Background: an optimization exercise with open tools, aiming at a short achievable clock period and few clock cycles. Do not read the settings as production practice. Where RTL was checked, it was by simulation tests only, not by an equivalence proof against the original. Some runs may be left out. An edit can pass the tests and still lose a function that they never use. The RTL of runs 5, 6, 8 and 9 was laid out without a check of its function.

===== design/flow/run.sh =====
#!/bin/bash
# synth_recipe.tcl (not shown) runs the flow's synth.tcl, then flattens the netlist and writes it again
# the make line also repeats each setting of config.mk as NAME=value (left out here)
make -C /OpenROAD-flow-scripts/flow DESIGN_CONFIG=/design/flow/config.mk WORK_HOME=/design/flow/orfs CLKGATE_MAP_FILE= SYNTH_SCRIPT=/design/flow/synth_recipe.tcl finish

===== design/flow/config.mk =====
export PLATFORM = sky130hd
export DESIGN_NAME = cpu
export DESIGN_NICKNAME = cpu
export VERILOG_FILES = /design/flow/design.v
export SDC_FILE = /design/flow/constraint.sdc
export NUM_CORES = 4
export LEC_CHECK = 0
export CAP_MARGIN = 20
export CORE_MARGIN = 2
export CORE_UTILIZATION = 40
export SLEW_MARGIN = 20

===== design/flow/constraint.sdc =====
create_clock -name core_clock -period 6.0 [get_ports {clk}]
set_input_delay 1.2000 -clock core_clock [delete_from_list [all_inputs] [get_ports {clk}]]
set_output_delay 1.2000 -clock core_clock [all_outputs]
set_load 0.01 [all_outputs]

===== design/flow/design.v =====
module ALU(Ain, Bin, ALUop, out, Z, V, N);
	input [15:0] Ain, Bin;
	input [1:0] ALUop;
	output [15:0] out;
	output Z;
	output V;
	output N;
	reg [15:0] out;
	reg Z, V, N;
always @(*) begin
case(ALUop)
	2'b00: out = Ain + Bin;  
	2'b01: out = Ain - Bin;  
	2'b10: out = Ain & Bin;  
	2'b11: out = ~(Bin);  
	default: out = 16'bxxxxxxxxxxxxxxxx;   
endcase
if(out == 0) begin  
	Z = 1;
	V = 0;
	N = 0;
end else if ( {~(Ain[15] && Bin[15]),(Ain[15] && Bin[15])} == 2'b01) begin  
	Z = 0;
	V = 1;
	N = 0;
end else if (out[15] == 1) begin  
	Z = 0;
	V = 0;
	N = 1;
end else begin 
	Z = 0;
	V = 0;
	N = 0;
end
end
endmodule 
module shifter(in, shift, sout);
	input [15:0] in; 
	input [1:0] shift; 
	output reg [15:0] sout;
always @(*) begin
case(shift)
2'b00: begin
sout = in; 
end
2'b01: begin
sout[0] = 0;
sout[1] = in[0];
sout[2] = in[1];
sout[3] = in[2];
sout[4] = in[3];
sout[5] = in[4];
sout[6] = in[5];
sout[7] = in[6];
sout[8] = in[7];
sout[9] = in[8];
sout[10] = in[9];
sout[11] = in[10];
sout[12] = in[11];
sout[13] = in[12];
sout[14] = in[13];
sout[15] = in[14];
end
2'b10: begin
sout[0] = in[1];
sout[1] = in[2];
sout[2] = in[3];
sout[3] = in[4];
sout[4] = in[5];
sout[5] = in[6];
sout[6] = in[7];
sout[7] = in[8];
sout[8] = in[9];
sout[9] = in[10];
sout[10] = in[11];
sout[11] = in[12];
sout[12] = in[13];
sout[13] = in[14];
sout[14] = in[15];
sout[15] = 0;
end
2'b11: begin
sout[0] = in[1];
sout[1] = in[2];
sout[2] = in[3];
sout[3] = in[4];
sout[4] = in[5];
sout[5] = in[6];
sout[6] = in[7];
sout[7] = in[8];
sout[8] = in[9];
sout[9] = in[10];
sout[10] = in[11];
sout[11] = in[12];
sout[12] = in[13];
sout[13] = in[14];
sout[14] = in[15];
sout[15] = in[15];
end
default: sout = 16'bxxxxxxxxxxxxxxxx;  
endcase
end 
endmodule 
module regfile(data_in,writenum,write,readnum,clk,data_out);
	input [15:0] data_in;
	input [2:0] writenum, readnum;
	input write;
	input clk;
	output [15:0] data_out;
	wire [7:0] topdecoderoutput;
	wire [7:0] bottomdecoderoutput;
	wire [15:0] R0;
	wire [15:0] R1;
	wire [15:0] R2;
	wire [15:0] R3;
	wire [15:0] R4;
	wire [15:0] R5;
	wire [15:0] R6;
	wire [15:0] R7;
decoder #(3,8) topinstance(writenum, topdecoderoutput);
vDFFE #(16) regzero(clk, (topdecoderoutput[0] && write), data_in, R0);
vDFFE #(16) regone(clk, (topdecoderoutput[1] && write), data_in, R1);
vDFFE #(16) regtwo(clk, (topdecoderoutput[2] && write), data_in, R2);
vDFFE #(16) regthree(clk, (topdecoderoutput[3] && write), data_in, R3);
vDFFE #(16) regfour(clk, (topdecoderoutput[4] && write), data_in, R4);
vDFFE #(16) regfive(clk, (topdecoderoutput[5] && write), data_in, R5);
vDFFE #(16) regsix(clk, (topdecoderoutput[6] && write), data_in, R6);
vDFFE #(16) regseven(clk, (topdecoderoutput[7] && write), data_in, R7);
decoder #(3,8) bottominstance(readnum, bottomdecoderoutput);
Mux8a #(16) bottommux(R7,R6,R5,R4,R3,R2,R1,R0, bottomdecoderoutput, data_out);
endmodule 
module decoder(a,b);
 parameter n = 2;
 parameter m = 4;
 input [n-1:0] a;
 output [m-1:0] b;
 wire [m-1:0] b = 1 << a;
endmodule
module Mux8a(regseven,regsix,regfive,regfour,regthree,regtwo,regone,regzero, decoderoutput, data_out);
	parameter k = 1;
	input [k-1:0] regseven,regsix,regfive,regfour,regthree,regtwo,regone,regzero;
	input [7:0] decoderoutput;
	output [k-1:0] data_out;
	reg [k-1:0] data_out;
always @(*) begin
	case(decoderoutput)
		8'b00000001: data_out = regzero;
		8'b00000010: data_out = regone;
		8'b00000100: data_out = regtwo;
		8'b00001000: data_out = regthree;
		8'b00010000: data_out = regfour;
		8'b00100000: data_out = regfive;
		8'b01000000: data_out = regsix;
		8'b10000000: data_out = regseven;
		default: data_out = {k{1'bx}};
	endcase
end
endmodule 
module vDFFE(clk, load, in, storedval);
	parameter n = 1;
	input clk, load;
	input [n-1:0] in;
	output [n-1:0] storedval;
	reg [n-1:0] storedval;
	wire [n-1:0] next_out;
	assign next_out = load ? in : storedval;
	always @(posedge clk)
	storedval <= next_out;
endmodule 
module datapath (clk,  
                readnum,
                vsel,
                loada,
                loadb,
                shift,
                asel,
                bsel,
                ALUop,
                loadc,
                loads,
                writenum,
                write,  
                Zout, Vout, Nout,
                C,
		mdata,
		sximm8,
		sximm5,
		PC
             );				 
	input [3:0] vsel;  
	input [15:0] mdata;				 
	input [15:0] sximm8;  
	input [8:0] PC;					 
	wire [15:0] data_in;
	input [15:0] sximm5;  
	input [2:0]  writenum;	 
	input write;
	input clk;
	input [2:0] readnum;
	wire [15:0] data_out;
	input loada;  
	wire [15:0] outa;
	input loadb;  
	wire [15:0] outb; 
	input [1:0] shift;  
	wire [15:0] sout; 		
	input bsel;  
	wire [15:0] Bin; 
	input asel;  
	wire [15:0] Ain;		 
	input [1:0] ALUop;  
	wire [15:0] out;
	wire Z, V, N;
	input loadc;  
	output [15:0] C; 
	input loads;  
	output Zout, Vout, Nout;
modifiedmux #(16) muxnine(mdata, sximm8, {7'b0, PC}, C, vsel, data_in);  
regfile REGFILE(data_in, writenum, write, readnum, clk, data_out);  
vDFFEx #(16) rlea(clk, loada, data_out, outa);  
Mux3a #(16) muxsix(16'b0, outa, asel, Ain);  
vDFFEx #(16) rleb(clk, loadb, data_out, outb);  
shifter shifterinstance(outb, shift, sout);  
Mux3a #(16) muxseven(sximm5, sout, bsel, Bin);  
ALU aluinstance(Ain, Bin, ALUop, out, Z, V, N);  
vDFFEx #(16) rlec(clk, loadc, out, C);  
modifiedvDFFEx status(clk, loads, Z, V, N, Zout, Vout, Nout);	   
endmodule 
module vDFFEx(clk, load, in, out);		 
	parameter n = 1;
	input clk, load;
	input [n-1:0] in;
	output [n-1:0] out;
	reg [n-1:0] out;
	wire [n-1:0] next_out;
	assign next_out = load ? in : out;
	always @(posedge clk)
	out <= next_out;
endmodule 
module Mux3a(a, b, selector, out);		 
	parameter k = 1;
	input [k-1:0] a, b;
	input selector;
	output [k-1:0] out;
	reg [k-1:0] out;
always @(*) begin				 
	case(selector)
		1'b1: out = a;
		1'b0: out = b;
		default: out = {k{1'bx}};
	endcase
end
endmodule 
module modifiedmux(a, b, c, d, selector, out);		 
	parameter k = 1;
	input [k-1:0] a, b, c, d;
	input [3:0] selector;
	output [k-1:0] out;
	reg [k-1:0] out;
always @(*) begin				 
	case(selector)
		4'b1000: out = a;
		4'b0100: out = b;
		4'b0010: out = c;
		4'b0001: out = d;
		default: out = {k{1'b0}};
	endcase
end
endmodule 
module modifiedvDFFEx(clk, load, Z, V, N, Zout, Vout, Nout);		 
	input clk, load, Z, V, N;
	output Zout;
	output Vout;
	output Nout;
	reg Zout, Vout, Nout;
	wire next_outz, next_outv, next_outn;
	assign next_outz = load ? Z: Zout;  
	assign next_outv = load ? V: Vout;  
	assign next_outn = load ? N: Nout;  
	always @(posedge clk) begin
		Zout <= next_outz;  
		Vout <= next_outv;
		Nout <= next_outn;
	end
endmodule 
module instructiondecoder (outtid, nsel, opcode, op, writenum, readnum, sximm5, sximm8,  ALUop, shift, cond, sxim8);
input [15:0] outtid;	 
input [2:0] nsel;
output [2:0] opcode;	 
output [1:0] op;
output reg [2:0] cond;
wire [2:0] Rm;			
wire [2:0] Rd;
wire [2:0] Rn;
wire [2:0] out;
output [2:0] writenum;
output [2:0] readnum;
output [8:0] sxim8;
reg [7:0] im8;
wire [7:0] imm8;
wire [4:0] imm5;
output [15:0] sximm8; 	 
output [15:0] sximm5; 	 
output [1:0] ALUop;		  
output reg [1:0] shift;		 
assign opcode = outtid[15:13];			  
assign op = outtid[12:11];
assign Rm = outtid[2:0];
assign Rd = outtid[7:5];
assign Rn = outtid[10:8];
always @(*) begin					 
if(opcode == 3'b100 && op == 2'b00) begin
	shift = 2'b00;		  
	cond = 3'b111;
	im8=8'b0;
end 
else if(opcode==3'b001 && op == 2'b00) begin	 
shift=2'b00;
cond = outtid[10:8];
im8 = outtid[7:0];
end
else if(opcode==3'b010 && op==2'b11) begin  
shift = 2'b00;
cond = 3'b101;  
im8 = outtid[7:0];
end
else if(opcode==3'b010 && op==2'b00) begin  
shift = 2'b00;
cond = 3'b110;
im8 = 8'b0;
end
else if(opcode == 3'b010 && op==2'b10) begin  
shift = 2'b00;
cond = 3'b111;
im8 = 8'b0;
end 
else begin 
	shift = outtid[4:3];   
	cond = 3'b111;
	im8 = 8'b0;
end
end
assign imm8 = outtid[7:0];
assign imm5 = outtid[4:0];
modifiedmuxid #(3) modifiedmuxinstance(Rn, Rd, Rm, nsel, out);		 
assign readnum = out;
assign writenum = out;
assign sximm5 = {{(16-5+1){imm5[5-1]}},imm5[3:0]};  
assign sximm8 = {{(16-8+1){imm8[8-1]}},imm8[6:0]};  
assign sxim8 = {{(9-8+1){im8[7]}},im8[6:0]};	 
assign ALUop = outtid[12:11];
endmodule
module modifiedmuxid(a, b, c, selector, out);		 
	parameter k = 1;
	input [k-1:0] a, b, c;
	input [2:0] selector;
	output [k-1:0] out;
	reg [k-1:0] out;
always @(*) begin				 
	case(selector)
		3'b100: out = a;
		3'b010: out = b;
		3'b001: out = c;
		default: out = {k{1'b0}};
	endcase
end
endmodule 
module statemachine(opcode, op, reset, clk,
nsel,
vsel,
write, 
loada,
loadb,
bsel,
asel,
loadc,
loads,
load_ir,
load_pc,
reset_pc,
addr_sel,
m_cmd,
load_addr,
halt_state_output,stage2
);
	output reg load_pc;		 
	output reg reset_pc;
	output reg [1:0] m_cmd;		 
	output reg addr_sel;		 
	output reg load_ir;		 
	output reg load_addr;		 
	output reg stage2;
	input [2:0] opcode;  
	input [1:0] op; 
	input reset;
	input clk;
	reg [5:0] present_state;
	reg [5:0] next_state;
	output reg halt_state_output;		 
	output reg [2:0] nsel;	
	output reg [3:0] vsel;  
	output reg write;
	output reg loada;  
	output reg loadb;  
	output reg bsel;  
	output reg asel;  
	output reg loadc;  
	output reg loads;  
always @(*) begin
if(reset == 1) begin			 
	next_state = 6'b100000;
end else begin
	case(present_state)		 
	6'b100000: next_state = 6'b100001;	 
	6'b100001: next_state = 6'b100010;	 
	6'b100010: next_state = 6'b100011;
	6'b100011: next_state = 6'b100100;
	6'b100100: 					 
		if(opcode == 3'b101 && op == 2'b00) begin
			next_state = 6'b110101				 ;
		end else if(opcode == 3'b101 && op == 2'b01) begin
			next_state = 6'b100101			 ;
		end else if(opcode == 3'b101 && op == 2'b10) begin
			next_state = 6'b101101			 ; 
		end else if(opcode == 3'b101 && op == 2'b11) begin
			next_state = 6'b110010				 ;
		end
			else if(opcode == 3'b110 && op == 2'b10) begin
			next_state = 6'b101000		 ;
		end else if (opcode == 3'b110 && op == 2'b00) begin
			next_state = 6'b101010			 ;
		end 
		else if (opcode == 3'b011 && op == 2'b00) begin		 
			next_state = 6'b111001				 ;
		end else if (opcode == 3'b100 && op == 2'b00) begin
			next_state = 6'b111111;
		end 
		else if(opcode == 3'b001 && op ==2'b00)begin 
			next_state = 6'b100001;
		end
		else if(opcode==3'b010 && op==2'b11) begin  
			next_state = 6'b000010;
		end
		else if(opcode==3'b010 && op==2'b00) begin
			next_state = 6'b000001;	 
		end 
		else begin 
			next_state = 6'b010101;
		end
	6'b110101				 : next_state = 6'b110110;		 
	6'b110110: next_state = 6'b110111;
	6'b110111: next_state = 6'b111000;
	6'b111000: next_state = 6'b100001;
	6'b100101			 : next_state = 6'b100110;		 
	6'b100110: next_state = 6'b100111;
	6'b100111: next_state = 6'b100001;
	6'b101000		 : next_state = 6'b100001;
	6'b101010			 : next_state = 6'b101011;
	6'b101011: next_state = 6'b101100;
	6'b101100: next_state = 6'b100001;
  	6'b101101			 : next_state = 6'b101110;
 	6'b101110: next_state =6'b110000;
  	6'b110000: next_state = 6'b110001;
  	6'b110001: next_state = 6'b100001; 
  	6'b110010				 : next_state = 6'b110011;
  	6'b110011: next_state = 6'b110100; 
  	6'b110100: next_state = 6'b100001;
	6'b111001				 : next_state = 6'b111010;	 
	6'b111010: next_state = 6'b111011;
	6'b111011: next_state = 6'b111100;
	6'b111100: next_state = 6'b111101;
	6'b111101: next_state = 6'b111110;
	6'b111110: next_state = 6'b001100;
	6'b001100: next_state = 6'b100001;
	6'b111111: next_state = 6'b010000; 	 
	6'b010000: next_state = 6'b010001;
	6'b010001: next_state = 6'b010010;
	6'b010010: next_state = 6'b010011;
	6'b010011: next_state = 6'b010100;
	6'b010100: next_state = 6'b100001;
	6'b000010:next_state=6'b100001;
	6'b000001:next_state=6'b000000;
	6'b000000:next_state = 6'b000011;
	6'b000011:next_state = 6'b100001;
 	6'b010101: next_state = 6'b010101; 	  
	default: next_state = 6'b100000; 
	endcase
end
end
always @(posedge clk)
	present_state <= next_state;
always @(*) begin
	case(present_state)				  
		6'b100000: begin				 				
	nsel = 0;
	vsel = 0;
	loada = 0;
        loadb = 0;	
        asel = 0;
        bsel = 0;
        loadc = 0;
        loads = 0;
        write = 0; 
	halt_state_output = 0;
	stage2 = 1'b0;
	reset_pc = 1;	  
	load_pc = 1;
	load_ir = 0;
	m_cmd = 2'b00;
	addr_sel = 1;
	load_addr = 0;
end
		6'b100001: begin		
	load_ir = 0;
	load_pc = 0;
	reset_pc = 0;
	addr_sel  = 1;  
	m_cmd = 2'b01;		 
	addr_sel = 1;
	load_addr = 0;
	nsel = 0;
	vsel = 0;
	loada = 0;
        loadb = 0;	
        asel = 0;
        bsel = 0;
        loadc = 0;
        loads = 0;
        write = 0; 
	halt_state_output = 0;
	stage2 = 1'b0;
end
		6'b100010: begin
	load_ir = 1;		 
	load_pc = 0;
	reset_pc = 0;
	m_cmd = 2'b01;		 
	addr_sel = 1;
	load_addr = 0;
	nsel = 0;
	vsel = 0;
	loada = 0;
        loadb = 0;	
        asel = 0;
        bsel = 0;
        loadc = 0;
        loads = 0;
        write = 0; 
	halt_state_output = 0;
	stage2 = 1'b0;
end
		6'b100011: begin
	load_ir = 0;		 
	load_pc = 1;
	reset_pc = 0;
	m_cmd = 2'b00;		 
	addr_sel = 0;
	load_addr = 0;
	nsel = 0;
	vsel = 0;
	loada = 0;
        loadb = 0;	
        asel = 0;
        bsel = 0;
        loadc = 0;
        loads = 0;
        write = 0; 
	halt_state_output = 0;
stage2 = 1'b0;
end
		6'b100100: begin			 
				nsel = 0;
				vsel = 0;
				loada = 0;
        			loadb = 0;	
        			asel = 1;
        			bsel = 1;
        			loadc = 0;
        			loads = 0;
        			write = 0; 
				stage2 = 1'b0;
				reset_pc = 0;
				load_pc  = 0;
				m_cmd = 2'b00;
				addr_sel = 0;
				load_ir = 0;
				load_addr = 0;
				halt_state_output = 0;
end
		6'b100101			 : begin		 
			nsel = 3'b001;
			vsel = 0;
			loada = 0;
       			loadb = 1;	
        		asel = 1;
        		bsel = 1;
        		loadc = 0;
        		loads = 0;
        		write = 0; 
			halt_state_output = 0;
			reset_pc = 0;
			load_pc  = 0;
			m_cmd = 2'b00;
			addr_sel = 0;
			load_ir = 0;
			load_addr = 0;
			stage2 = 1'b0;
			end	
		6'b100110: begin      
		stage2 = 1'b0;		
		nsel = 3'b100;
		vsel = 0;
		loada = 1;
        	loadb = 0;	
        	asel = 1;
        	bsel = 1;
        	loadc = 0;
        	loads = 0;
        	write = 0; 
		halt_state_output = 0;
				reset_pc = 0;
				load_pc  = 0;
				m_cmd = 2'b00;
				addr_sel = 0;
				load_ir = 0;
				load_addr = 0;
		end
		6'b100111: begin		 
		stage2 = 1'b0;
		nsel = 3'b100;
		vsel = 0;
		loada = 0;
        	loadb = 0;	
        	asel = 0;
        	bsel = 0;
        	loadc = 0;				
        	loads = 1;
        	write = 0; 
		halt_state_output = 0;
				reset_pc = 0;
				load_pc  = 0;
				m_cmd = 2'b00;
				addr_sel = 0;
				load_ir = 0;
				load_addr = 0;
	end 
	6'b101101			 : begin			 
		stage2 = 1'b0;
		nsel = 3'b001;
		vsel = 0;
		loada = 0;
        	loadb = 1;	
        	asel = 1;
        	bsel = 1;
        	loadc = 0;
        	loads = 0;
        	write = 0; 
		halt_state_output = 0;
				reset_pc = 0;
				load_pc  = 0;
				m_cmd = 2'b00;
				addr_sel = 0;
				load_ir = 0;
				load_addr = 0;
   end
		6'b101110: begin	 
      stage2 = 1'b0;
      nsel = 3'b100;
			vsel = 0;
			loada = 1;
      loadb = 0;	
      asel = 1;
      bsel = 1;
      loadc = 0;
      loads = 0;
      write = 0; 
			halt_state_output = 0;
				reset_pc = 0;
				load_pc  = 0;
				m_cmd = 2'b00;
				addr_sel = 0;
				load_ir = 0;
				load_addr = 0;
    end
      6'b110000: begin		 
      stage2 = 1'b0;
      nsel = 0;
	vsel = 0;
	loada = 0;
      loadb = 0;	
      asel = 0;
      bsel = 0;
      loadc = 1;
      loads = 0;
      write = 0; 
			halt_state_output = 0;
				reset_pc = 0;
				load_pc  = 0;
				m_cmd = 2'b00;
				addr_sel = 0;
				load_ir = 0;
				load_addr = 0;
      end
    	6'b110001: begin	 
        stage2 = 1'b0;
      nsel = 3'b010;
			vsel = 4'b0001;
			loada = 0;
      loadb = 0;	
      asel = 1;
      bsel = 1;
      loadc = 0;
      loads = 0;
      write = 1; 
			halt_state_output = 0;
				reset_pc = 0;
				load_pc  = 0;
				m_cmd = 2'b00;
				addr_sel = 0;
				load_ir = 0;
				load_addr = 0;
      end
    6'b110010				 : begin  
      stage2 = 1'b0;
      nsel = 3'b001;
			vsel = 0;
			loada = 0;
      loadb = 1;	
      asel = 1;
      bsel = 1;
      loadc = 0;
      loads = 0;
      write = 0; 
			halt_state_output = 0;
				reset_pc = 0;
				load_pc  = 0;
				m_cmd = 2'b00;
				addr_sel = 0;
				load_ir = 0;
				load_addr = 0;
    end
    6'b110011: begin	 
      stage2 = 1'b0;
      nsel = 3'b001;
			vsel = 0;
			loada = 0;
      loadb = 0;	
      asel = 1;
      bsel = 0;
      loadc = 1;
      loads = 0;
      write = 0; 
			halt_state_output = 0;
				reset_pc = 0;
				load_pc  = 0;
				m_cmd = 2'b00;
				addr_sel = 0;
				load_ir = 0;
				load_addr = 0;
      end
        6'b110100: begin	 
      stage2 = 1'b0;
      nsel = 3'b010;
			vsel = 4'b0001;
			loada = 0;
      loadb = 0;	
      asel = 1;
      bsel = 1;
      loadc = 0;
      loads = 0;
      write = 1; 
			halt_state_output = 0;
				reset_pc = 0;
				load_pc  = 0;
				m_cmd = 2'b00;
				addr_sel = 0;
				load_ir = 0;
				load_addr = 0;
    end
	6'b101000		 : begin	 
      stage2 = 1'b0;
      nsel = 3'b100;
			vsel = 4'b0100;
			loada = 0;
      			loadb = 0;	
      			asel = 1;
      			bsel = 0;
      loadc = 1;
      loads = 0;
      write = 1; 
			halt_state_output = 0;
				reset_pc = 0;
				load_pc  = 0;
				m_cmd = 2'b00;
				addr_sel = 0;
				load_ir = 0;
				load_addr = 0;
	end
	6'b101010			 : begin		 
      stage2 = 1'b0;
      nsel = 3'b001;
			vsel = 0;
			loada = 0;
      			loadb = 1;	
      			asel = 1;
      			bsel = 1;
      loadc = 0;
      loads = 0;
      write = 0; 
			halt_state_output = 0;
				load_pc = 0;
				reset_pc = 0;
				m_cmd = 2'b00;
				addr_sel = 0;
				load_ir = 0;
				load_addr = 0;
	end
	6'b101011: begin	 
      stage2 = 1'b0;
           nsel = 3'b001;
		vsel = 0;
		loada = 0;
      		loadb = 0;	
      		asel = 1;
      		bsel = 0;
      loadc = 1;
      loads = 0;
      write = 0; 
			halt_state_output = 0;
				reset_pc = 0;
				load_pc  = 0;
				m_cmd = 2'b00;
				addr_sel = 0;
				load_ir = 0;
				load_addr = 0;	
				reset_pc = 0;
				m_cmd = 2'b00;
				load_addr = 0;
	end
	6'b101100: begin	 
      stage2 = 1'b0;
      nsel = 3'b010;
			vsel = 4'b0001;
			loada = 0;
      			loadb = 0;	
      			asel = 1;
      			bsel = 1;
      loadc = 0;
      loads = 0;
      write = 1; 
		halt_state_output = 0;
				reset_pc = 0;
				load_pc  = 0;
				addr_sel  = 0;
				m_cmd = 2'b00;
				addr_sel = 0;
				load_ir = 0;
				load_addr = 0;
	end
	6'b110101				 : begin		 
stage2 = 1'b0;
                nsel = 3'b100;
		vsel = 0;
                loada = 1;
                loadb = 0;	
                asel = 1;
                bsel = 1;
                loadc = 0;
                loads = 0;
halt_state_output = 0;
                write = 0; 
		reset_pc = 0;
		load_pc  = 0;
		addr_sel  = 0;
		m_cmd = 2'b00;
		addr_sel = 0;
		load_ir = 0;
		load_addr = 0;
	end
	6'b110110: begin		 
stage2 = 1'b0;
		halt_state_output = 0;
		nsel = 3'b001;
		vsel = 0;
                loada = 0;
                loadb = 1;	
                asel = 1;
                bsel = 1;
                loadc = 0;
                loads = 0;
                write = 0; 
				reset_pc = 0;
				load_pc  = 0;
				addr_sel  = 0;
				m_cmd = 2'b00;
				addr_sel = 0;
				load_ir = 0;
				load_addr = 0;
	end 
	6'b110111:	begin	 
	stage2 = 1'b0;
		halt_state_output = 0;
		nsel = 0;
		vsel = 0;
                loada = 0;
                loadb = 0;	
                asel = 0;
                bsel = 0;
                loadc = 1;
                loads = 0;
                write = 0; 
				reset_pc = 0;
				load_pc  = 0;
				addr_sel  = 0;
				m_cmd = 2'b00;
				addr_sel = 0;
				load_ir = 0;
				load_addr = 0;
	end
	6'b111000: 	begin		 
halt_state_output = 0;
		nsel = 3'b010;
		vsel = 4'b0001;
                loada = 0;
                loadb = 0;	
		stage2 = 1'b0;
                asel = 1;
                bsel = 1;
                loadc = 0;
                loads = 0;
                write = 1; 
				reset_pc = 0;
				load_pc  = 0;
				addr_sel  = 0;
				m_cmd = 2'b00;
				addr_sel = 0;
				load_ir = 0;
				load_addr = 0;
	end
6'b111001				 : begin		 
	reset_pc = 0;	
	load_pc  = 0;
	m_cmd = 2'b00;
	addr_sel = 1;
	load_ir = 0;
	load_addr = 0;
	nsel = 3'b100;  
	vsel = 0;
	loada = 1;  
    	loadb = 0;	
    	asel = 1;
    	bsel = 1;
    	loadc = 0;
    	loads = 0;
    	write = 0; 	  
halt_state_output = 0;
stage2 = 1'b0;
end
6'b111010: begin
	reset_pc = 0;
	load_pc  = 0;
	m_cmd = 2'b00;
	addr_sel = 1;
	load_ir = 0;
	load_addr = 0;
	nsel = 3'b100;  
	vsel = 0;
	loada = 0;
    	loadb = 0;	
    	asel = 0;
    	bsel = 1;
    	loadc = 1;  
    	loads = 0;
    	write = 0; 
	halt_state_output = 0;
stage2 = 1'b0;
end	
6'b111011:  begin
	reset_pc = 0;
	load_pc  = 0;
	m_cmd = 2'b00;
	addr_sel = 1;
	load_ir = 0;
	load_addr = 1;  
	nsel = 3'b100;  
	vsel = 0;
	loada = 0;
    	loadb = 0;	
    	asel = 1;
    	bsel = 1;
    	loadc = 0;
    	loads = 0;
    	write = 0; 
halt_state_output = 0;
stage2 = 1'b0;
end	
6'b111100: begin
	reset_pc = 0;
	load_pc  = 0;
	m_cmd = 2'b01;	 
	addr_sel = 0;  
	load_ir = 0;
	load_addr = 0;  
	nsel = 3'b100;  
	vsel = 0;
stage2 = 1'b0;
	loada = 0;
    	loadb = 0;	
    	asel = 1;
    	bsel = 1;
    	loadc = 0;
    	loads = 0;
    	write = 0; 
	halt_state_output = 0;
end	
6'b111101: begin			 
	reset_pc = 0;		 
	load_pc  = 0;
	m_cmd = 2'b01;
	addr_sel = 0;  
	load_ir = 0;
stage2 = 1'b0;
	load_addr = 0;  
	nsel = 3'b100;  
	vsel = 0;
	loada = 0;
    	loadb = 0;	
    	asel = 1;
    	bsel = 1;
    	loadc = 0;
    	loads = 0;
    	write = 0; 
	halt_state_output = 0;
end	
6'b111110: begin
	reset_pc = 0;
	load_pc  = 0;
stage2 = 1'b0;
	m_cmd = 2'b01;
	addr_sel = 0;  
	load_ir = 0;
	load_addr = 0;  
	nsel = 3'b010;  
	vsel = 4'b1000;  
	loada = 0;
    	loadb = 0;	
    	asel = 1;
    	bsel = 1;
   	loadc = 0;
    	loads = 0;
    	write = 1; 
halt_state_output = 0;
end	
6'b001100: begin
	reset_pc = 0;
	load_pc  = 0;
	m_cmd = 2'b01;
stage2 = 1'b0;
	addr_sel = 0;  
	load_ir = 0;
	load_addr = 0;  
	nsel = 3'b010;  
	vsel = 4'b1000;  
	loada = 0;
    	loadb = 0;	
    	asel = 1;
    	bsel = 1;
   	loadc = 0;
    	loads = 0;
    	write = 1; 
	halt_state_output = 0;
end	
6'b111111: begin			  
	reset_pc = 0;
	load_pc  = 0;
stage2 = 1'b0;
	m_cmd = 2'b00;
	addr_sel = 0;
	load_ir = 0;
	load_addr = 0;
	nsel = 3'b100;  
	vsel = 0;
	loada = 1;  
    	loadb = 0;	
    	asel = 1;
    	bsel = 1;
    	loadc = 0;
    	loads = 0;
    	write = 0; 
halt_state_output = 0;
end	
6'b010000: begin
	reset_pc = 0;
	load_pc  = 0;
	m_cmd = 2'b00;
	addr_sel = 0;
stage2 = 1'b0;
	load_ir = 0;
	load_addr = 0;
	nsel = 3'b100;  
	vsel = 0;
	loada = 0;  
    	loadb = 0;	
    	asel = 0;
    	bsel = 1;
    	loadc = 1;
    	loads = 0;
    	write = 0; 
halt_state_output = 0;
end	
6'b010001: begin
	reset_pc = 0;
	load_pc  = 0;
	m_cmd = 2'b00;
	addr_sel = 0;
	load_ir = 0;
stage2 = 1'b0;
	load_addr = 1;
	nsel = 3'b100;  
	vsel = 0;
	loada = 0;  
    	loadb = 0;	
    	asel = 1;
    	bsel = 1;
    	loadc = 0;
    	loads = 0;
halt_state_output = 0;
    	write = 0; 
end	
6'b010010: begin  
	reset_pc = 0;
	load_pc  = 0; 
	m_cmd = 2'b00;
stage2 = 1'b0;
	addr_sel = 0;
	load_ir = 0;
	load_addr = 0;
	nsel = 3'b010;  
	vsel = 0;
	loada = 0;  
    	loadb = 1;	 
    	asel = 1;	 
    	bsel = 1;
    	loadc = 0;
    	loads = 0;
    	write = 0; 
halt_state_output = 0;
end	
6'b010011: begin
	reset_pc = 0;
	load_pc  = 0;
	m_cmd = 2'b00;
stage2 = 1'b0;
	addr_sel = 0;
	load_ir = 0;
	load_addr = 0;
	nsel = 3'b010;  
	vsel = 0;
	loada = 0;  
    	loadb = 0;	
    	asel = 1;
    	bsel = 0;
    	loadc = 1;	 
    	loads = 0;	
    	write = 0; 
halt_state_output = 0;
end	
6'b010100: begin
	reset_pc = 0;
	load_pc  = 0;
	m_cmd = 2'b10;	 
	addr_sel = 0;
	load_ir = 0;
stage2 = 1'b0;
	load_addr = 0;
	nsel = 3'b010;  
	vsel = 0;
	loada = 1;  
    	loadb = 0;	
    	asel = 1;
    	bsel = 1;
    	loadc = 0;
    	loads = 0;
    	write = 0; 
	halt_state_output = 0;
end	
	6'b010101: begin		 
	halt_state_output = 1;
	reset_pc = 1;		 
	load_pc  = 0;
	m_cmd = 2'b00;  
	addr_sel = 0;  
	load_ir = 0;
stage2 = 1'b0;
	load_addr = 0;  
	nsel = 3'b010;  
	vsel = 0;  
	loada = 0;
    	loadb = 0;	
    	asel = 1;
    	bsel = 1;
    	loadc = 0;
    	loads = 0;
    	write = 0; 
	end	
6'b000010: begin
	nsel = 3'b100;  
	vsel = 4'b0010;
stage2 = 1'b0;
	loada = 0;
        loadb = 0;	
        asel = 0;
        bsel = 0;
        loadc = 0;
        loads = 0;
        write = 1; 
	halt_state_output = 0;
	reset_pc = 0;	 
	load_pc = 0;
	load_ir = 1;
	m_cmd = 2'b00;
	addr_sel = 1;
	load_addr = 0;
	end
6'b000001: begin		 
	nsel = 3'b010;
	vsel = 4'b0000;
	loada = 0;
	loadb = 1;
	asel = 1;
	bsel = 1;
	loadc = 0;
	loads = 0;
	write = 0;
	halt_state_output = 0;
	stage2 = 1'b0;
	reset_pc = 0;
	load_pc = 0;
	load_ir = 0;
	m_cmd = 2'b00;
	addr_sel = 0;
	load_addr = 0;
	end
6'b000000: begin		 
	nsel = 3'b000;
	vsel = 4'b0000;
	loada = 0;
	loadb = 0;
	asel = 1;
	bsel = 0;
	loadc = 1;
	loads = 0;
	write = 0;
	halt_state_output = 0;
	stage2 = 1'b0;
	reset_pc = 0;
	load_pc = 0;
	load_ir = 0;
	m_cmd = 2'b00;
	addr_sel = 0;
	load_addr = 0;
	end
6'b000011: begin		 
	nsel = 3'b000;
	vsel = 4'b0000;
	loada = 0;
	loadb = 0;
	asel = 1;
	bsel = 1;
	loadc = 0;
	loads = 0;
	write = 0;
	halt_state_output = 0;
	stage2 = 1'b0;
	reset_pc = 0;
	load_pc = 1;
	load_ir = 0;
	m_cmd = 2'b00;
	addr_sel = 0;
	load_addr = 0;
	end
default: begin
	nsel = 3'b000;
	vsel = 4'b0000;
	loada = 0;
	loadb = 0;
	asel = 0;
	bsel = 0;
	loadc = 0;
	loads = 0;
	write = 0;
	halt_state_output = 0;
	stage2 = 1'b0;
	reset_pc = 0;
	load_pc = 0;
	load_ir = 0;
	m_cmd = 2'b00;
	addr_sel = 0;
	load_addr = 0;
	end
endcase
end
endmodule
module cpu(clk, reset, read_data, datapath_out, N, V, Z, mem_addr, m_cmd, write_data,halt_state_output);
input clk, reset;
input [15:0] read_data;
output [15:0] datapath_out;
output N,V,Z; 
output [8:0] mem_addr;
output halt_state_output;
wire [15:0] outtid;  
wire [2:0] nsel;
wire [2:0] opcode;
wire [1:0] op;
wire [2:0] cond;
wire [2:0] writenum;
wire [2:0] readnum;
wire [15:0] sximm8;  
wire [15:0] sximm5;  
wire [8:0] sxim8; 
wire [1:0] ALUop; 
	wire [3:0] vsel;  
	wire [15:0] mdata;
	wire [8:0] PCin;
	wire write;
	wire loada;  
	wire loadb;  
	wire [1:0] shift;  
	wire bsel;  
	wire asel;  
	wire loadc;  
	wire loads;  
wire load_ir, load_pc, reset_pc, addr_sel, load_addr;
output [1:0] m_cmd;
wire [8:0] in1;
assign in1 = 9'b0;	  
wire [8:0] PC;
wire [8:0] next_pc;
output [15:0] write_data;
wire [8:0] dataaddout;
wire [8:0] counterout;
wire [8:0] dataout_PC;
wire stage2;
vDFFE #(16) instructionregisterinstantiation(clk, load_ir, read_data, outtid);  
instructiondecoder instructiondecoderinstantiation(outtid, nsel, opcode, op, writenum, readnum, sximm5, sximm8,  ALUop, shift,cond,sxim8); 
statemachine FSM(opcode, op, reset, clk,
nsel,
vsel,
write, 
loada,
loadb,
bsel,
asel,
loadc,
loads,
load_ir,
load_pc,
reset_pc,
addr_sel,
m_cmd,
load_addr,
halt_state_output,
stage2
);
datapath DP(clk,  
                readnum,
                vsel,
                loada,
                loadb,
                shift,
                asel,
                bsel,
                ALUop,
                loadc,
                loads,
                writenum,
                write,  
                Z, V, N,
                datapath_out,
		mdata,
		sximm8,
		sximm5,
		PCin-9'd2
             );
Counter PC_counter(PC, counterout, Z, N, V, sxim8, cond,stage2,datapath_out);   
Mux3a #(9) PCmux(in1, counterout, reset_pc, next_pc); 	
vDFFE #(9) PCinstance(clk, load_pc, next_pc, PC);  
vDFFE #(9) DataAddressinstance(clk, load_addr, write_data[8:0], dataaddout);	 
Mux3a #(9) PCDataAddressmuxinstance(PC, dataaddout, addr_sel, mem_addr);	   
assign PCin = PC;	 
assign write_data = datapath_out;   
assign mdata = read_data;
endmodule 
module Counter(in, out, Z, N, V, sxim8, cond,stage2,datapath_out);	 
input [8:0] in;
input Z,V,N;
input [8:0]sxim8;
input [2:0]cond;
input stage2;
input [15:0] datapath_out;
output reg [8:0] out;		 
always @(*) begin		  
case(cond) 
	3'b000:begin
		out=in+9'd1+sxim8;	 
	end
	3'b001:begin			 
		if(Z==1)
			out=in+9'd1+sxim8;	
		else 
			out=in+9'd1;
	end
	3'b010:begin			 
		if(Z==0)
			out=in+9'd1+sxim8;
		else 
			out=in+9'd1;
	end
	3'b011:begin 			 
		if(N!=V)
			out=in+9'd1+sxim8;
		else 
			out=in+9'd1;
	end
	3'b100:begin			 
		if(N!=V || Z==1)
			out=in+9'd1+sxim8;
		else 
			out=in+9'd1;
	end
	3'b101:begin
		out=in+9'd1+sxim8;
		end
	3'b110: begin
		out = datapath_out[8:0];
		end
	default:out=in+9'd1;
endcase
end
endmodule

==> run_1/pdn.png <==
Pins as bars on the die edge.
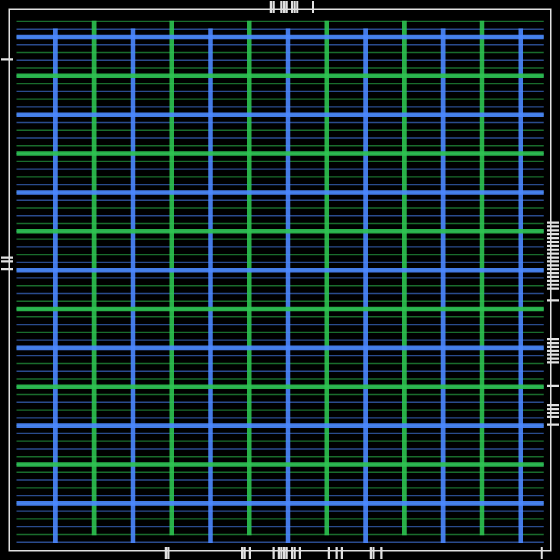
Key: VDD = green; VSS = blue
65 signal pins sit on the boundary. 13 straps on met4. 13 straps on met5.

==> run_1/final_congestion.png <==
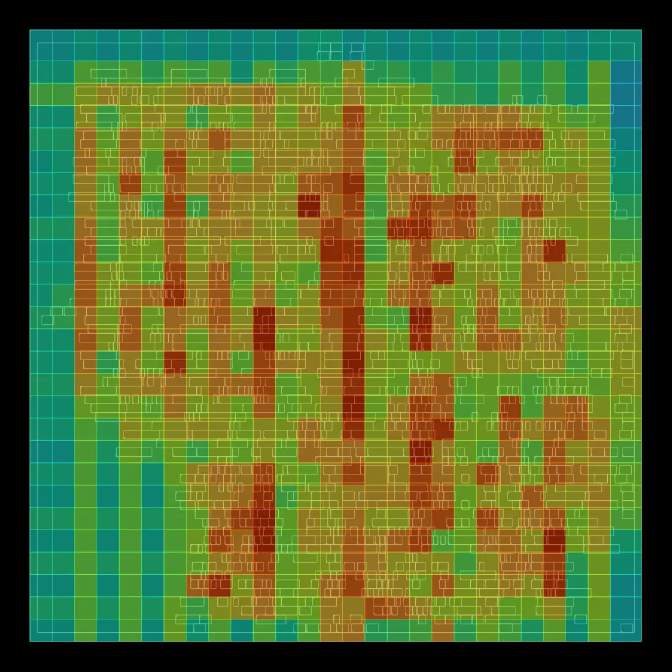
met1 usage: 29.89%
Layout Utilization: 46.45%

==> reports/results.txt, run 1 <==
post_cts resized - 0
CP Capture Point - DP.status.Vout$_SDFFCE_PN0P_
total grt overflow - 0
met2 Use GR - 35.32%
post-synthesis mux area share - 1.875%
Crit Path Class - flop to flop
Ports - 65
die area - 0.03570 sq mm
largest area contributor in the netlist - edfxtp_1
R2R setup slack - 410 ps
CP endpoint kind - flop
Area Overhead vs Synth - 14.12%
via/cell ratio - 5.748
Worst Setup SP - instructionregisterinstantiation.storedval[14]$_DFFE_PP_
DRT antenna net count - 0
most repeated library cell on the critical path - a21oi_1
setup slack at placement - 300.3 ps
top cells by count, synth - 213 x edfxtp_1, 182 x nand2_1, 101 x a21oi_1
YS warnings - 14
total nets after synthesis - 1402
Top Metal Used - met4
# setup viols final - 0
CTS max path bufs - 3
pin count of the biggest net entering global routing - 40
sequential area share after synthesis - 50.84%
post-route DRC violation count - 0
clk sinks - 241
diode count - 0
placed cells - 1805
reg2reg start - instructionregisterinstantiation.storedval[14]$_DFFE_PP_
antenna violations before repair - 1
critical-path cell list - nand2b_1 -> or3_1 -> a21oi_1 -> nor3_1 -> inv_1 -> ha_2 -> buf_4 -> a211oi_1 -> a221oi_1 -> a211oi_4 -> nand2_1 -> o21ai_0 -> xor2_1 -> ha_1 -> a21oi_1 -> o22ai_1 -> a211o_1 -> a21oi_1 -> xnor2_1 -> nor2_1 -> a31oi_1 -> or4_1 -> o41a_1
Final Hold Viols - 0
max cap viols - 0
layout cells sized above 1 - 9.026%
crit share post-route - 93.17%
Hold Startpoint - DP.status.load$_SDFF_PP0_
Floorplan Core Area - 0.03362 sq mm
num rows - 67
synthesized instance count - 1340
Setup TNS - 0 ps
Post-CTS Setup Inserts - 0
wire length on met1 - 17070 microns
Synth Register Bits - 241
Layout Nets - 1448
slowest stage delay, CP - 590 ps
status - no timing/DRC/antenna violations
Finished Cell Area - 0.01562 sq mm
worst endpoint required time - 6300 ps
crit path DAT - 5890 ps
Testbench counts for the RTL of run 1, summed over its fixed seeds: cycles 242,615.
==> run_1/density.png <==
19 x 19 tiles, from dark purple (low) to yellow (high), 0 to 100% covered.
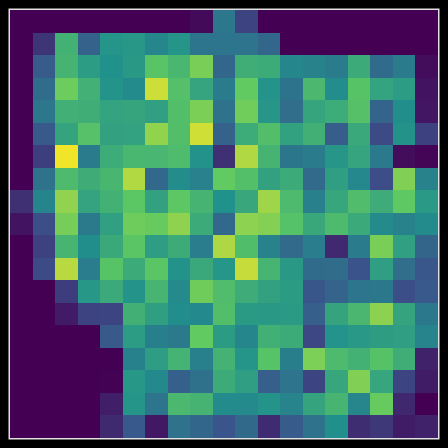
17% of the tiles are nearly empty. The fullest tile reaches 98%. 8.6% of the tiles are over 75% full.

==> run 1: area by class of cell <==
cell class                      instances  area [sq um]
Fill cell                            3130         18000
Clock inverter                          9         60.06
Tap cell                              448         560.5
Sequential cell                       241          6957
Timing Repair Buffer                  107         963.4
Clock buffer                           41         749.5
Multi-Input combinational cell        962          6148
Inverter                               47         176.4
==> run 1: worst max-delay path: cells and delay by family (launching register included) <==
family	cells	cell delay, ps
buffers and inverters	2	370
AOI/OAI and AO/OA	11	2240
adders and majority gates	2	640
xor gates and xnor gates	2	260
DFF	1	380
and+or+nand+nor	6	1450
==> run 1: cell usage in the layout (no fill, tap or decap), types with 19 or more instances in the layout <==
| cell type | instances |
|---|---|
| a21oi_1 | 98 |
| a31oi_1 | 19 |
| and2_1 | 19 |
| buf_4 | 43 |
| clkbuf_16 | 28 |
| clkdlybuf4s50_1 | 64 |
| dfxtp_1 | 28 |
| edfxtp_1 | 213 |
| ha_1 | 41 |
| inv_1 | 45 |
| nand2_1 | 182 |
| nand2b_1 | 20 |
| nand3_1 | 37 |
| nor2_1 | 84 |
| nor2b_1 | 28 |
| nor3_1 | 20 |
| o21ai_0 | 77 |
| xnor2_1 | 33 |
| xor2_1 | 19 |
==> run_1/zoom.png <==
Window x 117 to 167, y 117 to 167 microns. Cells in gray, sequential cells in the stronger gray; small squares are vias.
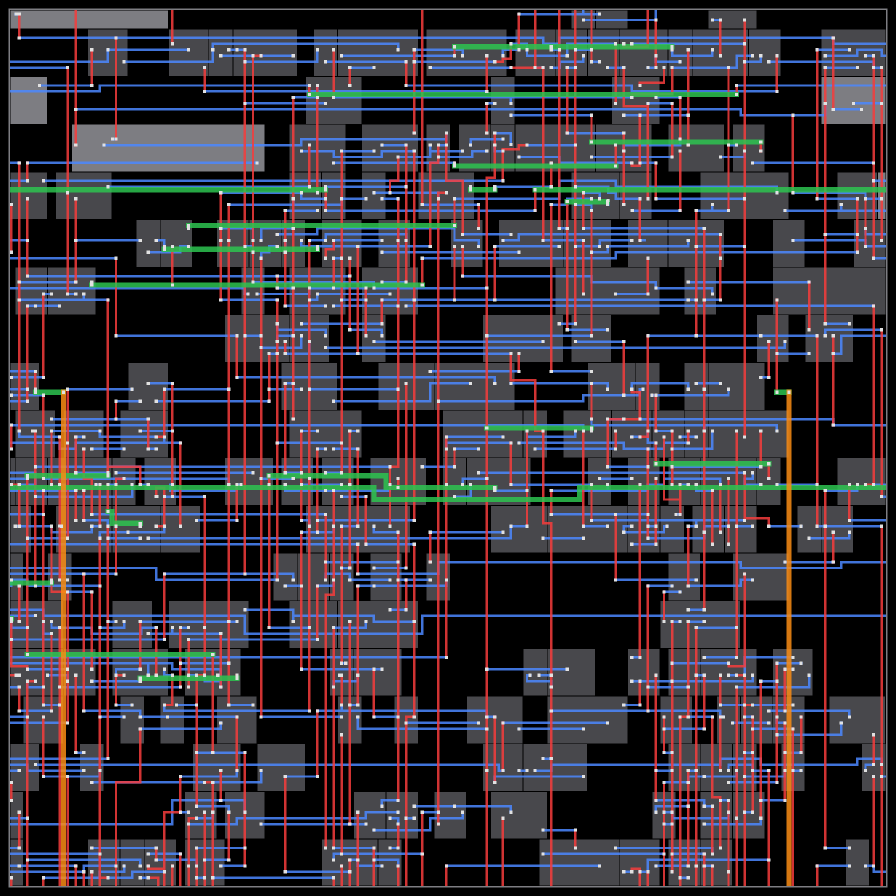

## Run 2: files that changed since run 1, shown whole
==> design/flow/design.v <==
module cpu(clk, reset, read_data, datapath_out, N, V, Z, mem_addr, m_cmd, write_data, halt_state_output);
  input clk, reset;
  input [15:0] read_data;
  output [15:0] datapath_out;
  output N, V, Z;
  output [8:0] mem_addr;
  output [1:0] m_cmd;
  output [15:0] write_data;
  output halt_state_output;
  reg [127:0] rf;             
  reg [15:0]  C;
  reg         fN, fV, fZ;
  reg         halted;
  reg [8:0]   pcF;            
  reg         fv;             
  reg [8:0]   fa, fa1;        
  reg [15:0]  IR;
  reg         iv;             
  reg [8:0]   ipc1, ipc2;     
  reg [8:0]   itgt;           
  reg [1:0]   scnt;           
  reg         d_add, d_cmp, d_and, d_mvn, d_mov, d_movi, d_ldr, d_str, d_bx, d_bl, d_halt;
  reg         d_we;           
  reg [7:0]   d_wsel;         
  reg [7:0]   d_asel;         
  reg [7:0]   d_bsel;         
  reg [1:0]   d_sh;           
  reg         c_alw, c_z, c_nz, c_lt, c_le, c_c;    
  reg         dop, dst;       
  reg [8:0]   daddr;
  reg         ld1, ld2;       
  reg [2:0]   ld1rd, ld2rd;
  reg         kill;           
  reg [8:0]   kpc;
  wire exec = iv & (scnt == 2'd0) & ~kill & ~halted;
  reg [15:0] A, Braw;
  integer k;
  always @(*) begin
    A = 16'd0; Braw = 16'd0;
    for (k = 0; k < 8; k = k + 1) begin
      A    = A    | ({16{d_asel[k]}} & rf[16*k +: 16]);
      Braw = Braw | ({16{d_bsel[k]}} & rf[16*k +: 16]);
    end
  end
  reg [15:0] shB;
  always @(*) begin
    case (d_sh)
      2'b00: shB = Braw;
      2'b01: shB = {Braw[14:0], 1'b0};
      2'b10: shB = {1'b0, Braw[15:1]};
      default: shB = {Braw[15], Braw[15:1]};
    endcase
  end
  wire [15:0] sx5  = {{11{IR[4]}}, IR[4:0]};
  wire [15:0] sx8  = {{8{IR[7]}}, IR[7:0]};
  wire        mem  = d_ldr | d_str;
  wire [15:0] addB = mem ? sx5 : shB;
  wire [15:0] sum  = A + addB;
  wire [15:0] diff = A - shB;
  wire        eqz  = (A == shB);
  wire        nV   = ~eqz & A[15] & shB[15];
  wire        nN   = ~eqz & ~nV & diff[15];
  wire [8:0]  blv  = itgt - 9'd2;
  reg [15:0] res;
  always @(*) begin
    res = 16'd0;
    if (d_add)  res = res | sum;
    if (d_and)  res = res | (A & shB);
    if (d_mvn)  res = res | ~shB;
    if (d_mov)  res = res | shB;
    if (d_movi) res = res | sx8;
    if (d_bl)   res = res | {7'd0, blv};
  end
  reg [15:0] cnext;
  always @(*) begin
    if (d_ldr)              cnext = sum;
    else if (d_str | d_bx)  cnext = Braw;
    else if (d_movi)        cnext = 16'd0;
    else                    cnext = res;
  end
  wire cwr = d_add | d_and | d_mvn | d_mov | d_movi | d_ldr | d_str | d_bx;
  wire flt   = fN | fV;
  wire takec = c_alw | (c_z & fZ) | (c_nz & ~fZ) | (c_lt & flt) | (c_le & (flt | fZ)) | c_c;
  wire taken = exec & takec;
  wire [8:0] tgt = c_c ? C[8:0] : itgt;
  wire redir = taken & ~dop;
  assign mem_addr = dop ? daddr : (redir ? tgt : pcF);
  assign m_cmd    = dop ? (dst ? 2'b10 : 2'b01) : (halted ? 2'b00 : 2'b01);
  assign write_data = C;
  assign datapath_out = C;
  assign N = fN;
  assign V = fV;
  assign Z = fZ;
  assign halt_state_output = halted;
  wire flush      = (exec & (takec | d_bx)) | kill;   
  wire ir_free    = ~iv | exec | kill;
  wire cap        = fv & ~flush & ir_free;
  wire drop_stall = fv & ~flush & ~ir_free;
  wire fetch_seq  = ~dop & ~halted & ~redir & ~(iv & d_bx) & ~drop_stall & ~kill;
  wire [8:0] fa_n = redir ? tgt : pcF;
  wire [8:0] fa1_n = fa_n + 9'd1;
  wire [15:0] rd = read_data;
  wire [4:0] op5 = rd[15:11];
  wire p_add  = op5 == 5'b10100;
  wire p_cmp  = op5 == 5'b10101;
  wire p_and  = op5 == 5'b10110;
  wire p_mvn  = op5 == 5'b10111;
  wire p_movi = op5 == 5'b11010;
  wire p_mov  = op5 == 5'b11000;
  wire p_ldr  = op5 == 5'b01100;
  wire p_str  = op5 == 5'b10000;
  wire p_b    = op5 == 5'b00100;
  wire p_bl   = op5 == 5'b01011;
  wire p_bx   = op5 == 5'b01000;
  wire p_halt = ~(p_add | p_cmp | p_and | p_mvn | p_movi | p_mov | p_ldr | p_str | p_b | p_bl | p_bx);
  wire [2:0] rRn = rd[10:8], rRd = rd[7:5], rRm = rd[2:0];
  wire use_rn = p_add | p_cmp | p_and | p_ldr | p_str | p_movi | p_bl;
  wire use_rd = p_add | p_and | p_mvn | p_mov | p_ldr | p_str | p_bx;
  wire use_rm = p_add | p_cmp | p_and | p_mvn | p_mov;
  wire dep0 = iv & d_ldr & ((use_rn & (rRn == IR[7:5])) | (use_rd & (rRd == IR[7:5])) | (use_rm & (rRm == IR[7:5])));
  wire dep1 = ld1 & ((use_rn & (rRn == ld1rd)) | (use_rd & (rRd == ld1rd)) | (use_rm & (rRm == ld1rd)));
  wire [2:0] bnum = (p_str | p_bx) ? rRd : rRm;
  wire [2:0] wnum = (p_movi | p_bl) ? rRn : rRd;
  wire [2:0] cnd = rd[10:8];
  integer r;
  always @(posedge clk) begin
    for (r = 0; r < 8; r = r + 1) begin
      if (exec & d_we & d_wsel[r])
        rf[16*r +: 16] <= res;
      else if (ld2 & (ld2rd == r))
        rf[16*r +: 16] <= read_data;
    end
    if (exec & cwr) C <= cnext;
    if (exec & d_cmp) begin
      fZ <= eqz; fV <= nV; fN <= nN;
    end
    if (cap) begin
      IR <= rd;
      ipc1 <= fa1;
      ipc2 <= fa1 + 9'd1;
      itgt <= fa1 + {rd[7], rd[7:0]};
      scnt <= dep0 ? 2'd2 : (dep1 ? 2'd1 : 2'd0);
      d_add <= p_add; d_cmp <= p_cmp; d_and <= p_and; d_mvn <= p_mvn;
      d_mov <= p_mov; d_movi <= p_movi; d_ldr <= p_ldr; d_str <= p_str;
      d_bx <= p_bx; d_bl <= p_bl; d_halt <= p_halt;
      d_we <= p_add | p_and | p_mvn | p_mov | p_movi | p_bl;
      d_wsel <= 8'd1 << wnum;
      d_asel <= 8'd1 << rRn;
      d_bsel <= 8'd1 << bnum;
      d_sh <= (p_add | p_cmp | p_and | p_mvn | p_mov) ? rd[4:3] : 2'b00;
      c_alw <= (p_b & (cnd == 3'b000 | cnd == 3'b101)) | p_bl;
      c_z   <= p_b & (cnd == 3'b001);
      c_nz  <= p_b & (cnd == 3'b010);
      c_lt  <= p_b & (cnd == 3'b011);
      c_le  <= p_b & (cnd == 3'b100);
      c_c   <= p_b & (cnd == 3'b110);
    end else if (scnt != 2'd0)
      scnt <= scnt - 2'd1;
    daddr <= sum[8:0];
    dst <= d_str;
    ld1rd <= IR[7:5];
    ld2rd <= ld1rd;
    kpc <= ipc1;
    fa <= fa_n;
    fa1 <= fa1_n;
    if (kill)
      pcF <= kpc;
    else if (drop_stall)
      pcF <= fa;
    else if (exec & d_bx)
      pcF <= Braw[8:0];
    else if (taken)
      pcF <= redir ? fa1_n : tgt;
    else if (fetch_seq)
      pcF <= fa1_n;
    if (reset) begin
      pcF <= 9'd0;
      fv <= 1'b0;
      iv <= 1'b0;
      scnt <= 2'd0;
      dop <= 1'b0;
      ld1 <= 1'b0;
      ld2 <= 1'b0;
      kill <= 1'b0;
      halted <= 1'b0;
    end else begin
      fv <= redir | fetch_seq;
      iv <= cap | (iv & ~ir_free);
      dop <= exec & mem;
      ld1 <= exec & d_ldr;
      ld2 <= ld1;
      kill <= exec & d_str & ((sum[8:0] == ipc1) | (sum[8:0] == ipc2));
      if (exec & d_halt) halted <= 1'b1;
    end
  end
endmodule
==> design/flow/config.mk <==
export PLATFORM = sky130hd
export DESIGN_NAME = cpu
export DESIGN_NICKNAME = cpu
export VERILOG_FILES = /design/flow/design.v
export SDC_FILE = /design/flow/constraint.sdc
export NUM_CORES = 4
export LEC_CHECK = 0
export ABC_CLOCK_PERIOD_IN_PS = 2000
export CAP_MARGIN = 20
export CORE_MARGIN = 2
export CORE_UTILIZATION = 40
export SETUP_SLACK_MARGIN = 3.5
export SLEW_MARGIN = 20
export TNS_END_PERCENT = 100
==> run_2/zoom.png <==
Window x 131 to 181, y 131 to 181 microns. Cells in gray, sequential cells in the stronger gray; small squares are vias.
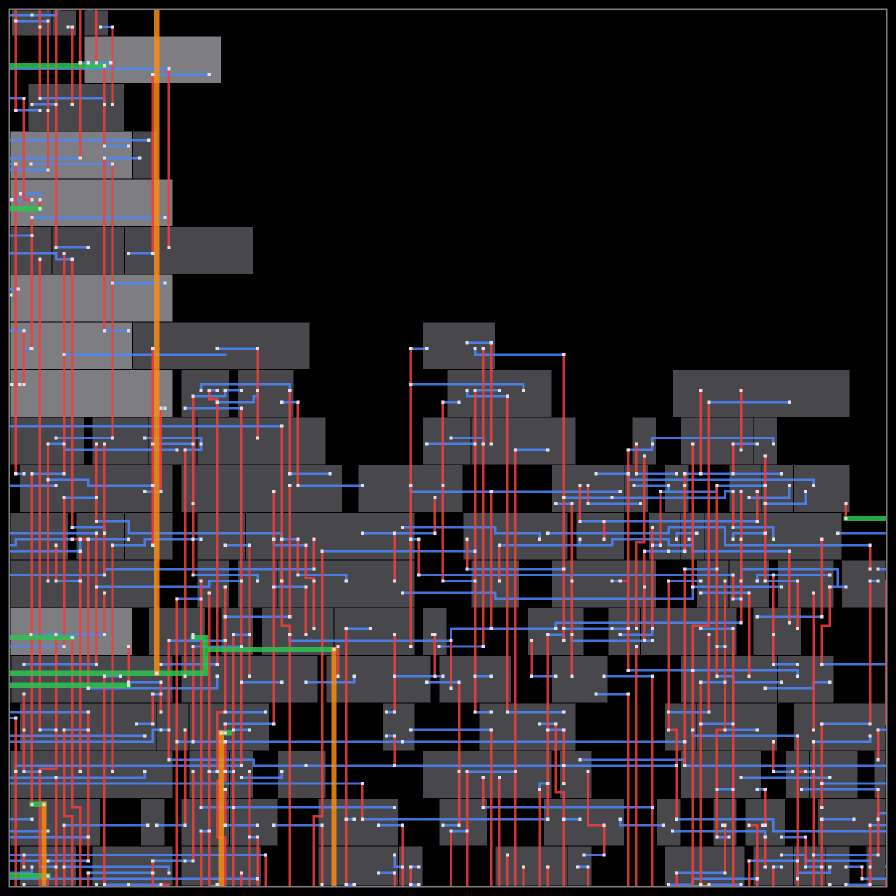
Key: met1 = blue; met3 = green; met4 = orange; met2 = red
Most frequent: inv_1 (11), ha_1 (11), buf_4 (11). Netlist names of flops here include ipc1 (2), kpc (2). Sequential cells in the window: 7. 115 logic cells have their middle in the window.

==> run 2 against run 1 <==
  * Fmax grew 41%
  * Global-route usage grew 8.4 points
  * Synthesized cell count grew 27%
  * Sequential share of layout area decreased by 10 points
  * Area after synthesis grew 22%
  * Setup slack better by 1600 ps
  * Final cell count grew 37%
  * Worst hold slack got worse by 170 ps
  * Largest cell class is now multi-input gates
  * Highest routed layer is now met5
==> reports/results.txt, run 2 <==
die area - 0.04349 sq mm
critical-path cell list - buf_12 -> buf_4 -> a22oi_2 -> nand4_1 -> buf_4 -> nand2_2 -> o21ai_2 -> buf_4 -> ha_1 -> o21bai_1 -> a2111oi_0 -> o31ai_1 -> a31oi_1 -> xnor2_1 -> a211oi_4
# setup viols final - 0
max cap viols - 0
largest area contributor in the netlist - edfxtp_1
placed cells - 2183
sequential area share after synthesis - 47.85%
flip-flop count of the largest register after layout - 128
R2R setup slack - 2030 ps
NonClk Buf Share - 15.58%
Placed Area - 0.01815 sq mm
main combinational cell family by area after synthesis - compound AO/OA/AOI/OAI gates
worst endpoint required time - 6300 ps
crit share post-route - 66.11%
Area Overhead vs Synth - 40.73%
Finished Cell Area - 0.02355 sq mm
DRT antenna net count - 0
Hold Startpoint - ipc1[3]$_DFFE_PP_
FF+latch count - 287
Post-CTS Setup Inserts - 215
HP Class - flop to flop
top-area cell type share of the netlist area - 40.56%
number of non-clock inverters in the layout - 61
CP max stage cell - a2111oi_0
leading cell type in the layout, fill and taps excluded - edfxtp_1
multi-input combinational area share - 41.70%
post-synthesis area per instance - 9.814 sq um
Vias - 15960
layout cells sized above 1 - 37.50%
setup slack at placement - 1317 ps
CP bufs+invs - 4
number of multi-input logic gates - 1215
clk sinks - 287
Reg with most FFs - rf
Setup TNS - 0 ps
Crit Path Class - flop to flop
post-route DRC violation count - 0
CP delay by family, top - compound AO/OA/AOI/OAI gates
antenna violations before repair - 3
CTS clk-pin slew, worst paths - 60 ps
pin count of the biggest net entering global routing - 34
CTS max path bufs - 3
num rows - 74
slew of the pin with the lowest slew margin - 1079 ps
WL final - 68010 microns
Setup WS post-layout - 2033 ps
IO buf count - 64
via/cell ratio - 6.298
most frequent cells in the layout - 226 x edfxtp_1, 211 x buf_4, 204 x nand2_1, 124 x a22oi_1, 105 x o21ai_1
post-synthesis mux area share - 3.679%
most repeated library cell on the critical path - buf_4
Async SR Flop Fraction - 0%
CP endpoint kind - flop
register area - 0.008019 sq mm
crit path DAT - 4270 ps
slowest stage delay, CP - 560 ps
synthesized instance count - 1705
number of DRC markers in iteration 0 - 2045
total nets after synthesis - 1783
YS warnings - 1
status - no timing/DRC/antenna violations
total grt overflow - 0
Area-dominant class - multi-input gates
GP Congestion - 0.9183
top cells by count, synth - 226 x edfxtp_1, 223 x nand2_1, 147 x o21ai_0
Layout Nets - 2055
multi-input logic area - 0.009821 sq mm
Non-clk bufs - 377
Synth Register Bits - 287
Floorplan Core Area - 0.04102 sq mm
Tapcell Cnt - 532
Final Hold Viols - 0
CP startpoint kind - flop
diode count - 2
Clock Buffer Count - 39
clock buffer count from CTS - 35
FILL cells - 3306
clk tree area frac - 4.793%
Ports - 65
reg2reg start - d_bsel[2]$_SDFFCE_PP0P_
post_cts resized - 459
Seq area share - 34.05%
Testbench counts for the RTL of run 2, summed over its fixed seeds: cycles 45,678.
==> run_2/final_congestion.png <==
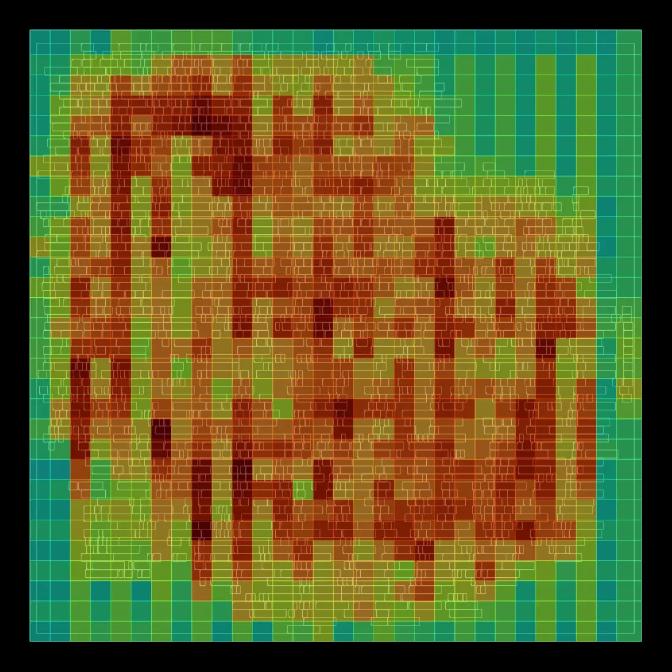
met1 usage: 39.32%
most used routing layer: met2
GRT Resource Usage Total: 29.60%
Layout Utilization: 57.41%

==> run 2: metal layers <==
metal | GRT usage [%] | vias up | wire [microns]
met5 | 0 | - | 13
met4 | 14.56 | 2 | 3767
met3 | 6.506 | 241 | 7524
met2 | 45.82 | 1077 | 30450
met1 | 39.32 | 7748 | 26250
li1 | - | 6892 | -
==> run 2: cell families after synthesis <==
logic type	after synthesis
AOI/OAI and AO/OA	522
xor gates and xnor gates	78
adders and majority gates	61
buffers and inverters	210
DFF	287
muxes	58
and+or+nand+nor	489
==> run 2: worst max-delay path by stage <==
stage / start / endpoint / slack, ps / depth (start not counted)
after floorplan: d_bsel[1]$_SDFFCE_PP0P_ / C[10]$_DFFE_PP_ / 2420 / 15
after CTS: d_bsel[2]$_SDFFCE_PP0P_ / rf[47]$_DFFE_PP_ / 2110 / 15
final: d_bsel[2]$_SDFFCE_PP0P_ / fN$_DFFE_PP_ / 2030 / 15
after global routing: d_bsel[7]$_SDFFCE_PN0P_ / kill$_SDFF_PP0_ / 1980 / 17
after detailed placement: d_bsel[4]$_SDFFCE_PN0P_ / C[9]$_DFFE_PP_ / 1320 / 14
after global placement: d_bsel[3]$_SDFFCE_PP0P_ / C[9]$_DFFE_PP_ / 1460 / 14
==> run_2/pdn.png <==
Pins as bars on the die edge.
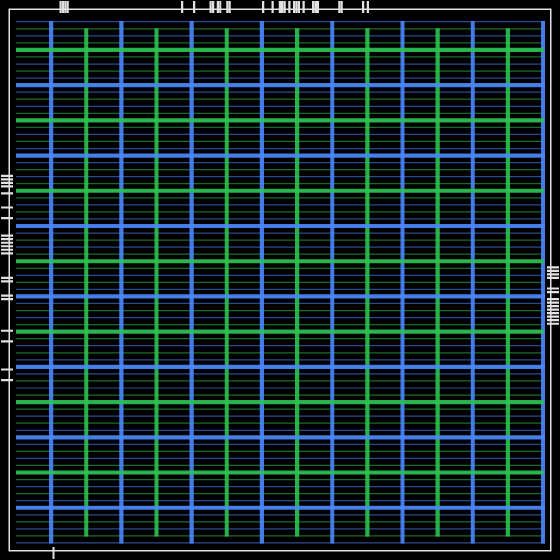

## Run 3: what changed since run 2
==> design/flow/config.mk (replaced) <==
export PLATFORM = sky130hd
export DESIGN_NAME = cpu
export DESIGN_NICKNAME = cpu
export VERILOG_FILES = /design/flow/design.v
export SDC_FILE = /design/flow/constraint.sdc
export NUM_CORES = 4
export LEC_CHECK = 0
export CAP_MARGIN = 20
export CORE_MARGIN = 2
export CORE_UTILIZATION = 40
export SLEW_MARGIN = 20
==> run_3/pdn.png <==
Pins as bars on the die edge.
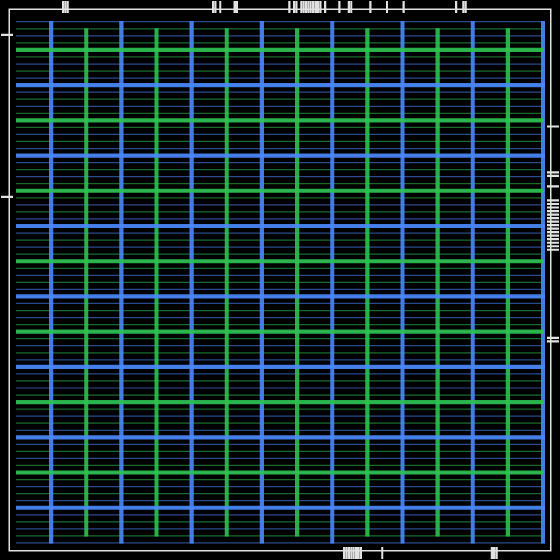
Key: VDD = green; VSS = blue
The core has 74 rows. 65 signal pins sit on the boundary. 75 met1 rails follow the rows.

==> run 3 against run 2 <==
  * Die area stayed put
  * Non-clock buffer count is 283 lower
  * Count of clock-buffer cells in the layout is 1 higher
  * Critical path type unchanged
  * Still clean
  * Register-to-register slack worse by 1300 ps
  * Critical endpoint is now C[5]$_DFFE_PP_
  * Global-route usage is 3.6 points lower
==> reports/results.txt, run 3 <==
Finished Cell Area - 0.01856 sq mm
antenna violations before repair - 1
Top Metal Used - met4
flip-flop count of the largest register after layout - 128
Area Overhead vs Synth - 10.92%
height of the die - 208.5 microns
slowest stage delay, CP - 970 ps
CP delay by family, top - compound AO/OA/AOI/OAI gates
total nets after synthesis - 1783
sequential area share after synthesis - 47.85%
CTS clk-pin slew, worst paths - 60 ps
met2 WL - 26930 microns
num rows - 74
total grt overflow - 0
Setup TNS - 0 ps
Global Route met3 Usage - 3.879%
layout cells sized above 1 - 7.331%
setup slack at placement - 1086 ps
synthesized instance count - 1705
worst endpoint required time - 6260 ps
Vias - 14068
WP depth - 13
Layout Utilization - 45.25%
status - no timing/DRC/antenna violations
IO buf count - 64
post-synthesis mux area share - 3.679%
placed cells - 2182
most frequent cell after synthesis - edfxtp_1
CP bufs+invs - 1
met1 usage - 34.46%
max cap viols - 0
most used routing layer - met2
met2 Use GR - 42.76%
most repeated library cell on the critical path - o21ai_0
# setup viols final - 0
critical-path cell list - a22oi_1 -> nand4_1 -> mux2i_1 -> o21ai_0 -> inv_1 -> a21oi_1 -> ha_1 -> o21ai_0 -> o21ai_0 -> a21oi_1 -> xnor2_1 -> a221oi_2 -> o21ai_0
met3 WL post-DR - 5017 microns
wire length on met1 - 23560 microns
GP Congestion - 0.9469
Hold Startpoint - ipc1[1]$_DFFE_PP_
crit share post-route - 87.31%
CP startpoint kind - flop
post-route DRC violation count - 0
DRT antenna net count - 0
WL final - 57720 microns
Rel. slew slack - 24.90%
Ports - 65
top cells by count, synth - 226 x edfxtp_1, 223 x nand2_1, 147 x o21ai_0
Reg with most FFs - rf
post-synthesis area per instance - 9.814 sq um
CTS max path bufs - 3
leading cell type in the layout, fill and taps excluded - edfxtp_1
Floorplan Core Area - 0.04102 sq mm
die area - 0.04349 sq mm
largest area contributor in the netlist - edfxtp_1
Placed Area - 0.01764 sq mm
reg2reg start - d_bsel[0]$_SDFFCE_PP0P_
CP endpoint kind - flop
Async SR Flop Fraction - 0%
Synth Register Bits - 287
main combinational cell family by area after synthesis - compound AO/OA/AOI/OAI gates
Crit Path Class - flop to flop
Setup WS post-layout - 761.2 ps
HP Class - flop to flop
CP max stage cell - a221oi_2
most frequent cells in the layout - 226 x edfxtp_1, 222 x nand2_1, 141 x o21ai_0, 140 x a22oi_1, 83 x nor2_1
FILL cells - 3870
number of DRC markers in iteration 0 - 2041
clock buffer count from CTS - 31
clk sinks - 287
==> run_3/clock_map.png <==
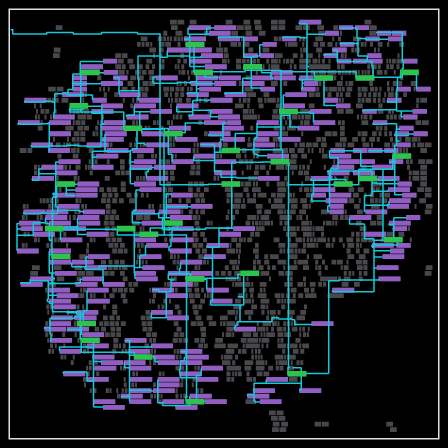
Key: clock wires = cyan [length 3920 microns]; cells driving clock nets = green [count 31]; flip-flops = purple [count 287]
Position of the flops: spread over the die. There are 32 routed clock nets.

-- run 3: cell counts after synthesis --
No cell type changed its count.
-- run 3: worst max-delay path by stage --
stage | start | end
global route | d_bsel[4]$_SDFFCE_PN0P_ | rf[117]$_DFFE_PP_
global placement | d_bsel[4]$_SDFFCE_PN0P_ | C[5]$_DFFE_PP_
CTS | d_bsel[0]$_SDFFCE_PP0P_ | C[5]$_DFFE_PP_
detailed placement | d_bsel[0]$_SDFFCE_PP0P_ | C[5]$_DFFE_PP_
floorplan | scnt[0]$_SDFFE_PP0P_ | scnt[0]$_SDFFE_PP0P_
finish | d_bsel[0]$_SDFFCE_PP0P_ | C[5]$_DFFE_PP_
-- run 3: area by class of cell --
type	instances	area (sq um)	area share (%)
clock buffers	40	809.5	4.362
well taps	532	665.6	3.586
repair buffers	94	865.8	4.665
inverters	61	229.0	1.234
multi-input cells	1208	7876	42.44
clock inverters	15	101.3	0.5460
flip-flops and latches	287	8008	43.14
diodes	2	5.005	0.02697
==> run_3/final_congestion.png <==
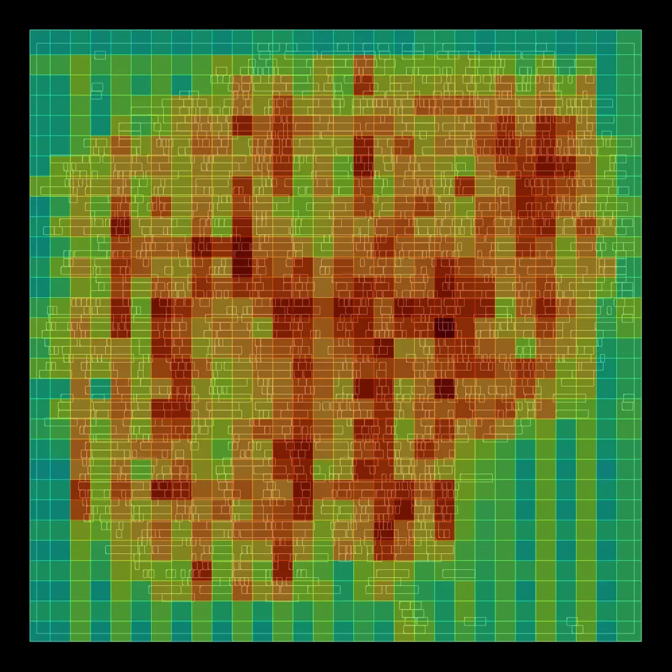

## Run 4: what changed since run 3
--- a/design/flow/config.mk
+++ b/design/flow/config.mk
@@ -5,7 +5,9 @@
 export SDC_FILE = /design/flow/constraint.sdc
 export NUM_CORES = 4
 export LEC_CHECK = 0
+export ABC_CLOCK_PERIOD_IN_PS = 2500
 export CAP_MARGIN = 20
 export CORE_MARGIN = 2
 export CORE_UTILIZATION = 40
+export SETUP_SLACK_MARGIN = 2.5
 export SLEW_MARGIN = 20
==> run_4/final_congestion.png <==
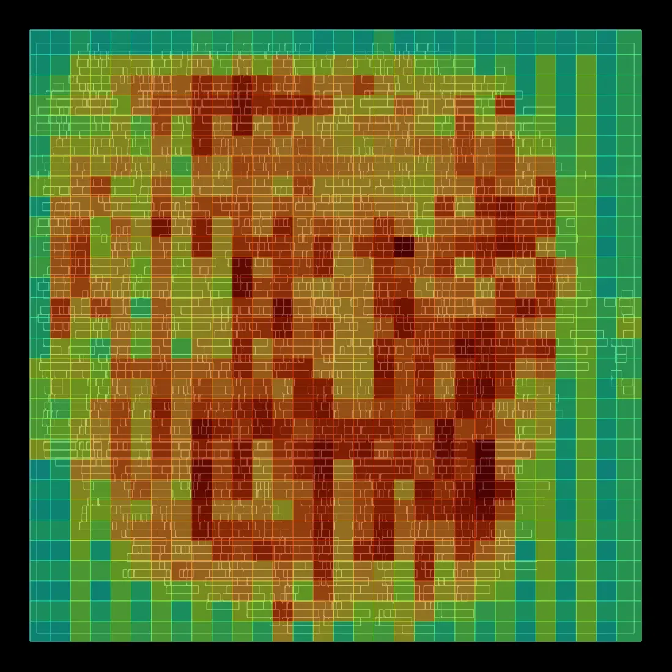
routed len/inst: 27.78 microns
Global Route met3 Usage: 6.581%
met2 Use GR: 46.17%

==> run 4 against run 3 <==
  * Critical path depth up 5
  * Still clean on timing, DRC and antenna
  * Count of clock-buffer cells in the layout grew 4
  * Highest routed layer is now met5
  * Worst hold slack better by 7.5 ps
  * First-iteration DRC count rose by 15%
  * Synthesized cell count did not move
  * Fmax increased by 29%
  * Critical endpoint is now C[10]$_DFFE_PP_
  * Non-clock buffer count rose by 259
==> reports/results.txt, run 4 <==
IO buf count - 64
worst endpoint required time - 6310 ps
Finished Cell Area - 0.02285 sq mm
CP startpoint kind - flop
CTS max path bufs - 3
Crit Path Class - flop to flop
Area-dominant class - multi-input gates
Setup WS post-layout - 1943 ps
slew of the pin with the lowest slew margin - 1111 ps
DRT antenna net count - 0
Async SR Flop Fraction - 0%
critical-path cell list - buf_6 -> buf_8 -> buf_6 -> a22oi_2 -> nand4_1 -> buf_4 -> mux2_4 -> o21ai_4 -> a21oi_2 -> ha_4 -> buf_6 -> a21o_1 -> a41oi_4 -> o21bai_4 -> xor2_4 -> a211oi_4 -> buf_6 -> o41ai_4
flip-flop count of the largest register after layout - 128
Placed Area - 0.01773 sq mm
WL final - 69700 microns
Floorplan Core Area - 0.04102 sq mm
height of the die - 208.5 microns
Synth Register Bits - 287
crit path DAT - 4370 ps
leading cell type in the layout, fill and taps excluded - edfxtp_1
GRT Resource Usage Total - 30.71%
FF+latch count - 287
Reg with most FFs - rf
most frequent cells in the layout - 226 x edfxtp_1, 216 x buf_4, 211 x nand2_1, 122 x a22oi_1, 77 x o21ai_0
Non-clk bufs - 353
Setup TNS - 0 ps
num rows - 74
sequential area share after synthesis - 47.85%
Layout Nets - 2029
post-synthesis area per instance - 9.814 sq um
max cap viols - 0
antenna violations before repair - 1
via/cell ratio - 6.396
slowest stage delay, CP - 430 ps
Area Overhead vs Synth - 36.53%
largest area contributor in the netlist - edfxtp_1
most frequent cell after synthesis - edfxtp_1
CP max stage cell - edfxtp_1
post-synthesis mux area share - 3.679%
pin count of the biggest net entering global routing - 49
multi-input combinational area share - 41.71%
CTS clk-pin slew, worst paths - 60 ps
top-area cell type share of the netlist area - 40.56%
# setup viols final - 0
Vias - 16047
status - no timing/DRC/antenna violations
clock buffer count from CTS - 35
die area - 0.04349 sq mm
FILL cells - 3416
Clock Buffer Count - 44
number of multi-input logic gates - 1213
number of non-clock inverters in the layout - 61
main combinational cell family by area after synthesis - compound AO/OA/AOI/OAI gates
HP Class - flop to flop
Layout Utilization - 55.70%
number of DRC markers in iteration 0 - 2348
total nets after synthesis - 1783
top cells by count, synth - 226 x edfxtp_1, 223 x nand2_1, 147 x o21ai_0
crit share post-route - 67.61%
setup slack at placement - 1194 ps
GP Congestion - 0.9698
multi-input logic area - 0.009530 sq mm
==> run_4/clock_map.png <==
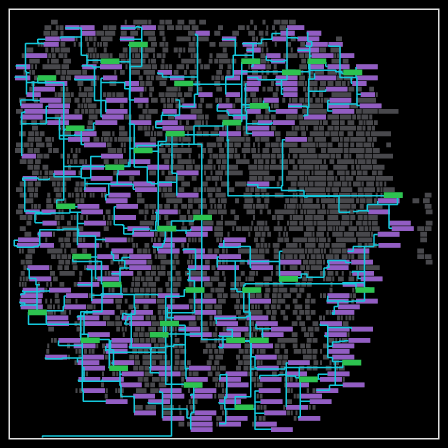
Key: cells driving clock nets = green [count 35]; clock wires = cyan [length 4070 microns]; flip-flops = purple [count 287]
Position of the flops: spread over the die.

## run 4: routing by layer
metal	routed length, microns	vias to the layer above	track usage [%]
met5	11	-	0
met4	3917	2	13.94
met3	8484	248	6.581
met2	29870	1158	46.17
met1	27410	7810	42.50
li1	-	6829	-
## run 4: what timing repair did
item	4_1_cts	5_1_grt
gates resized for setup	330	156
gates cloned	5	2
buffers inserted	204	52
hold buffers	0	0
pin swaps	98	99
setup endpoints to repair	166	145
## run 4: final timing paths
path                                         startpoint               to  slack [ps]  cells past startpoint
worst max-delay path            d_bsel[6]$_SDFFCE_PN0P_  C[10]$_DFFE_PP_        1940                     18
worst min-delay path                  ipc1[1]$_DFFE_PP_   kpc[1]$_DFF_P_         390                      0
worst max register to register  d_bsel[6]$_SDFFCE_PN0P_  C[10]$_DFFE_PP_        1940                     18
worst min register to register        ipc1[1]$_DFFE_PP_   kpc[1]$_DFF_P_         390                      0
==> run_4/density.png <==
21 x 21 tiles, from dark purple (low) to yellow (high), 0 to 100% covered.
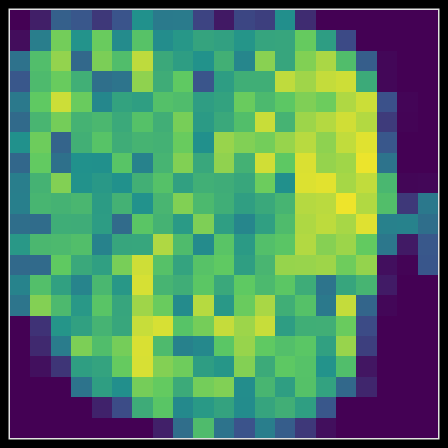

--- run 5 (changed files replaced; the others as in run 4) ---
==> design/flow/design.v <==
module cpu(clk, reset, read_data, datapath_out, N, V, Z, mem_addr, m_cmd, write_data, halt_state_output);
  input clk, reset;
  input [15:0] read_data;
  output [15:0] datapath_out;
  output N, V, Z;
  output [8:0] mem_addr;
  output [1:0] m_cmd;
  output [15:0] write_data;
  output halt_state_output;
  reg [127:0] rf;             
  reg [15:0]  C;
  reg         fN, fV, fZ;
  reg         fNZ, fLT, fLE;   
  reg         halted;
  reg [8:0]   pcF;            
  reg         fv;             
  reg [8:0]   fa, fa1;        
  reg [15:0]  IR;
  reg         iv;             
  reg [8:0]   ipc1, ipc2;     
  reg [8:0]   itgt;           
  reg [1:0]   scnt;           
  reg         d_add, d_cmp, d_and, d_mvn, d_mov, d_movi, d_ldr, d_str, d_bx, d_bl, d_halt;
  reg         d_we;           
  reg [7:0]   d_wsel;         
  reg [7:0]   d_asel;         
  reg [7:0]   d_bn, d_bl1, d_br1, d_ba1;  
  reg         c_alw, c_z, c_nz, c_lt, c_le, c_c;    
  reg         dop, dst;       
  reg [8:0]   daddr;
  reg         ld1, ld2;       
  reg [2:0]   ld1rd, ld2rd;
  reg         kill;           
  reg [8:0]   kpc;
  wire exec = iv & (scnt == 2'd0) & ~kill & ~halted;
  reg [15:0] A, B;
  integer k;
  always @(*) begin
    A = 16'd0; B = 16'd0;
    for (k = 0; k < 8; k = k + 1) begin
      A = A | ({16{d_asel[k]}} & rf[16*k +: 16]);
      B = B | ({16{d_bn[k]}} & rf[16*k +: 16])
            | ({16{d_bl1[k]}} & {rf[16*k +: 15], 1'b0})
            | ({16{d_br1[k]}} & {1'b0, rf[16*k+1 +: 15]})
            | ({16{d_ba1[k]}} & {rf[16*k+15], rf[16*k+1 +: 15]});
    end
  end
  wire [15:0] sx5  = {{11{IR[4]}}, IR[4:0]};
  wire [15:0] sx8  = {{8{IR[7]}}, IR[7:0]};
  wire        mem  = d_ldr | d_str;
  wire [15:0] sumR = A + B;
  wire [15:0] sumI = A + sx5;
  wire [15:0] diff = A - B;
  wire        eqz  = (A == B);
  wire        nV   = ~eqz & A[15] & B[15];
  wire        nN   = ~eqz & ~nV & diff[15];
  wire        nLT  = ~eqz & (nV | diff[15]);
  wire [8:0]  blv  = itgt - 9'd2;
  wire [15:0] resc = ({16{d_add}} & sumR) | ({16{d_and}} & (A & B)) | ({16{d_mvn}} & ~B);
  wire [15:0] res  = resc | ({16{d_mov}} & B) | ({16{d_movi}} & sx8) | ({16{d_bl}} & {7'd0, blv});
  wire [15:0] cnext = resc | ({16{d_mov | d_str | d_bx}} & B) | ({16{d_ldr}} & sumI);
  wire cwr = d_add | d_and | d_mvn | d_mov | d_movi | d_ldr | d_str | d_bx;
  wire [15:0] Braw = B;
  wire takec = c_alw | (c_z & fZ) | (c_nz & fNZ) | (c_lt & fLT) | (c_le & fLE) | c_c;
  wire taken = exec & takec;
  wire [8:0] tgt = c_c ? C[8:0] : itgt;
  wire redir = taken & ~dop;
  wire redir_a = iv & (scnt == 2'd0) & ~dop & takec;
  assign mem_addr = redir_a ? tgt : (dop ? daddr : pcF);
  assign m_cmd    = dop ? (dst ? 2'b10 : 2'b01) : (halted ? 2'b00 : 2'b01);
  assign write_data = C;
  assign datapath_out = C;
  assign N = fN;
  assign V = fV;
  assign Z = fZ;
  assign halt_state_output = halted;
  wire flush      = (exec & (takec | d_bx)) | kill;   
  wire ir_free    = ~iv | exec | kill;
  wire cap        = fv & ~flush & ir_free;
  wire drop_stall = fv & ~flush & ~ir_free;
  wire fetch_seq  = ~dop & ~halted & ~redir & ~(iv & d_bx) & ~drop_stall & ~kill;
  wire [8:0] fa_n = redir ? tgt : pcF;
  wire [8:0] fa1_n = fa_n + 9'd1;
  wire [15:0] rd = read_data;
  wire [4:0] op5 = rd[15:11];
  wire p_add  = op5 == 5'b10100;
  wire p_cmp  = op5 == 5'b10101;
  wire p_and  = op5 == 5'b10110;
  wire p_mvn  = op5 == 5'b10111;
  wire p_movi = op5 == 5'b11010;
  wire p_mov  = op5 == 5'b11000;
  wire p_ldr  = op5 == 5'b01100;
  wire p_str  = op5 == 5'b10000;
  wire p_b    = op5 == 5'b00100;
  wire p_bl   = op5 == 5'b01011;
  wire p_bx   = op5 == 5'b01000;
  wire p_halt = ~(p_add | p_cmp | p_and | p_mvn | p_movi | p_mov | p_ldr | p_str | p_b | p_bl | p_bx);
  wire [2:0] rRn = rd[10:8], rRd = rd[7:5], rRm = rd[2:0];
  wire use_rn = p_add | p_cmp | p_and | p_ldr | p_str | p_movi | p_bl;
  wire use_rd = p_add | p_and | p_mvn | p_mov | p_ldr | p_str | p_bx;
  wire use_rm = p_add | p_cmp | p_and | p_mvn | p_mov;
  wire dep0 = iv & d_ldr & ((use_rn & (rRn == IR[7:5])) | (use_rd & (rRd == IR[7:5])) | (use_rm & (rRm == IR[7:5])));
  wire dep1 = ld1 & ((use_rn & (rRn == ld1rd)) | (use_rd & (rRd == ld1rd)) | (use_rm & (rRm == ld1rd)));
  wire [2:0] bnum = (p_str | p_bx) ? rRd : rRm;
  wire [1:0] bsh = (p_add | p_cmp | p_and | p_mvn | p_mov) ? rd[4:3] : 2'b00;
  wire [2:0] wnum = (p_movi | p_bl) ? rRn : rRd;
  wire [2:0] cnd = rd[10:8];
  integer r;
  always @(posedge clk) begin
    for (r = 0; r < 8; r = r + 1) begin
      if (exec & d_we & d_wsel[r])
        rf[16*r +: 16] <= res;
      else if (ld2 & (ld2rd == r))
        rf[16*r +: 16] <= read_data;
    end
    if (exec & cwr) C <= cnext;
    if (exec & d_cmp) begin
      fZ <= eqz; fV <= nV; fN <= nN;
      fNZ <= ~eqz; fLT <= nLT; fLE <= nLT | eqz;
    end
    if (cap) begin
      IR <= rd;
      ipc1 <= fa1;
      ipc2 <= fa1 + 9'd1;
      itgt <= fa1 + {rd[7], rd[7:0]};
      scnt <= dep0 ? 2'd2 : (dep1 ? 2'd1 : 2'd0);
      d_add <= p_add; d_cmp <= p_cmp; d_and <= p_and; d_mvn <= p_mvn;
      d_mov <= p_mov; d_movi <= p_movi; d_ldr <= p_ldr; d_str <= p_str;
      d_bx <= p_bx; d_bl <= p_bl; d_halt <= p_halt;
      d_we <= p_add | p_and | p_mvn | p_mov | p_movi | p_bl;
      d_wsel <= 8'd1 << wnum;
      d_asel <= 8'd1 << rRn;
      d_bn  <= (bsh == 2'b00) ? (8'd1 << bnum) : 8'd0;
      d_bl1 <= (bsh == 2'b01) ? (8'd1 << bnum) : 8'd0;
      d_br1 <= (bsh == 2'b10) ? (8'd1 << bnum) : 8'd0;
      d_ba1 <= (bsh == 2'b11) ? (8'd1 << bnum) : 8'd0;
      c_alw <= (p_b & (cnd == 3'b000 | cnd == 3'b101)) | p_bl;
      c_z   <= p_b & (cnd == 3'b001);
      c_nz  <= p_b & (cnd == 3'b010);
      c_lt  <= p_b & (cnd == 3'b011);
      c_le  <= p_b & (cnd == 3'b100);
      c_c   <= p_b & (cnd == 3'b110);
    end else if (scnt != 2'd0)
      scnt <= scnt - 2'd1;
    daddr <= sumI[8:0];
    dst <= d_str;
    ld1rd <= IR[7:5];
    ld2rd <= ld1rd;
    kpc <= ipc1;
    fa <= fa_n;
    fa1 <= fa1_n;
    if (kill)
      pcF <= kpc;
    else if (drop_stall)
      pcF <= fa;
    else if (exec & d_bx)
      pcF <= Braw[8:0];
    else if (taken)
      pcF <= redir ? fa1_n : tgt;
    else if (fetch_seq)
      pcF <= fa1_n;
    if (reset) begin
      pcF <= 9'd0;
      fv <= 1'b0;
      iv <= 1'b0;
      scnt <= 2'd0;
      dop <= 1'b0;
      ld1 <= 1'b0;
      ld2 <= 1'b0;
      kill <= 1'b0;
      halted <= 1'b0;
    end else begin
      fv <= redir | fetch_seq;
      iv <= cap | (iv & ~ir_free);
      dop <= exec & mem;
      ld1 <= exec & d_ldr;
      ld2 <= ld1;
      kill <= exec & d_str & ((sumI[8:0] == ipc1) | (sumI[8:0] == ipc2));
      if (exec & d_halt) halted <= 1'b1;
    end
  end
endmodule
==> design/flow/config.mk <==
export PLATFORM = sky130hd
export DESIGN_NAME = cpu
export DESIGN_NICKNAME = cpu
export VERILOG_FILES = /design/flow/design.v
export SDC_FILE = /design/flow/constraint.sdc
export NUM_CORES = 4
export LEC_CHECK = 0
export ABC_CLOCK_PERIOD_IN_PS = 2000
export CAP_MARGIN = 20
export CORE_MARGIN = 2
export CORE_UTILIZATION = 40
export SETUP_SLACK_MARGIN = 3.5
export SLEW_MARGIN = 20
export TNS_END_PERCENT = 100
==> run_5/density.png <==
22 x 22 tiles, from dark purple (low) to yellow (high), 0 to 100% covered.
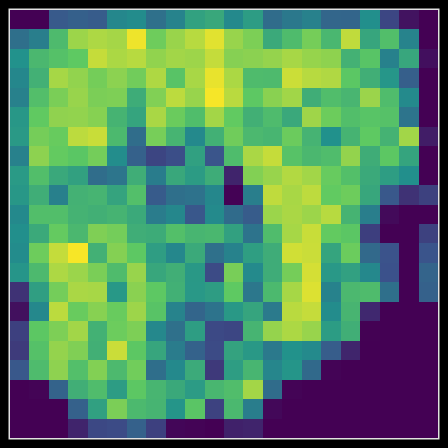
14% of the tiles are nearly empty. The emptiest ninth of the die: south-east. 28% of the tiles are over 75% full. The mean over all tiles is 53%. The densest ninth of the die: north. The fullest tile reaches 99%.

==> run_5/zoom.png <==
Window x 141 to 191, y 141 to 191 microns. Cells in gray, sequential cells in the stronger gray; small squares are vias.
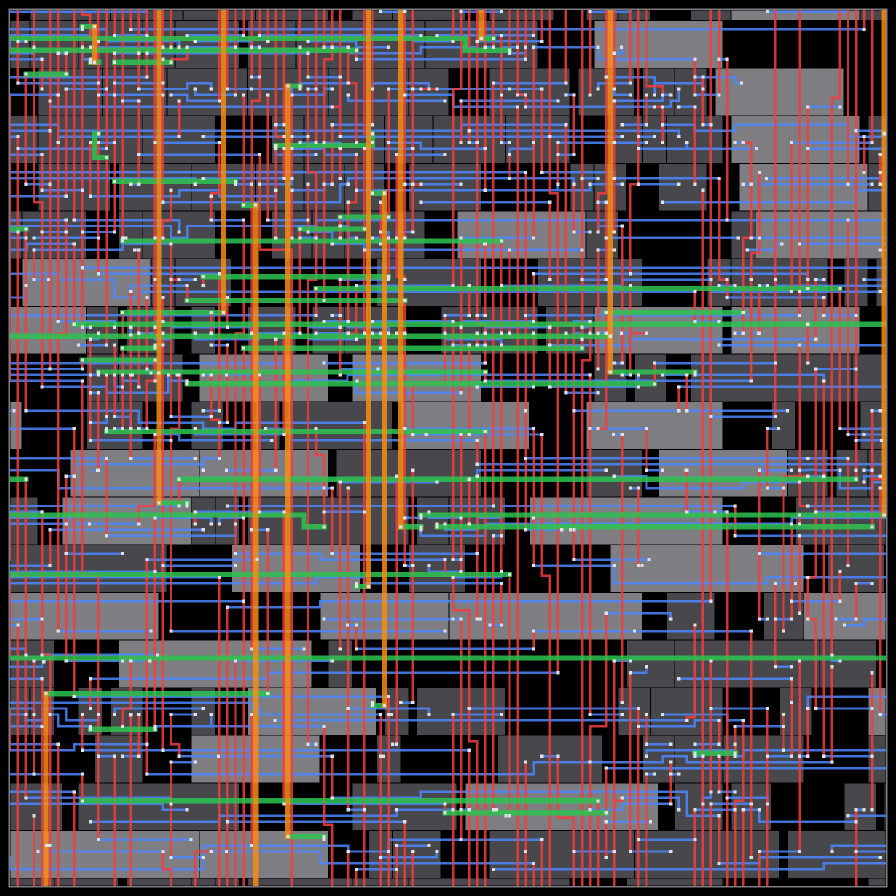
Key: met4 = orange; met3 = green; met2 = red; met1 = blue
Most frequent: dfxtp_1 (21), buf_4 (10), a21oi_1 (9). Netlist names of flops here include daddr (6), fa1 (5), fa (4). 150 logic cells have their middle in the window. Sequential cells in the window: 29.

==> run 5 against run 4 <==
  * Count of clock-buffer cells in the layout grew 6
  * First-iteration DRC count increased by 28%
  * Setup slack gained 9.3 ps
  * Die area up 13%
  * Worst hold slack better by 7.7 ps
  * Critical path depth is 1 higher
  * Via count increased by 19%
==> reports/results.txt, run 5 <==
layout cells sized above 1 - 36.33%
DRT antenna net count - 0
crit path DAT - 4310 ps
FILL cells - 3864
register area - 0.008768 sq mm
number of buffers inserted by hold repair at cts - 0
post-synthesis area per instance - 9.823 sq um
total nets after synthesis - 2004
Crit Path Class - flop to flop
met3 WL post-DR - 10400 microns
critical-path cell list - or2_4 -> buf_8 -> buf_4 -> buf_12 -> a22o_1 -> a221oi_2 -> nand4_1 -> buf_6 -> ha_4 -> nor3_4 -> nand2_1 -> nor3_2 -> or2_1 -> o211ai_1 -> buf_4 -> xnor2_4 -> a2111oi_4 -> buf_6 -> a21oi_1
Vias - 19125
number of DRC markers in iteration 0 - 2997
Layout Nets - 2307
diode count - 2
met1 usage - 43.14%
Clock Buffer Count - 50
clock buffer count from CTS - 38
status - no timing/DRC/antenna violations
slew of the pin with the lowest slew margin - 1313 ps
Post-CTS Setup Inserts - 246
height of the die - 221.4 microns
max cap viols - 0
post-synthesis mux area share - 4.281%
Synth Register Bits - 312
Floorplan Core Area - 0.04665 sq mm
most frequent cell after synthesis - edfxtp_1
Global Route met3 Usage - 8.804%
antenna violations before repair - 1
Non-clk bufs - 416
multi-input logic area - 0.01143 sq mm
main combinational cell family by area after synthesis - compound AO/OA/AOI/OAI gates
total grt overflow - 0
leading cell type in the layout, fill and taps excluded - edfxtp_1
GP Congestion - 1.010
CP endpoint kind - flop
wire length on met1 - 32530 microns
HP Class - flop to flop
Setup TNS - 0 ps
met2 Use GR - 50.17%
NonClk Buf Share - 15.67%
most frequent cells in the layout - 251 x edfxtp_1, 223 x buf_4, 185 x a22oi_1, 148 x nor2_1, 115 x nand2_1
number of non-clock inverters in the layout - 63
worst endpoint required time - 6260 ps
CTS clk-pin slew, worst paths - 60 ps
most used routing layer - met2
GRT Resource Usage Total - 33.00%
met2 WL - 37970 microns
Final Hold Viols - 0
Async SR Flop Fraction - 0%
Area Overhead vs Synth - 40.53%
synthesized instance count - 1925
YS warnings - 1
CP max stage cell - edfxtp_1
Top Metal Used - met4
Tapcell Cnt - 607
slowest stage delay, CP - 400 ps
post_cts resized - 533
clk tree area frac - 4.544%
top cells by count, synth - 251 x edfxtp_1, 198 x a22oi_1, 172 x nor2_1
crit share post-route - 67.46%
die area - 0.04903 sq mm
CTS max path bufs - 3
Area-dominant class - multi-input gates
routed len/inst - 30.13 microns
# setup viols final - 0
CP delay by family, top - simple AND/OR/NAND/NOR gates
Seq area share - 33.00%
Rel. slew slack - 12.45%
-- run 5: cell count changes after synthesis, sizes merged, moves of 16 or more --
cell    before  now
nand3       13   54
clkbuf     101  123
and3        11   28
edfxtp     226  251
nand4       38   54
buf         48   32
a21oi       75  121
o21ai      194  107
nor2        84  172
a22oi      141  199
a221oi       6   31
a22o         5   31
nand2      223  132
-- run 5: through the flow --
stage               hold slack (ps)  std cells  area (sq um)  util [%]
floorplan                     362.3       1925         19060         -
global placement              382.1       2474         20060     42.99
detailed placement            383.7       2474         20060     42.99
CTS                           403.8       2799         25010     53.60
global route                  429.4       2864         26570     56.95
finish                        402.4       2866         26570     56.96
-- run 5: final timing paths --
check | startpoint | endpoint | slack, ps | cells past startpoint
worst max-delay path | d_ba1[2]$_SDFFCE_PP0P_ | rf[93]$_DFFE_PP_ | 1950 | 19
worst max register to register | d_ba1[2]$_SDFFCE_PP0P_ | rf[93]$_DFFE_PP_ | 1950 | 19
worst min register to register | ipc1[1]$_DFFE_PP_ | kpc[1]$_DFF_P_ | 400 | 0
worst min-delay path | ipc1[1]$_DFFE_PP_ | kpc[1]$_DFF_P_ | 400 | 0
==> run_5/final_congestion.png <==
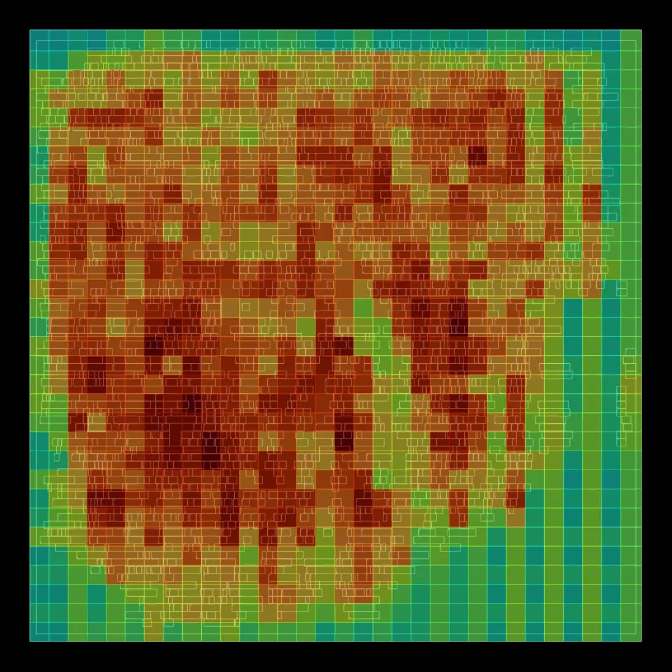

## Run 6: what changed since run 5
==> design/flow/config.mk (replaced) <==
export PLATFORM = sky130hd
export DESIGN_NAME = cpu
export DESIGN_NICKNAME = cpu
export VERILOG_FILES = /design/flow/design.v
export SDC_FILE = /design/flow/constraint.sdc
export NUM_CORES = 4
export LEC_CHECK = 0
export ABC_CLOCK_PERIOD_IN_PS = 1000
export CAP_MARGIN = 20
export CORE_MARGIN = 2
export CORE_UTILIZATION = 40
export SETUP_SLACK_MARGIN = 4.0
export SLEW_MARGIN = 20
export TNS_END_PERCENT = 100
==> run_6/final_congestion.png <==
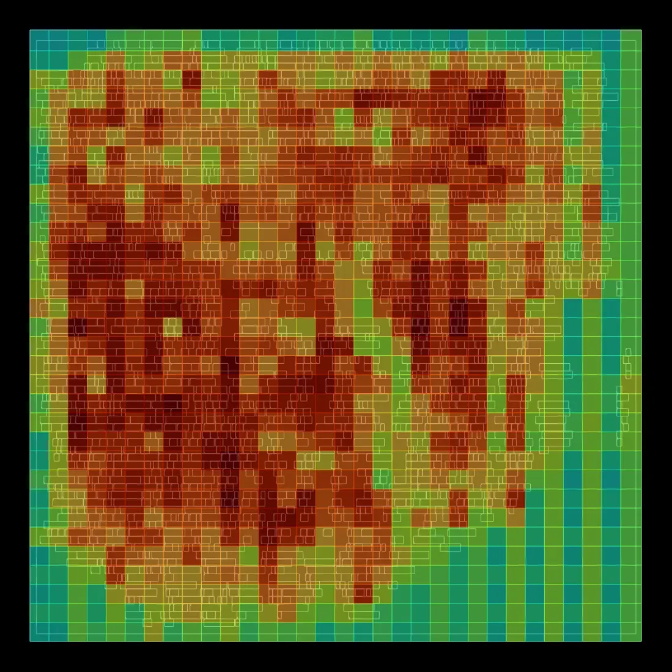
Global Route met3 Usage: 11.01%
routed len/inst: 31.15 microns
GRT Resource Usage Total: 35.19%
Layout Utilization: 60.62%
met1 usage: 44.12%

==> run 6 against run 5 <==
  * Synthesized cell count unchanged
  * Count of clock-buffer cells in the layout is the same
  * Sequential cell count did not move
  * Critical path depth did not move
  * Wire length grew 6.4%
  * Largest cell class unchanged
  * Critical path type unchanged
==> reports/results.txt, run 6 <==
FF-to-FF End - rf[45]$_DFFE_PP_
top cells by count, synth - 251 x edfxtp_1, 198 x a22oi_1, 172 x nor2_1
YS warnings - 1
pin count of the biggest net entering global routing - 34
CP max stage cell - edfxtp_1
Layout Nets - 2391
crit share post-route - 67.13%
CP startpoint kind - flop
Async SR Flop Fraction - 0%
# setup viols final - 0
Floorplan Core Area - 0.04665 sq mm
layout cells sized above 1 - 42.89%
most used routing layer - met2
number of buffers inserted by hold repair at cts - 0
max cap viols - 0
clock buffer count from CTS - 38
Ports - 65
antenna violations before repair - 0
post-route DRC violation count - 0
R2R setup slack - 1970 ps
Vias - 20031
met2 Use GR - 53.02%
DRT antenna net count - 0
most frequent cell after synthesis - edfxtp_1
WP depth - 19
Finished Cell Area - 0.02828 sq mm
met3 WL post-DR - 12640 microns
top-area cell type share of the netlist area - 39.86%
Final Hold Viols - 0
CP delay by family, top - simple AND/OR/NAND/NOR gates
status - no timing/DRC/antenna violations
die area - 0.04903 sq mm
post_cts resized - 813
sequential area share after synthesis - 46.32%
Reg with most FFs - rf
Top Metal Used - met4
Crit Path Class - flop to flop
Area Overhead vs Synth - 49.56%
Worst Setup SP - d_ba1[2]$_SDFFCE_PP0P_
Placed Area - 0.02006 sq mm
CP bufs+invs - 6
CTS clk-pin slew, worst paths - 60 ps
==> run_6/pdn.png <==
Pins as bars on the die edge.
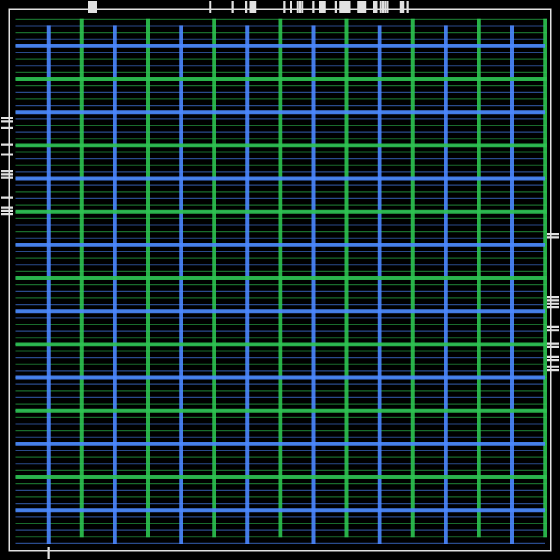
Key: VSS = blue; VDD = green
65 signal pins sit on the boundary. 16 straps on met4. The core has 79 rows. 15 straps on met5.

run 6: cell types whose count changed in the layout (fill, tap and decap cells not counted), moves of 15 or more:
cell and change:
buf_4 +23, o21ai_2 +16, nor2_1 -26, buf_6 +50
o21ai_0 -15, buf_12 +20
run 6: layout make-up:
type | count | area share [%]
flip-flops and latches | 312 | 31.03
clock buffers | 50 | 3.628
well taps | 607 | 2.685
multi-input cells | 1398 | 42.61
inverters | 63 | 0.8627
diodes | 1 | 0.008848
repair buffers | 499 | 18.54
clock inverters | 19 | 0.6415
run 6: worst min path at each step:
stage	start	end	slack (ps)	cells past startpoint
5_1_grt	ipc1[7]$_DFFE_PP_	kpc[7]$_DFF_P_	430	0
6_report	ipc1[1]$_DFFE_PP_	kpc[1]$_DFF_P_	400	0
3_3_place_gp	ipc1[0]$_DFFE_PP_	kpc[0]$_DFF_P_	380	0
3_5_place_dp	ipc1[1]$_DFFE_PP_	kpc[1]$_DFF_P_	380	0
2_1_floorplan	ipc1[7]$_DFFE_PP_	kpc[7]$_DFF_P_	360	0
4_1_cts	ipc1[1]$_DFFE_PP_	kpc[1]$_DFF_P_	400	0
==> run_6/zoom.png <==
Window x 141 to 191, y 141 to 191 microns. Cells in gray, sequential cells in the stronger gray; small squares are vias.
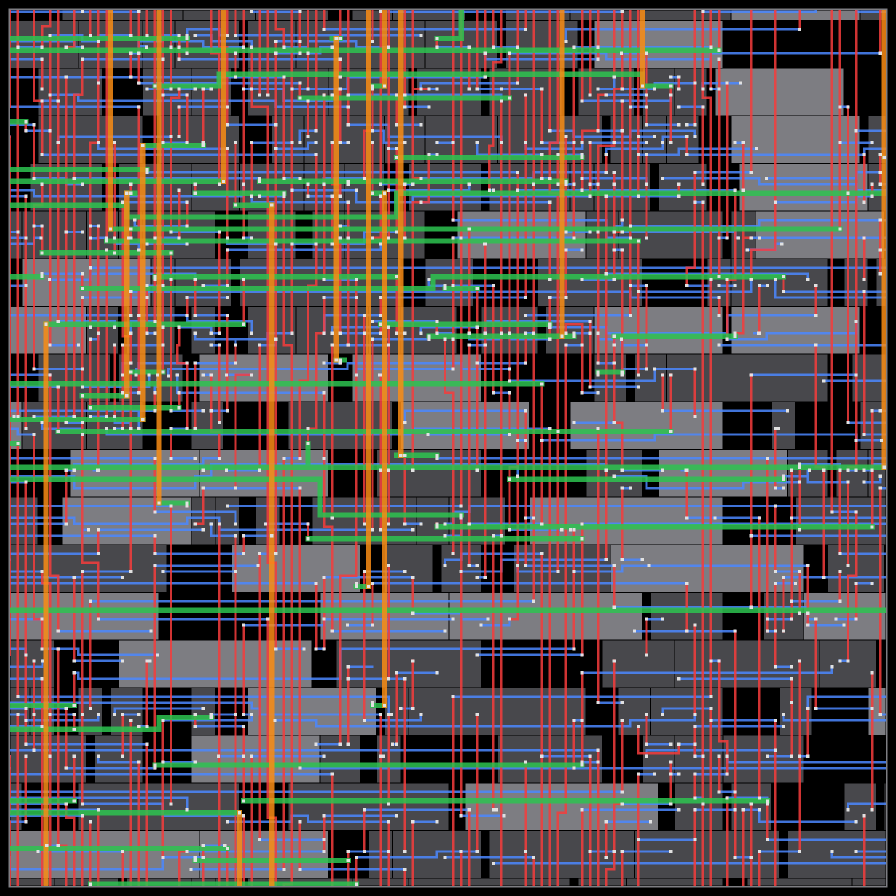

## Run 7: files that changed since run 6, shown whole
==> design/flow/design.v <==
module cpu(clk, reset, read_data, datapath_out, N, V, Z, mem_addr, m_cmd, write_data, halt_state_output);
  input clk, reset;
  input [15:0] read_data;
  output [15:0] datapath_out;
  output N, V, Z;
  output [8:0] mem_addr;
  output [1:0] m_cmd;
  output [15:0] write_data;
  output halt_state_output;
  reg [127:0] rf;             
  reg [15:0]  C;
  reg         fN, fV, fZ;
  reg         fNZ, fLT, fLE, fGE, fGT;   
  reg         halted;
  reg [8:0]   pcF;            
  reg         fv;             
  reg [8:0]   fa, fa1;        
  reg         fpred;          
  reg [3:0]   bv;
  reg [35:0]  bpc, btg;       
  reg [1:0]   bptr;
  reg [15:0]  IR;
  reg         iv;             
  reg [8:0]   ipc0, ipc1, ipc2;   
  reg         ipred;          
  reg         d_bwd;          
  reg [8:0]   itgt;           
  reg [1:0]   scnt;           
  reg         d_add, d_cmp, d_and, d_mvn, d_mov, d_movi, d_ldr, d_str, d_bx, d_bl, d_halt;
  reg         d_we;           
  reg [7:0]   d_wsel;         
  reg [7:0]   d_asel;         
  reg [7:0]   d_bn, d_bl1, d_br1, d_ba1;  
  reg         c_alw, c_z, c_nz, c_lt, c_le, c_ge, c_gt, c_c;    
  reg         dop, dst;       
  reg [8:0]   daddr;
  reg         ld1, ld2;       
  reg [2:0]   ld1rd, ld2rd;
  reg         kill;           
  reg [8:0]   kpc;
  wire exec = iv & (scnt == 2'd0) & ~kill & ~halted;
  reg [15:0] A, B;
  integer k;
  always @(*) begin
    A = 16'd0; B = 16'd0;
    for (k = 0; k < 8; k = k + 1) begin
      A = A | ({16{d_asel[k]}} & rf[16*k +: 16]);
      B = B | ({16{d_bn[k]}} & rf[16*k +: 16])
            | ({16{d_bl1[k]}} & {rf[16*k +: 15], 1'b0})
            | ({16{d_br1[k]}} & {1'b0, rf[16*k+1 +: 15]})
            | ({16{d_ba1[k]}} & {rf[16*k+15], rf[16*k+1 +: 15]});
    end
  end
  wire [15:0] sx5  = {{11{IR[4]}}, IR[4:0]};
  wire [15:0] sx8  = {{8{IR[7]}}, IR[7:0]};
  wire        mem  = d_ldr | d_str;
  wire [15:0] sumR = A + B;
  wire [15:0] sumI = A + sx5;
  wire [15:0] diff = A - B;
  wire        eqz  = (A == B);
  wire        nV   = ~eqz & A[15] & B[15];
  wire        nN   = ~eqz & ~nV & diff[15];
  wire        nLT  = ~eqz & (nV | diff[15]);
  wire [8:0]  blv  = itgt - 9'd2;
  wire [15:0] resc = ({16{d_add}} & sumR) | ({16{d_and}} & (A & B)) | ({16{d_mvn}} & ~B);
  wire [15:0] res  = resc | ({16{d_mov}} & B) | ({16{d_movi}} & sx8) | ({16{d_bl}} & {7'd0, blv});
  wire [15:0] cnext = resc | ({16{d_mov | d_str | d_bx}} & B) | ({16{d_ldr}} & sumI);
  wire cwr = d_add | d_and | d_mvn | d_mov | d_movi | d_ldr | d_str | d_bx;
  wire [15:0] Braw = B;
  wire takec = c_alw | (c_z & fZ) | (c_nz & fNZ) | (c_lt & fLT) | (c_le & fLE)
             | (c_ge & fGE) | (c_gt & fGT) | c_c;
  wire taken = exec & takec;
  wire [8:0] tgt = c_c ? C[8:0] : itgt;
  wire redir = taken & ~dop;
  wire redir_a = iv & (scnt == 2'd0) & ~dop & takec;
  assign mem_addr = redir_a ? tgt : (dop ? daddr : pcF);
  assign m_cmd    = dop ? (dst ? 2'b10 : 2'b01) : (halted ? 2'b00 : 2'b01);
  assign write_data = C;
  assign datapath_out = C;
  assign N = fN;
  assign V = fV;
  assign Z = fZ;
  assign halt_state_output = halted;
  wire flush      = (exec & (takec | d_bx)) | kill;   
  wire ir_free    = ~iv | exec | kill;
  wire cap        = fv & ~flush & ir_free;
  wire drop_stall = fv & ~flush & ~ir_free;
  wire fetch_seq  = ~dop & ~halted & ~redir & ~(iv & d_bx) & ~drop_stall & ~kill;
  wire [8:0] fa_n = redir ? tgt : pcF;
  wire [8:0] fa1_n = fa_n + 9'd1;
  reg        hit;
  reg [8:0]  htg;
  integer q;
  always @(*) begin
    hit = 1'b0; htg = 9'd0;
    for (q = 0; q < 4; q = q + 1)
      if (bv[q] & (bpc[9*q +: 9] == fa_n)) begin
        hit = 1'b1; htg = htg | btg[9*q +: 9];
      end
  end
  wire [8:0] nxt_n = hit ? htg : fa1_n;
  wire [15:0] rd = read_data;
  wire [4:0] op5 = rd[15:11];
  wire p_add  = op5 == 5'b10100;
  wire p_cmp  = op5 == 5'b10101;
  wire p_and  = op5 == 5'b10110;
  wire p_mvn  = op5 == 5'b10111;
  wire p_movi = op5 == 5'b11010;
  wire p_mov  = op5 == 5'b11000;
  wire p_ldr  = op5 == 5'b01100;
  wire p_str  = op5 == 5'b10000;
  wire p_b    = op5 == 5'b00100;
  wire p_bl   = op5 == 5'b01011;
  wire p_bx   = op5 == 5'b01000;
  wire p_halt = ~(p_add | p_cmp | p_and | p_mvn | p_movi | p_mov | p_ldr | p_str | p_b | p_bl | p_bx);
  wire [2:0] rRn = rd[10:8], rRd = rd[7:5], rRm = rd[2:0];
  wire use_rn = p_add | p_cmp | p_and | p_ldr | p_str | p_movi | p_bl;
  wire use_rd = p_add | p_and | p_mvn | p_mov | p_ldr | p_str | p_bx;
  wire use_rm = p_add | p_cmp | p_and | p_mvn | p_mov;
  wire dep0 = iv & d_ldr & ((use_rn & (rRn == IR[7:5])) | (use_rd & (rRd == IR[7:5])) | (use_rm & (rRm == IR[7:5])));
  wire dep1 = ld1 & ((use_rn & (rRn == ld1rd)) | (use_rd & (rRd == ld1rd)) | (use_rm & (rRm == ld1rd)));
  wire [2:0] bnum = (p_str | p_bx) ? rRd : rRm;
  wire [1:0] bsh = (p_add | p_cmp | p_and | p_mvn | p_mov) ? rd[4:3] : 2'b00;
  wire [2:0] wnum = (p_movi | p_bl) ? rRn : rRd;
  wire [2:0] cnd = rd[10:8];
  wire p_bc = p_b & (cnd == 3'b001 | cnd == 3'b010 | cnd == 3'b011 | cnd == 3'b100);
  wire pr = fpred & p_bc;    
  integer r;
  always @(posedge clk) begin
    for (r = 0; r < 8; r = r + 1) begin
      if (exec & d_we & d_wsel[r])
        rf[16*r +: 16] <= res;
      else if (ld2 & (ld2rd == r))
        rf[16*r +: 16] <= read_data;
    end
    if (exec & cwr) C <= cnext;
    if (exec & d_cmp) begin
      fZ <= eqz; fV <= nV; fN <= nN;
      fNZ <= ~eqz; fLT <= nLT; fLE <= nLT | eqz; fGE <= ~nLT; fGT <= ~(nLT | eqz);
    end
    if (cap) begin
      IR <= rd;
      ipc1 <= fa1;
      ipc2 <= fa1 + 9'd1;
      itgt <= pr ? fa1 : fa1 + {rd[7], rd[7:0]};
      ipc0 <= fa;
      ipred <= pr;
      d_bwd <= p_bc & rd[7] & ~fpred;
      scnt <= dep0 ? 2'd2 : (dep1 ? 2'd1 : 2'd0);
      d_add <= p_add; d_cmp <= p_cmp; d_and <= p_and; d_mvn <= p_mvn;
      d_mov <= p_mov; d_movi <= p_movi; d_ldr <= p_ldr; d_str <= p_str;
      d_bx <= p_bx; d_bl <= p_bl; d_halt <= p_halt;
      d_we <= p_add | p_and | p_mvn | p_mov | p_movi | p_bl;
      d_wsel <= 8'd1 << wnum;
      d_asel <= 8'd1 << rRn;
      d_bn  <= (bsh == 2'b00) ? (8'd1 << bnum) : 8'd0;
      d_bl1 <= (bsh == 2'b01) ? (8'd1 << bnum) : 8'd0;
      d_br1 <= (bsh == 2'b10) ? (8'd1 << bnum) : 8'd0;
      d_ba1 <= (bsh == 2'b11) ? (8'd1 << bnum) : 8'd0;
      c_alw <= (p_b & (cnd == 3'b000 | cnd == 3'b101)) | p_bl;
      c_z   <= p_b & (pr ? (cnd == 3'b010) : (cnd == 3'b001));
      c_nz  <= p_b & (pr ? (cnd == 3'b001) : (cnd == 3'b010));
      c_lt  <= p_b & ~pr & (cnd == 3'b011);
      c_le  <= p_b & ~pr & (cnd == 3'b100);
      c_ge  <= pr & (cnd == 3'b011);
      c_gt  <= pr & (cnd == 3'b100);
      c_c   <= p_b & (cnd == 3'b110);
    end else if (scnt != 2'd0)
      scnt <= scnt - 2'd1;
    daddr <= sumI[8:0];
    dst <= d_str;
    ld1rd <= IR[7:5];
    ld2rd <= ld1rd;
    kpc <= ipc1;
    fa <= fa_n;
    fa1 <= fa1_n;
    fpred <= hit;
    for (q = 0; q < 4; q = q + 1)
      if (exec & d_str & (sumI[8:0] == bpc[9*q +: 9])) bv[q] <= 1'b0;
    if (exec & takec & d_bwd) begin
      bv[bptr] <= 1'b1;
      bpc[9*bptr +: 9] <= ipc0;
      btg[9*bptr +: 9] <= itgt;
      bptr <= bptr + 2'd1;
    end
    if (kill)
      pcF <= kpc;
    else if (drop_stall)
      pcF <= fa;
    else if (exec & d_bx)
      pcF <= Braw[8:0];
    else if (taken)
      pcF <= redir ? nxt_n : tgt;
    else if (fetch_seq)
      pcF <= nxt_n;
    if (reset) begin
      pcF <= 9'd0;
      fv <= 1'b0;
      iv <= 1'b0;
      scnt <= 2'd0;
      dop <= 1'b0;
      ld1 <= 1'b0;
      ld2 <= 1'b0;
      kill <= 1'b0;
      halted <= 1'b0;
      bv <= 4'd0;
      bptr <= 2'd0;
    end else begin
      fv <= redir | fetch_seq;
      iv <= cap | (iv & ~ir_free);
      dop <= exec & mem;
      ld1 <= exec & d_ldr;
      ld2 <= ld1;
      kill <= exec & d_str & ((sumI[8:0] == ipc1) | (sumI[8:0] == ipc2));
      if (exec & d_halt) halted <= 1'b1;
    end
  end
endmodule
==> design/flow/config.mk <==
export PLATFORM = sky130hd
export DESIGN_NAME = cpu
export DESIGN_NICKNAME = cpu
export VERILOG_FILES = /design/flow/design.v
export SDC_FILE = /design/flow/constraint.sdc
export NUM_CORES = 4
export LEC_CHECK = 0
export ABC_CLOCK_PERIOD_IN_PS = 2000
export CAP_MARGIN = 20
export CORE_MARGIN = 2
export CORE_UTILIZATION = 40
export SETUP_SLACK_MARGIN = 3.5
export SLEW_MARGIN = 20
export TNS_END_PERCENT = 100
==> run_7/zoom.png <==
Window x 160 to 210, y 160 to 210 microns. Cells in gray, sequential cells in the stronger gray; small squares are vias.
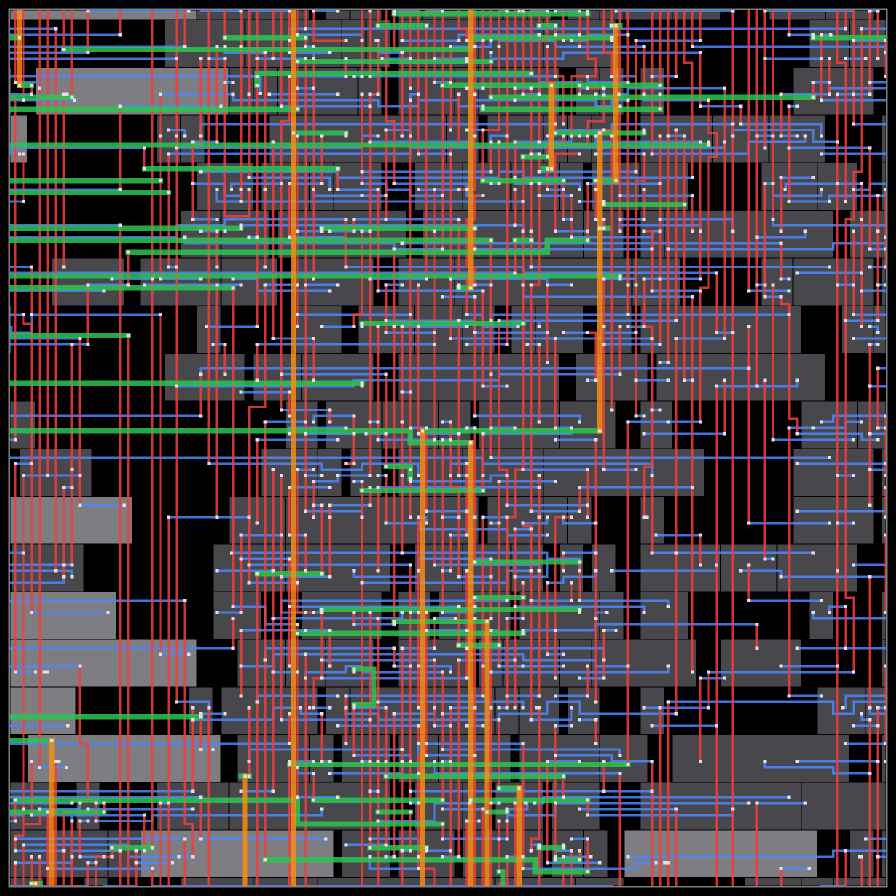
Key: met4 = orange; met3 = green; met2 = red; met1 = blue
Netlist names of flops here include rf (6), C (1). Most frequent: buf_4 (23), nand2_1 (19), ha_1 (16). 175 logic cells have their middle in the window. Sequential cells in the window: 7.

==> run_7/density.png <==
25 x 25 tiles, from dark purple (low) to yellow (high), 0 to 100% covered.
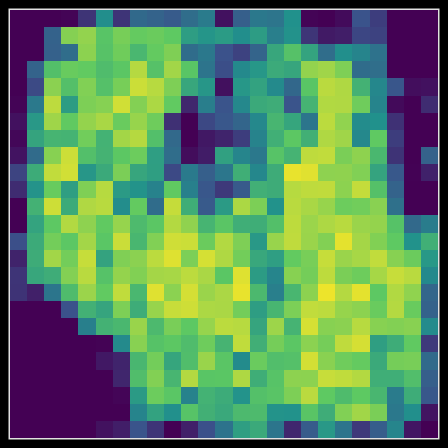
14% of the tiles are nearly empty. 36% of the tiles are over 75% full. The emptiest ninth of the die: south-west. The fullest tile reaches 97%.

==> run 7 against run 6 <==
  * Still clean on timing, DRC and antenna
  * Register-to-register slack got worse by 270 ps
  * Sequential cell count rose by 93
  * Synthesized cell count rose by 22%
  * Via count rose by 17%
  * Final cell count rose by 22%
  * Sequential share of layout area rose by 2.9 points
  * Global-route usage fell by 1.2 points
  * Wire length rose by 17%
  * Worst hold slack got worse by 21 ps
  * Largest cell class unchanged
  * Highest routed layer is now met5
==> reports/results.txt, run 7 <==
Finished Cell Area - 0.03384 sq mm
WHS Path Cells - 0
worst endpoint required time - 6370 ps
status - no timing/DRC/antenna violations
CTS clk-pin slew, worst paths - 60 ps
Setup WS post-layout - 1707 ps
CP delay by family, top - compound AO/OA/AOI/OAI gates
FILL cells - 4617
CP startpoint kind - flop
CTS max path bufs - 3
slowest stage delay, CP - 580 ps
Post-CTS Setup Inserts - 335
Final Hold Viols - 0
total nets after synthesis - 2430
DRT antenna net count - 0
CP bufs+invs - 3
WP depth - 17
clock buffer count from CTS - 47
Floorplan Core Area - 0.05792 sq mm
layout cells sized above 1 - 35.67%
flip-flop count of the largest register after layout - 128
Layout Nets - 2865
FF-to-FF End - rf[79]$_DFFE_PP_
FF+latch count - 405
Seq area share - 33.96%
via/cell ratio - 6.511
main combinational cell family by area after synthesis - compound AO/OA/AOI/OAI gates
R2R cell count - 17
diode count - 1
slew of the pin with the lowest slew margin - 1068 ps
Reg with most FFs - rf
post_cts resized - 633
Async SR Flop Fraction - 0%
synthesized instance count - 2347
Area Overhead vs Synth - 43.98%
routed len/inst - 30.00 microns
post-route DRC violation count - 0
most frequent cells in the layout - 337 x edfxtp_1, 261 x buf_4, 260 x nand2_1, 192 x a22oi_1, 166 x buf_6
number of DRC markers in iteration 0 - 3669
CP Capture Point - rf[79]$_DFFE_PP_
register area - 0.01149 sq mm
clk tree area frac - 4.685%
Hold Startpoint - ipc1[0]$_DFFE_PP_
setup slack at placement - 1077 ps
most frequent cell after synthesis - edfxtp_1
met3 WL post-DR - 14340 microns
Finished Layout Cells - 3586
NonClk Buf Share - 17.40%
die area - 0.06071 sq mm
Non-clk bufs - 544
Crit Path Class - flop to flop
post-synthesis mux area share - 3.807%
Placed Area - 0.02510 sq mm
total grt overflow - 0
GP Congestion - 0.9755
Area-dominant class - multi-input gates
Tapcell Cnt - 765
max cap viols - 0
Testbench counts for the RTL of run 7, summed over its fixed seeds: cycles 44,776.
-- run 7: cell types whose count changed in the layout (fill, tap and decap cells not counted), sizes merged, moves of 14 or more --
cell / delta
nand3: -14
o21ai: +101
and3: -19
mux2: +15
nor2: -47
buf: +30
xnor2: +75
edfxtp: +86
nand2: +143
a21oi: -38
mux2i: -17
inv: +81
nor4: +17
-- run 7: worst register-to-register path, cell delays in order, from the launching register on --
cell and delay, ps:
edfxtp_1 500, buf_6 190, a22o_1 230, a221oi_2 180, nand3_1 130, nor2_2 140, nand4_1 210, buf_6 210
ha_4 160, or3_4 360, buf_4 160, a21oi_4 150, or4_4 170, a21oi_4 50, a211oi_2 170, xnor2_1 120
a2111o_2 580, mux2_4 330
-- run 7: metal layers --
metal	track usage, %	vias to the layer above
met3	10.74	486
met1	44.19	11371
met5	0	-
li1	-	9621
met4	16.51	2
met2	51.02	1870
==> run_7/final_congestion.png <==
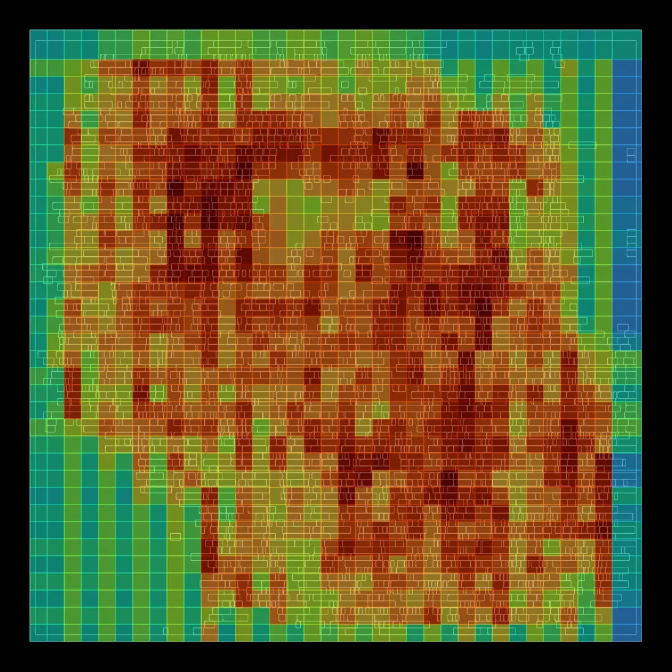

## Run 8: files that changed since run 7, shown whole
==> design/flow/design.v <==
module cpu(clk, reset, read_data, datapath_out, N, V, Z, mem_addr, m_cmd, write_data, halt_state_output);
  input clk, reset;
  input [15:0] read_data;
  output [15:0] datapath_out;
  output N, V, Z;
  output [8:0] mem_addr;
  output [1:0] m_cmd;
  output [15:0] write_data;
  output halt_state_output;
  reg [127:0] rf;             
  reg [15:0]  C;
  reg         fN, fV, fZ;
  reg         fNZ, fLT, fLE, fGE, fGT;   
  reg         halted;
  reg [8:0]   pcF;            
  reg         fv;             
  reg [8:0]   fa, fa1;        
  reg         fpred;          
  reg [3:0]   bv;
  reg [35:0]  bpc, btg;       
  reg [1:0]   bptr;
  reg [15:0]  IR;
  reg         iv;             
  reg [8:0]   ipc0, ipc1, ipc2;   
  reg         d_bwd;          
  reg [8:0]   itgt;           
  reg [1:0]   scnt;           
  reg [15:0]  Aop, Bop;       
  reg         d_add, d_cmp, d_and, d_mvn, d_mov, d_movi, d_ldr, d_str, d_bx, d_bl, d_halt, d_cc;
  reg         d_we;           
  reg [7:0]   d_wsel;         
  reg [2:0]   d_wnum;         
  reg [2:0]   d_srcA, d_srcB;
  reg [1:0]   d_bsh;
  reg         c_alw, c_z, c_nz, c_lt, c_le, c_ge, c_gt;    
  reg         tk;             
  reg         ra;             
  reg         dop, dst;       
  reg [8:0]   daddr;
  reg         mcw, mcr;       
  reg         ld1, ld2;       
  reg [2:0]   ld1rd, ld2rd;
  reg         kill;           
  reg [8:0]   kpc;
  function [15:0] shf;
    input [15:0] x;
    input [1:0] s;
    case (s)
      2'b00: shf = x;
      2'b01: shf = {x[14:0], 1'b0};
      2'b10: shf = {1'b0, x[15:1]};
      default: shf = {x[15], x[15:1]};
    endcase
  endfunction
  wire exec = iv & (scnt == 2'd0) & ~kill & ~halted;
  wire [15:0] A = Aop, B = Bop;
  wire [15:0] sx5  = {{11{IR[4]}}, IR[4:0]};
  wire [15:0] sx8  = {{8{IR[7]}}, IR[7:0]};
  wire        mem  = d_ldr | d_str;
  wire [15:0] sumR = A + B;
  wire [15:0] sumI = A + sx5;
  wire [15:0] diff = A - B;
  wire        eqz  = (A == B);
  wire        nV   = ~eqz & A[15] & B[15];
  wire        nN   = ~eqz & ~nV & diff[15];
  wire        nLT  = ~eqz & (nV | diff[15]);
  wire [8:0]  blv  = itgt - 9'd2;
  wire [15:0] resc = ({16{d_add}} & sumR) | ({16{d_and}} & (A & B)) | ({16{d_mvn}} & ~B);
  wire [15:0] res  = resc | ({16{d_mov}} & B) | ({16{d_movi}} & sx8) | ({16{d_bl}} & {7'd0, blv});
  wire [15:0] cnext = resc | ({16{d_mov | d_str | d_bx}} & B) | ({16{d_ldr}} & sumI);
  wire cwr = d_add | d_and | d_mvn | d_mov | d_movi | d_ldr | d_str | d_bx;
  wire wrE = exec & d_we;
  wire cmpE = exec & d_cmp;
  wire gZ   = cmpE ? eqz : fZ;
  wire gNZ  = cmpE ? ~eqz : fNZ;
  wire gLT  = cmpE ? nLT : fLT;
  wire gLE  = cmpE ? (nLT | eqz) : fLE;
  wire gGE  = cmpE ? ~nLT : fGE;
  wire gGT  = cmpE ? ~(nLT | eqz) : fGT;
  wire taken = exec & tk;
  wire redir = taken & ~dop;
  wire slow  = d_bx | d_cc;      
  assign mem_addr = ra ? itgt : (dop ? daddr : pcF);
  assign m_cmd    = {mcw, mcr};
  assign write_data = C;
  assign datapath_out = C;
  assign N = fN;
  assign V = fV;
  assign Z = fZ;
  assign halt_state_output = halted;
  wire flush      = (exec & (tk | slow)) | kill;   
  wire ir_free    = ~iv | exec | kill;
  wire cap        = fv & ~flush & ir_free;
  wire drop_stall = fv & ~flush & ~ir_free;
  wire fetch_seq  = ~dop & ~halted & ~redir & ~(iv & slow) & ~drop_stall & ~kill;
  wire [8:0] fa_n = ra ? itgt : pcF;
  wire [8:0] fa1_n = fa_n + 9'd1;
  reg        hit;
  reg [8:0]  htg;
  integer q;
  always @(*) begin
    hit = 1'b0; htg = 9'd0;
    for (q = 0; q < 4; q = q + 1)
      if (bv[q] & (bpc[9*q +: 9] == fa_n)) begin
        hit = 1'b1; htg = htg | btg[9*q +: 9];
      end
  end
  wire [8:0] nxt_n = hit ? htg : fa1_n;
  wire [15:0] rd = read_data;
  wire [4:0] op5 = rd[15:11];
  wire p_add  = op5 == 5'b10100;
  wire p_cmp  = op5 == 5'b10101;
  wire p_and  = op5 == 5'b10110;
  wire p_mvn  = op5 == 5'b10111;
  wire p_movi = op5 == 5'b11010;
  wire p_mov  = op5 == 5'b11000;
  wire p_ldr  = op5 == 5'b01100;
  wire p_str  = op5 == 5'b10000;
  wire p_b    = op5 == 5'b00100;
  wire p_bl   = op5 == 5'b01011;
  wire p_bx   = op5 == 5'b01000;
  wire p_halt = ~(p_add | p_cmp | p_and | p_mvn | p_movi | p_mov | p_ldr | p_str | p_b | p_bl | p_bx);
  wire [2:0] rRn = rd[10:8], rRd = rd[7:5], rRm = rd[2:0];
  wire use_rn = p_add | p_cmp | p_and | p_ldr | p_str | p_movi | p_bl;
  wire use_rd = p_add | p_and | p_mvn | p_mov | p_ldr | p_str | p_bx;
  wire use_rm = p_add | p_cmp | p_and | p_mvn | p_mov;
  wire dep0 = iv & d_ldr & ((use_rn & (rRn == IR[7:5])) | (use_rd & (rRd == IR[7:5])) | (use_rm & (rRm == IR[7:5])));
  wire dep1 = ld1 & ((use_rn & (rRn == ld1rd)) | (use_rd & (rRd == ld1rd)) | (use_rm & (rRm == ld1rd)));
  wire [2:0] bnum = (p_str | p_bx) ? rRd : rRm;
  wire [1:0] bsh = (p_add | p_cmp | p_and | p_mvn | p_mov) ? rd[4:3] : 2'b00;
  wire [2:0] wnum = (p_movi | p_bl) ? rRn : rRd;
  wire [2:0] cnd = rd[10:8];
  wire p_bc = p_b & (cnd == 3'b001 | cnd == 3'b010 | cnd == 3'b011 | cnd == 3'b100);
  wire pr = fpred & p_bc;    
  wire [1:0] scnt_c = dep0 ? 2'd2 : (dep1 ? 2'd1 : 2'd0);
  wire n_alw = (p_b & (cnd == 3'b000 | cnd == 3'b101)) | p_bl;
  wire n_z   = p_b & (pr ? (cnd == 3'b010) : (cnd == 3'b001));
  wire n_nz  = p_b & (pr ? (cnd == 3'b001) : (cnd == 3'b010));
  wire n_lt  = p_b & ~pr & (cnd == 3'b011);
  wire n_le  = p_b & ~pr & (cnd == 3'b100);
  wire n_ge  = pr & (cnd == 3'b011);
  wire n_gt  = pr & (cnd == 3'b100);
  reg [15:0] rfA, rfB;
  integer k;
  always @(*) begin
    rfA = 16'd0; rfB = 16'd0;
    for (k = 0; k < 8; k = k + 1) begin
      if (rRn == k)  rfA = rf[16*k +: 16];
      if (bnum == k) rfB = rf[16*k +: 16];
    end
  end
  wire [15:0] Anew = (wrE & (d_wnum == rRn)) ? res : ((ld2 & (ld2rd == rRn)) ? rd : rfA);
  wire [15:0] Bnew = (wrE & (d_wnum == bnum)) ? res : ((ld2 & (ld2rd == bnum)) ? rd : rfB);
  wire       iv_n   = cap | (iv & ~ir_free);
  wire [1:0] scnt_n = cap ? scnt_c : ((scnt != 2'd0) ? scnt - 2'd1 : 2'd0);
  wire       a_alw = cap ? n_alw : c_alw;
  wire       a_z   = cap ? n_z   : c_z;
  wire       a_nz  = cap ? n_nz  : c_nz;
  wire       a_lt  = cap ? n_lt  : c_lt;
  wire       a_le  = cap ? n_le  : c_le;
  wire       a_ge  = cap ? n_ge  : c_ge;
  wire       a_gt  = cap ? n_gt  : c_gt;
  wire tk_n = a_alw | (a_z & gZ) | (a_nz & gNZ) | (a_lt & gLT) | (a_le & gLE) | (a_ge & gGE) | (a_gt & gGT);
  wire dop_n = exec & mem;
  integer r;
  always @(posedge clk) begin
    for (r = 0; r < 8; r = r + 1) begin
      if (wrE & d_wsel[r])
        rf[16*r +: 16] <= res;
      else if (ld2 & (ld2rd == r))
        rf[16*r +: 16] <= read_data;
    end
    if (exec & cwr) C <= cnext;
    if (cmpE) begin
      fZ <= eqz; fV <= nV; fN <= nN;
    end
    fNZ <= gNZ; fLT <= gLT; fLE <= gLE; fGE <= gGE; fGT <= gGT;
    if (cap) begin
      IR <= rd;
      Aop <= Anew;
      Bop <= shf(Bnew, bsh);
      ipc1 <= fa1;
      ipc2 <= fa1 + 9'd1;
      itgt <= pr ? fa1 : fa1 + {rd[7], rd[7:0]};
      ipc0 <= fa;
      d_bwd <= p_bc & rd[7] & ~fpred;
      d_add <= p_add; d_cmp <= p_cmp; d_and <= p_and; d_mvn <= p_mvn;
      d_mov <= p_mov; d_movi <= p_movi; d_ldr <= p_ldr; d_str <= p_str;
      d_bx <= p_bx; d_bl <= p_bl; d_halt <= p_halt;
      d_cc <= p_b & (cnd == 3'b110);
      d_we <= p_add | p_and | p_mvn | p_mov | p_movi | p_bl;
      d_wsel <= 8'd1 << wnum;
      d_wnum <= wnum;
      d_srcA <= rRn;
      d_srcB <= bnum;
      d_bsh <= bsh;
    end else if (ld2) begin
      if (ld2rd == d_srcA) Aop <= rd;
      if (ld2rd == d_srcB) Bop <= shf(rd, d_bsh);
    end
    c_alw <= a_alw; c_z <= a_z; c_nz <= a_nz; c_lt <= a_lt; c_le <= a_le; c_ge <= a_ge; c_gt <= a_gt;
    tk <= tk_n;
    scnt <= scnt_n;
    daddr <= sumI[8:0];
    dst <= d_str;
    ld1rd <= IR[7:5];
    ld2rd <= ld1rd;
    kpc <= ipc1;
    fa <= fa_n;
    fa1 <= fa1_n;
    fpred <= hit;
    for (q = 0; q < 4; q = q + 1)
      if (exec & d_str & (sumI[8:0] == bpc[9*q +: 9])) bv[q] <= 1'b0;
    if (taken & d_bwd) begin
      bv[bptr] <= 1'b1;
      bpc[9*bptr +: 9] <= ipc0;
      btg[9*bptr +: 9] <= itgt;
      bptr <= bptr + 2'd1;
    end
    if (kill)
      pcF <= kpc;
    else if (drop_stall)
      pcF <= fa;
    else if (exec & d_bx)
      pcF <= Bop[8:0];
    else if (exec & d_cc)
      pcF <= C[8:0];
    else if (taken)
      pcF <= redir ? nxt_n : itgt;
    else if (fetch_seq)
      pcF <= nxt_n;
    if (reset) begin
      pcF <= 9'd0;
      fv <= 1'b0;
      iv <= 1'b0;
      scnt <= 2'd0;
      ra <= 1'b0;
      dop <= 1'b0;
      mcw <= 1'b0;
      mcr <= 1'b1;
      ld1 <= 1'b0;
      ld2 <= 1'b0;
      kill <= 1'b0;
      halted <= 1'b0;
      bv <= 4'd0;
      bptr <= 2'd0;
    end else begin
      fv <= redir | fetch_seq;
      iv <= iv_n;
      ra <= tk_n & iv_n & (scnt_n == 2'd0) & ~dop_n;
      dop <= dop_n;
      mcw <= exec & d_str;
      mcr <= dop_n ? ~d_str : ~(halted | (exec & d_halt));
      ld1 <= exec & d_ldr;
      ld2 <= ld1;
      kill <= exec & d_str & ((sumI[8:0] == ipc1) | (sumI[8:0] == ipc2));
      if (exec & d_halt) halted <= 1'b1;
    end
  end
endmodule
==> run_8/final_congestion.png <==
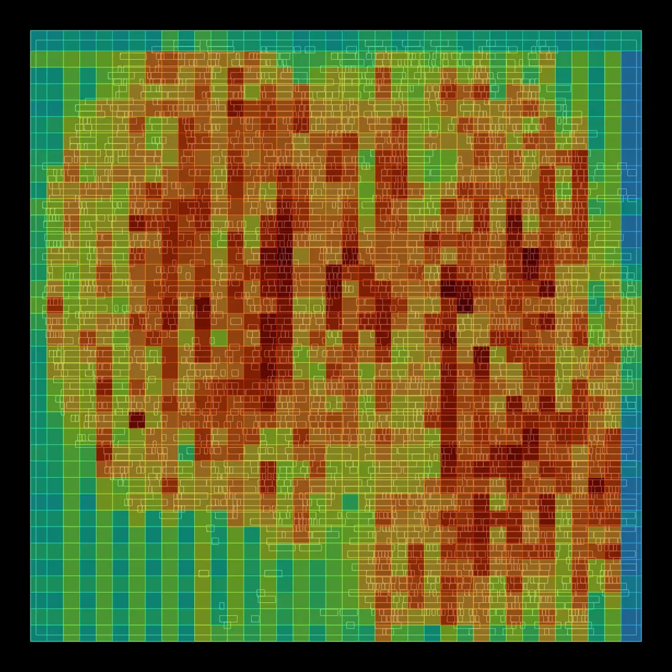
Layout Utilization: 53.71%
met2 Use GR: 49.56%
routed len/inst: 27.03 microns
GRT Resource Usage Total: 30.36%

==> run_8/pdn.png <==
Pins as bars on the die edge.
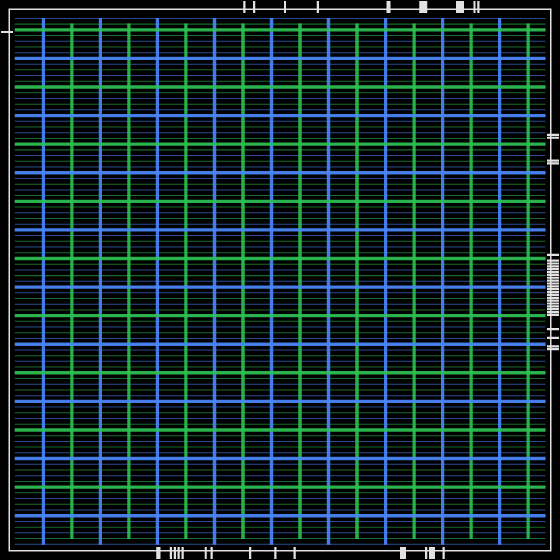
Key: VDD = green; VSS = blue
65 signal pins sit on the boundary. The core has 92 rows. 18 straps on met4. 18 straps on met5. 93 met1 rails follow the rows.

==> run 8 against run 7 <==
  * Cell area is 0.31% higher
  * Highest routed layer is now met4
  * Worst hold slack better by 8.9 ps
  * Die area is 8.8% higher
  * Still clean
  * Wire length is 2.6% lower
  * Non-clock buffer count is 120 lower
  * Synthesized cell count is 16% higher
==> reports/results.txt, run 8 <==
slowest stage delay, CP - 530 ps
CTS max path bufs - 3
CP max stage cell - edfxtp_1
diode count - 0
Post-CTS Setup Inserts - 230
Reg with most FFs - rf
reg2reg start - Bop[5]$_DFFE_PP_
IO buf count - 64
register area - 0.01152 sq mm
CP delay by family, top - compound AO/OA/AOI/OAI gates
DRT antenna net count - 0
pin count of the biggest net entering global routing - 47
Area Overhead vs Synth - 32.60%
status - no timing/DRC/antenna violations
flip-flop count of the largest register after layout - 128
top cells by count, synth - 373 x nand2_1, 331 x o21ai_0, 327 x edfxtp_1
critical-path cell list - inv_2 -> ha_4 -> or3b_4 -> a31o_4 -> nor2b_4 -> a31o_4 -> a311oi_4 -> xnor2_2 -> a221oi_2 -> buf_6 -> buf_12 -> o21ai_1
Vias - 23866
crit path DAT - 3710 ps
met3 WL post-DR - 9243 microns
CTS clk-pin slew, worst paths - 60 ps
height of the die - 257.0 microns
most frequent cell after synthesis - nand2_1
main combinational cell family by area after synthesis - compound AO/OA/AOI/OAI gates
sequential area share after synthesis - 44.93%
total nets after synthesis - 2803
YS warnings - 1
number of DRC markers in iteration 0 - 2754
setup slack at placement - 815.0 ps
CP bufs+invs - 3
antenna violations before repair - 0
HP Class - flop to flop
WL final - 104800 microns
GP Congestion - 0.9646
num rows - 92
post-synthesis area per instance - 9.407 sq um
Floorplan Core Area - 0.06320 sq mm
Final Hold Viols - 0
post-route DRC violation count - 0
most frequent cells in the layout - 355 x nand2_1, 327 x edfxtp_1, 237 x buf_4, 187 x o21ai_0, 143 x inv_1
Synth Register Bits - 411
clock buffer count from CTS - 46
max cap viols - 0
Setup WS post-layout - 2633 ps
Async SR Flop Fraction - 0%
Layout Nets - 3076
die area - 0.06603 sq mm
leading cell type in the layout, fill and taps excluded - nand2_1
largest area contributor in the netlist - edfxtp_1
## run 8: worst paths after layout
check	to	slack (ps)	depth (start not counted)
min	kpc[2]$_DFF_P_	390	0
min reg2reg	kpc[2]$_DFF_P_	390	0
max reg2reg	rf[15]$_DFFE_PP_	2630	12
max	rf[15]$_DFFE_PP_	2630	12
## run 8: through the flow
| step | utilization [%] | instances | hold slack (ps) | area, sq um |
|---|---|---|---|---|
| floorplan | - | 2721 | 367.4 | 26430 |
| global placement | 43.52 | 3500 | 386.3 | 27500 |
| CTS | 52.02 | 3829 | 393.9 | 32870 |
| global route | 53.71 | 3877 | 414.9 | 33940 |
| detailed placement | 43.53 | 3501 | 380.5 | 27510 |
| finish | 53.71 | 3877 | 390.2 | 33940 |
## run 8: final cells by class
type | count | share of cell area (%)
clock buffer | 60 | 3.635
clock inverter | 25 | 0.7226
inverter | 171 | 2.142
multi-input combinational | 1936 | 44.09
sequential | 411 | 33.93
tap | 846 | 3.119
timing repair buffer | 424 | 12.22
timing repair inverter | 4 | 0.1327
## run 8: routing by layer
layer / vias to the layer above / GRT usage, %
met4: 0 / 12.63
met3: 298 / 5.053
met1: 11775 / 39.98
met2: 1300 / 49.56
li1: 10493 / -
met5: - / 0
==> run_8/clock_map.png <==
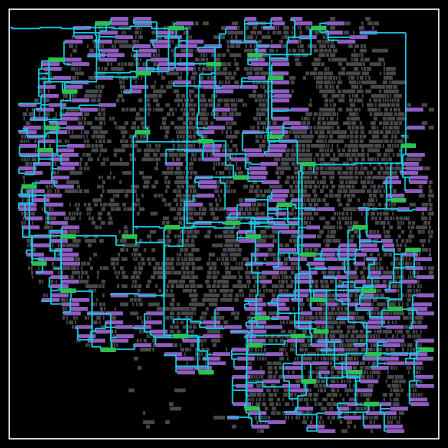

## Run 9: what changed since run 8
--- a/design/flow/design.v
+++ b/design/flow/design.v
@@ -140,17 +140,25 @@
   wire n_le  = p_b & ~pr & (cnd == 3'b100);
   wire n_ge  = pr & (cnd == 3'b011);
   wire n_gt  = pr & (cnd == 3'b100);
-  reg [15:0] rfA, rfB;
+  reg [15:0] rfN, rfD, rfM, rfA_h, rfB_h;
   integer k;
   always @(*) begin
-    rfA = 16'd0; rfB = 16'd0;
+    rfN = 16'd0; rfD = 16'd0; rfM = 16'd0; rfA_h = 16'd0; rfB_h = 16'd0;
     for (k = 0; k < 8; k = k + 1) begin
-      if (rRn == k)  rfA = rf[16*k +: 16];
-      if (bnum == k) rfB = rf[16*k +: 16];
+      if (rRn == k)   rfN = rf[16*k +: 16];
+      if (rRd == k)   rfD = rf[16*k +: 16];
+      if (rRm == k)   rfM = rf[16*k +: 16];
+      if (d_srcA == k) rfA_h = rf[16*k +: 16];
+      if (d_srcB == k) rfB_h = rf[16*k +: 16];
     end
   end
-  wire [15:0] Anew = (wrE & (d_wnum == rRn)) ? res : ((ld2 & (ld2rd == rRn)) ? rd : rfA);
-  wire [15:0] Bnew = (wrE & (d_wnum == bnum)) ? res : ((ld2 & (ld2rd == bnum)) ? rd : rfB);
+  wire [15:0] vN = (wrE & (d_wnum == rRn)) ? res : ((ld2 & (ld2rd == rRn)) ? rd : rfN);
+  wire [15:0] vD = (wrE & (d_wnum == rRd)) ? res : ((ld2 & (ld2rd == rRd)) ? rd : rfD);
+  wire [15:0] vM = (wrE & (d_wnum == rRm)) ? res : ((ld2 & (ld2rd == rRm)) ? rd : rfM);
+  wire        bRd = p_str | p_bx;
+  wire [15:0] Bnew = bRd ? vD : shf(vM, bsh);
+  wire [15:0] Ahold = (ld2 & (ld2rd == d_srcA)) ? rd : rfA_h;
+  wire [15:0] Bhold = shf((ld2 & (ld2rd == d_srcB)) ? rd : rfB_h, d_bsh);
   wire       iv_n   = cap | (iv & ~ir_free);
   wire [1:0] scnt_n = cap ? scnt_c : ((scnt != 2'd0) ? scnt - 2'd1 : 2'd0);
   wire       a_alw = cap ? n_alw : c_alw;
@@ -177,8 +185,6 @@
     fNZ <= gNZ; fLT <= gLT; fLE <= gLE; fGE <= gGE; fGT <= gGT;
     if (cap) begin
       IR <= rd;
-      Aop <= Anew;
-      Bop <= shf(Bnew, bsh);
       ipc1 <= fa1;
       ipc2 <= fa1 + 9'd1;
       itgt <= pr ? fa1 : fa1 + {rd[7], rd[7:0]};
@@ -194,10 +200,9 @@
       d_srcA <= rRn;
       d_srcB <= bnum;
       d_bsh <= bsh;
-    end else if (ld2) begin
-      if (ld2rd == d_srcA) Aop <= rd;
-      if (ld2rd == d_srcB) Bop <= shf(rd, d_bsh);
-    end
+    end
+    Aop <= cap ? vN : Ahold;
+    Bop <= cap ? Bnew : Bhold;
     c_alw <= a_alw; c_z <= a_z; c_nz <= a_nz; c_lt <= a_lt; c_le <= a_le; c_ge <= a_ge; c_gt <= a_gt;
     tk <= tk_n;
     scnt <= scnt_n;
==> run_9/clock_map.png <==
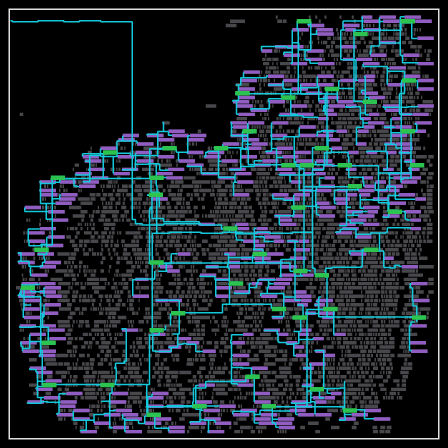
Key: cells driving clock nets = green [count 48]; flip-flops = purple [count 411]; clock wires = cyan [length 6180 microns]
There are 49 routed clock nets.

==> run_9/density.png <==
28 x 28 tiles, from dark purple (low) to yellow (high), 0 to 100% covered.
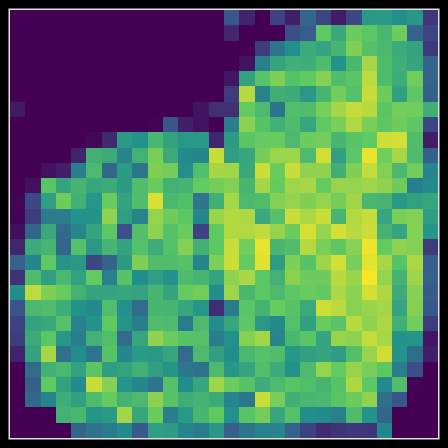
19% of the tiles are nearly empty. The fullest tile reaches 99%. The mean over all tiles is 50%. 25% of the tiles are over 75% full. The emptiest ninth of the die: north-west.

==> run 9 against run 8 <==
  * Still clean
  * First-iteration DRC count grew 62%
  * Wire length grew 20%
  * Utilization grew 0.052 points
  * Critical path depth shrank 2
  * Cell area grew 15%
  * Count of clock-buffer cells in the layout grew 11
  * Final cell count grew 15%
  * Critical path type unchanged
==> reports/results.txt, run 9 <==
Finished Cell Area - 0.03916 sq mm
met2 WL - 55050 microns
status - no timing/DRC/antenna violations
number of buffers inserted by hold repair at cts - 0
GRT Resource Usage Total - 31.86%
Clk Latency, worst-skew pair - 650 ps
pin count of the biggest net entering global routing - 50
Reg with most FFs - rf
Layout Utilization - 53.76%
total grt overflow - 0
GP Congestion - 0.9780
placed cells - 4025
crit path DAT - 3410 ps
CTS clk-pin slew, worst paths - 60 ps
slew of the pin with the lowest slew margin - 962.1 ps
# setup viols final - 0
Global Route met3 Usage - 7.412%
met1 usage - 42.87%
CP startpoint kind - flop
Synth Register Bits - 411
Top Metal Used - met4
most frequent cells in the layout - 393 x nand2_1, 295 x edfxtp_1, 264 x buf_4, 207 x o21ai_0, 164 x nor2_1
met2 Use GR - 48.55%
height of the die - 275.2 microns
DP HPWL - 77540 microns
flip-flop count of the largest register after layout - 128
routed len/inst - 28.21 microns
WL final - 126100 microns
layout cells sized above 1 - 32.17%
Setup WS post-layout - 2955 ps
total nets after synthesis - 3281
sequential area share after synthesis - 38.00%
leading cell type in the layout, fill and taps excluded - nand2_1
Post-CTS Setup Inserts - 246
Finished Layout Cells - 4471
top-area cell type share of the netlist area - 30.11%
setup slack at placement - 1845 ps
antenna violations before repair - 4
most frequent cell after synthesis - nand2_1
max cap viols - 0
first drt pass iteration count - 8
DRT antenna net count - 0
CP endpoint kind - flop
Crit Path Class - flop to flop
wire length on met1 - 49150 microns
Vias - 28797
synthesized instance count - 3199
post-synthesis area per instance - 9.197 sq um
vias in the first global route - 26222
post_cts resized - 639
top cells by count, synth - 409 x nand2_1, 305 x o21ai_0, 295 x edfxtp_1
largest area contributor in the netlist - edfxtp_1
register area - 0.01127 sq mm
Layout Nets - 3552
YS warnings - 1
Placed Area - 0.03107 sq mm
hold slack final - 394.0 ps
initial core utilization - 40.40%
IO buf count - 64
via/cell ratio - 6.441
Setup TNS - 0 ps
crit share post-route - 50.76%
H-Tree Depth - 2
post-synthesis mux area share - 11.96%
post-route DRC violation count - 0
clk sinks - 411
die area - 0.07574 sq mm
Ports - 65
worst endpoint required time - 6370 ps
Final Hold Viols - 0
met3 WL post-DR - 14820 microns
Area Overhead vs Synth - 33.08%
number of DRC markers in iteration 0 - 4448
FILL cells - 6327
Floorplan Core Area - 0.07283 sq mm
CTS max path bufs - 3
Async SR Flop Fraction - 0%
main combinational cell family by area after synthesis - compound AO/OA/AOI/OAI gates
multi-input logic area - 0.01907 sq mm
Rel. slew slack - 35.86%
HP Class - flop to flop
clock buffer count from CTS - 48
most used routing layer - met2
num rows - 99
first-pass GRT wire length - 178900 microns
-- run 9: final timing paths --
kind / from / to / slack [ps] / cells past startpoint
hold reg to reg: ipc1[7]$_DFFE_PN_ / kpc[7]$_DFF_P_ / 390 / 0
setup / recovery: IR[0]$_DFFE_PN_ / C[14]$_DFFE_PP_ / 2950 / 10
hold / removal: ipc1[7]$_DFFE_PN_ / kpc[7]$_DFF_P_ / 390 / 0
setup reg to reg: IR[0]$_DFFE_PN_ / C[14]$_DFFE_PP_ / 2950 / 10
-- run 9: critical path: stages (launching register included) --
cell	delay, ps
edfxtp_1	410
ha_2	210
fa_2	380
a211o_1	310
a21o_4	230
a2111oi_4	380
nor3_2	80
o32a_1	330
a21o_1	220
nand4b_1	120
o311ai_2	120
-- run 9: cell type report --
type	instances	area share [%]
Multi-Input combinational cell	2358	48.72
Sequential cell	411	28.79
Timing Repair Buffer	492	13.60
Clock buffer	71	3.499
Tap cell	959	3.064
Inverter	157	1.694
Clock inverter	19	0.5720
Timing Repair inverter	2	0.04474
Antenna cell	2	0.01278
==> run_9/final_congestion.png <==
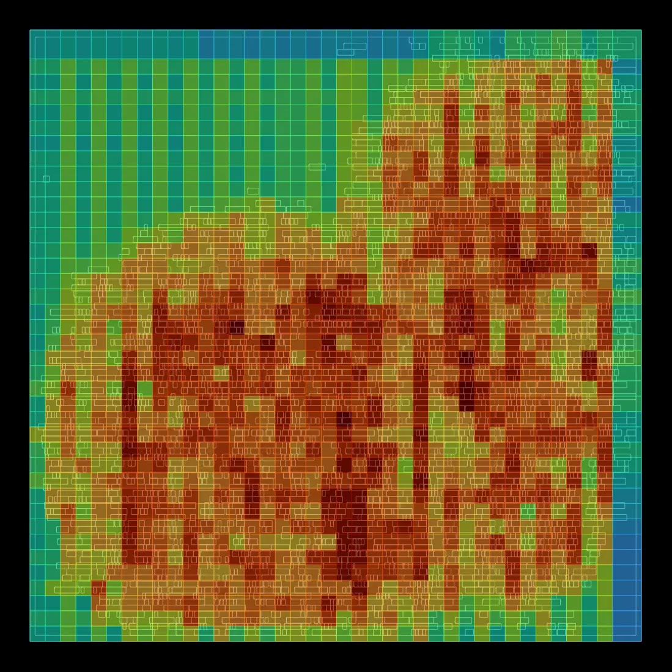

## Run 10: what changed since run 9
--- a/design/flow/design.v
+++ b/design/flow/design.v
@@ -35,10 +35,12 @@
   reg         c_alw, c_z, c_nz, c_lt, c_le, c_ge, c_gt;    
   reg         tk;             
   reg         ra;             
+  reg [8:0]   mar;            
   reg         dop, dst;       
   reg [8:0]   daddr;
   reg         mcw, mcr;       
   reg         ld1, ld2;       
+  reg         ld2c;           
   reg [2:0]   ld1rd, ld2rd;
   reg         kill;           
   reg [8:0]   kpc;
@@ -58,7 +60,11 @@
   wire [15:0] sx8  = {{8{IR[7]}}, IR[7:0]};
   wire        mem  = d_ldr | d_str;
   wire [15:0] sumR = A + B;
-  wire [15:0] sumI = A + sx5;
+  wire [5:0]  lo5  = {1'b0, A[4:0]} + {1'b0, IR[4:0]};
+  wire [10:0] hiP  = A[15:5] + 11'd1;
+  wire [10:0] hiM  = A[15:5] - 11'd1;
+  wire [10:0] hiI  = (lo5[5] & ~IR[4]) ? hiP : ((~lo5[5] & IR[4]) ? hiM : A[15:5]);
+  wire [15:0] sumI = {hiI, lo5[4:0]};
   wire [15:0] diff = A - B;
   wire        eqz  = (A == B);
   wire        nV   = ~eqz & A[15] & B[15];
@@ -80,7 +86,7 @@
   wire taken = exec & tk;
   wire redir = taken & ~dop;
   wire slow  = d_bx | d_cc;      
-  assign mem_addr = ra ? itgt : (dop ? daddr : pcF);
+  assign mem_addr = mar;
   assign m_cmd    = {mcw, mcr};
   assign write_data = C;
   assign datapath_out = C;
@@ -93,7 +99,7 @@
   wire cap        = fv & ~flush & ir_free;
   wire drop_stall = fv & ~flush & ~ir_free;
   wire fetch_seq  = ~dop & ~halted & ~redir & ~(iv & slow) & ~drop_stall & ~kill;
-  wire [8:0] fa_n = ra ? itgt : pcF;
+  wire [8:0] fa_n = mar;
   wire [8:0] fa1_n = fa_n + 9'd1;
   reg        hit;
   reg [8:0]  htg;
@@ -121,8 +127,8 @@
   wire p_bx   = op5 == 5'b01000;
   wire p_halt = ~(p_add | p_cmp | p_and | p_mvn | p_movi | p_mov | p_ldr | p_str | p_b | p_bl | p_bx);
   wire [2:0] rRn = rd[10:8], rRd = rd[7:5], rRm = rd[2:0];
-  wire use_rn = p_add | p_cmp | p_and | p_ldr | p_str | p_movi | p_bl;
-  wire use_rd = p_add | p_and | p_mvn | p_mov | p_ldr | p_str | p_bx;
+  wire use_rn = p_add | p_cmp | p_and | p_ldr | p_str;
+  wire use_rd = p_str | p_bx;
   wire use_rm = p_add | p_cmp | p_and | p_mvn | p_mov;
   wire dep0 = iv & d_ldr & ((use_rn & (rRn == IR[7:5])) | (use_rd & (rRd == IR[7:5])) | (use_rm & (rRm == IR[7:5])));
   wire dep1 = ld1 & ((use_rn & (rRn == ld1rd)) | (use_rd & (rRd == ld1rd)) | (use_rm & (rRm == ld1rd)));
@@ -152,13 +158,14 @@
       if (d_srcB == k) rfB_h = rf[16*k +: 16];
     end
   end
-  wire [15:0] vN = (wrE & (d_wnum == rRn)) ? res : ((ld2 & (ld2rd == rRn)) ? rd : rfN);
-  wire [15:0] vD = (wrE & (d_wnum == rRd)) ? res : ((ld2 & (ld2rd == rRd)) ? rd : rfD);
-  wire [15:0] vM = (wrE & (d_wnum == rRm)) ? res : ((ld2 & (ld2rd == rRm)) ? rd : rfM);
+  wire        ldw = ld2 & ~ld2c;    
+  wire [15:0] vN = (wrE & (d_wnum == rRn)) ? res : ((ldw & (ld2rd == rRn)) ? rd : rfN);
+  wire [15:0] vD = (wrE & (d_wnum == rRd)) ? res : ((ldw & (ld2rd == rRd)) ? rd : rfD);
+  wire [15:0] vM = (wrE & (d_wnum == rRm)) ? res : ((ldw & (ld2rd == rRm)) ? rd : rfM);
   wire        bRd = p_str | p_bx;
   wire [15:0] Bnew = bRd ? vD : shf(vM, bsh);
-  wire [15:0] Ahold = (ld2 & (ld2rd == d_srcA)) ? rd : rfA_h;
-  wire [15:0] Bhold = shf((ld2 & (ld2rd == d_srcB)) ? rd : rfB_h, d_bsh);
+  wire [15:0] Ahold = (ldw & (ld2rd == d_srcA)) ? rd : rfA_h;
+  wire [15:0] Bhold = shf((ldw & (ld2rd == d_srcB)) ? rd : rfB_h, d_bsh);
   wire       iv_n   = cap | (iv & ~ir_free);
   wire [1:0] scnt_n = cap ? scnt_c : ((scnt != 2'd0) ? scnt - 2'd1 : 2'd0);
   wire       a_alw = cap ? n_alw : c_alw;
@@ -168,14 +175,34 @@
   wire       a_le  = cap ? n_le  : c_le;
   wire       a_ge  = cap ? n_ge  : c_ge;
   wire       a_gt  = cap ? n_gt  : c_gt;
-  wire tk_n = a_alw | (a_z & gZ) | (a_nz & gNZ) | (a_lt & gLT) | (a_le & gLE) | (a_ge & gGE) | (a_gt & gGT);
+  wire tk_n = cap & (n_alw | (n_z & gZ) | (n_nz & gNZ) | (n_lt & gLT) | (n_le & gLE) | (n_ge & gGE) | (n_gt & gGT));
   wire dop_n = exec & mem;
+  wire ra_n  = tk_n & ~dop_n;
+  wire [8:0] itgt_n = cap ? (pr ? fa1 : fa1 + {rd[7], rd[7:0]}) : itgt;
+  reg [8:0] pcF_n;
+  always @(*) begin
+    if (kill)
+      pcF_n = kpc;
+    else if (drop_stall)
+      pcF_n = fa;
+    else if (exec & d_bx)
+      pcF_n = Bop[8:0];
+    else if (exec & d_cc)
+      pcF_n = C[8:0];
+    else if (taken)
+      pcF_n = redir ? nxt_n : itgt;
+    else if (fetch_seq)
+      pcF_n = nxt_n;
+    else
+      pcF_n = pcF;
+  end
+  wire [8:0] mar_n = ra_n ? itgt_n : (dop_n ? sumI[8:0] : pcF_n);
   integer r;
   always @(posedge clk) begin
     for (r = 0; r < 8; r = r + 1) begin
       if (wrE & d_wsel[r])
         rf[16*r +: 16] <= res;
-      else if (ld2 & (ld2rd == r))
+      else if (ldw & (ld2rd == r))
         rf[16*r +: 16] <= read_data;
     end
     if (exec & cwr) C <= cnext;
@@ -187,7 +214,6 @@
       IR <= rd;
       ipc1 <= fa1;
       ipc2 <= fa1 + 9'd1;
-      itgt <= pr ? fa1 : fa1 + {rd[7], rd[7:0]};
       ipc0 <= fa;
       d_bwd <= p_bc & rd[7] & ~fpred;
       d_add <= p_add; d_cmp <= p_cmp; d_and <= p_and; d_mvn <= p_mvn;
@@ -205,6 +231,7 @@
     Bop <= cap ? Bnew : Bhold;
     c_alw <= a_alw; c_z <= a_z; c_nz <= a_nz; c_lt <= a_lt; c_le <= a_le; c_ge <= a_ge; c_gt <= a_gt;
     tk <= tk_n;
+    itgt <= itgt_n;
     scnt <= scnt_n;
     daddr <= sumI[8:0];
     dst <= d_str;
@@ -222,20 +249,12 @@
       btg[9*bptr +: 9] <= itgt;
       bptr <= bptr + 2'd1;
     end
-    if (kill)
-      pcF <= kpc;
-    else if (drop_stall)
-      pcF <= fa;
-    else if (exec & d_bx)
-      pcF <= Bop[8:0];
-    else if (exec & d_cc)
-      pcF <= C[8:0];
-    else if (taken)
-      pcF <= redir ? nxt_n : itgt;
-    else if (fetch_seq)
-      pcF <= nxt_n;
+    pcF <= pcF_n;
+    mar <= mar_n;
+    ld2c <= ld1 & wrE & (d_wnum == ld1rd);
     if (reset) begin
       pcF <= 9'd0;
+      mar <= 9'd0;
       fv <= 1'b0;
       iv <= 1'b0;
       scnt <= 2'd0;
@@ -252,7 +271,7 @@
     end else begin
       fv <= redir | fetch_seq;
       iv <= iv_n;
-      ra <= tk_n & iv_n & (scnt_n == 2'd0) & ~dop_n;
+      ra <= ra_n;
       dop <= dop_n;
       mcw <= exec & d_str;
       mcr <= dop_n ? ~d_str : ~(halted | (exec & d_halt));
==> run_10/final_congestion.png <==
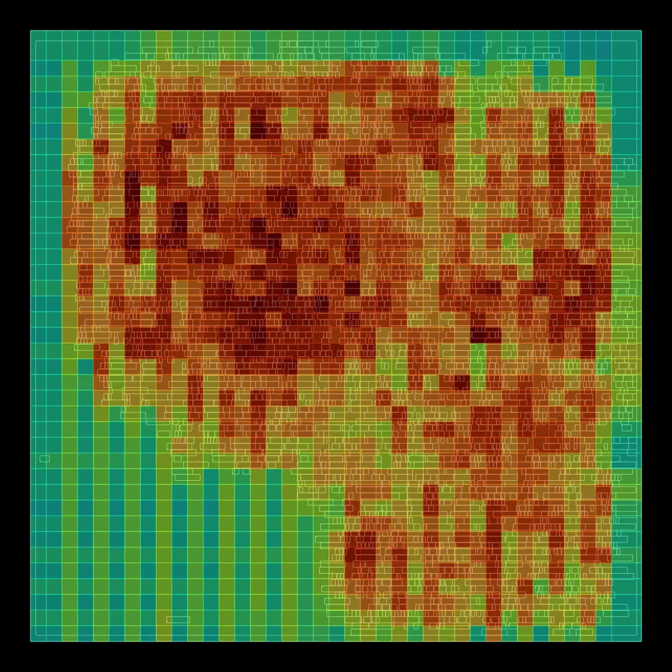
Layout Utilization: 53.83%
GRT Resource Usage Total: 32.75%
met1 usage: 42.77%
routed len/inst: 29.24 microns

==> run_10/clock_map.png <==
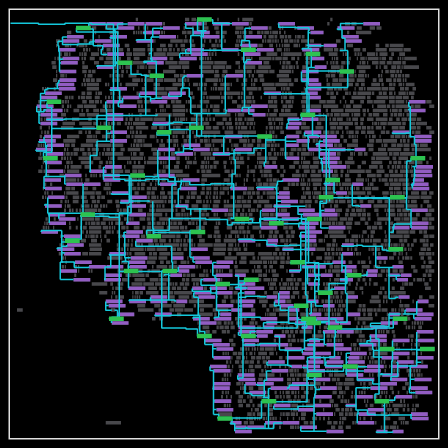
Key: flip-flops = purple [count 404]; clock wires = cyan [length 6100 microns]; cells driving clock nets = green [count 49]
Position of the flops: spread over the die. There are 50 routed clock nets.

==> run 10 against run 9 <==
  * Still clean
  * Non-clock buffer count fell by 76
  * Synthesized cell count fell by 2.9%
  * Sequential cell count fell by 7
  * Sequential share of layout area rose by 1.1 points
  * Largest cell class unchanged
==> reports/results.txt, run 10 <==
Global Route met3 Usage - 9.530%
via/cell ratio - 6.601
hold slack final - 371.4 ps
WL final - 124900 microns
met2 WL - 53580 microns
num rows - 96
DRT antenna net count - 0
Reg with most FFs - rf
Setup WS post-layout - 2919 ps
Hold Startpoint - ipc1[1]$_DFFE_PP_
GP Congestion - 0.9709
IO buf count - 64
Finished Cell Area - 0.03712 sq mm
FILL cells - 6008
initial core utilization - 40.55%
sequential area share after synthesis - 39.17%
met2 Use GR - 49.18%
Setup TNS - 0 ps
HP Class - flop to flop
status - no timing/DRC/antenna violations
max cap viols - 0
total grt overflow - 0
setup slack at placement - 1625 ps
R2R cell count - 14
FF-to-FF End - mar[1]$_SDFF_PP0_
worst endpoint required time - 6510 ps
Finished Layout Cells - 4270
clk sinks - 404
Ports - 65
Rel. slew slack - 29.63%
post_cts resized - 654
die area - 0.07203 sq mm
crit path DAT - 3590 ps
# setup viols final - 0
flip-flop count of the largest register after layout - 128
Layout Nets - 3371
placed cells - 3888
Testbench counts for the RTL of run 10, summed over its fixed seeds: cycles 44,536.
-- run 10: cell types whose count changed in the layout (fill, tap and decap cells not counted), sizes merged, moves of 16 or more --
cell	change
a21oi	+30
a22o	-16
a22oi	+22
buf	-93
mux2i	-23
nand2	+23
nand3b	-19
o211ai	-19
o21ai	+28
o221ai	-16
-- run 10: critical path, stage by stage, from the launching register on --
cell and delay [ps]:
dfxtp_4 400, inv_2 70, ha_4 260, inv_4 110, nor4_2 60, or4_4 530, o21ai_2 280, nand3_4 130
mux2i_4 220, a211oi_4 260, buf_6 160, buf_6 130, nor2_1 50, nor3_1 210, nor3_1 60
-- run 10: cell families after synthesis --
logic type | synth area share, %
mux | 11.98
compound gates | 20.28
buf+inv | 6.059
xor+xnor | 5.764
flops | 39.17
simple gates | 14.16
fa+ha+maj | 2.587
-- run 10: cell type report --
cell class / count / area share [%]
clock buffer: 73 / 3.823
sequential: 404 / 29.88
antenna: 1 / 0.006742
timing repair buffer: 416 / 12.69
inverter: 144 / 1.642
tap: 931 / 3.138
clock inverter: 19 / 0.5798
timing repair inverter: 1 / 0.02023
multi-input combinational: 2281 / 48.22
==> run_10/density.png <==
27 x 27 tiles, from dark purple (low) to yellow (high), 0 to 100% covered.
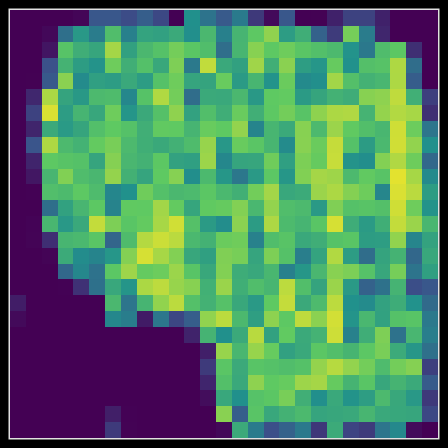

## Run 11: what changed since run 10
--- a/design/flow/design.v
+++ b/design/flow/design.v
@@ -65,11 +65,15 @@
   wire [10:0] hiM  = A[15:5] - 11'd1;
   wire [10:0] hiI  = (lo5[5] & ~IR[4]) ? hiP : ((~lo5[5] & IR[4]) ? hiM : A[15:5]);
   wire [15:0] sumI = {hiI, lo5[4:0]};
-  wire [15:0] diff = A - B;
+  wire        c15  = (A[14:0] >= B[14:0]);
   wire        eqz  = (A == B);
-  wire        nV   = ~eqz & A[15] & B[15];
-  wire        nN   = ~eqz & ~nV & diff[15];
-  wire        nLT  = ~eqz & (nV | diff[15]);
+  wire        ab15 = A[15] & B[15];
+  wire        nV   = ~eqz & ab15;
+  wire        r15  = A[15] ^ ~B[15] ^ c15;
+  wire        nN   = ~eqz & ~nV & r15;
+  wire        nLT1 = ~eqz & (ab15 | (A[15] ^ B[15]));
+  wire        nLT0 = ~eqz & (ab15 | ~(A[15] ^ B[15]));
+  wire        nLT  = c15 ? nLT1 : nLT0;
   wire [8:0]  blv  = itgt - 9'd2;
   wire [15:0] resc = ({16{d_add}} & sumR) | ({16{d_and}} & (A & B)) | ({16{d_mvn}} & ~B);
   wire [15:0] res  = resc | ({16{d_mov}} & B) | ({16{d_movi}} & sx8) | ({16{d_bl}} & {7'd0, blv});
@@ -159,11 +163,13 @@
     end
   end
   wire        ldw = ld2 & ~ld2c;    
-  wire [15:0] vN = (wrE & (d_wnum == rRn)) ? res : ((ldw & (ld2rd == rRn)) ? rd : rfN);
-  wire [15:0] vD = (wrE & (d_wnum == rRd)) ? res : ((ldw & (ld2rd == rRd)) ? rd : rfD);
-  wire [15:0] vM = (wrE & (d_wnum == rRm)) ? res : ((ldw & (ld2rd == rRm)) ? rd : rfM);
+  wire [15:0] oN = (ldw & (ld2rd == rRn)) ? rd : rfN;
+  wire [15:0] oD = (ldw & (ld2rd == rRd)) ? rd : rfD;
+  wire [15:0] oM = (ldw & (ld2rd == rRm)) ? rd : rfM;
+  wire        eN = wrE & (d_wnum == rRn);
+  wire        eD = wrE & (d_wnum == rRd);
+  wire        eM = wrE & (d_wnum == rRm);
   wire        bRd = p_str | p_bx;
-  wire [15:0] Bnew = bRd ? vD : shf(vM, bsh);
   wire [15:0] Ahold = (ldw & (ld2rd == d_srcA)) ? rd : rfA_h;
   wire [15:0] Bhold = shf((ldw & (ld2rd == d_srcB)) ? rd : rfB_h, d_bsh);
   wire       iv_n   = cap | (iv & ~ir_free);
@@ -175,28 +181,44 @@
   wire       a_le  = cap ? n_le  : c_le;
   wire       a_ge  = cap ? n_ge  : c_ge;
   wire       a_gt  = cap ? n_gt  : c_gt;
-  wire tk_n = cap & (n_alw | (n_z & gZ) | (n_nz & gNZ) | (n_lt & gLT) | (n_le & gLE) | (n_ge & gGE) | (n_gt & gGT));
+  wire gLT1 = cmpE ? nLT1 : fLT;
+  wire gLT0 = cmpE ? nLT0 : fLT;
+  wire gLE1 = cmpE ? (nLT1 | eqz) : fLE;
+  wire gLE0 = cmpE ? (nLT0 | eqz) : fLE;
+  wire [7:0] ttab1 = {1'b0, 1'b0, 1'b1, fpred ^ gLE1, fpred ^ gLT1, fpred ^ gNZ, fpred ^ gZ, 1'b1};
+  wire [7:0] ttab0 = {1'b0, 1'b0, 1'b1, fpred ^ gLE0, fpred ^ gLT0, fpred ^ gNZ, fpred ^ gZ, 1'b1};
+  wire tk1 = cap & ((p_b & ttab1[cnd]) | p_bl);
+  wire tk0 = cap & ((p_b & ttab0[cnd]) | p_bl);
+  wire tk_n = c15 ? tk1 : tk0;
   wire dop_n = exec & mem;
   wire ra_n  = tk_n & ~dop_n;
+  wire ra1   = tk1 & ~dop_n;
+  wire ra0   = tk0 & ~dop_n;
   wire [8:0] itgt_n = cap ? (pr ? fa1 : fa1 + {rd[7], rd[7:0]}) : itgt;
-  reg [8:0] pcF_n;
-  always @(*) begin
-    if (kill)
-      pcF_n = kpc;
-    else if (drop_stall)
-      pcF_n = fa;
-    else if (exec & d_bx)
-      pcF_n = Bop[8:0];
-    else if (exec & d_cc)
-      pcF_n = C[8:0];
-    else if (taken)
-      pcF_n = redir ? nxt_n : itgt;
-    else if (fetch_seq)
-      pcF_n = nxt_n;
-    else
-      pcF_n = pcF;
-  end
-  wire [8:0] mar_n = ra_n ? itgt_n : (dop_n ? sumI[8:0] : pcF_n);
+  wire selK = kill;
+  wire selD = fv & iv & ~exec & ~kill;       
+  wire selX = exec & d_bx;
+  wire selC = exec & d_cc;
+  wire selT = taken & dop;                   
+  wire selN = redir | fetch_seq;             
+  wire selH = ~(selK | selD | selX | selC | selT | selN);
+  wire [8:0] pcF_n = ({9{selK}} & kpc) | ({9{selD}} & fa) | ({9{selX}} & Bop[8:0])
+                   | ({9{selC}} & C[8:0]) | ({9{selT}} & itgt) | ({9{selN}} & nxt_n)
+                   | ({9{selH}} & pcF);
+  wire        sA  = cap & eN;
+  wire        sB0 = cap & (bRd ? eD : (eM & (bsh == 2'b00)));
+  wire        sBL = cap & ~bRd & eM & (bsh == 2'b01);
+  wire        sBR = cap & ~bRd & eM & bsh[1];
+  wire        sBA = cap & ~bRd & eM & (bsh == 2'b11);
+  wire [15:0] Aoth = cap ? (eN ? 16'd0 : oN) : Ahold;
+  wire [15:0] Both = cap ? (bRd ? (eD ? 16'd0 : oD) : (eM ? 16'd0 : shf(oM, bsh))) : Bhold;
+  wire [15:0] Anext = ({16{sA}} & res) | Aoth;
+  wire [15:0] Bnext = ({16{sB0}} & res) | ({16{sBL}} & {res[14:0], 1'b0})
+                    | ({16{sBR}} & {sBA & res[15], res[15:1]}) | Both;
+  wire [8:0] mar_o = dop_n ? sumI[8:0] : pcF_n;
+  wire [8:0] mar1  = ra1 ? itgt_n : mar_o;
+  wire [8:0] mar0  = ra0 ? itgt_n : mar_o;
+  wire [8:0] mar_n = c15 ? mar1 : mar0;
   integer r;
   always @(posedge clk) begin
     for (r = 0; r < 8; r = r + 1) begin
@@ -227,8 +249,8 @@
       d_srcB <= bnum;
       d_bsh <= bsh;
     end
-    Aop <= cap ? vN : Ahold;
-    Bop <= cap ? Bnew : Bhold;
+    Aop <= Anext;
+    Bop <= Bnext;
     c_alw <= a_alw; c_z <= a_z; c_nz <= a_nz; c_lt <= a_lt; c_le <= a_le; c_ge <= a_ge; c_gt <= a_gt;
     tk <= tk_n;
     itgt <= itgt_n;
==> design/flow/flow/run.sh (new file) <==
#!/bin/bash
set -euo pipefail
export BUFFER_PORTS_ARGS="-buffer_cell sky130_fd_sc_hd__buf_4"
bash standard.sh > standard_flow.log 2>&1
==> design/flow/standard.sh (new file) <==
#!/bin/bash
# synth_recipe.tcl (not shown) runs the flow's synth.tcl, then flattens the netlist and writes it again
# the make line also repeats each setting of config.mk as NAME=value (left out here)
make -C /OpenROAD-flow-scripts/flow DESIGN_CONFIG=/design/flow/config.mk WORK_HOME=/design/flow/orfs CLKGATE_MAP_FILE= SYNTH_SCRIPT=/design/flow/synth_recipe.tcl "${@:-finish}"
removed: design/flow/run.sh
==> run_11/density.png <==
27 x 27 tiles, from dark purple (low) to yellow (high), 0 to 100% covered.
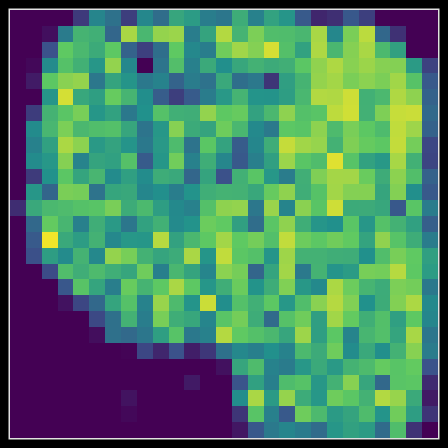
20% of the tiles are over 75% full. The emptiest ninth of the die: south-west. The fullest tile reaches 98%.

==> run 11 against run 10 <==
  * Still clean on timing, DRC and antenna
  * Critical endpoint is now Bop[11]$_DFF_P_
  * Global-route usage rose by 0.68 points
  * Register-to-register slack lost 180 ps
  * Cell area down 2.1%
  * Final cell count decreased by 3.1%
  * Largest cell class unchanged
==> reports/results.txt, run 11 <==
status - no timing/DRC/antenna violations
slowest stage delay, CP - 770 ps
crit share post-route - 54.41%
first-pass GRT wire length - 176000 microns
met2 Use GR - 50.89%
GRT Resource Usage Total - 33.44%
multi-input logic area - 0.01766 sq mm
xor-xnor portion of the synthesized cell area - 6.079%
GP Congestion - 0.9981
DRT antenna net count - 0
Ports - 65
number of DRC markers in iteration 0 - 3851
FILL cells - 5925
num rows - 96
Floorplan Core Area - 0.06847 sq mm
number of multi-input logic gates - 2213
simple-gate share of the synthesized area - 13.57%
Non-clk bufs - 407
sequential area share after synthesis - 39.54%
Setup WS post-layout - 2735 ps
pin count of the biggest net entering global routing - 65
main combinational cell family by area after synthesis - compound AO/OA/AOI/OAI gates
hold slack final - 394.2 ps
CP delay by family, top - compound AO/OA/AOI/OAI gates
NonClk Buf Share - 11.91%
post-route DRC violation count - 0
most frequent cell after synthesis - nand2_1
flip-flop count of the largest register after layout - 128
Worst Setup SP - d_srcB[1]$_DFFE_PP_
setup slack at placement - 1685 ps
number of non-clock inverters in the layout - 145
placed cells - 3767
critical-path cell list - buf_6 -> buf_12 -> mux2_2 -> a22oi_2 -> o221ai_2 -> a222oi_1 -> a21oi_2 -> buf_4 -> a221o_1 -> a221oi_2 -> o221ai_1
clk sinks - 402
clk tree area frac - 4.407%
clock buffer count from CTS - 47
Clk Latency, worst-skew pair - 650 ps
Layout Nets - 3291
register area - 0.01105 sq mm
top cells by count, synth - 377 x nand2_1, 357 x o21ai_0, 288 x edfxtp_1
WP depth - 11
Crit Path Class - flop to flop
most frequent cells in the layout - 360 x nand2_1, 288 x edfxtp_1, 281 x buf_4, 195 x o21ai_0, 162 x nor2_1
Async SR Flop Fraction - 0%
height of the die - 266.9 microns
leading cell type in the layout, fill and taps excluded - nand2_1
worst endpoint required time - 6480 ps
YS warnings - 1
Reg with most FFs - rf
Synth Register Bits - 402
R2R cell count - 11
FF+latch count - 402
crit path DAT - 3740 ps
post-synthesis area per instance - 9.142 sq um
initial core utilization - 40.38%
DP HPWL - 77200 microns
largest area contributor in the netlist - edfxtp_1
CP Capture Point - Bop[11]$_DFF_P_
total grt overflow - 0
multi-input combinational area share - 48.60%
number of buffers inserted by hold repair at cts - 0
CP startpoint kind - flop
H-Tree Depth - 2
Top Metal Used - met5
met3 WL post-DR - 14720 microns
Area-dominant class - multi-input gates
Tapcell Cnt - 882
max cap viols - 0
first drt pass iteration count - 9
Finished Layout Cells - 4137
Area Overhead vs Synth - 31.45%
vias in the first global route - 25633
reg2reg start - d_srcB[1]$_DFFE_PP_
total nets after synthesis - 3099
diode count - 1
# setup viols final - 0
WHS Path Cells - 0
routed len/inst - 29.74 microns
fraction of the mapped netlist area in compound gates - 20.97%
Rel. slew slack - 37.47%
met1 usage - 44.43%
Placed Area - 0.02934 sq mm
post-synthesis mux area share - 11.20%
Testbench counts for the RTL of run 11, summed over its fixed seeds: cycles 44,536.
==> run_11/zoom.png <==
Window x 175 to 225, y 175 to 225 microns. Cells in gray, sequential cells in the stronger gray; small squares are vias.
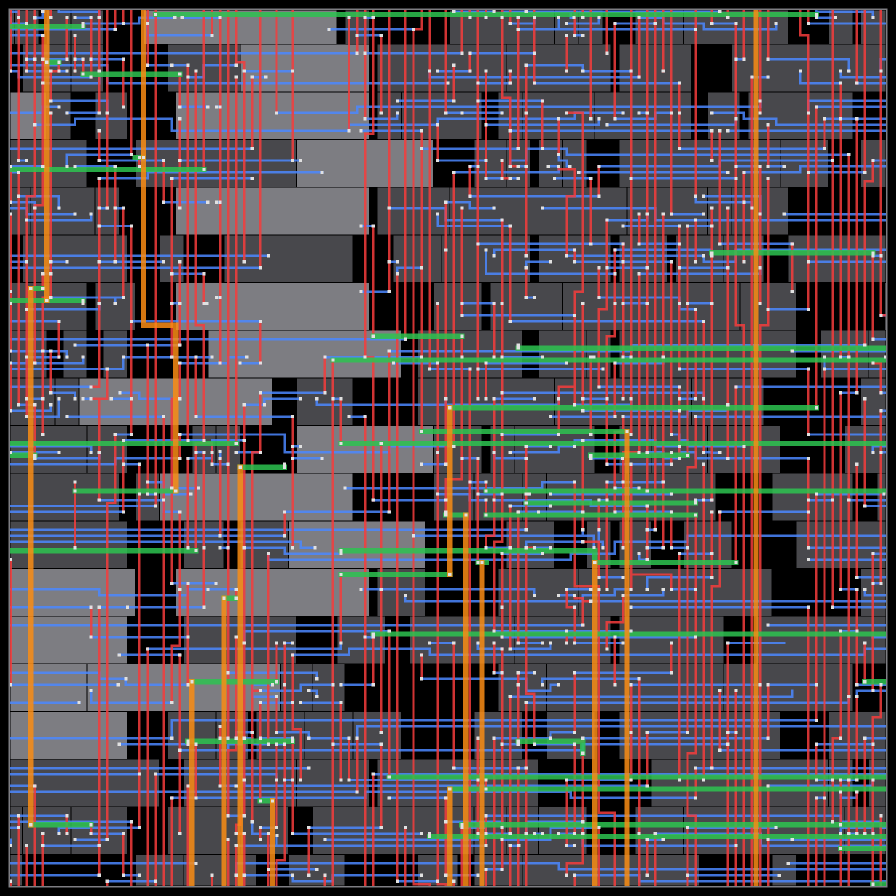
Key: met1 = blue; met3 = green; met4 = orange; met2 = red
Sequential cells in the window: 16. Netlist names of flops here include IR (5), Aop (4). Most frequent: buf_4 (23), edfxtp_1 (12), nand2_1 (12). 161 logic cells have their middle in the window.

-- run 11: changes by cell type in the layout (fill, tap and decap cells not counted), moves of 13 or more --
cell,before,now
a211oi_1,33,19
a21oi_1,142,117
a21oi_2,33,17
a22oi_1,51,70
buf_4,206,281
buf_6,82,54
inv_1,116,129
mux2i_1,94,108
mux4_2,75,61
nand2_1,414,360
nand3_1,48,26
o21ai_0,247,195
o21ai_1,44,63
o21ai_2,66,95
-- run 11: kinds of logic after synthesis --
group,Yosys count
compound gates,913
simple gates,822
buf+inv,413
flops,402
mux,226
xor+xnor,191
fa+ha+maj,57
-- run 11: repair_timing --
item / 4_1_cts / 5_1_grt
gates cloned: 15 / 4
setup buffers: 205 / 58
pin swaps: 161 / 127
resized for setup: 497 / 203
setup endpoints to repair: 487 / 279
==> run_11/pdn.png <==
Pins as bars on the die edge.
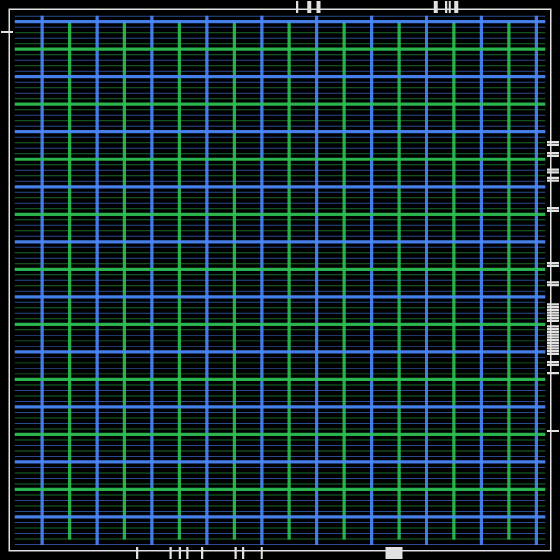

## Run 12: what changed since run 11
--- a/design/flow/design.v
+++ b/design/flow/design.v
@@ -9,6 +9,9 @@
   output halt_state_output;
   reg [127:0] rf;             
   reg [15:0]  C;
+  reg [15:0]  Wr, Wc;
+  reg [7:0]   wv;
+  reg         wcv;
   reg         fN, fV, fZ;
   reg         fNZ, fLT, fLE, fGE, fGT;   
   reg         halted;
@@ -75,9 +78,10 @@
   wire        nLT0 = ~eqz & (ab15 | ~(A[15] ^ B[15]));
   wire        nLT  = c15 ? nLT1 : nLT0;
   wire [8:0]  blv  = itgt - 9'd2;
-  wire [15:0] resc = ({16{d_add}} & sumR) | ({16{d_and}} & (A & B)) | ({16{d_mvn}} & ~B);
-  wire [15:0] res  = resc | ({16{d_mov}} & B) | ({16{d_movi}} & sx8) | ({16{d_bl}} & {7'd0, blv});
-  wire [15:0] cnext = resc | ({16{d_mov | d_str | d_bx}} & B) | ({16{d_ldr}} & sumI);
+  wire [15:0] rlog = ({16{d_and}} & (A & B)) | ({16{d_mvn}} & ~B);
+  wire [15:0] ro   = rlog | ({16{d_mov}} & B) | ({16{d_movi}} & sx8) | ({16{d_bl}} & {7'd0, blv});
+  wire [15:0] res  = ({16{d_add}} & sumR) | ro;
+  wire [15:0] cnext = ({16{d_add}} & sumR) | rlog | ({16{d_mov | d_str | d_bx}} & B) | ({16{d_ldr}} & sumI);
   wire cwr = d_add | d_and | d_mvn | d_mov | d_movi | d_ldr | d_str | d_bx;
   wire wrE = exec & d_we;
   wire cmpE = exec & d_cmp;
@@ -92,7 +96,7 @@
   wire slow  = d_bx | d_cc;      
   assign mem_addr = mar;
   assign m_cmd    = {mcw, mcr};
-  assign write_data = C;
+  assign write_data = Wc;    
   assign datapath_out = C;
   assign N = fN;
   assign V = fV;
@@ -150,16 +154,21 @@
   wire n_le  = p_b & ~pr & (cnd == 3'b100);
   wire n_ge  = pr & (cnd == 3'b011);
   wire n_gt  = pr & (cnd == 3'b100);
+  reg [127:0] rfe;
+  integer e;
+  always @(*)
+    for (e = 0; e < 8; e = e + 1)
+      rfe[16*e +: 16] = wv[e] ? Wr : rf[16*e +: 16];
   reg [15:0] rfN, rfD, rfM, rfA_h, rfB_h;
   integer k;
   always @(*) begin
     rfN = 16'd0; rfD = 16'd0; rfM = 16'd0; rfA_h = 16'd0; rfB_h = 16'd0;
     for (k = 0; k < 8; k = k + 1) begin
-      if (rRn == k)   rfN = rf[16*k +: 16];
-      if (rRd == k)   rfD = rf[16*k +: 16];
-      if (rRm == k)   rfM = rf[16*k +: 16];
-      if (d_srcA == k) rfA_h = rf[16*k +: 16];
-      if (d_srcB == k) rfB_h = rf[16*k +: 16];
+      if (rRn == k)   rfN = rfe[16*k +: 16];
+      if (rRd == k)   rfD = rfe[16*k +: 16];
+      if (rRm == k)   rfM = rfe[16*k +: 16];
+      if (d_srcA == k) rfA_h = rfe[16*k +: 16];
+      if (d_srcB == k) rfB_h = rfe[16*k +: 16];
     end
   end
   wire        ldw = ld2 & ~ld2c;    
@@ -203,7 +212,7 @@
   wire selN = redir | fetch_seq;             
   wire selH = ~(selK | selD | selX | selC | selT | selN);
   wire [8:0] pcF_n = ({9{selK}} & kpc) | ({9{selD}} & fa) | ({9{selX}} & Bop[8:0])
-                   | ({9{selC}} & C[8:0]) | ({9{selT}} & itgt) | ({9{selN}} & nxt_n)
+                   | ({9{selC}} & (wcv ? Wc[8:0] : C[8:0])) | ({9{selT}} & itgt) | ({9{selN}} & nxt_n)
                    | ({9{selH}} & pcF);
   wire        sA  = cap & eN;
   wire        sB0 = cap & (bRd ? eD : (eM & (bsh == 2'b00)));
@@ -212,9 +221,12 @@
   wire        sBA = cap & ~bRd & eM & (bsh == 2'b11);
   wire [15:0] Aoth = cap ? (eN ? 16'd0 : oN) : Ahold;
   wire [15:0] Both = cap ? (bRd ? (eD ? 16'd0 : oD) : (eM ? 16'd0 : shf(oM, bsh))) : Bhold;
-  wire [15:0] Anext = ({16{sA}} & res) | Aoth;
-  wire [15:0] Bnext = ({16{sB0}} & res) | ({16{sBL}} & {res[14:0], 1'b0})
-                    | ({16{sBR}} & {sBA & res[15], res[15:1]}) | Both;
+  wire        ad  = d_add;
+  wire [15:0] Anext = ({16{sA & ad}} & sumR) | ({16{sA & ~ad}} & ro) | Aoth;
+  wire [15:0] Bnext = ({16{sB0 & ad}} & sumR) | ({16{sBL & ad}} & {sumR[14:0], 1'b0})
+                    | ({16{sBR & ad}} & {sBA & sumR[15], sumR[15:1]})
+                    | ({16{sB0 & ~ad}} & ro) | ({16{sBL & ~ad}} & {ro[14:0], 1'b0})
+                    | ({16{sBR & ~ad}} & {sBA & ro[15], ro[15:1]}) | Both;
   wire [8:0] mar_o = dop_n ? sumI[8:0] : pcF_n;
   wire [8:0] mar1  = ra1 ? itgt_n : mar_o;
   wire [8:0] mar0  = ra0 ? itgt_n : mar_o;
@@ -222,12 +234,14 @@
   integer r;
   always @(posedge clk) begin
     for (r = 0; r < 8; r = r + 1) begin
-      if (wrE & d_wsel[r])
-        rf[16*r +: 16] <= res;
+      if (wv[r])
+        rf[16*r +: 16] <= Wr;
       else if (ldw & (ld2rd == r))
         rf[16*r +: 16] <= read_data;
     end
-    if (exec & cwr) C <= cnext;
+    Wr <= res;
+    Wc <= cnext;
+    if (wcv) C <= Wc;
     if (cmpE) begin
       fZ <= eqz; fV <= nV; fN <= nN;
     end
@@ -288,6 +302,8 @@
       ld2 <= 1'b0;
       kill <= 1'b0;
       halted <= 1'b0;
+      wv <= 8'd0;
+      wcv <= 1'b0;
       bv <= 4'd0;
       bptr <= 2'd0;
     end else begin
@@ -301,6 +317,8 @@
       ld2 <= ld1;
       kill <= exec & d_str & ((sumI[8:0] == ipc1) | (sumI[8:0] == ipc2));
       if (exec & d_halt) halted <= 1'b1;
+      wv <= wrE ? d_wsel : 8'd0;
+      wcv <= exec & cwr;
     end
   end
 endmodule
==> run_12/pdn.png <==
Pins as bars on the die edge.
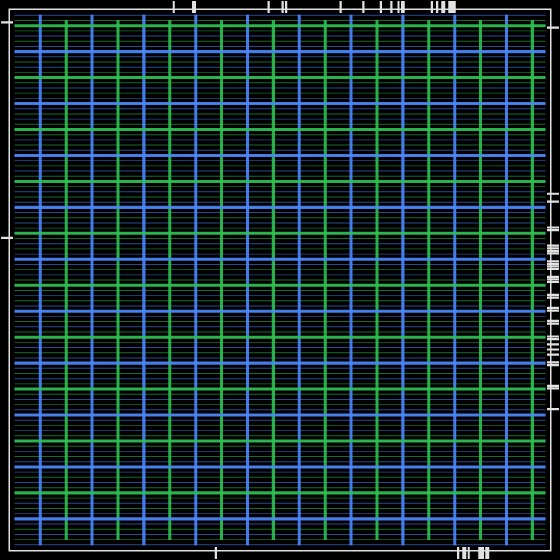
Key: VSS = blue; VDD = green
The core has 102 rows. 20 straps on met4.

==> run 12 against run 11 <==
  * Still clean
  * Area after synthesis is 13% higher
  * Clock skew is 28 ps higher
  * Critical endpoint is now mar[7]$_SDFF_PP0_
  * Highest routed layer unchanged
==> reports/results.txt, run 12 <==
top-area cell type share of the netlist area - 27.79%
Post-CTS Setup Inserts - 194
most frequent cell after synthesis - nand2_1
Crit Path Class - flop to flop
first drt pass iteration count - 7
post-route DRC violation count - 0
initial core utilization - 40.31%
Rel. slew slack - 25.46%
HP Class - flop to flop
first-pass GRT wire length - 204100 microns
GP Congestion - 1.010
Area Overhead vs Synth - 33.88%
H-Tree Depth - 2
crit path DAT - 3560 ps
post_cts resized - 563
Synth Register Bits - 443
slowest stage delay, CP - 430 ps
Final Hold Viols - 0
WP depth - 12
status - no timing/DRC/antenna violations
largest area contributor in the netlist - edfxtp_1
max cap viols - 0
height of the die - 282.9 microns
post-synthesis area per instance - 9.057 sq um
Worst Setup SP - Aop[7]$_DFF_P_
Hold Path Sink - kpc[5]$_DFF_P_
CP Capture Point - mar[7]$_SDFF_PP0_
FF-to-FF End - mar[7]$_SDFF_PP0_
Layout Utilization - 53.96%
DP HPWL - 87590 microns
CP bufs+invs - 2
YS warnings - 1
R2R cell count - 12
CP max stage cell - dfxtp_4
CTS clk-pin slew, worst paths - 80 ps
Clk Latency, worst-skew pair - 670 ps
IO buf count - 64
die area - 0.08005 sq mm
slew of the pin with the lowest slew margin - 1118 ps
Placed Area - 0.03272 sq mm
WHS Path Cells - 0
num rows - 102
multi-input logic area - 0.02064 sq mm
FILL cells - 6586
worst endpoint required time - 6600 ps
register area - 0.01195 sq mm
Async SR Flop Fraction - 0%
via/cell ratio - 6.620
DRT antenna net count - 0
sequential area share after synthesis - 37.76%
clock buffer count from CTS - 52
Hold Startpoint - ipc1[5]$_DFFE_PN_
Ports - 65
total grt overflow - 0
number of DRC markers in iteration 0 - 4686
# setup viols final - 0
CP startpoint kind - flop
CP endpoint kind - flop
Vias - 31227
pin count of the biggest net entering global routing - 79
crit share post-route - 49.42%
Layout Nets - 3703
Floorplan Core Area - 0.07721 sq mm
synthesized instance count - 3436
layout cells sized above 1 - 33.91%
flip-flop count of the largest register after layout - 128
CP delay by family, top - compound AO/OA/AOI/OAI gates
Reg with most FFs - rf
reg2reg start - Aop[7]$_DFF_P_
vias in the first global route - 28212
critical-path cell list - ha_4 -> and4_4 -> and3_4 -> a2111o_1 -> a211o_4 -> a211oi_2 -> a31oi_2 -> a21oi_4 -> buf_12 -> buf_4 -> mux2i_1 -> a22o_1
top cells by count, synth - 403 x nand2_1, 328 x o21ai_0, 288 x edfxtp_1
number of buffers inserted by hold repair at cts - 0
CTS max path bufs - 3
most frequent cells in the layout - 380 x nand2_1, 297 x buf_4, 288 x edfxtp_1, 260 x o21ai_0, 209 x nor2_1
total nets after synthesis - 3511
WL final - 145900 microns
antenna violations before repair - 6
Testbench counts for the RTL of run 12, summed over its fixed seeds: cycles 44,536.
==> run_12/final_congestion.png <==
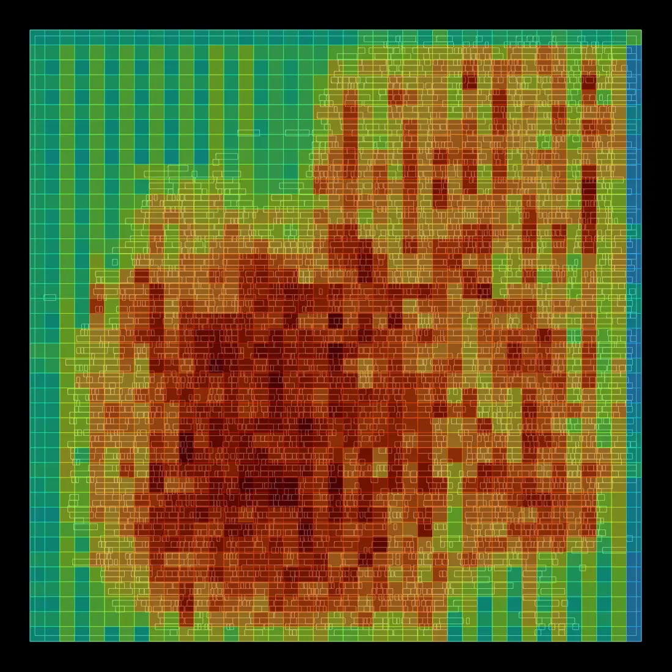
GRT Resource Usage Total: 34.30%
routed len/inst: 30.94 microns
met2 Use GR: 49.52%

run 12: logic make-up (layout without fill, tap and decap cells):
group,Yosys count,in the layout,share of synthesized area [%]
and+or+nand+nor,977,979,14.51
buffers and inverters,497,731,6.437
adders and majority gates,57,57,2.364
AOI/OAI and AO/OA,969,969,20.41
xor gates and xnor gates,194,194,5.568
DFF,443,443,37.76
other,0,5,0
muxes,299,299,12.96
run 12: per-stage QoR:
step,cells,hold WS [ps],setup slack (ps)
finish,4717,385.6,3035
global route,4712,395.0,2987
CTS,4615,383.9,3013
detailed placement,4294,376.9,1604
global placement,4293,372.2,1683
floorplan,3436,329.0,2841
run 12: per-layer routing:
layer	vias to the layer above	routed length [microns]	global-route usage [%]
met3	686	19750	11.98
met1	14982	55520	44.85
met4	4	11220	18.50
met5	-	50	0
li1	13067	-	-
met2	2488	59390	49.52
run 12: layout make-up:
| cell class | count | area share (%) |
|---|---|---|
| repair inverters | 4 | 0.09309 |
| inverters | 191 | 1.991 |
| clock buffers | 74 | 3.802 |
| diodes | 5 | 0.03003 |
| well taps | 1040 | 3.123 |
| multi-input cells | 2498 | 49.53 |
| flip-flops and latches | 443 | 28.67 |
| clock inverters | 24 | 0.7748 |
| repair buffers | 438 | 11.98 |
==> run_12/density.png <==
28 x 28 tiles, from dark purple (low) to yellow (high), 0 to 100% covered.
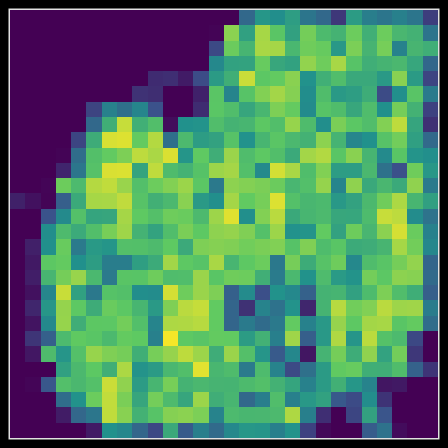

## Run 13: what changed since run 12
--- a/design/flow/design.v
+++ b/design/flow/design.v
@@ -27,7 +27,6 @@
   reg [8:0]   ipc0, ipc1, ipc2;   
   reg         d_bwd;          
   reg [8:0]   itgt;           
-  reg [1:0]   scnt;           
   reg [15:0]  Aop, Bop;       
   reg         d_add, d_cmp, d_and, d_mvn, d_mov, d_movi, d_ldr, d_str, d_bx, d_bl, d_halt, d_cc;
   reg         d_we;           
@@ -57,7 +56,7 @@
       default: shf = {x[15], x[15:1]};
     endcase
   endfunction
-  wire exec = iv & (scnt == 2'd0) & ~kill & ~halted;
+  wire exec = iv & ~kill & ~halted;
   wire [15:0] A = Aop, B = Bop;
   wire [15:0] sx5  = {{11{IR[4]}}, IR[4:0]};
   wire [15:0] sx8  = {{8{IR[7]}}, IR[7:0]};
@@ -103,10 +102,10 @@
   assign Z = fZ;
   assign halt_state_output = halted;
   wire flush      = (exec & (tk | slow)) | kill;   
-  wire ir_free    = ~iv | exec | kill;
-  wire cap        = fv & ~flush & ir_free;
-  wire drop_stall = fv & ~flush & ~ir_free;
-  wire fetch_seq  = ~dop & ~halted & ~redir & ~(iv & slow) & ~drop_stall & ~kill;
+  wire drop_dep   = fv & ~flush & dep;
+  wire cap        = fv & ~flush & ~dep;
+  wire fetch_seq  = ~dop & ~halted & ~redir & ~(iv & slow) & ~kill;
+  wire fv_n       = (redir | fetch_seq) & ~drop_dep;
   wire [8:0] fa_n = mar;
   wire [8:0] fa1_n = fa_n + 9'd1;
   reg        hit;
@@ -146,7 +145,7 @@
   wire [2:0] cnd = rd[10:8];
   wire p_bc = p_b & (cnd == 3'b001 | cnd == 3'b010 | cnd == 3'b011 | cnd == 3'b100);
   wire pr = fpred & p_bc;    
-  wire [1:0] scnt_c = dep0 ? 2'd2 : (dep1 ? 2'd1 : 2'd0);
+  wire dep = dep0 | dep1;
   wire n_alw = (p_b & (cnd == 3'b000 | cnd == 3'b101)) | p_bl;
   wire n_z   = p_b & (pr ? (cnd == 3'b010) : (cnd == 3'b001));
   wire n_nz  = p_b & (pr ? (cnd == 3'b001) : (cnd == 3'b010));
@@ -159,16 +158,14 @@
   always @(*)
     for (e = 0; e < 8; e = e + 1)
       rfe[16*e +: 16] = wv[e] ? Wr : rf[16*e +: 16];
-  reg [15:0] rfN, rfD, rfM, rfA_h, rfB_h;
+  reg [15:0] rfN, rfD, rfM;
   integer k;
   always @(*) begin
-    rfN = 16'd0; rfD = 16'd0; rfM = 16'd0; rfA_h = 16'd0; rfB_h = 16'd0;
+    rfN = 16'd0; rfD = 16'd0; rfM = 16'd0;
     for (k = 0; k < 8; k = k + 1) begin
       if (rRn == k)   rfN = rfe[16*k +: 16];
       if (rRd == k)   rfD = rfe[16*k +: 16];
       if (rRm == k)   rfM = rfe[16*k +: 16];
-      if (d_srcA == k) rfA_h = rfe[16*k +: 16];
-      if (d_srcB == k) rfB_h = rfe[16*k +: 16];
     end
   end
   wire        ldw = ld2 & ~ld2c;    
@@ -179,10 +176,7 @@
   wire        eD = wrE & (d_wnum == rRd);
   wire        eM = wrE & (d_wnum == rRm);
   wire        bRd = p_str | p_bx;
-  wire [15:0] Ahold = (ldw & (ld2rd == d_srcA)) ? rd : rfA_h;
-  wire [15:0] Bhold = shf((ldw & (ld2rd == d_srcB)) ? rd : rfB_h, d_bsh);
-  wire       iv_n   = cap | (iv & ~ir_free);
-  wire [1:0] scnt_n = cap ? scnt_c : ((scnt != 2'd0) ? scnt - 2'd1 : 2'd0);
+  wire       iv_n   = cap;
   wire       a_alw = cap ? n_alw : c_alw;
   wire       a_z   = cap ? n_z   : c_z;
   wire       a_nz  = cap ? n_nz  : c_nz;
@@ -205,22 +199,22 @@
   wire ra0   = tk0 & ~dop_n;
   wire [8:0] itgt_n = cap ? (pr ? fa1 : fa1 + {rd[7], rd[7:0]}) : itgt;
   wire selK = kill;
-  wire selD = fv & iv & ~exec & ~kill;       
+  wire selD = drop_dep & ~kill;              
   wire selX = exec & d_bx;
   wire selC = exec & d_cc;
   wire selT = taken & dop;                   
-  wire selN = redir | fetch_seq;             
+  wire selN = (redir | fetch_seq) & ~drop_dep;    
   wire selH = ~(selK | selD | selX | selC | selT | selN);
   wire [8:0] pcF_n = ({9{selK}} & kpc) | ({9{selD}} & fa) | ({9{selX}} & Bop[8:0])
                    | ({9{selC}} & (wcv ? Wc[8:0] : C[8:0])) | ({9{selT}} & itgt) | ({9{selN}} & nxt_n)
                    | ({9{selH}} & pcF);
-  wire        sA  = cap & eN;
-  wire        sB0 = cap & (bRd ? eD : (eM & (bsh == 2'b00)));
-  wire        sBL = cap & ~bRd & eM & (bsh == 2'b01);
-  wire        sBR = cap & ~bRd & eM & bsh[1];
-  wire        sBA = cap & ~bRd & eM & (bsh == 2'b11);
-  wire [15:0] Aoth = cap ? (eN ? 16'd0 : oN) : Ahold;
-  wire [15:0] Both = cap ? (bRd ? (eD ? 16'd0 : oD) : (eM ? 16'd0 : shf(oM, bsh))) : Bhold;
+  wire        sA  = eN;
+  wire        sB0 = (bRd ? eD : (eM & (bsh == 2'b00)));
+  wire        sBL = ~bRd & eM & (bsh == 2'b01);
+  wire        sBR = ~bRd & eM & bsh[1];
+  wire        sBA = ~bRd & eM & (bsh == 2'b11);
+  wire [15:0] Aoth = eN ? 16'd0 : oN;
+  wire [15:0] Both = bRd ? (eD ? 16'd0 : oD) : (eM ? 16'd0 : shf(oM, bsh));
   wire        ad  = d_add;
   wire [15:0] Anext = ({16{sA & ad}} & sumR) | ({16{sA & ~ad}} & ro) | Aoth;
   wire [15:0] Bnext = ({16{sB0 & ad}} & sumR) | ({16{sBL & ad}} & {sumR[14:0], 1'b0})
@@ -268,7 +262,6 @@
     c_alw <= a_alw; c_z <= a_z; c_nz <= a_nz; c_lt <= a_lt; c_le <= a_le; c_ge <= a_ge; c_gt <= a_gt;
     tk <= tk_n;
     itgt <= itgt_n;
-    scnt <= scnt_n;
     daddr <= sumI[8:0];
     dst <= d_str;
     ld1rd <= IR[7:5];
@@ -278,7 +271,7 @@
     fa1 <= fa1_n;
     fpred <= hit;
     for (q = 0; q < 4; q = q + 1)
-      if (exec & d_str & (sumI[8:0] == bpc[9*q +: 9])) bv[q] <= 1'b0;
+      if (dop & dst & (daddr == bpc[9*q +: 9])) bv[q] <= 1'b0;
     if (taken & d_bwd) begin
       bv[bptr] <= 1'b1;
       bpc[9*bptr +: 9] <= ipc0;
@@ -293,7 +286,6 @@
       mar <= 9'd0;
       fv <= 1'b0;
       iv <= 1'b0;
-      scnt <= 2'd0;
       ra <= 1'b0;
       dop <= 1'b0;
       mcw <= 1'b0;
@@ -307,7 +299,7 @@
       bv <= 4'd0;
       bptr <= 2'd0;
     end else begin
-      fv <= redir | fetch_seq;
+      fv <= fv_n;
       iv <= iv_n;
       ra <= ra_n;
       dop <= dop_n;
==> run_13/density.png <==
27 x 27 tiles, from dark purple (low) to yellow (high), 0 to 100% covered.
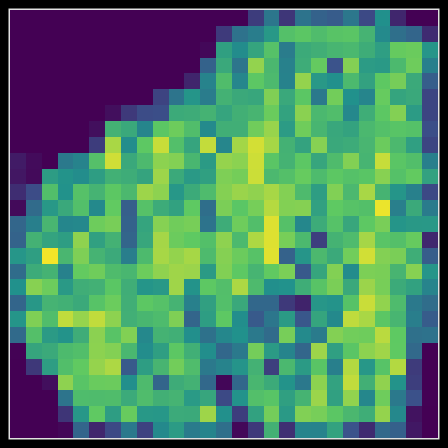
21% of the tiles are over 75% full. 15% of the tiles are nearly empty. The emptiest ninth of the die: north-west.

==> run_13/final_congestion.png <==
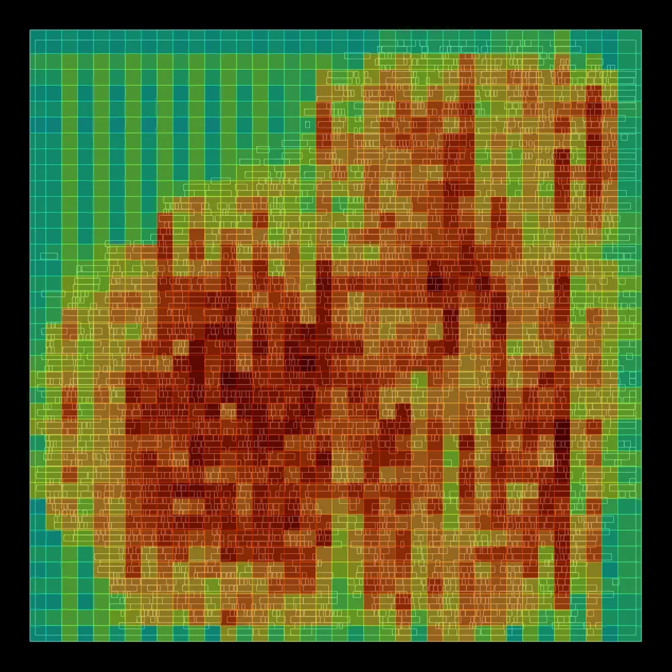
routed len/inst: 29.19 microns
Global Route met3 Usage: 6.897%
met2 Use GR: 51.02%
GRT Resource Usage Total: 32.99%

==> run 13 against run 12 <==
  * Critical path depth fell by 2
  * Sequential cell count did not move
  * Utilization rose by 0.51 points
==> reports/results.txt, run 13 <==
Hold Startpoint - ipc1[7]$_DFFE_PP_
Rel. slew slack - 24.65%
Setup TNS - 0 ps
die area - 0.07049 sq mm
Floorplan Core Area - 0.06740 sq mm
HP Class - flop to flop
most used routing layer - met2
hold slack final - 394.2 ps
Async SR Flop Fraction - 0%
Synth Register Bits - 443
Vias - 26608
antenna violations before repair - 3
worst endpoint required time - 6560 ps
crit path DAT - 3570 ps
CTS clk-pin slew, worst paths - 60 ps
WL final - 121200 microns
CTS tree - built
CTS max path bufs - 3
H-Tree Depth - 2
IO buf count - 64
CP startpoint kind - flop
met2 WL - 53270 microns
initial core utilization - 40.59%
Placed Area - 0.02870 sq mm
FILL cells - 5825
Finished Layout Cells - 4153
leading cell type in the layout, fill and taps excluded - nand2_1
Area Overhead vs Synth - 34.20%
sequential area share after synthesis - 42.67%
Clk Latency, worst-skew pair - 660 ps
top-area cell type share of the netlist area - 30.74%
Final Hold Viols - 0
Crit Path Class - flop to flop
CP endpoint kind - flop
Post-CTS Setup Inserts - 224
total grt overflow - 0
num rows - 95
Reg with most FFs - rf
number of DRC markers in iteration 0 - 3439
Setup WS post-layout - 2988 ps
FF-to-FF End - kill$_SDFF_PP0_
DP HPWL - 74870 microns
placed cells - 3722
RSZ-0062 raised after global routing - yes
clk sinks - 443
Layout Skew - 88.22 ps
GP Congestion - 1.006
slew of the pin with the lowest slew margin - 1130 ps
Hold Path Sink - kpc[7]$_DFF_P_
WHS Path Cells - 0
status - no timing/DRC/antenna violations
top cells by count, synth - 390 x nand2_1, 296 x o21ai_0, 280 x edfxtp_1
reg2reg start - IR[3]$_DFFE_PP_
post-synthesis area per instance - 9.158 sq um
Layout Utilization - 54.47%
via/cell ratio - 6.407
vias in the first global route - 25412
Ports - 65
setup slack at placement - 1785 ps
Finished Cell Area - 0.03671 sq mm
most frequent cell after synthesis - nand2_1
post_cts resized - 513
crit-path max FO - 4
first drt pass iteration count - 9
most frequent cells in the layout - 367 x nand2_1, 300 x buf_4, 280 x edfxtp_1, 255 x o21ai_0, 184 x nor2_1
maximum clock frequency - 0.3320 GHz
first-pass GRT wire length - 173500 microns
number of buffers inserted by hold repair at cts - 0
crit share post-route - 50.19%
Worst Setup SP - IR[3]$_DFFE_PP_
total nets after synthesis - 3062
predominant post-synthesis flop cell - edfxtp_1
met1 usage - 43.90%
YS warnings - 1
R2R setup slack - 2990 ps
synthesized instance count - 2987
CP Capture Point - kill$_SDFF_PP0_
layout cells sized above 1 - 32.44%
clock buffer count from CTS - 51
height of the die - 265.5 microns
pin count of the biggest net entering global routing - 47
flip-flop count of the largest register after layout - 128
R2R cell count - 10
Top Metal Used - met5
post-route DRC violation count - 0
largest area contributor in the netlist - edfxtp_1
Layout Nets - 3309
met3 WL post-DR - 13560 microns
wire length on met1 - 47220 microns
max cap viols - 0
DRT antenna net count - 0
clk root buf - clkbuf_16
# setup viols final - 0
Testbench counts for the RTL of run 13, summed over its fixed seeds: cycles 44,865.
## run 13: worst max-delay path: stages, from the launching register on
cell      delay, ps
edfxtp_1        460
ha_1            380
o21a_1          200
a21o_1          250
a21oi_4         270
mux2i_4         330
xor2_4          320
xor2_1          150
nor3_2          250
a221oi_2         90
a211oi_1        210
## run 13: logic make-up after synthesis
kind of cell,synth area share [%]
flip-flops,42.67
adder cells (fa/ha/maj),2.690
multiplexers,9.340
buffers and inverters,5.910
XOR/XNOR,6.111
AO/OA/AOI/OAI,18.63
AND/OR/NAND/NOR,14.66
## run 13: cell type report
| type | instances | area (sq um) | area share (%) |
|---|---|---|---|
| Antenna cell | 3 | 7.507 | 0.02045 |
| Clock inverter | 26 | 274.0 | 0.7464 |
| Multi-Input combinational cell | 2136 | 16780 | 45.70 |
| Timing Repair inverter | 11 | 156.4 | 0.4261 |
| Timing Repair Buffer | 408 | 4338 | 11.82 |
| Inverter | 183 | 783.3 | 2.134 |
| Tap cell | 873 | 1092 | 2.976 |
| Clock buffer | 70 | 1439 | 3.920 |
| Sequential cell | 443 | 11840 | 32.26 |
==> run_13/pdn.png <==
Pins as bars on the die edge.
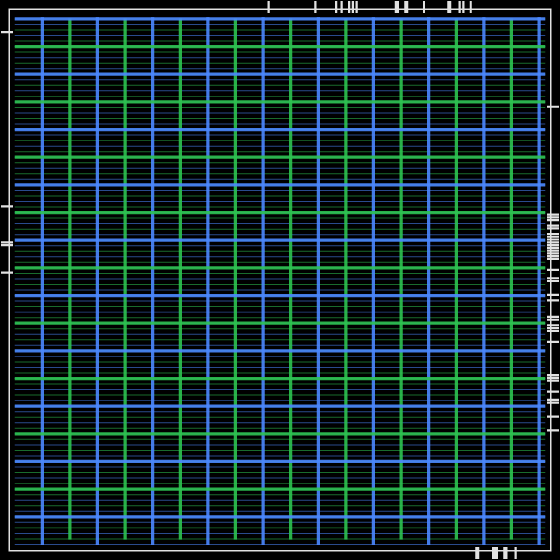

## Run 14: what changed since run 13
--- a/design/flow/design.v
+++ b/design/flow/design.v
@@ -93,7 +93,7 @@
   wire taken = exec & tk;
   wire redir = taken & ~dop;
   wire slow  = d_bx | d_cc;      
-  assign mem_addr = mar;
+  assign mem_addr = ra ? itgt : mar;    
   assign m_cmd    = {mcw, mcr};
   assign write_data = Wc;    
   assign datapath_out = C;
@@ -106,7 +106,7 @@
   wire cap        = fv & ~flush & ~dep;
   wire fetch_seq  = ~dop & ~halted & ~redir & ~(iv & slow) & ~kill;
   wire fv_n       = (redir | fetch_seq) & ~drop_dep;
-  wire [8:0] fa_n = mar;
+  wire [8:0] fa_n = mem_addr;
   wire [8:0] fa1_n = fa_n + 9'd1;
   reg        hit;
   reg [8:0]  htg;
@@ -195,8 +195,6 @@
   wire tk_n = c15 ? tk1 : tk0;
   wire dop_n = exec & mem;
   wire ra_n  = tk_n & ~dop_n;
-  wire ra1   = tk1 & ~dop_n;
-  wire ra0   = tk0 & ~dop_n;
   wire [8:0] itgt_n = cap ? (pr ? fa1 : fa1 + {rd[7], rd[7:0]}) : itgt;
   wire selK = kill;
   wire selD = drop_dep & ~kill;              
@@ -222,9 +220,7 @@
                     | ({16{sB0 & ~ad}} & ro) | ({16{sBL & ~ad}} & {ro[14:0], 1'b0})
                     | ({16{sBR & ~ad}} & {sBA & ro[15], ro[15:1]}) | Both;
   wire [8:0] mar_o = dop_n ? sumI[8:0] : pcF_n;
-  wire [8:0] mar1  = ra1 ? itgt_n : mar_o;
-  wire [8:0] mar0  = ra0 ? itgt_n : mar_o;
-  wire [8:0] mar_n = c15 ? mar1 : mar0;
+  wire [8:0] mar_n = mar_o;
   integer r;
   always @(posedge clk) begin
     for (r = 0; r < 8; r = r + 1) begin
==> run_14/pdn.png <==
Pins as bars on the die edge.
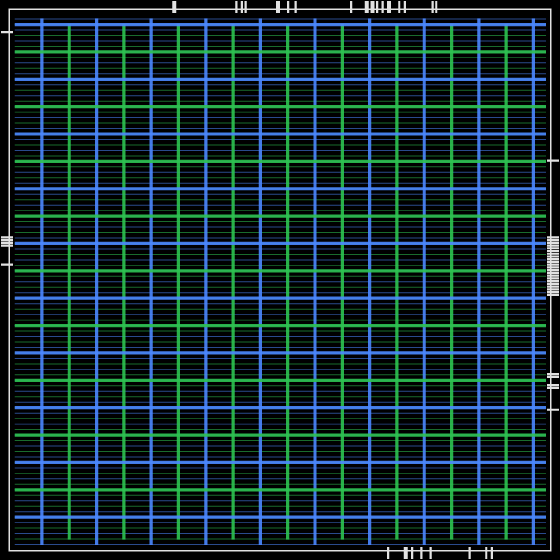
Key: VSS = blue; VDD = green
97 met1 rails follow the rows. 19 straps on met5. The core has 96 rows. 65 signal pins sit on the boundary. 19 straps on met4.

==> run_14/clock_map.png <==
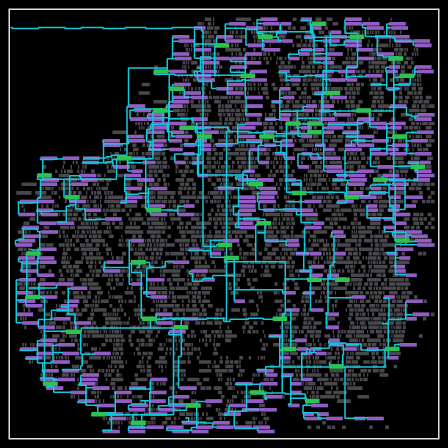
Key: flip-flops = purple [count 444]; cells driving clock nets = green [count 50]; clock wires = cyan [length 6390 microns]
There are 51 routed clock nets. Position of the flops: spread over the die.

==> run 14 against run 13 <==
  * Synthesized cell count rose by 2.6%
  * Via count increased by 1.5%
  * Count of clock-buffer cells in the layout shrank 3
  * Largest cell class unchanged
==> reports/results.txt, run 14 <==
status - no timing/DRC/antenna violations
Hold Path Sink - kpc[2]$_DFF_P_
antenna violations before repair - 2
FILL cells - 5993
vias in the first global route - 25242
crit-path max FO - 5
synthesized instance count - 3064
number of buffers inserted by hold repair at cts - 0
top cells by count, synth - 362 x nand2_1, 301 x o21ai_0, 289 x edfxtp_1
most frequent cells in the layout - 346 x nand2_1, 289 x edfxtp_1, 267 x o21ai_0, 255 x buf_4, 186 x nor2_1
met1 usage - 42.52%
crit share post-route - 48.72%
CP startpoint kind - flop
Global Route met3 Usage - 8.100%
total nets after synthesis - 3139
Final Hold Viols - 0
post_cts resized - 439
hold slack final - 396.5 ps
clock buffer count from CTS - 50
layout cells sized above 1 - 31.50%
slowest stage delay, CP - 410 ps
leading cell type in the layout, fill and taps excluded - nand2_1
GP Congestion - 1.040
placed cells - 3842
clk sinks - 444
reg2reg start - ra$_SDFF_PP0_
Clk Latency, worst-skew pair - 650 ps
IO buf count - 64
Finished Cell Area - 0.03702 sq mm
WL final - 121700 microns
Layout Skew - 55.15 ps
HP Class - flop to flop
number of DRC markers in iteration 0 - 4134
Layout Nets - 3341
Placed Area - 0.02916 sq mm
WP depth - 5
initial core utilization - 40.54%
most used routing layer - met2
worst endpoint required time - 4800 ps
met3 WL post-DR - 14460 microns
DP HPWL - 76750 microns
setup slack at placement - 1656 ps
CP max stage cell - dfxtp_4
CTS tree - built
Synth Register Bits - 444
R2R setup slack - 3110 ps
slew of the pin with the lowest slew margin - 1120 ps
clk root buf - clkbuf_16
Setup TNS - 0 ps
most frequent cell after synthesis - nand2_1
YS warnings - 1
via/cell ratio - 6.371
CTS clk-pin slew, worst paths - 60 ps
Area Overhead vs Synth - 32.44%
met2 Use GR - 48.49%
critical-path cell list - buf_12 -> buf_6 -> mux2i_4 -> inv_2 -> buf_6
wire length on met1 - 47210 microns
met2 WL - 52010 microns
R2R cell count - 14
DRT antenna net count - 0
Async SR Flop Fraction - 0%
CP delay by family, top - buffers and inverters
pin count of the biggest net entering global routing - 79
RSZ-0062 raised after global routing - yes
top-area cell type share of the netlist area - 31.05%
predominant post-synthesis flop cell - edfxtp_1
first-pass GRT wire length - 170900 microns
height of the die - 268.3 microns
Crit Path Class - flop to output pin
flip-flop count of the largest register after layout - 128
maximum clock frequency - 0.3421 GHz
sequential area share after synthesis - 42.15%
die area - 0.07201 sq mm
post-synthesis area per instance - 9.123 sq um
first drt pass iteration count - 8
CP endpoint kind - output pin
CP bufs+invs - 4
max cap viols - 0
WHS Path Cells - 0
Vias - 27013
largest area contributor in the netlist - edfxtp_1
total grt overflow - 0
Post-CTS Setup Inserts - 196
Layout Utilization - 53.69%
EDFF count, synth - 289
Largest regs - rf x128, bpc x36, btg x36
routed len/inst - 28.71 microns
H-Tree Depth - 2
CTS max path bufs - 3
Rel. slew slack - 25.33%
Worst Setup SP - ra$_SDFF_PP0_
post-route DRC violation count - 0
Floorplan Core Area - 0.06895 sq mm
Finished Layout Cells - 4240
Testbench counts for the RTL of run 14, summed over its fixed seeds: cycles 44,865.
run 14: changes by cell type after synthesis, sizes merged, moves of 15 or more:
cell	change
a21oi	+16
a221o	-22
a222oi	+15
a31oi	+20
buf	+16
mux2	+20
mux2i	-28
nand2	-28
nor3	+28
run 14: final cells by class:
class	instances	area, sq um	area share, %
Antenna cell	1	2.502	0.006760
Clock buffer	67	1448	3.911
Clock inverter	27	361.6	0.9768
Inverter	189	803.3	2.170
Multi-Input combinational cell	2179	16990	45.89
Sequential cell	444	11900	32.15
Tap cell	931	1165	3.147
Timing Repair Buffer	398	4315	11.66
Timing Repair inverter	4	31.28	0.08450
run 14: cells by family (layout without fill, tap and decap cells):
| kind of cell | Yosys count | count (layout) | share of synthesized area, % |
|---|---|---|---|
| other | 0 | 1 | 0 |
| flip-flops | 444 | 444 | 42.15 |
| XOR/XNOR | 190 | 190 | 6.052 |
| adder cells (fa/ha/maj) | 57 | 57 | 2.632 |
| AO/OA/AOI/OAI | 840 | 840 | 19.43 |
| buffers and inverters | 444 | 685 | 6.258 |
| AND/OR/NAND/NOR | 890 | 893 | 14.74 |
| multiplexers | 199 | 199 | 8.738 |
==> run_14/final_congestion.png <==
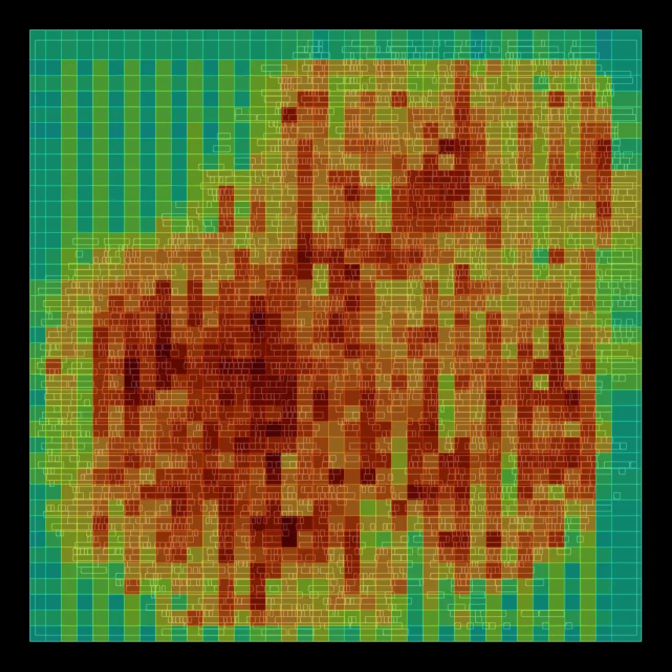

## Run 15: what changed since run 14
--- a/design/flow/design.v
+++ b/design/flow/design.v
@@ -25,6 +25,7 @@
   reg [15:0]  IR;
   reg         iv;             
   reg [8:0]   ipc0, ipc1, ipc2;   
+  reg [8:0]   kc1, kc2;       
   reg         d_bwd;          
   reg [8:0]   itgt;           
   reg [15:0]  Aop, Bop;       
@@ -104,6 +105,7 @@
   wire flush      = (exec & (tk | slow)) | kill;   
   wire drop_dep   = fv & ~flush & dep;
   wire cap        = fv & ~flush & ~dep;
+  wire capw       = fv & ~flush;           
   wire fetch_seq  = ~dop & ~halted & ~redir & ~(iv & slow) & ~kill;
   wire fv_n       = (redir | fetch_seq) & ~drop_dep;
   wire [8:0] fa_n = mem_addr;
@@ -236,10 +238,12 @@
       fZ <= eqz; fV <= nV; fN <= nN;
     end
     fNZ <= gNZ; fLT <= gLT; fLE <= gLE; fGE <= gGE; fGT <= gGT;
-    if (cap) begin
+    if (capw) begin
       IR <= rd;
       ipc1 <= fa1;
       ipc2 <= fa1 + 9'd1;
+      kc1 <= fa1 - {{4{rd[4]}}, rd[4:0]};
+      kc2 <= fa1 + 9'd1 - {{4{rd[4]}}, rd[4:0]};
       ipc0 <= fa;
       d_bwd <= p_bc & rd[7] & ~fpred;
       d_add <= p_add; d_cmp <= p_cmp; d_and <= p_and; d_mvn <= p_mvn;
@@ -303,7 +307,7 @@
       mcr <= dop_n ? ~d_str : ~(halted | (exec & d_halt));
       ld1 <= exec & d_ldr;
       ld2 <= ld1;
-      kill <= exec & d_str & ((sumI[8:0] == ipc1) | (sumI[8:0] == ipc2));
+      kill <= exec & d_str & ((A[8:0] == kc1) | (A[8:0] == kc2));
       if (exec & d_halt) halted <= 1'b1;
       wv <= wrE ? d_wsel : 8'd0;
       wcv <= exec & cwr;
==> run_15/final_congestion.png <==
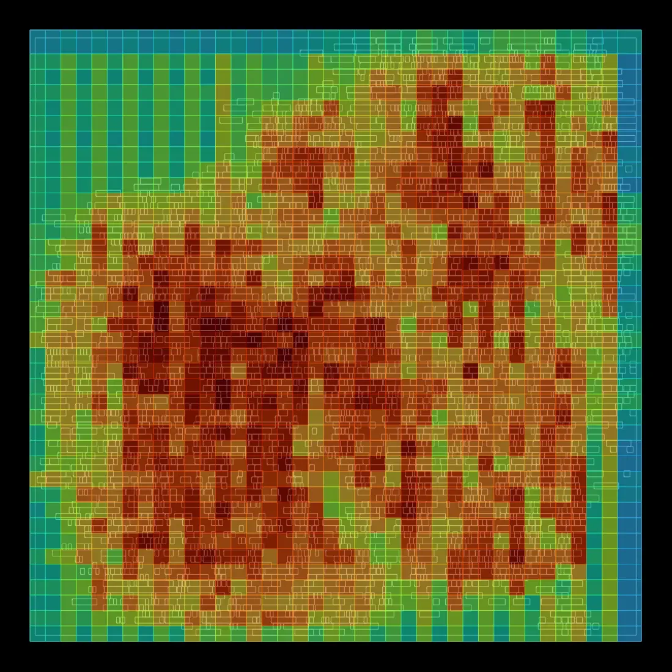
Layout Utilization: 54.57%
met2 Use GR: 51.45%
met1 usage: 44.09%

==> run_15/clock_map.png <==
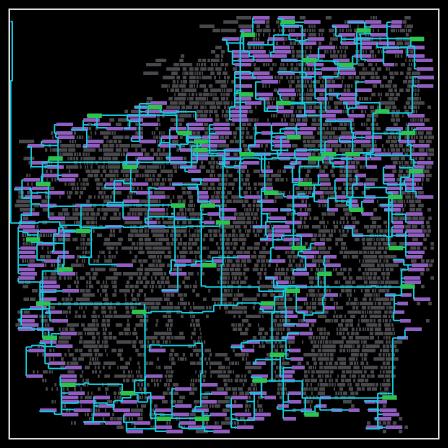
Key: clock wires = cyan [length 6540 microns]; flip-flops = purple [count 453]; cells driving clock nets = green [count 52]
There are 53 routed clock nets. Position of the flops: spread over the die.

==> run 15 against run 14 <==
  * Still clean on timing, DRC and antenna
  * Sequential cell count increased by 9
  * Register-to-register slack got worse by 60 ps
  * Via count increased by 5.5%
  * Global-route usage increased by 1.6 points
  * Utilization increased by 0.88 points
  * Critical endpoint is now mem_addr[0]
==> reports/results.txt, run 15 <==
Placed Area - 0.03040 sq mm
Tapcell Cnt - 950
layout cells sized above 1 - 32.69%
number of buffers inserted by hold repair at cts - 0
slew of the pin with the lowest slew margin - 1181 ps
IO buf count - 64
top cells by count, synth - 348 x nand2_1, 322 x o21ai_0, 298 x edfxtp_1
post-route DRC violation count - 0
first drt pass iteration count - 8
top-area cell type share of the netlist area - 30.96%
reg2reg start - ra$_SDFF_PP0_
GRT Resource Usage Total - 33.65%
RSZ-0062 raised after global routing - yes
Finished Cell Area - 0.03901 sq mm
R2R setup slack - 3050 ps
status - no timing/DRC/antenna violations
Rel. slew slack - 21.27%
Hold Path Sink - kpc[0]$_DFF_P_
Ports - 65
Final Hold Viols - 0
Floorplan Core Area - 0.07149 sq mm
vias in the first global route - 26961
NonClk Buf Share - 13.38%
clock buffer count from CTS - 52
WL final - 131600 microns
WP depth - 5
max cap viols - 0
initial core utilization - 40.44%
CP Capture Point - mem_addr[0]
Finished Layout Cells - 4435
clk root buf - clkbuf_16
via/cell ratio - 6.429
Vias - 28511
Testbench counts for the RTL of run 15, summed over its fixed seeds: cycles 44,865.
run 15: timing repair:
item / 4_1_cts / 5_1_grt
endpoints found under the setup margin: 217 / 104
setup buffers: 254 / 101
pin swaps: 99 / 143
resized for setup: 496 / 252
gates cloned: 21 / 6
run 15: cells by family (layout without fill, tap and decap cells):
kind of cell,after synthesis,count (layout),share of synthesized area (%)
AOI/OAI and AO/OA,883,883,19.74
xor gates and xnor gates,191,191,5.787
adders and majority gates,80,80,3.722
buffers and inverters,467,800,6.190
DFF,453,453,41.69
muxes,196,196,8.384
other,0,1,0
and+or+nand+nor,881,881,14.49
run 15: per-stage QoR:
stage / setup WS, ps / hold WS [ps] / util, %
global route: 2953 / 384.9 / 54.57
detailed placement: 1513 / 379.1 / 42.53
global placement: 1591 / 403.0 / 42.52
CTS: 2995 / 378.1 / 51.53
finish: 2984 / 374.2 / 54.57
floorplan: 1745 / 323.3 / -
run 15: metal layers:
metal / up-vias / global-route usage, % / wire length (microns)
met5: - / 0 / 0
met4: 0 / 19.33 / 9594
met3: 546 / 7.143 / 15090
met2: 2008 / 51.45 / 56850
met1: 13865 / 44.09 / 50030
li1: 12092 / - / -
==> run_15/pdn.png <==
Pins as bars on the die edge.
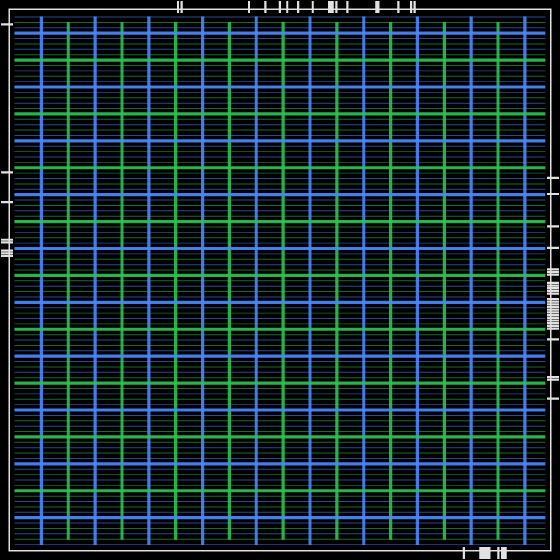

## Run 16: what changed since run 15
--- a/design/flow/design.v
+++ b/design/flow/design.v
@@ -307,7 +307,7 @@
       mcr <= dop_n ? ~d_str : ~(halted | (exec & d_halt));
       ld1 <= exec & d_ldr;
       ld2 <= ld1;
-      kill <= exec & d_str & ((A[8:0] == kc1) | (A[8:0] == kc2));
+      kill <= exec & d_str & ((A[8:0] == kc1) | (A[8:0] == kc2) | fpred);
       if (exec & d_halt) halted <= 1'b1;
       wv <= wrE ? d_wsel : 8'd0;
       wcv <= exec & cwr;
==> run_16/pdn.png <==
Pins as bars on the die edge.
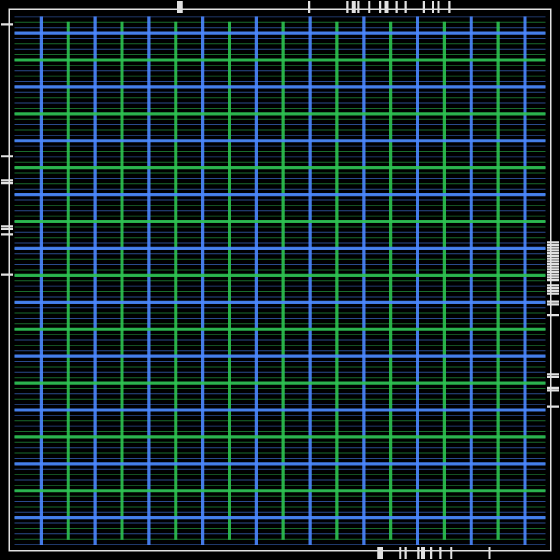
Key: VDD = green; VSS = blue
19 straps on met5. 19 straps on met4.

==> run 16 against run 15 <==
  * Synthesized cell count hardly changed
  * Fmax is 1.9% higher
  * Final cell count is 2.1% lower
  * Register-to-register slack better by 80 ps
  * Worst hold slack worse by 63 ps
  * Critical path depth stayed put
  * Die area hardly changed
==> reports/results.txt, run 16 <==
Floorplan Core Area - 0.07149 sq mm
Seq area share - 32.23%
Vias - 27661
routed len/inst - 27.83 microns
IO buf count - 64
register area - 0.01220 sq mm
placed cells - 3947
wire length on met1 - 47480 microns
top cells by count, synth - 392 x nand2_1, 308 x o21ai_0, 298 x edfxtp_1
setup slack at placement - 1665 ps
first drt pass iteration count - 12
Placed Area - 0.03024 sq mm
slowest stage delay, CP - 390 ps
initial core utilization - 40.42%
FILL cells - 6334
Worst Setup SP - ra$_SDFF_PP0_
predominant post-synthesis flop cell - edfxtp_1
diode count - 1
most repeated library cell on the critical path - buf_6
Global Route met3 Usage - 7.240%
FF-to-FF End - pcF[4]$_SDFF_PP0_
HP Class - flop to flop
DP HPWL - 76400 microns
Largest regs - rf x128, bpc x36, btg x36
number of buffers inserted by hold repair at cts - 0
H-Tree Depth - 2
Final Hold Viols - 0
total grt overflow - 0
Clock Buffer Count - 76
hold slack final - 311.2 ps
FF+latch count - 453
pin count of the biggest net entering global routing - 79
Post-CTS Setup Inserts - 176
met2 Use GR - 47.01%
number of DRC markers in iteration 0 - 4224
Tapcell Cnt - 950
DRT antenna net count - 0
R2R cell count - 17
Layout Skew - 58.50 ps
main combinational cell family by area after synthesis - compound AO/OA/AOI/OAI gates
CP endpoint kind - output pin
post_cts resized - 399
sequential area share after synthesis - 41.71%
clock buffer count from CTS - 55
clk sinks - 453
most frequent cell after synthesis - nand2_1
crit share post-route - 49.34%
YS warnings - 1
most used routing layer - met2
Non-clk bufs - 385
post-route DRC violation count - 0
Finished Layout Cells - 4342
RSZ-0062 raised after global routing - yes
largest area contributor in the netlist - edfxtp_1
met1 usage - 40.75%
critical-path cell list - buf_12 -> mux2i_4 -> buf_6 -> inv_4 -> buf_6
layout cells sized above 1 - 29.90%
top-area cell type share of the netlist area - 30.97%
worst endpoint required time - 4800 ps
status - no timing/DRC/antenna violations
flip-flop count of the largest register after layout - 128
CTS clk-pin slew, worst paths - 70 ps
Async SR Flop Fraction - 0%
slew of the pin with the lowest slew margin - 1155 ps
multi-input logic area - 0.01757 sq mm
Finished Cell Area - 0.03784 sq mm
fraction of the mapped netlist area in compound gates - 19.29%
leading cell type in the layout, fill and taps excluded - nand2_1
reg2reg start - ra$_SDFF_PP0_
WL final - 120800 microns
EDFF count, synth - 298
simple-gate share of the synthesized area - 14.39%
number of multi-input logic gates - 2241
height of the die - 272.8 microns
Crit Path Class - flop to output pin
CP startpoint kind - flop
first-pass GRT wire length - 170300 microns
GP Congestion - 1.014
post-synthesis mux area share - 8.566%
xor-xnor portion of the synthesized cell area - 5.972%
Area Overhead vs Synth - 30.98%
number of non-clock inverters in the layout - 208
synthesized instance count - 3150
CTS tree - built
crit path DAT - 1760 ps
maximum clock frequency - 0.3378 GHz
CP bufs+invs - 4
via/cell ratio - 6.371
Ports - 65
Reg with most FFs - rf
Clk Latency, worst-skew pair - 670 ps
GRT Resource Usage Total - 30.46%
Testbench counts for the RTL of run 16, summed over its fixed seeds: cycles 44,865.
==> run_16/density.png <==
27 x 27 tiles, from dark purple (low) to yellow (high), 0 to 100% covered.
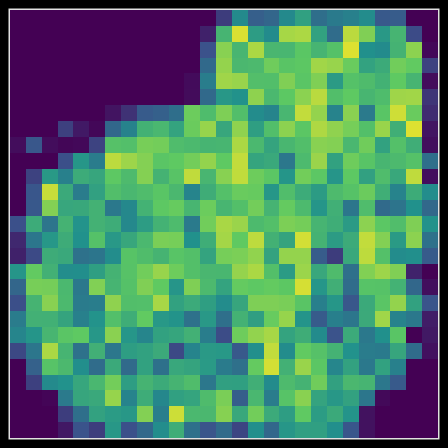
The fullest tile reaches 95%. 16% of the tiles are nearly empty. The densest ninth of the die: center. The emptiest ninth of the die: north-west. The mean over all tiles is 49%.

-- run 16: changes by cell type after synthesis, sizes merged, moves of 13 or more --
cell and change:
a211oi -20, o211ai +17, clkbuf -34, a21oi -16, nand4 -20, a31oi +13, a22oi +20, mux2i +15
nor2 +29, nand2 +45, buf +26
-- run 16: worst min path at each step --
stage | from | to | depth (start not counted)
6_report | ipc1[2]$_DFFE_PP_ | kpc[2]$_DFF_P_ | 0
5_1_grt | ipc1[2]$_DFFE_PP_ | kpc[2]$_DFF_P_ | 0
4_1_cts | ipc1[2]$_DFFE_PP_ | kpc[2]$_DFF_P_ | 0
3_5_place_dp | ipc1[7]$_DFFE_PP_ | kpc[7]$_DFF_P_ | 0
3_3_place_gp | ipc1[2]$_DFFE_PP_ | kpc[2]$_DFF_P_ | 0
2_1_floorplan | ipc1[0]$_DFFE_PP_ | kpc[0]$_DFF_P_ | 0
-- run 16: worst register-to-register path, delay by kind of cell, from the launching register on --
kind | cells | cell delay, ps
xor+xnor | 1 | 110
mux | 1 | 260
simple gates | 3 | 440
flops | 1 | 390
compound gates | 3 | 350
buf+inv | 9 | 1140
==> run_16/zoom.png <==
Window x 180 to 230, y 180 to 230 microns. Cells in gray, sequential cells in the stronger gray; small squares are vias.
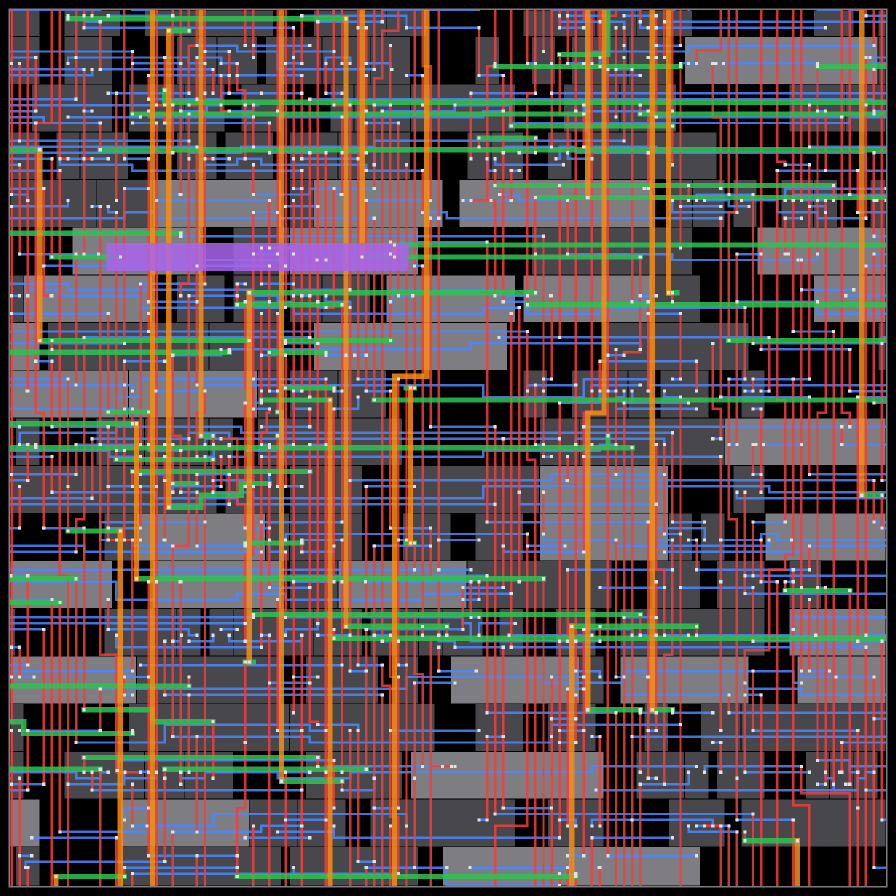

## Run 17: what changed since run 16
--- a/design/flow/design.v
+++ b/design/flow/design.v
@@ -38,6 +38,7 @@
   reg         c_alw, c_z, c_nz, c_lt, c_le, c_ge, c_gt;    
   reg         tk;             
   reg         ra;             
+  reg         ra_o;           
   reg [8:0]   mar;            
   reg         dop, dst;       
   reg [8:0]   daddr;
@@ -94,7 +95,7 @@
   wire taken = exec & tk;
   wire redir = taken & ~dop;
   wire slow  = d_bx | d_cc;      
-  assign mem_addr = ra ? itgt : mar;    
+  assign mem_addr = ra_o ? itgt : mar;    
   assign m_cmd    = {mcw, mcr};
   assign write_data = Wc;    
   assign datapath_out = C;
@@ -108,18 +109,24 @@
   wire capw       = fv & ~flush;           
   wire fetch_seq  = ~dop & ~halted & ~redir & ~(iv & slow) & ~kill;
   wire fv_n       = (redir | fetch_seq) & ~drop_dep;
-  wire [8:0] fa_n = mem_addr;
-  wire [8:0] fa1_n = fa_n + 9'd1;
-  reg        hit;
-  reg [8:0]  htg;
+  wire [8:0] fa_n = ra ? itgt : mar;
+  reg        hitT, hitM;
+  reg [8:0]  htgT, htgM;
   integer q;
   always @(*) begin
-    hit = 1'b0; htg = 9'd0;
-    for (q = 0; q < 4; q = q + 1)
-      if (bv[q] & (bpc[9*q +: 9] == fa_n)) begin
-        hit = 1'b1; htg = htg | btg[9*q +: 9];
+    hitT = 1'b0; htgT = 9'd0; hitM = 1'b0; htgM = 9'd0;
+    for (q = 0; q < 4; q = q + 1) begin
+      if (bv[q] & (bpc[9*q +: 9] == itgt)) begin
+        hitT = 1'b1; htgT = htgT | btg[9*q +: 9];
+      end
+      if (bv[q] & (bpc[9*q +: 9] == mar)) begin
+        hitM = 1'b1; htgM = htgM | btg[9*q +: 9];
       end
+    end
   end
+  wire       hit   = ra ? hitT : hitM;
+  wire [8:0] htg   = ra ? htgT : htgM;
+  wire [8:0] fa1_n = ra ? itgt + 9'd1 : mar + 9'd1;
   wire [8:0] nxt_n = hit ? htg : fa1_n;
   wire [15:0] rd = read_data;
   wire [4:0] op5 = rd[15:11];
@@ -287,6 +294,7 @@
       fv <= 1'b0;
       iv <= 1'b0;
       ra <= 1'b0;
+      ra_o <= 1'b0;
       dop <= 1'b0;
       mcw <= 1'b0;
       mcr <= 1'b1;
@@ -302,6 +310,7 @@
       fv <= fv_n;
       iv <= iv_n;
       ra <= ra_n;
+      ra_o <= ra_n & ~halted & ~(exec & d_halt);
       dop <= dop_n;
       mcw <= exec & d_str;
       mcr <= dop_n ? ~d_str : ~(halted | (exec & d_halt));
==> run_17/zoom.png <==
Window x 181 to 231, y 181 to 231 microns. Cells in gray, sequential cells in the stronger gray; small squares are vias.
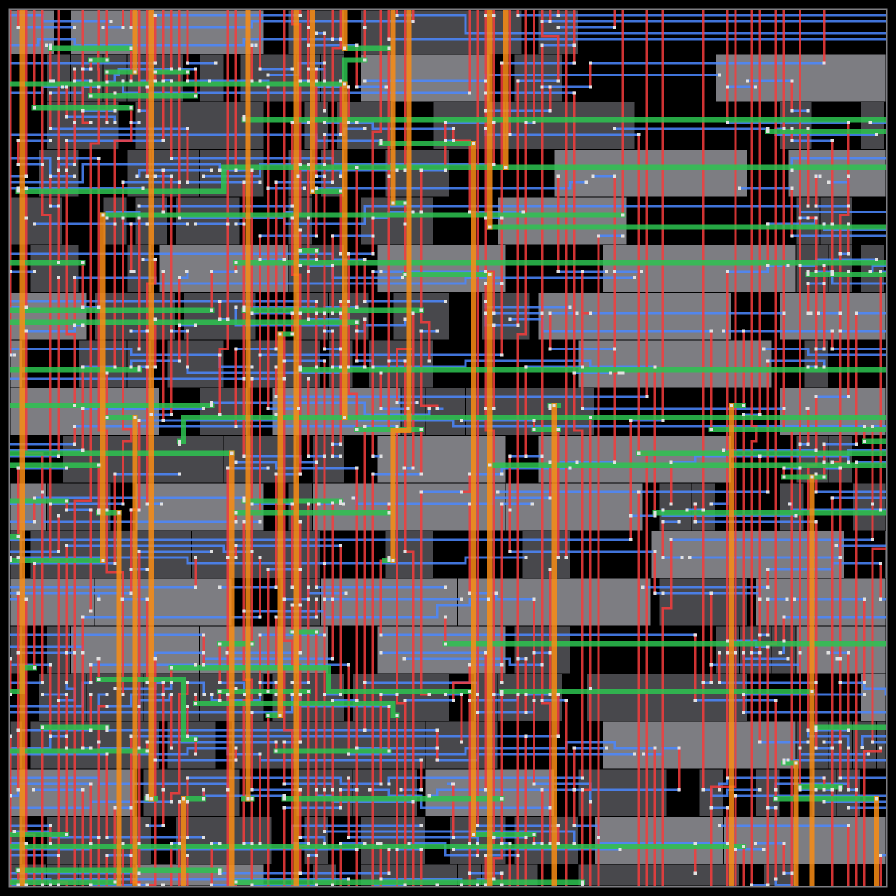
Key: met1 = blue; met3 = green; met2 = red; met4 = orange
Most frequent: nand2_1 (21), edfxtp_1 (16), dfxtp_1 (16). Netlist names of flops here include fa (8), ipc0 (8), bpc (6). Sequential cells in the window: 35. 148 logic cells have their middle in the window.

==> run_17/density.png <==
28 x 28 tiles, from dark purple (low) to yellow (high), 0 to 100% covered.
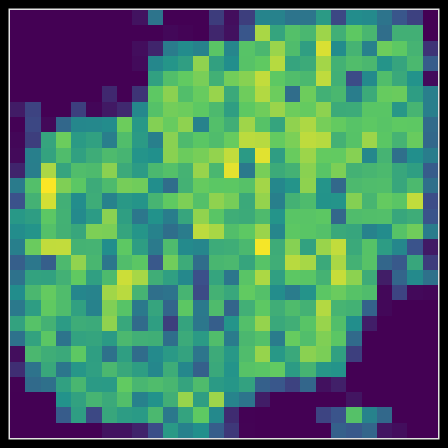
The emptiest ninth of the die: north-west. The fullest tile reaches 100%. 17% of the tiles are over 75% full. 17% of the tiles are nearly empty. The mean over all tiles is 48%.

==> run 17 against run 16 <==
  * Still clean
  * First-iteration DRC count shrank 5.5%
  * Setup slack better by 9.6 ps
  * Critical endpoint is now mar[4]$_SDFF_PP0_
  * Largest cell class unchanged
==> reports/results.txt, run 17 <==
flip-flop count of the largest register after layout - 128
diode count - 0
FILL cells - 6601
maximum clock frequency - 0.3389 GHz
total grt overflow - 0
post-route DRC violation count - 0
Async SR Flop Fraction - 0%
crit share post-route - 49.18%
first drt pass iteration count - 7
setup slack at placement - 1577 ps
number of non-clock inverters in the layout - 226
vias in the first global route - 26132
Seq area share - 32.47%
EDFF count, synth - 298
status - no timing/DRC/antenna violations
leading cell type in the layout, fill and taps excluded - nand2_1
predominant post-synthesis flop cell - edfxtp_1
worst endpoint required time - 6540 ps
RSZ-0062 raised after global routing - yes
Floorplan Core Area - 0.07283 sq mm
CP endpoint kind - flop
height of the die - 275.0 microns
CP max stage cell - or4_4
Clock Buffer Count - 70
Layout Utilization - 51.61%
DP HPWL - 77940 microns
layout cells sized above 1 - 25.87%
Setup WS post-layout - 3049 ps
post_cts resized - 415
CP startpoint kind - primary input
Clk Latency, worst-skew pair - 660 ps
Crit Path Class - primary input to flop
Finished Cell Area - 0.03759 sq mm
critical-path cell list - buf_16 -> xnor2_4 -> or4_4 -> nor4_4 -> o311ai_4 -> buf_4 -> o221a_4 -> a221oi_2 -> nor2_1 -> o32a_1
Reg with most FFs - rf
DRT antenna net count - 0
Non-clk bufs - 348
Final Hold Viols - 0
initial core utilization - 40.34%
CP delay by family, top - compound AO/OA/AOI/OAI gates
routed len/inst - 27.46 microns
Largest regs - rf x128, bpc x36, btg x36
hold slack final - 336.7 ps
Setup TNS - 0 ps
clock buffer count from CTS - 53
NonClk Buf Share - 10.08%
largest area contributor in the netlist - edfxtp_1
crit-path max FO - 7
die area - 0.07564 sq mm
slowest stage delay, CP - 480 ps
Vias - 27796
Layout Skew - 64.17 ps
Synth Register Bits - 454
most frequent cell after synthesis - nand2_1
post-synthesis area per instance - 9.001 sq um
number of multi-input logic gates - 2316
Finished Layout Cells - 4403
CTS max path bufs - 3
CTS tree - built
CP bufs+invs - 2
Ports - 65
clk sinks - 454
slew of the pin with the lowest slew margin - 1186 ps
first-pass GRT wire length - 175900 microns
Testbench counts for the RTL of run 17, summed over its fixed seeds: cycles 44,865.
run 17: logic make-up (layout without fill, tap and decap cells):
family	count (synthesis)	after routing	synth area share, %
AO/OA/AOI/OAI	919	921	20.56
AND/OR/NAND/NOR	913	914	14.49
buffers and inverters	497	674	6.499
flip-flops	454	454	41.09
XOR/XNOR	228	228	6.797
multiplexers	173	173	6.903
adder cells (fa/ha/maj)	80	80	3.662
run 17: layer usage:
layer  part of all wire (%)  track usage, %  up-vias
li1                       -               -    12154
met1                     40           41.96    13351
met2                     43           47.50     1846
met3                     11           6.345      437
met4                    5.8           15.31        8
met5                  0.044               0        -
run 17: final timing paths:
path / depth (start not counted) / slack, ps / from / to
worst min register to register: 0 / 340 / ipc1[1]$_DFFE_PP_ / kpc[1]$_DFF_P_
worst min-delay path: 0 / 340 / ipc1[1]$_DFFE_PP_ / kpc[1]$_DFF_P_
worst max-delay path: 10 / 3050 / read_data[14] / mar[4]$_SDFF_PP0_
worst max register to register: 10 / 3090 / Aop[0]$_DFF_P_ / Aop[14]$_DFF_P_
==> run_17/clock_map.png <==
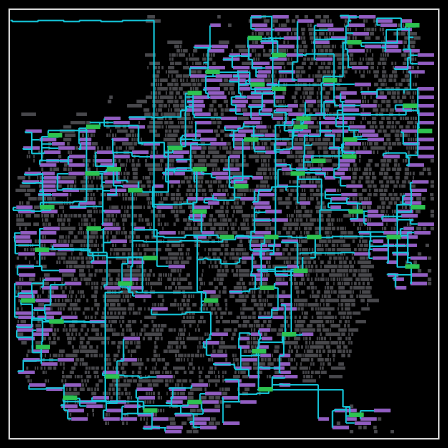

## Run 18: what changed since run 17
--- a/design/flow/design.v
+++ b/design/flow/design.v
@@ -38,7 +38,7 @@
   reg         c_alw, c_z, c_nz, c_lt, c_le, c_ge, c_gt;    
   reg         tk;             
   reg         ra;             
-  reg         ra_o;           
+  reg         ra_o, ma_o;     
   reg [8:0]   mar;            
   reg         dop, dst;       
   reg [8:0]   daddr;
@@ -95,7 +95,7 @@
   wire taken = exec & tk;
   wire redir = taken & ~dop;
   wire slow  = d_bx | d_cc;      
-  assign mem_addr = ra_o ? itgt : mar;    
+  assign mem_addr = ({9{ra_o}} & itgt) | ({9{ma_o}} & mar);    
   assign m_cmd    = {mcw, mcr};
   assign write_data = Wc;    
   assign datapath_out = C;
@@ -295,6 +295,7 @@
       iv <= 1'b0;
       ra <= 1'b0;
       ra_o <= 1'b0;
+      ma_o <= 1'b1;
       dop <= 1'b0;
       mcw <= 1'b0;
       mcr <= 1'b1;
@@ -311,6 +312,7 @@
       iv <= iv_n;
       ra <= ra_n;
       ra_o <= ra_n & ~halted & ~(exec & d_halt);
+      ma_o <= ~(ra_n & ~halted & ~(exec & d_halt));
       dop <= dop_n;
       mcw <= exec & d_str;
       mcr <= dop_n ? ~d_str : ~(halted | (exec & d_halt));
==> run_18/clock_map.png <==
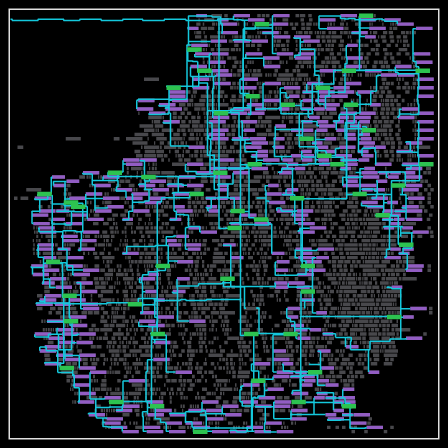
Key: clock wires = cyan [length 6670 microns]; flip-flops = purple [count 455]; cells driving clock nets = green [count 53]
Position of the flops: spread over the die.

==> run_18/zoom.png <==
Window x 181 to 231, y 181 to 231 microns. Cells in gray, sequential cells in the stronger gray; small squares are vias.
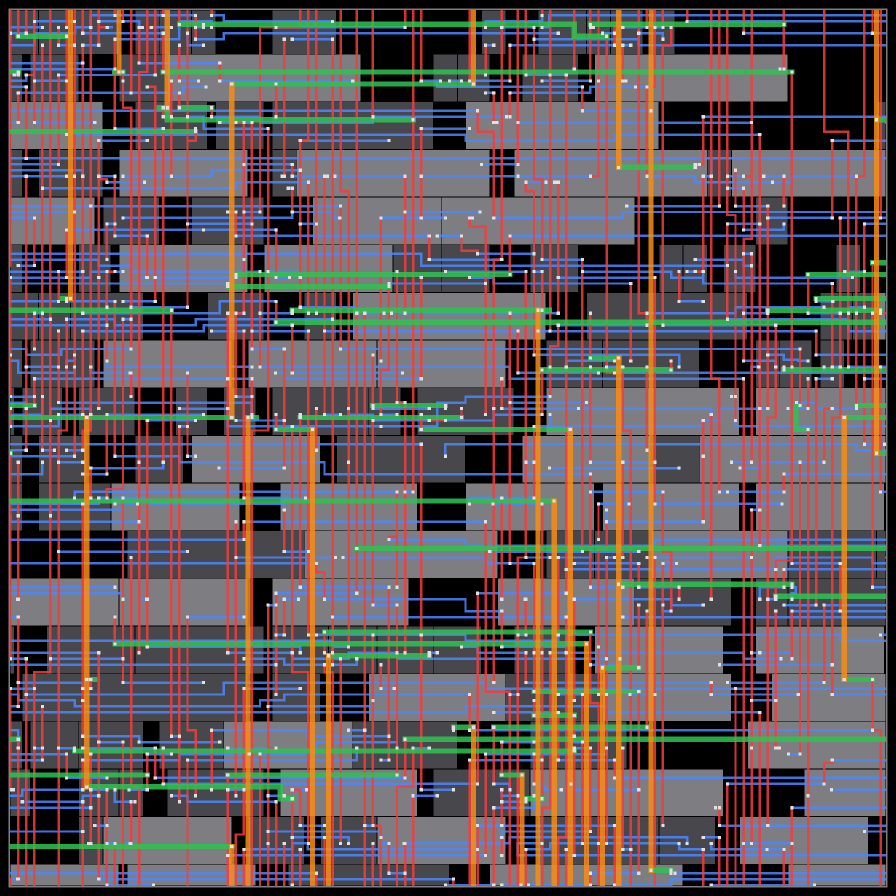
Key: met1 = blue; met2 = red; met4 = orange; met3 = green
Sequential cells in the window: 45. 141 logic cells have their middle in the window. Netlist names of flops here include daddr (7), fa (7), ipc0 (7). Most frequent: dfxtp_1 (24), buf_4 (18), edfxtp_1 (14).

==> run 18 against run 17 <==
  * Still clean
  * Synthesized cell count decreased by 1.3%
  * Area after synthesis is 0.56% lower
  * Critical path depth down 1
  * Final cell count is 0.23% higher
  * Register-to-register slack gained 20 ps
  * Sequential share of layout area is 0.072 points lower
  * Critical path type unchanged
  * Critical endpoint is now Bop[7]$_DFF_P_
  * Highest routed layer is now met4
==> reports/results.txt, run 18 <==
slew of the pin with the lowest slew margin - 1210 ps
pin count of the biggest net entering global routing - 60
Ports - 65
CP endpoint kind - flop
layout cells sized above 1 - 27.90%
setup slack at placement - 1606 ps
wire length on met1 - 48120 microns
initial core utilization - 40.25%
Hold Startpoint - ipc1[1]$_DFFE_PP_
crit path DAT - 3390 ps
post_cts resized - 456
Post-CTS Setup Inserts - 209
height of the die - 274.3 microns
antenna violations before repair - 3
main combinational cell family by area after synthesis - compound AO/OA/AOI/OAI gates
sequential area share after synthesis - 41.39%
Synth Register Bits - 455
Rel. slew slack - 19.30%
hold slack final - 323.3 ps
most frequent cell after synthesis - nand2_1
top-area cell type share of the netlist area - 30.63%
Setup WS post-layout - 3084 ps
met2 Use GR - 44.86%
Layout Nets - 3505
H-Tree Depth - 2
CP bufs+invs - 1
reg2reg start - ld2rd[2]$_DFF_P_
fraction of the mapped netlist area in compound gates - 20.26%
CP delay by family, top - simple AND/OR/NAND/NOR gates
HP Class - flop to flop
CTS clk-pin slew, worst paths - 60 ps
most frequent cells in the layout - 375 x nand2_1, 325 x o21ai_0, 298 x edfxtp_1, 285 x buf_4, 174 x nor2_1
status - no timing/DRC/antenna violations
R2R setup slack - 3110 ps
Finished Cell Area - 0.03781 sq mm
Reg with most FFs - rf
Layout Skew - 53.66 ps
NonClk Buf Share - 10.98%
flip-flop count of the largest register after layout - 128
total nets after synthesis - 3320
number of non-clock inverters in the layout - 192
Setup TNS - 0 ps
WHS Path Cells - 0
Area-dominant class - multi-input gates
critical-path cell list - buf_16 -> xor2_4 -> or4_4 -> nand2_4 -> a21oi_2 -> a221o_1 -> o22ai_1 -> a21oi_1 -> or4_1
number of buffers inserted by hold repair at cts - 0
clk tree area frac - 4.788%
crit-path max FO - 4
synthesized instance count - 3222
post-synthesis area per instance - 9.068 sq um
Vias - 27575
multi-input combinational area share - 46.40%
met3 WL post-DR - 14130 microns
Top Metal Used - met4
GRT Resource Usage Total - 30.40%
num rows - 99
clock buffer count from CTS - 53
FF+latch count - 455
clk root buf - clkbuf_16
top cells by count, synth - 391 x nand2_1, 369 x o21ai_0, 298 x edfxtp_1
met2 WL - 50830 microns
WL final - 119500 microns
vias in the first global route - 25235
Final Hold Viols - 0
predominant post-synthesis flop cell - edfxtp_1
die area - 0.07522 sq mm
Testbench counts for the RTL of run 18, summed over its fixed seeds: cycles 44,865.
## run 18: cell count changes after synthesis, moves of 17 or more
cell and delta:
buf_2 +37, clkbuf_1 -33, inv_1 -34, mux2i_1 +34, nand2_1 +17, nor3_1 -25
o21ai_0 +45
## run 18: worst max-delay path by stage
stage / slack [ps] / startpoint / cells after the start / endpoint
finish: 3080 / read_data[0] / 9 / Bop[7]$_DFF_P_
global route: 2980 / Bop[7]$_DFF_P_ / 12 / Bop[13]$_DFF_P_
CTS: 3130 / read_data[0] / 9 / Bop[7]$_DFF_P_
detailed placement: 1610 / read_data[1] / 9 / Bop[7]$_DFF_P_
global placement: 1650 / read_data[1] / 9 / Bop[7]$_DFF_P_
floorplan: 2500 / read_data[2] / 16 / kc2[8]$_DFFE_PP_
## run 18: metrics by stage
stage / cells
finish: 4413
floorplan: 3222
global placement: 4022
global route: 4411
detailed placement: 4022
CTS: 4342
==> run_18/pdn.png <==
Pins as bars on the die edge.
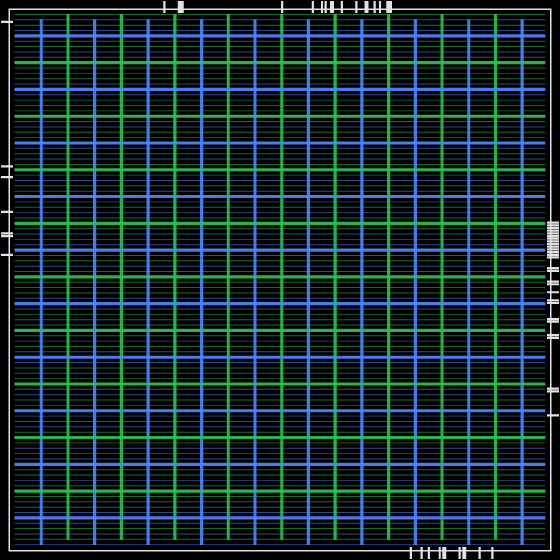

## Run 19: what changed since run 18
--- a/design/flow/design.v
+++ b/design/flow/design.v
@@ -18,6 +18,8 @@
   reg [8:0]   pcF;            
   reg         fv;             
   reg [8:0]   fa, fa1;        
+  reg         drop_r;         
+  reg [8:0]   fa_d;           
   reg         fpred;          
   reg [3:0]   bv;
   reg [35:0]  bpc, btg;       
@@ -108,7 +110,7 @@
   wire cap        = fv & ~flush & ~dep;
   wire capw       = fv & ~flush;           
   wire fetch_seq  = ~dop & ~halted & ~redir & ~(iv & slow) & ~kill;
-  wire fv_n       = (redir | fetch_seq) & ~drop_dep;
+  wire fv_n       = (redir | fetch_seq) & ~drop_dep & ~drop_r;
   wire [8:0] fa_n = ra ? itgt : mar;
   reg        hitT, hitM;
   reg [8:0]  htgT, htgM;
@@ -206,13 +208,13 @@
   wire ra_n  = tk_n & ~dop_n;
   wire [8:0] itgt_n = cap ? (pr ? fa1 : fa1 + {rd[7], rd[7:0]}) : itgt;
   wire selK = kill;
-  wire selD = drop_dep & ~kill;              
+  wire selD = drop_r & ~kill;                
   wire selX = exec & d_bx;
   wire selC = exec & d_cc;
   wire selT = taken & dop;                   
-  wire selN = (redir | fetch_seq) & ~drop_dep;    
+  wire selN = (redir | fetch_seq) & ~drop_r;      
   wire selH = ~(selK | selD | selX | selC | selT | selN);
-  wire [8:0] pcF_n = ({9{selK}} & kpc) | ({9{selD}} & fa) | ({9{selX}} & Bop[8:0])
+  wire [8:0] pcF_n = ({9{selK}} & kpc) | ({9{selD}} & fa_d) | ({9{selX}} & Bop[8:0])
                    | ({9{selC}} & (wcv ? Wc[8:0] : C[8:0])) | ({9{selT}} & itgt) | ({9{selN}} & nxt_n)
                    | ({9{selH}} & pcF);
   wire        sA  = eN;
@@ -275,6 +277,7 @@
     ld2rd <= ld1rd;
     kpc <= ipc1;
     fa <= fa_n;
+    fa_d <= fa;
     fa1 <= fa1_n;
     fpred <= hit;
     for (q = 0; q < 4; q = q + 1)
@@ -292,6 +295,7 @@
       pcF <= 9'd0;
       mar <= 9'd0;
       fv <= 1'b0;
+      drop_r <= 1'b0;
       iv <= 1'b0;
       ra <= 1'b0;
       ra_o <= 1'b0;
@@ -309,6 +313,7 @@
       bptr <= 2'd0;
     end else begin
       fv <= fv_n;
+      drop_r <= drop_dep;
       iv <= iv_n;
       ra <= ra_n;
       ra_o <= ra_n & ~halted & ~(exec & d_halt);
==> run_19/pdn.png <==
Pins as bars on the die edge.
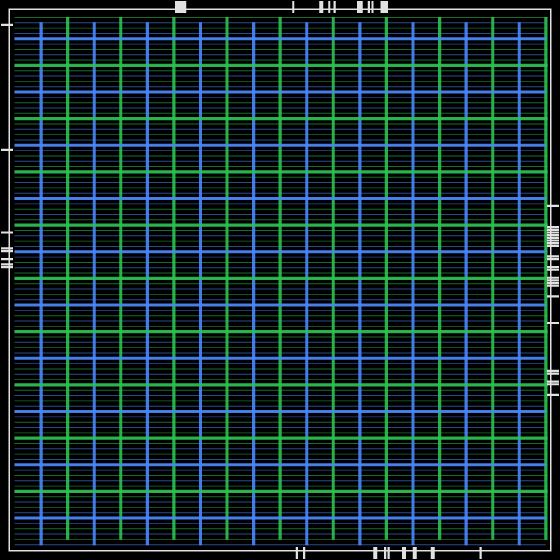
Key: VDD = green; VSS = blue
The core has 99 rows. 65 signal pins sit on the boundary. 20 straps on met4. 19 straps on met5.

==> run_19/clock_map.png <==
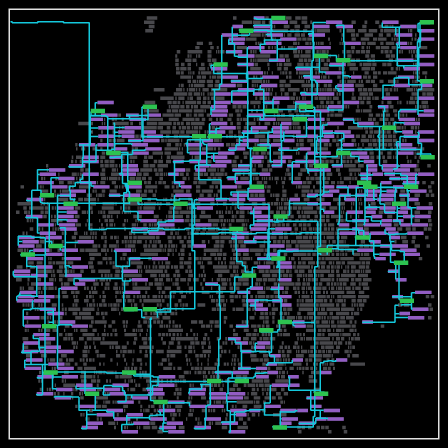
Key: cells driving clock nets = green [count 53]; clock wires = cyan [length 6960 microns]; flip-flops = purple [count 465]
Position of the flops: spread over the die. There are 54 routed clock nets.

==> run 19 against run 18 <==
  * Die area grew 1.1%
  * Setup slack lost 23 ps
  * Sequential cell count is 10 higher
  * Count of clock-buffer cells in the layout decreased by 6
  * Area after synthesis rose by 1.2%
  * Sequential share of layout area up 0.062 points
  * Non-clock buffer count rose by 6
  * Critical endpoint is now Bop[13]$_DFF_P_
  * Largest cell class unchanged
  * Highest routed layer unchanged
==> reports/results.txt, run 19 <==
number of DRC markers in iteration 0 - 3833
FILL cells - 6369
Area Overhead vs Synth - 29.86%
RSZ-0062 raised after global routing - yes
Placed Area - 0.03083 sq mm
GRT Resource Usage Total - 30.85%
CP Capture Point - Bop[13]$_DFF_P_
leading cell type in the layout, fill and taps excluded - nand2_1
Reg with most FFs - rf
layout cells sized above 1 - 29.05%
WP depth - 10
register area - 0.01246 sq mm
total nets after synthesis - 3291
Setup TNS - 0 ps
routed len/inst - 27.74 microns
vias in the first global route - 25642
R2R setup slack - 3060 ps
flip-flop count of the largest register after layout - 128
maximum clock frequency - 0.3403 GHz
CP endpoint kind - flop
crit path DAT - 3470 ps
setup slack at placement - 1569 ps
Final Hold Viols - 0
total grt overflow - 0
most frequent cell after synthesis - nand2_1
slew of the pin with the lowest slew margin - 1200 ps
FF-to-FF End - Bop[13]$_DFF_P_
predominant post-synthesis flop cell - edfxtp_1
crit share post-route - 48.98%
Synth Register Bits - 465
Clk Latency, worst-skew pair - 680 ps
slowest stage delay, CP - 450 ps
WL final - 122000 microns
first-pass GRT wire length - 174800 microns
IO buf count - 64
Ports - 65
R2R cell count - 10
post_cts resized - 423
most frequent cells in the layout - 344 x nand2_1, 298 x edfxtp_1, 281 x buf_4, 271 x o21ai_0, 184 x nor2_1
DRT antenna net count - 0
worst endpoint required time - 6530 ps
Largest regs - rf x128, bpc x36, btg x36
pin count of the biggest net entering global routing - 79
Post-CTS Setup Inserts - 179
Async SR Flop Fraction - 0%
Finished Layout Cells - 4398
Crit Path Class - flop to flop
CTS tree - built
first drt pass iteration count - 18
Vias - 27856
Layout Nets - 3492
Rel. slew slack - 20.00%
Layout Skew - 43.68 ps
HP Class - flop to flop
CP delay by family, top - compound AO/OA/AOI/OAI gates
status - no timing/DRC/antenna violations
largest area contributor in the netlist - edfxtp_1
Testbench counts for the RTL of run 19, summed over its fixed seeds: cycles 45,058.
==> run 19: changes by cell type after synthesis, moves of 9 or more <==
cell,change
nor3_1,+25
nand2b_1,-9
xnor2_1,+10
a222oi_1,+11
nor2_1,+11
o211ai_1,-12
a2111oi_0,+15
clkbuf_1,-9
a221oi_1,+11
dfxtp_1,+10
o21ai_0,-67
nand2_1,-30
==> run 19: cell type report <==
type,count,area share (%)
repair inverters,5,0.1141
repair buffers,404,10.79
clock buffers,70,3.938
well taps,959,3.126
inverters,189,2.096
multi-input cells,2276,46.43
flip-flops and latches,465,32.46
clock inverters,30,1.056
==> run 19: logic make-up after synthesis <==
kind of cell,share of synthesized area (%)
flops,41.59
mux,8.462
fa+ha+maj,3.641
compound gates,19.81
simple gates,13.48
buf+inv,6.143
xor+xnor,6.875
==> run 19: per-layer routing <==
| metal | GRT usage (%) | share of wire, % |
|---|---|---|
| met1 | 40.57 | 39 |
| met2 | 47.92 | 44 |
| met3 | 7.299 | 11 |
| met4 | 14.45 | 6.1 |
| met5 | 0.1880 | 0 |

-- re-timing with driven ports --
The results above use ideal ports. As a check the final layouts listed here were re-extracted and re-timed, cells and wires unchanged. Step 1: set_driving_cell puts a clkbuf_16 on clk and a buf_2 on each other input, an assumption about the parent block. Step 2 times the ports against the registers' clock, not the clock port: input delays grow and output delays shrink by t, the midpoint of the rising clock arrivals with the driver on. a / b / c = ideal / step 1 / step 2; a / b = the first two.
| run | t (ns) | slack for setup (ns) | hold slack, ns | worst data-port slew with drivers (ns) |
|---|---|---|---|---|
| run 1 | 0.601 | 0.410 / 0.410 / 0.410 | 0.571 / 0.571 / 0.571 | 0.06 |
| run 2 | 0.589 | 2.033 / 2.033 / 2.033 | 0.398 / 0.398 / 0.398 | 0.05 |
| run 3 | 0.627 | 0.761 / 0.761 / 0.761 | 0.387 / 0.387 / 0.387 | 0.04 |
| run 4 | 0.570 | 1.943 / 1.943 / 1.943 | 0.395 / 0.395 / 0.395 | 0.04 |
| run 5 | 0.617 | 1.953 / 1.953 / 1.953 | 0.402 / 0.402 / 0.402 | 0.08 |
| run 6 | 0.621 | 1.972 / 1.972 / 1.972 | 0.402 / 0.402 / 0.402 | 0.09 |
| run 7 | 0.657 | 1.707 / 1.707 / 1.707 | 0.381 / 0.381 / 0.381 | 0.08 |
| run 8 | 0.676 | 2.633 / 2.614 / 1.938 | 0.390 / 0.390 / 0.390 | 0.21 |
| run 9 | 0.689 | 2.955 / 2.955 / 2.459 | 0.394 / 0.394 / 0.394 | 0.18 |
| run 10 | 0.688 | 2.919 / 2.863 / 2.453 | 0.371 / 0.371 / 0.371 | 0.36 |
| run 11 | 0.688 | 2.735 / 2.735 / 2.309 | 0.394 / 0.394 / 0.394 | 0.25 |
| run 12 | 0.702 | 3.035 / 2.986 / 2.285 | 0.386 / 0.386 / 0.386 | 0.36 |
| run 13 | 0.675 | 2.988 / 2.847 / 2.172 | 0.394 / 0.394 / 0.394 | 0.42 |
| run 14 | 0.688 | 3.077 / 2.988 / 2.300 | 0.396 / 0.396 / 0.396 | 0.33 |
| run 15 | 0.695 | 2.984 / 2.918 / 2.308 | 0.374 / 0.374 / 0.374 | 0.34 |
| run 16 | 0.705 | 3.040 / 2.972 / 2.365 | 0.311 / 0.311 / 0.311 | 0.28 |
| run 17 | 0.692 | 3.049 / 2.934 / 2.242 | 0.337 / 0.337 / 0.337 | 0.27 |
| run 18 | 0.697 | 3.084 / 2.950 / 2.253 | 0.323 / 0.323 / 0.323 | 0.30 |
| run 19 | 0.724 | 3.061 / 2.972 / 2.248 | 0.341 / 0.341 / 0.341 | 0.33 |
After both steps setup and hold are still met in every run listed. For run 18, which loses most, drivers alone change the setup slack by -0.134 ns; drivers and shift together by -0.831 ns.
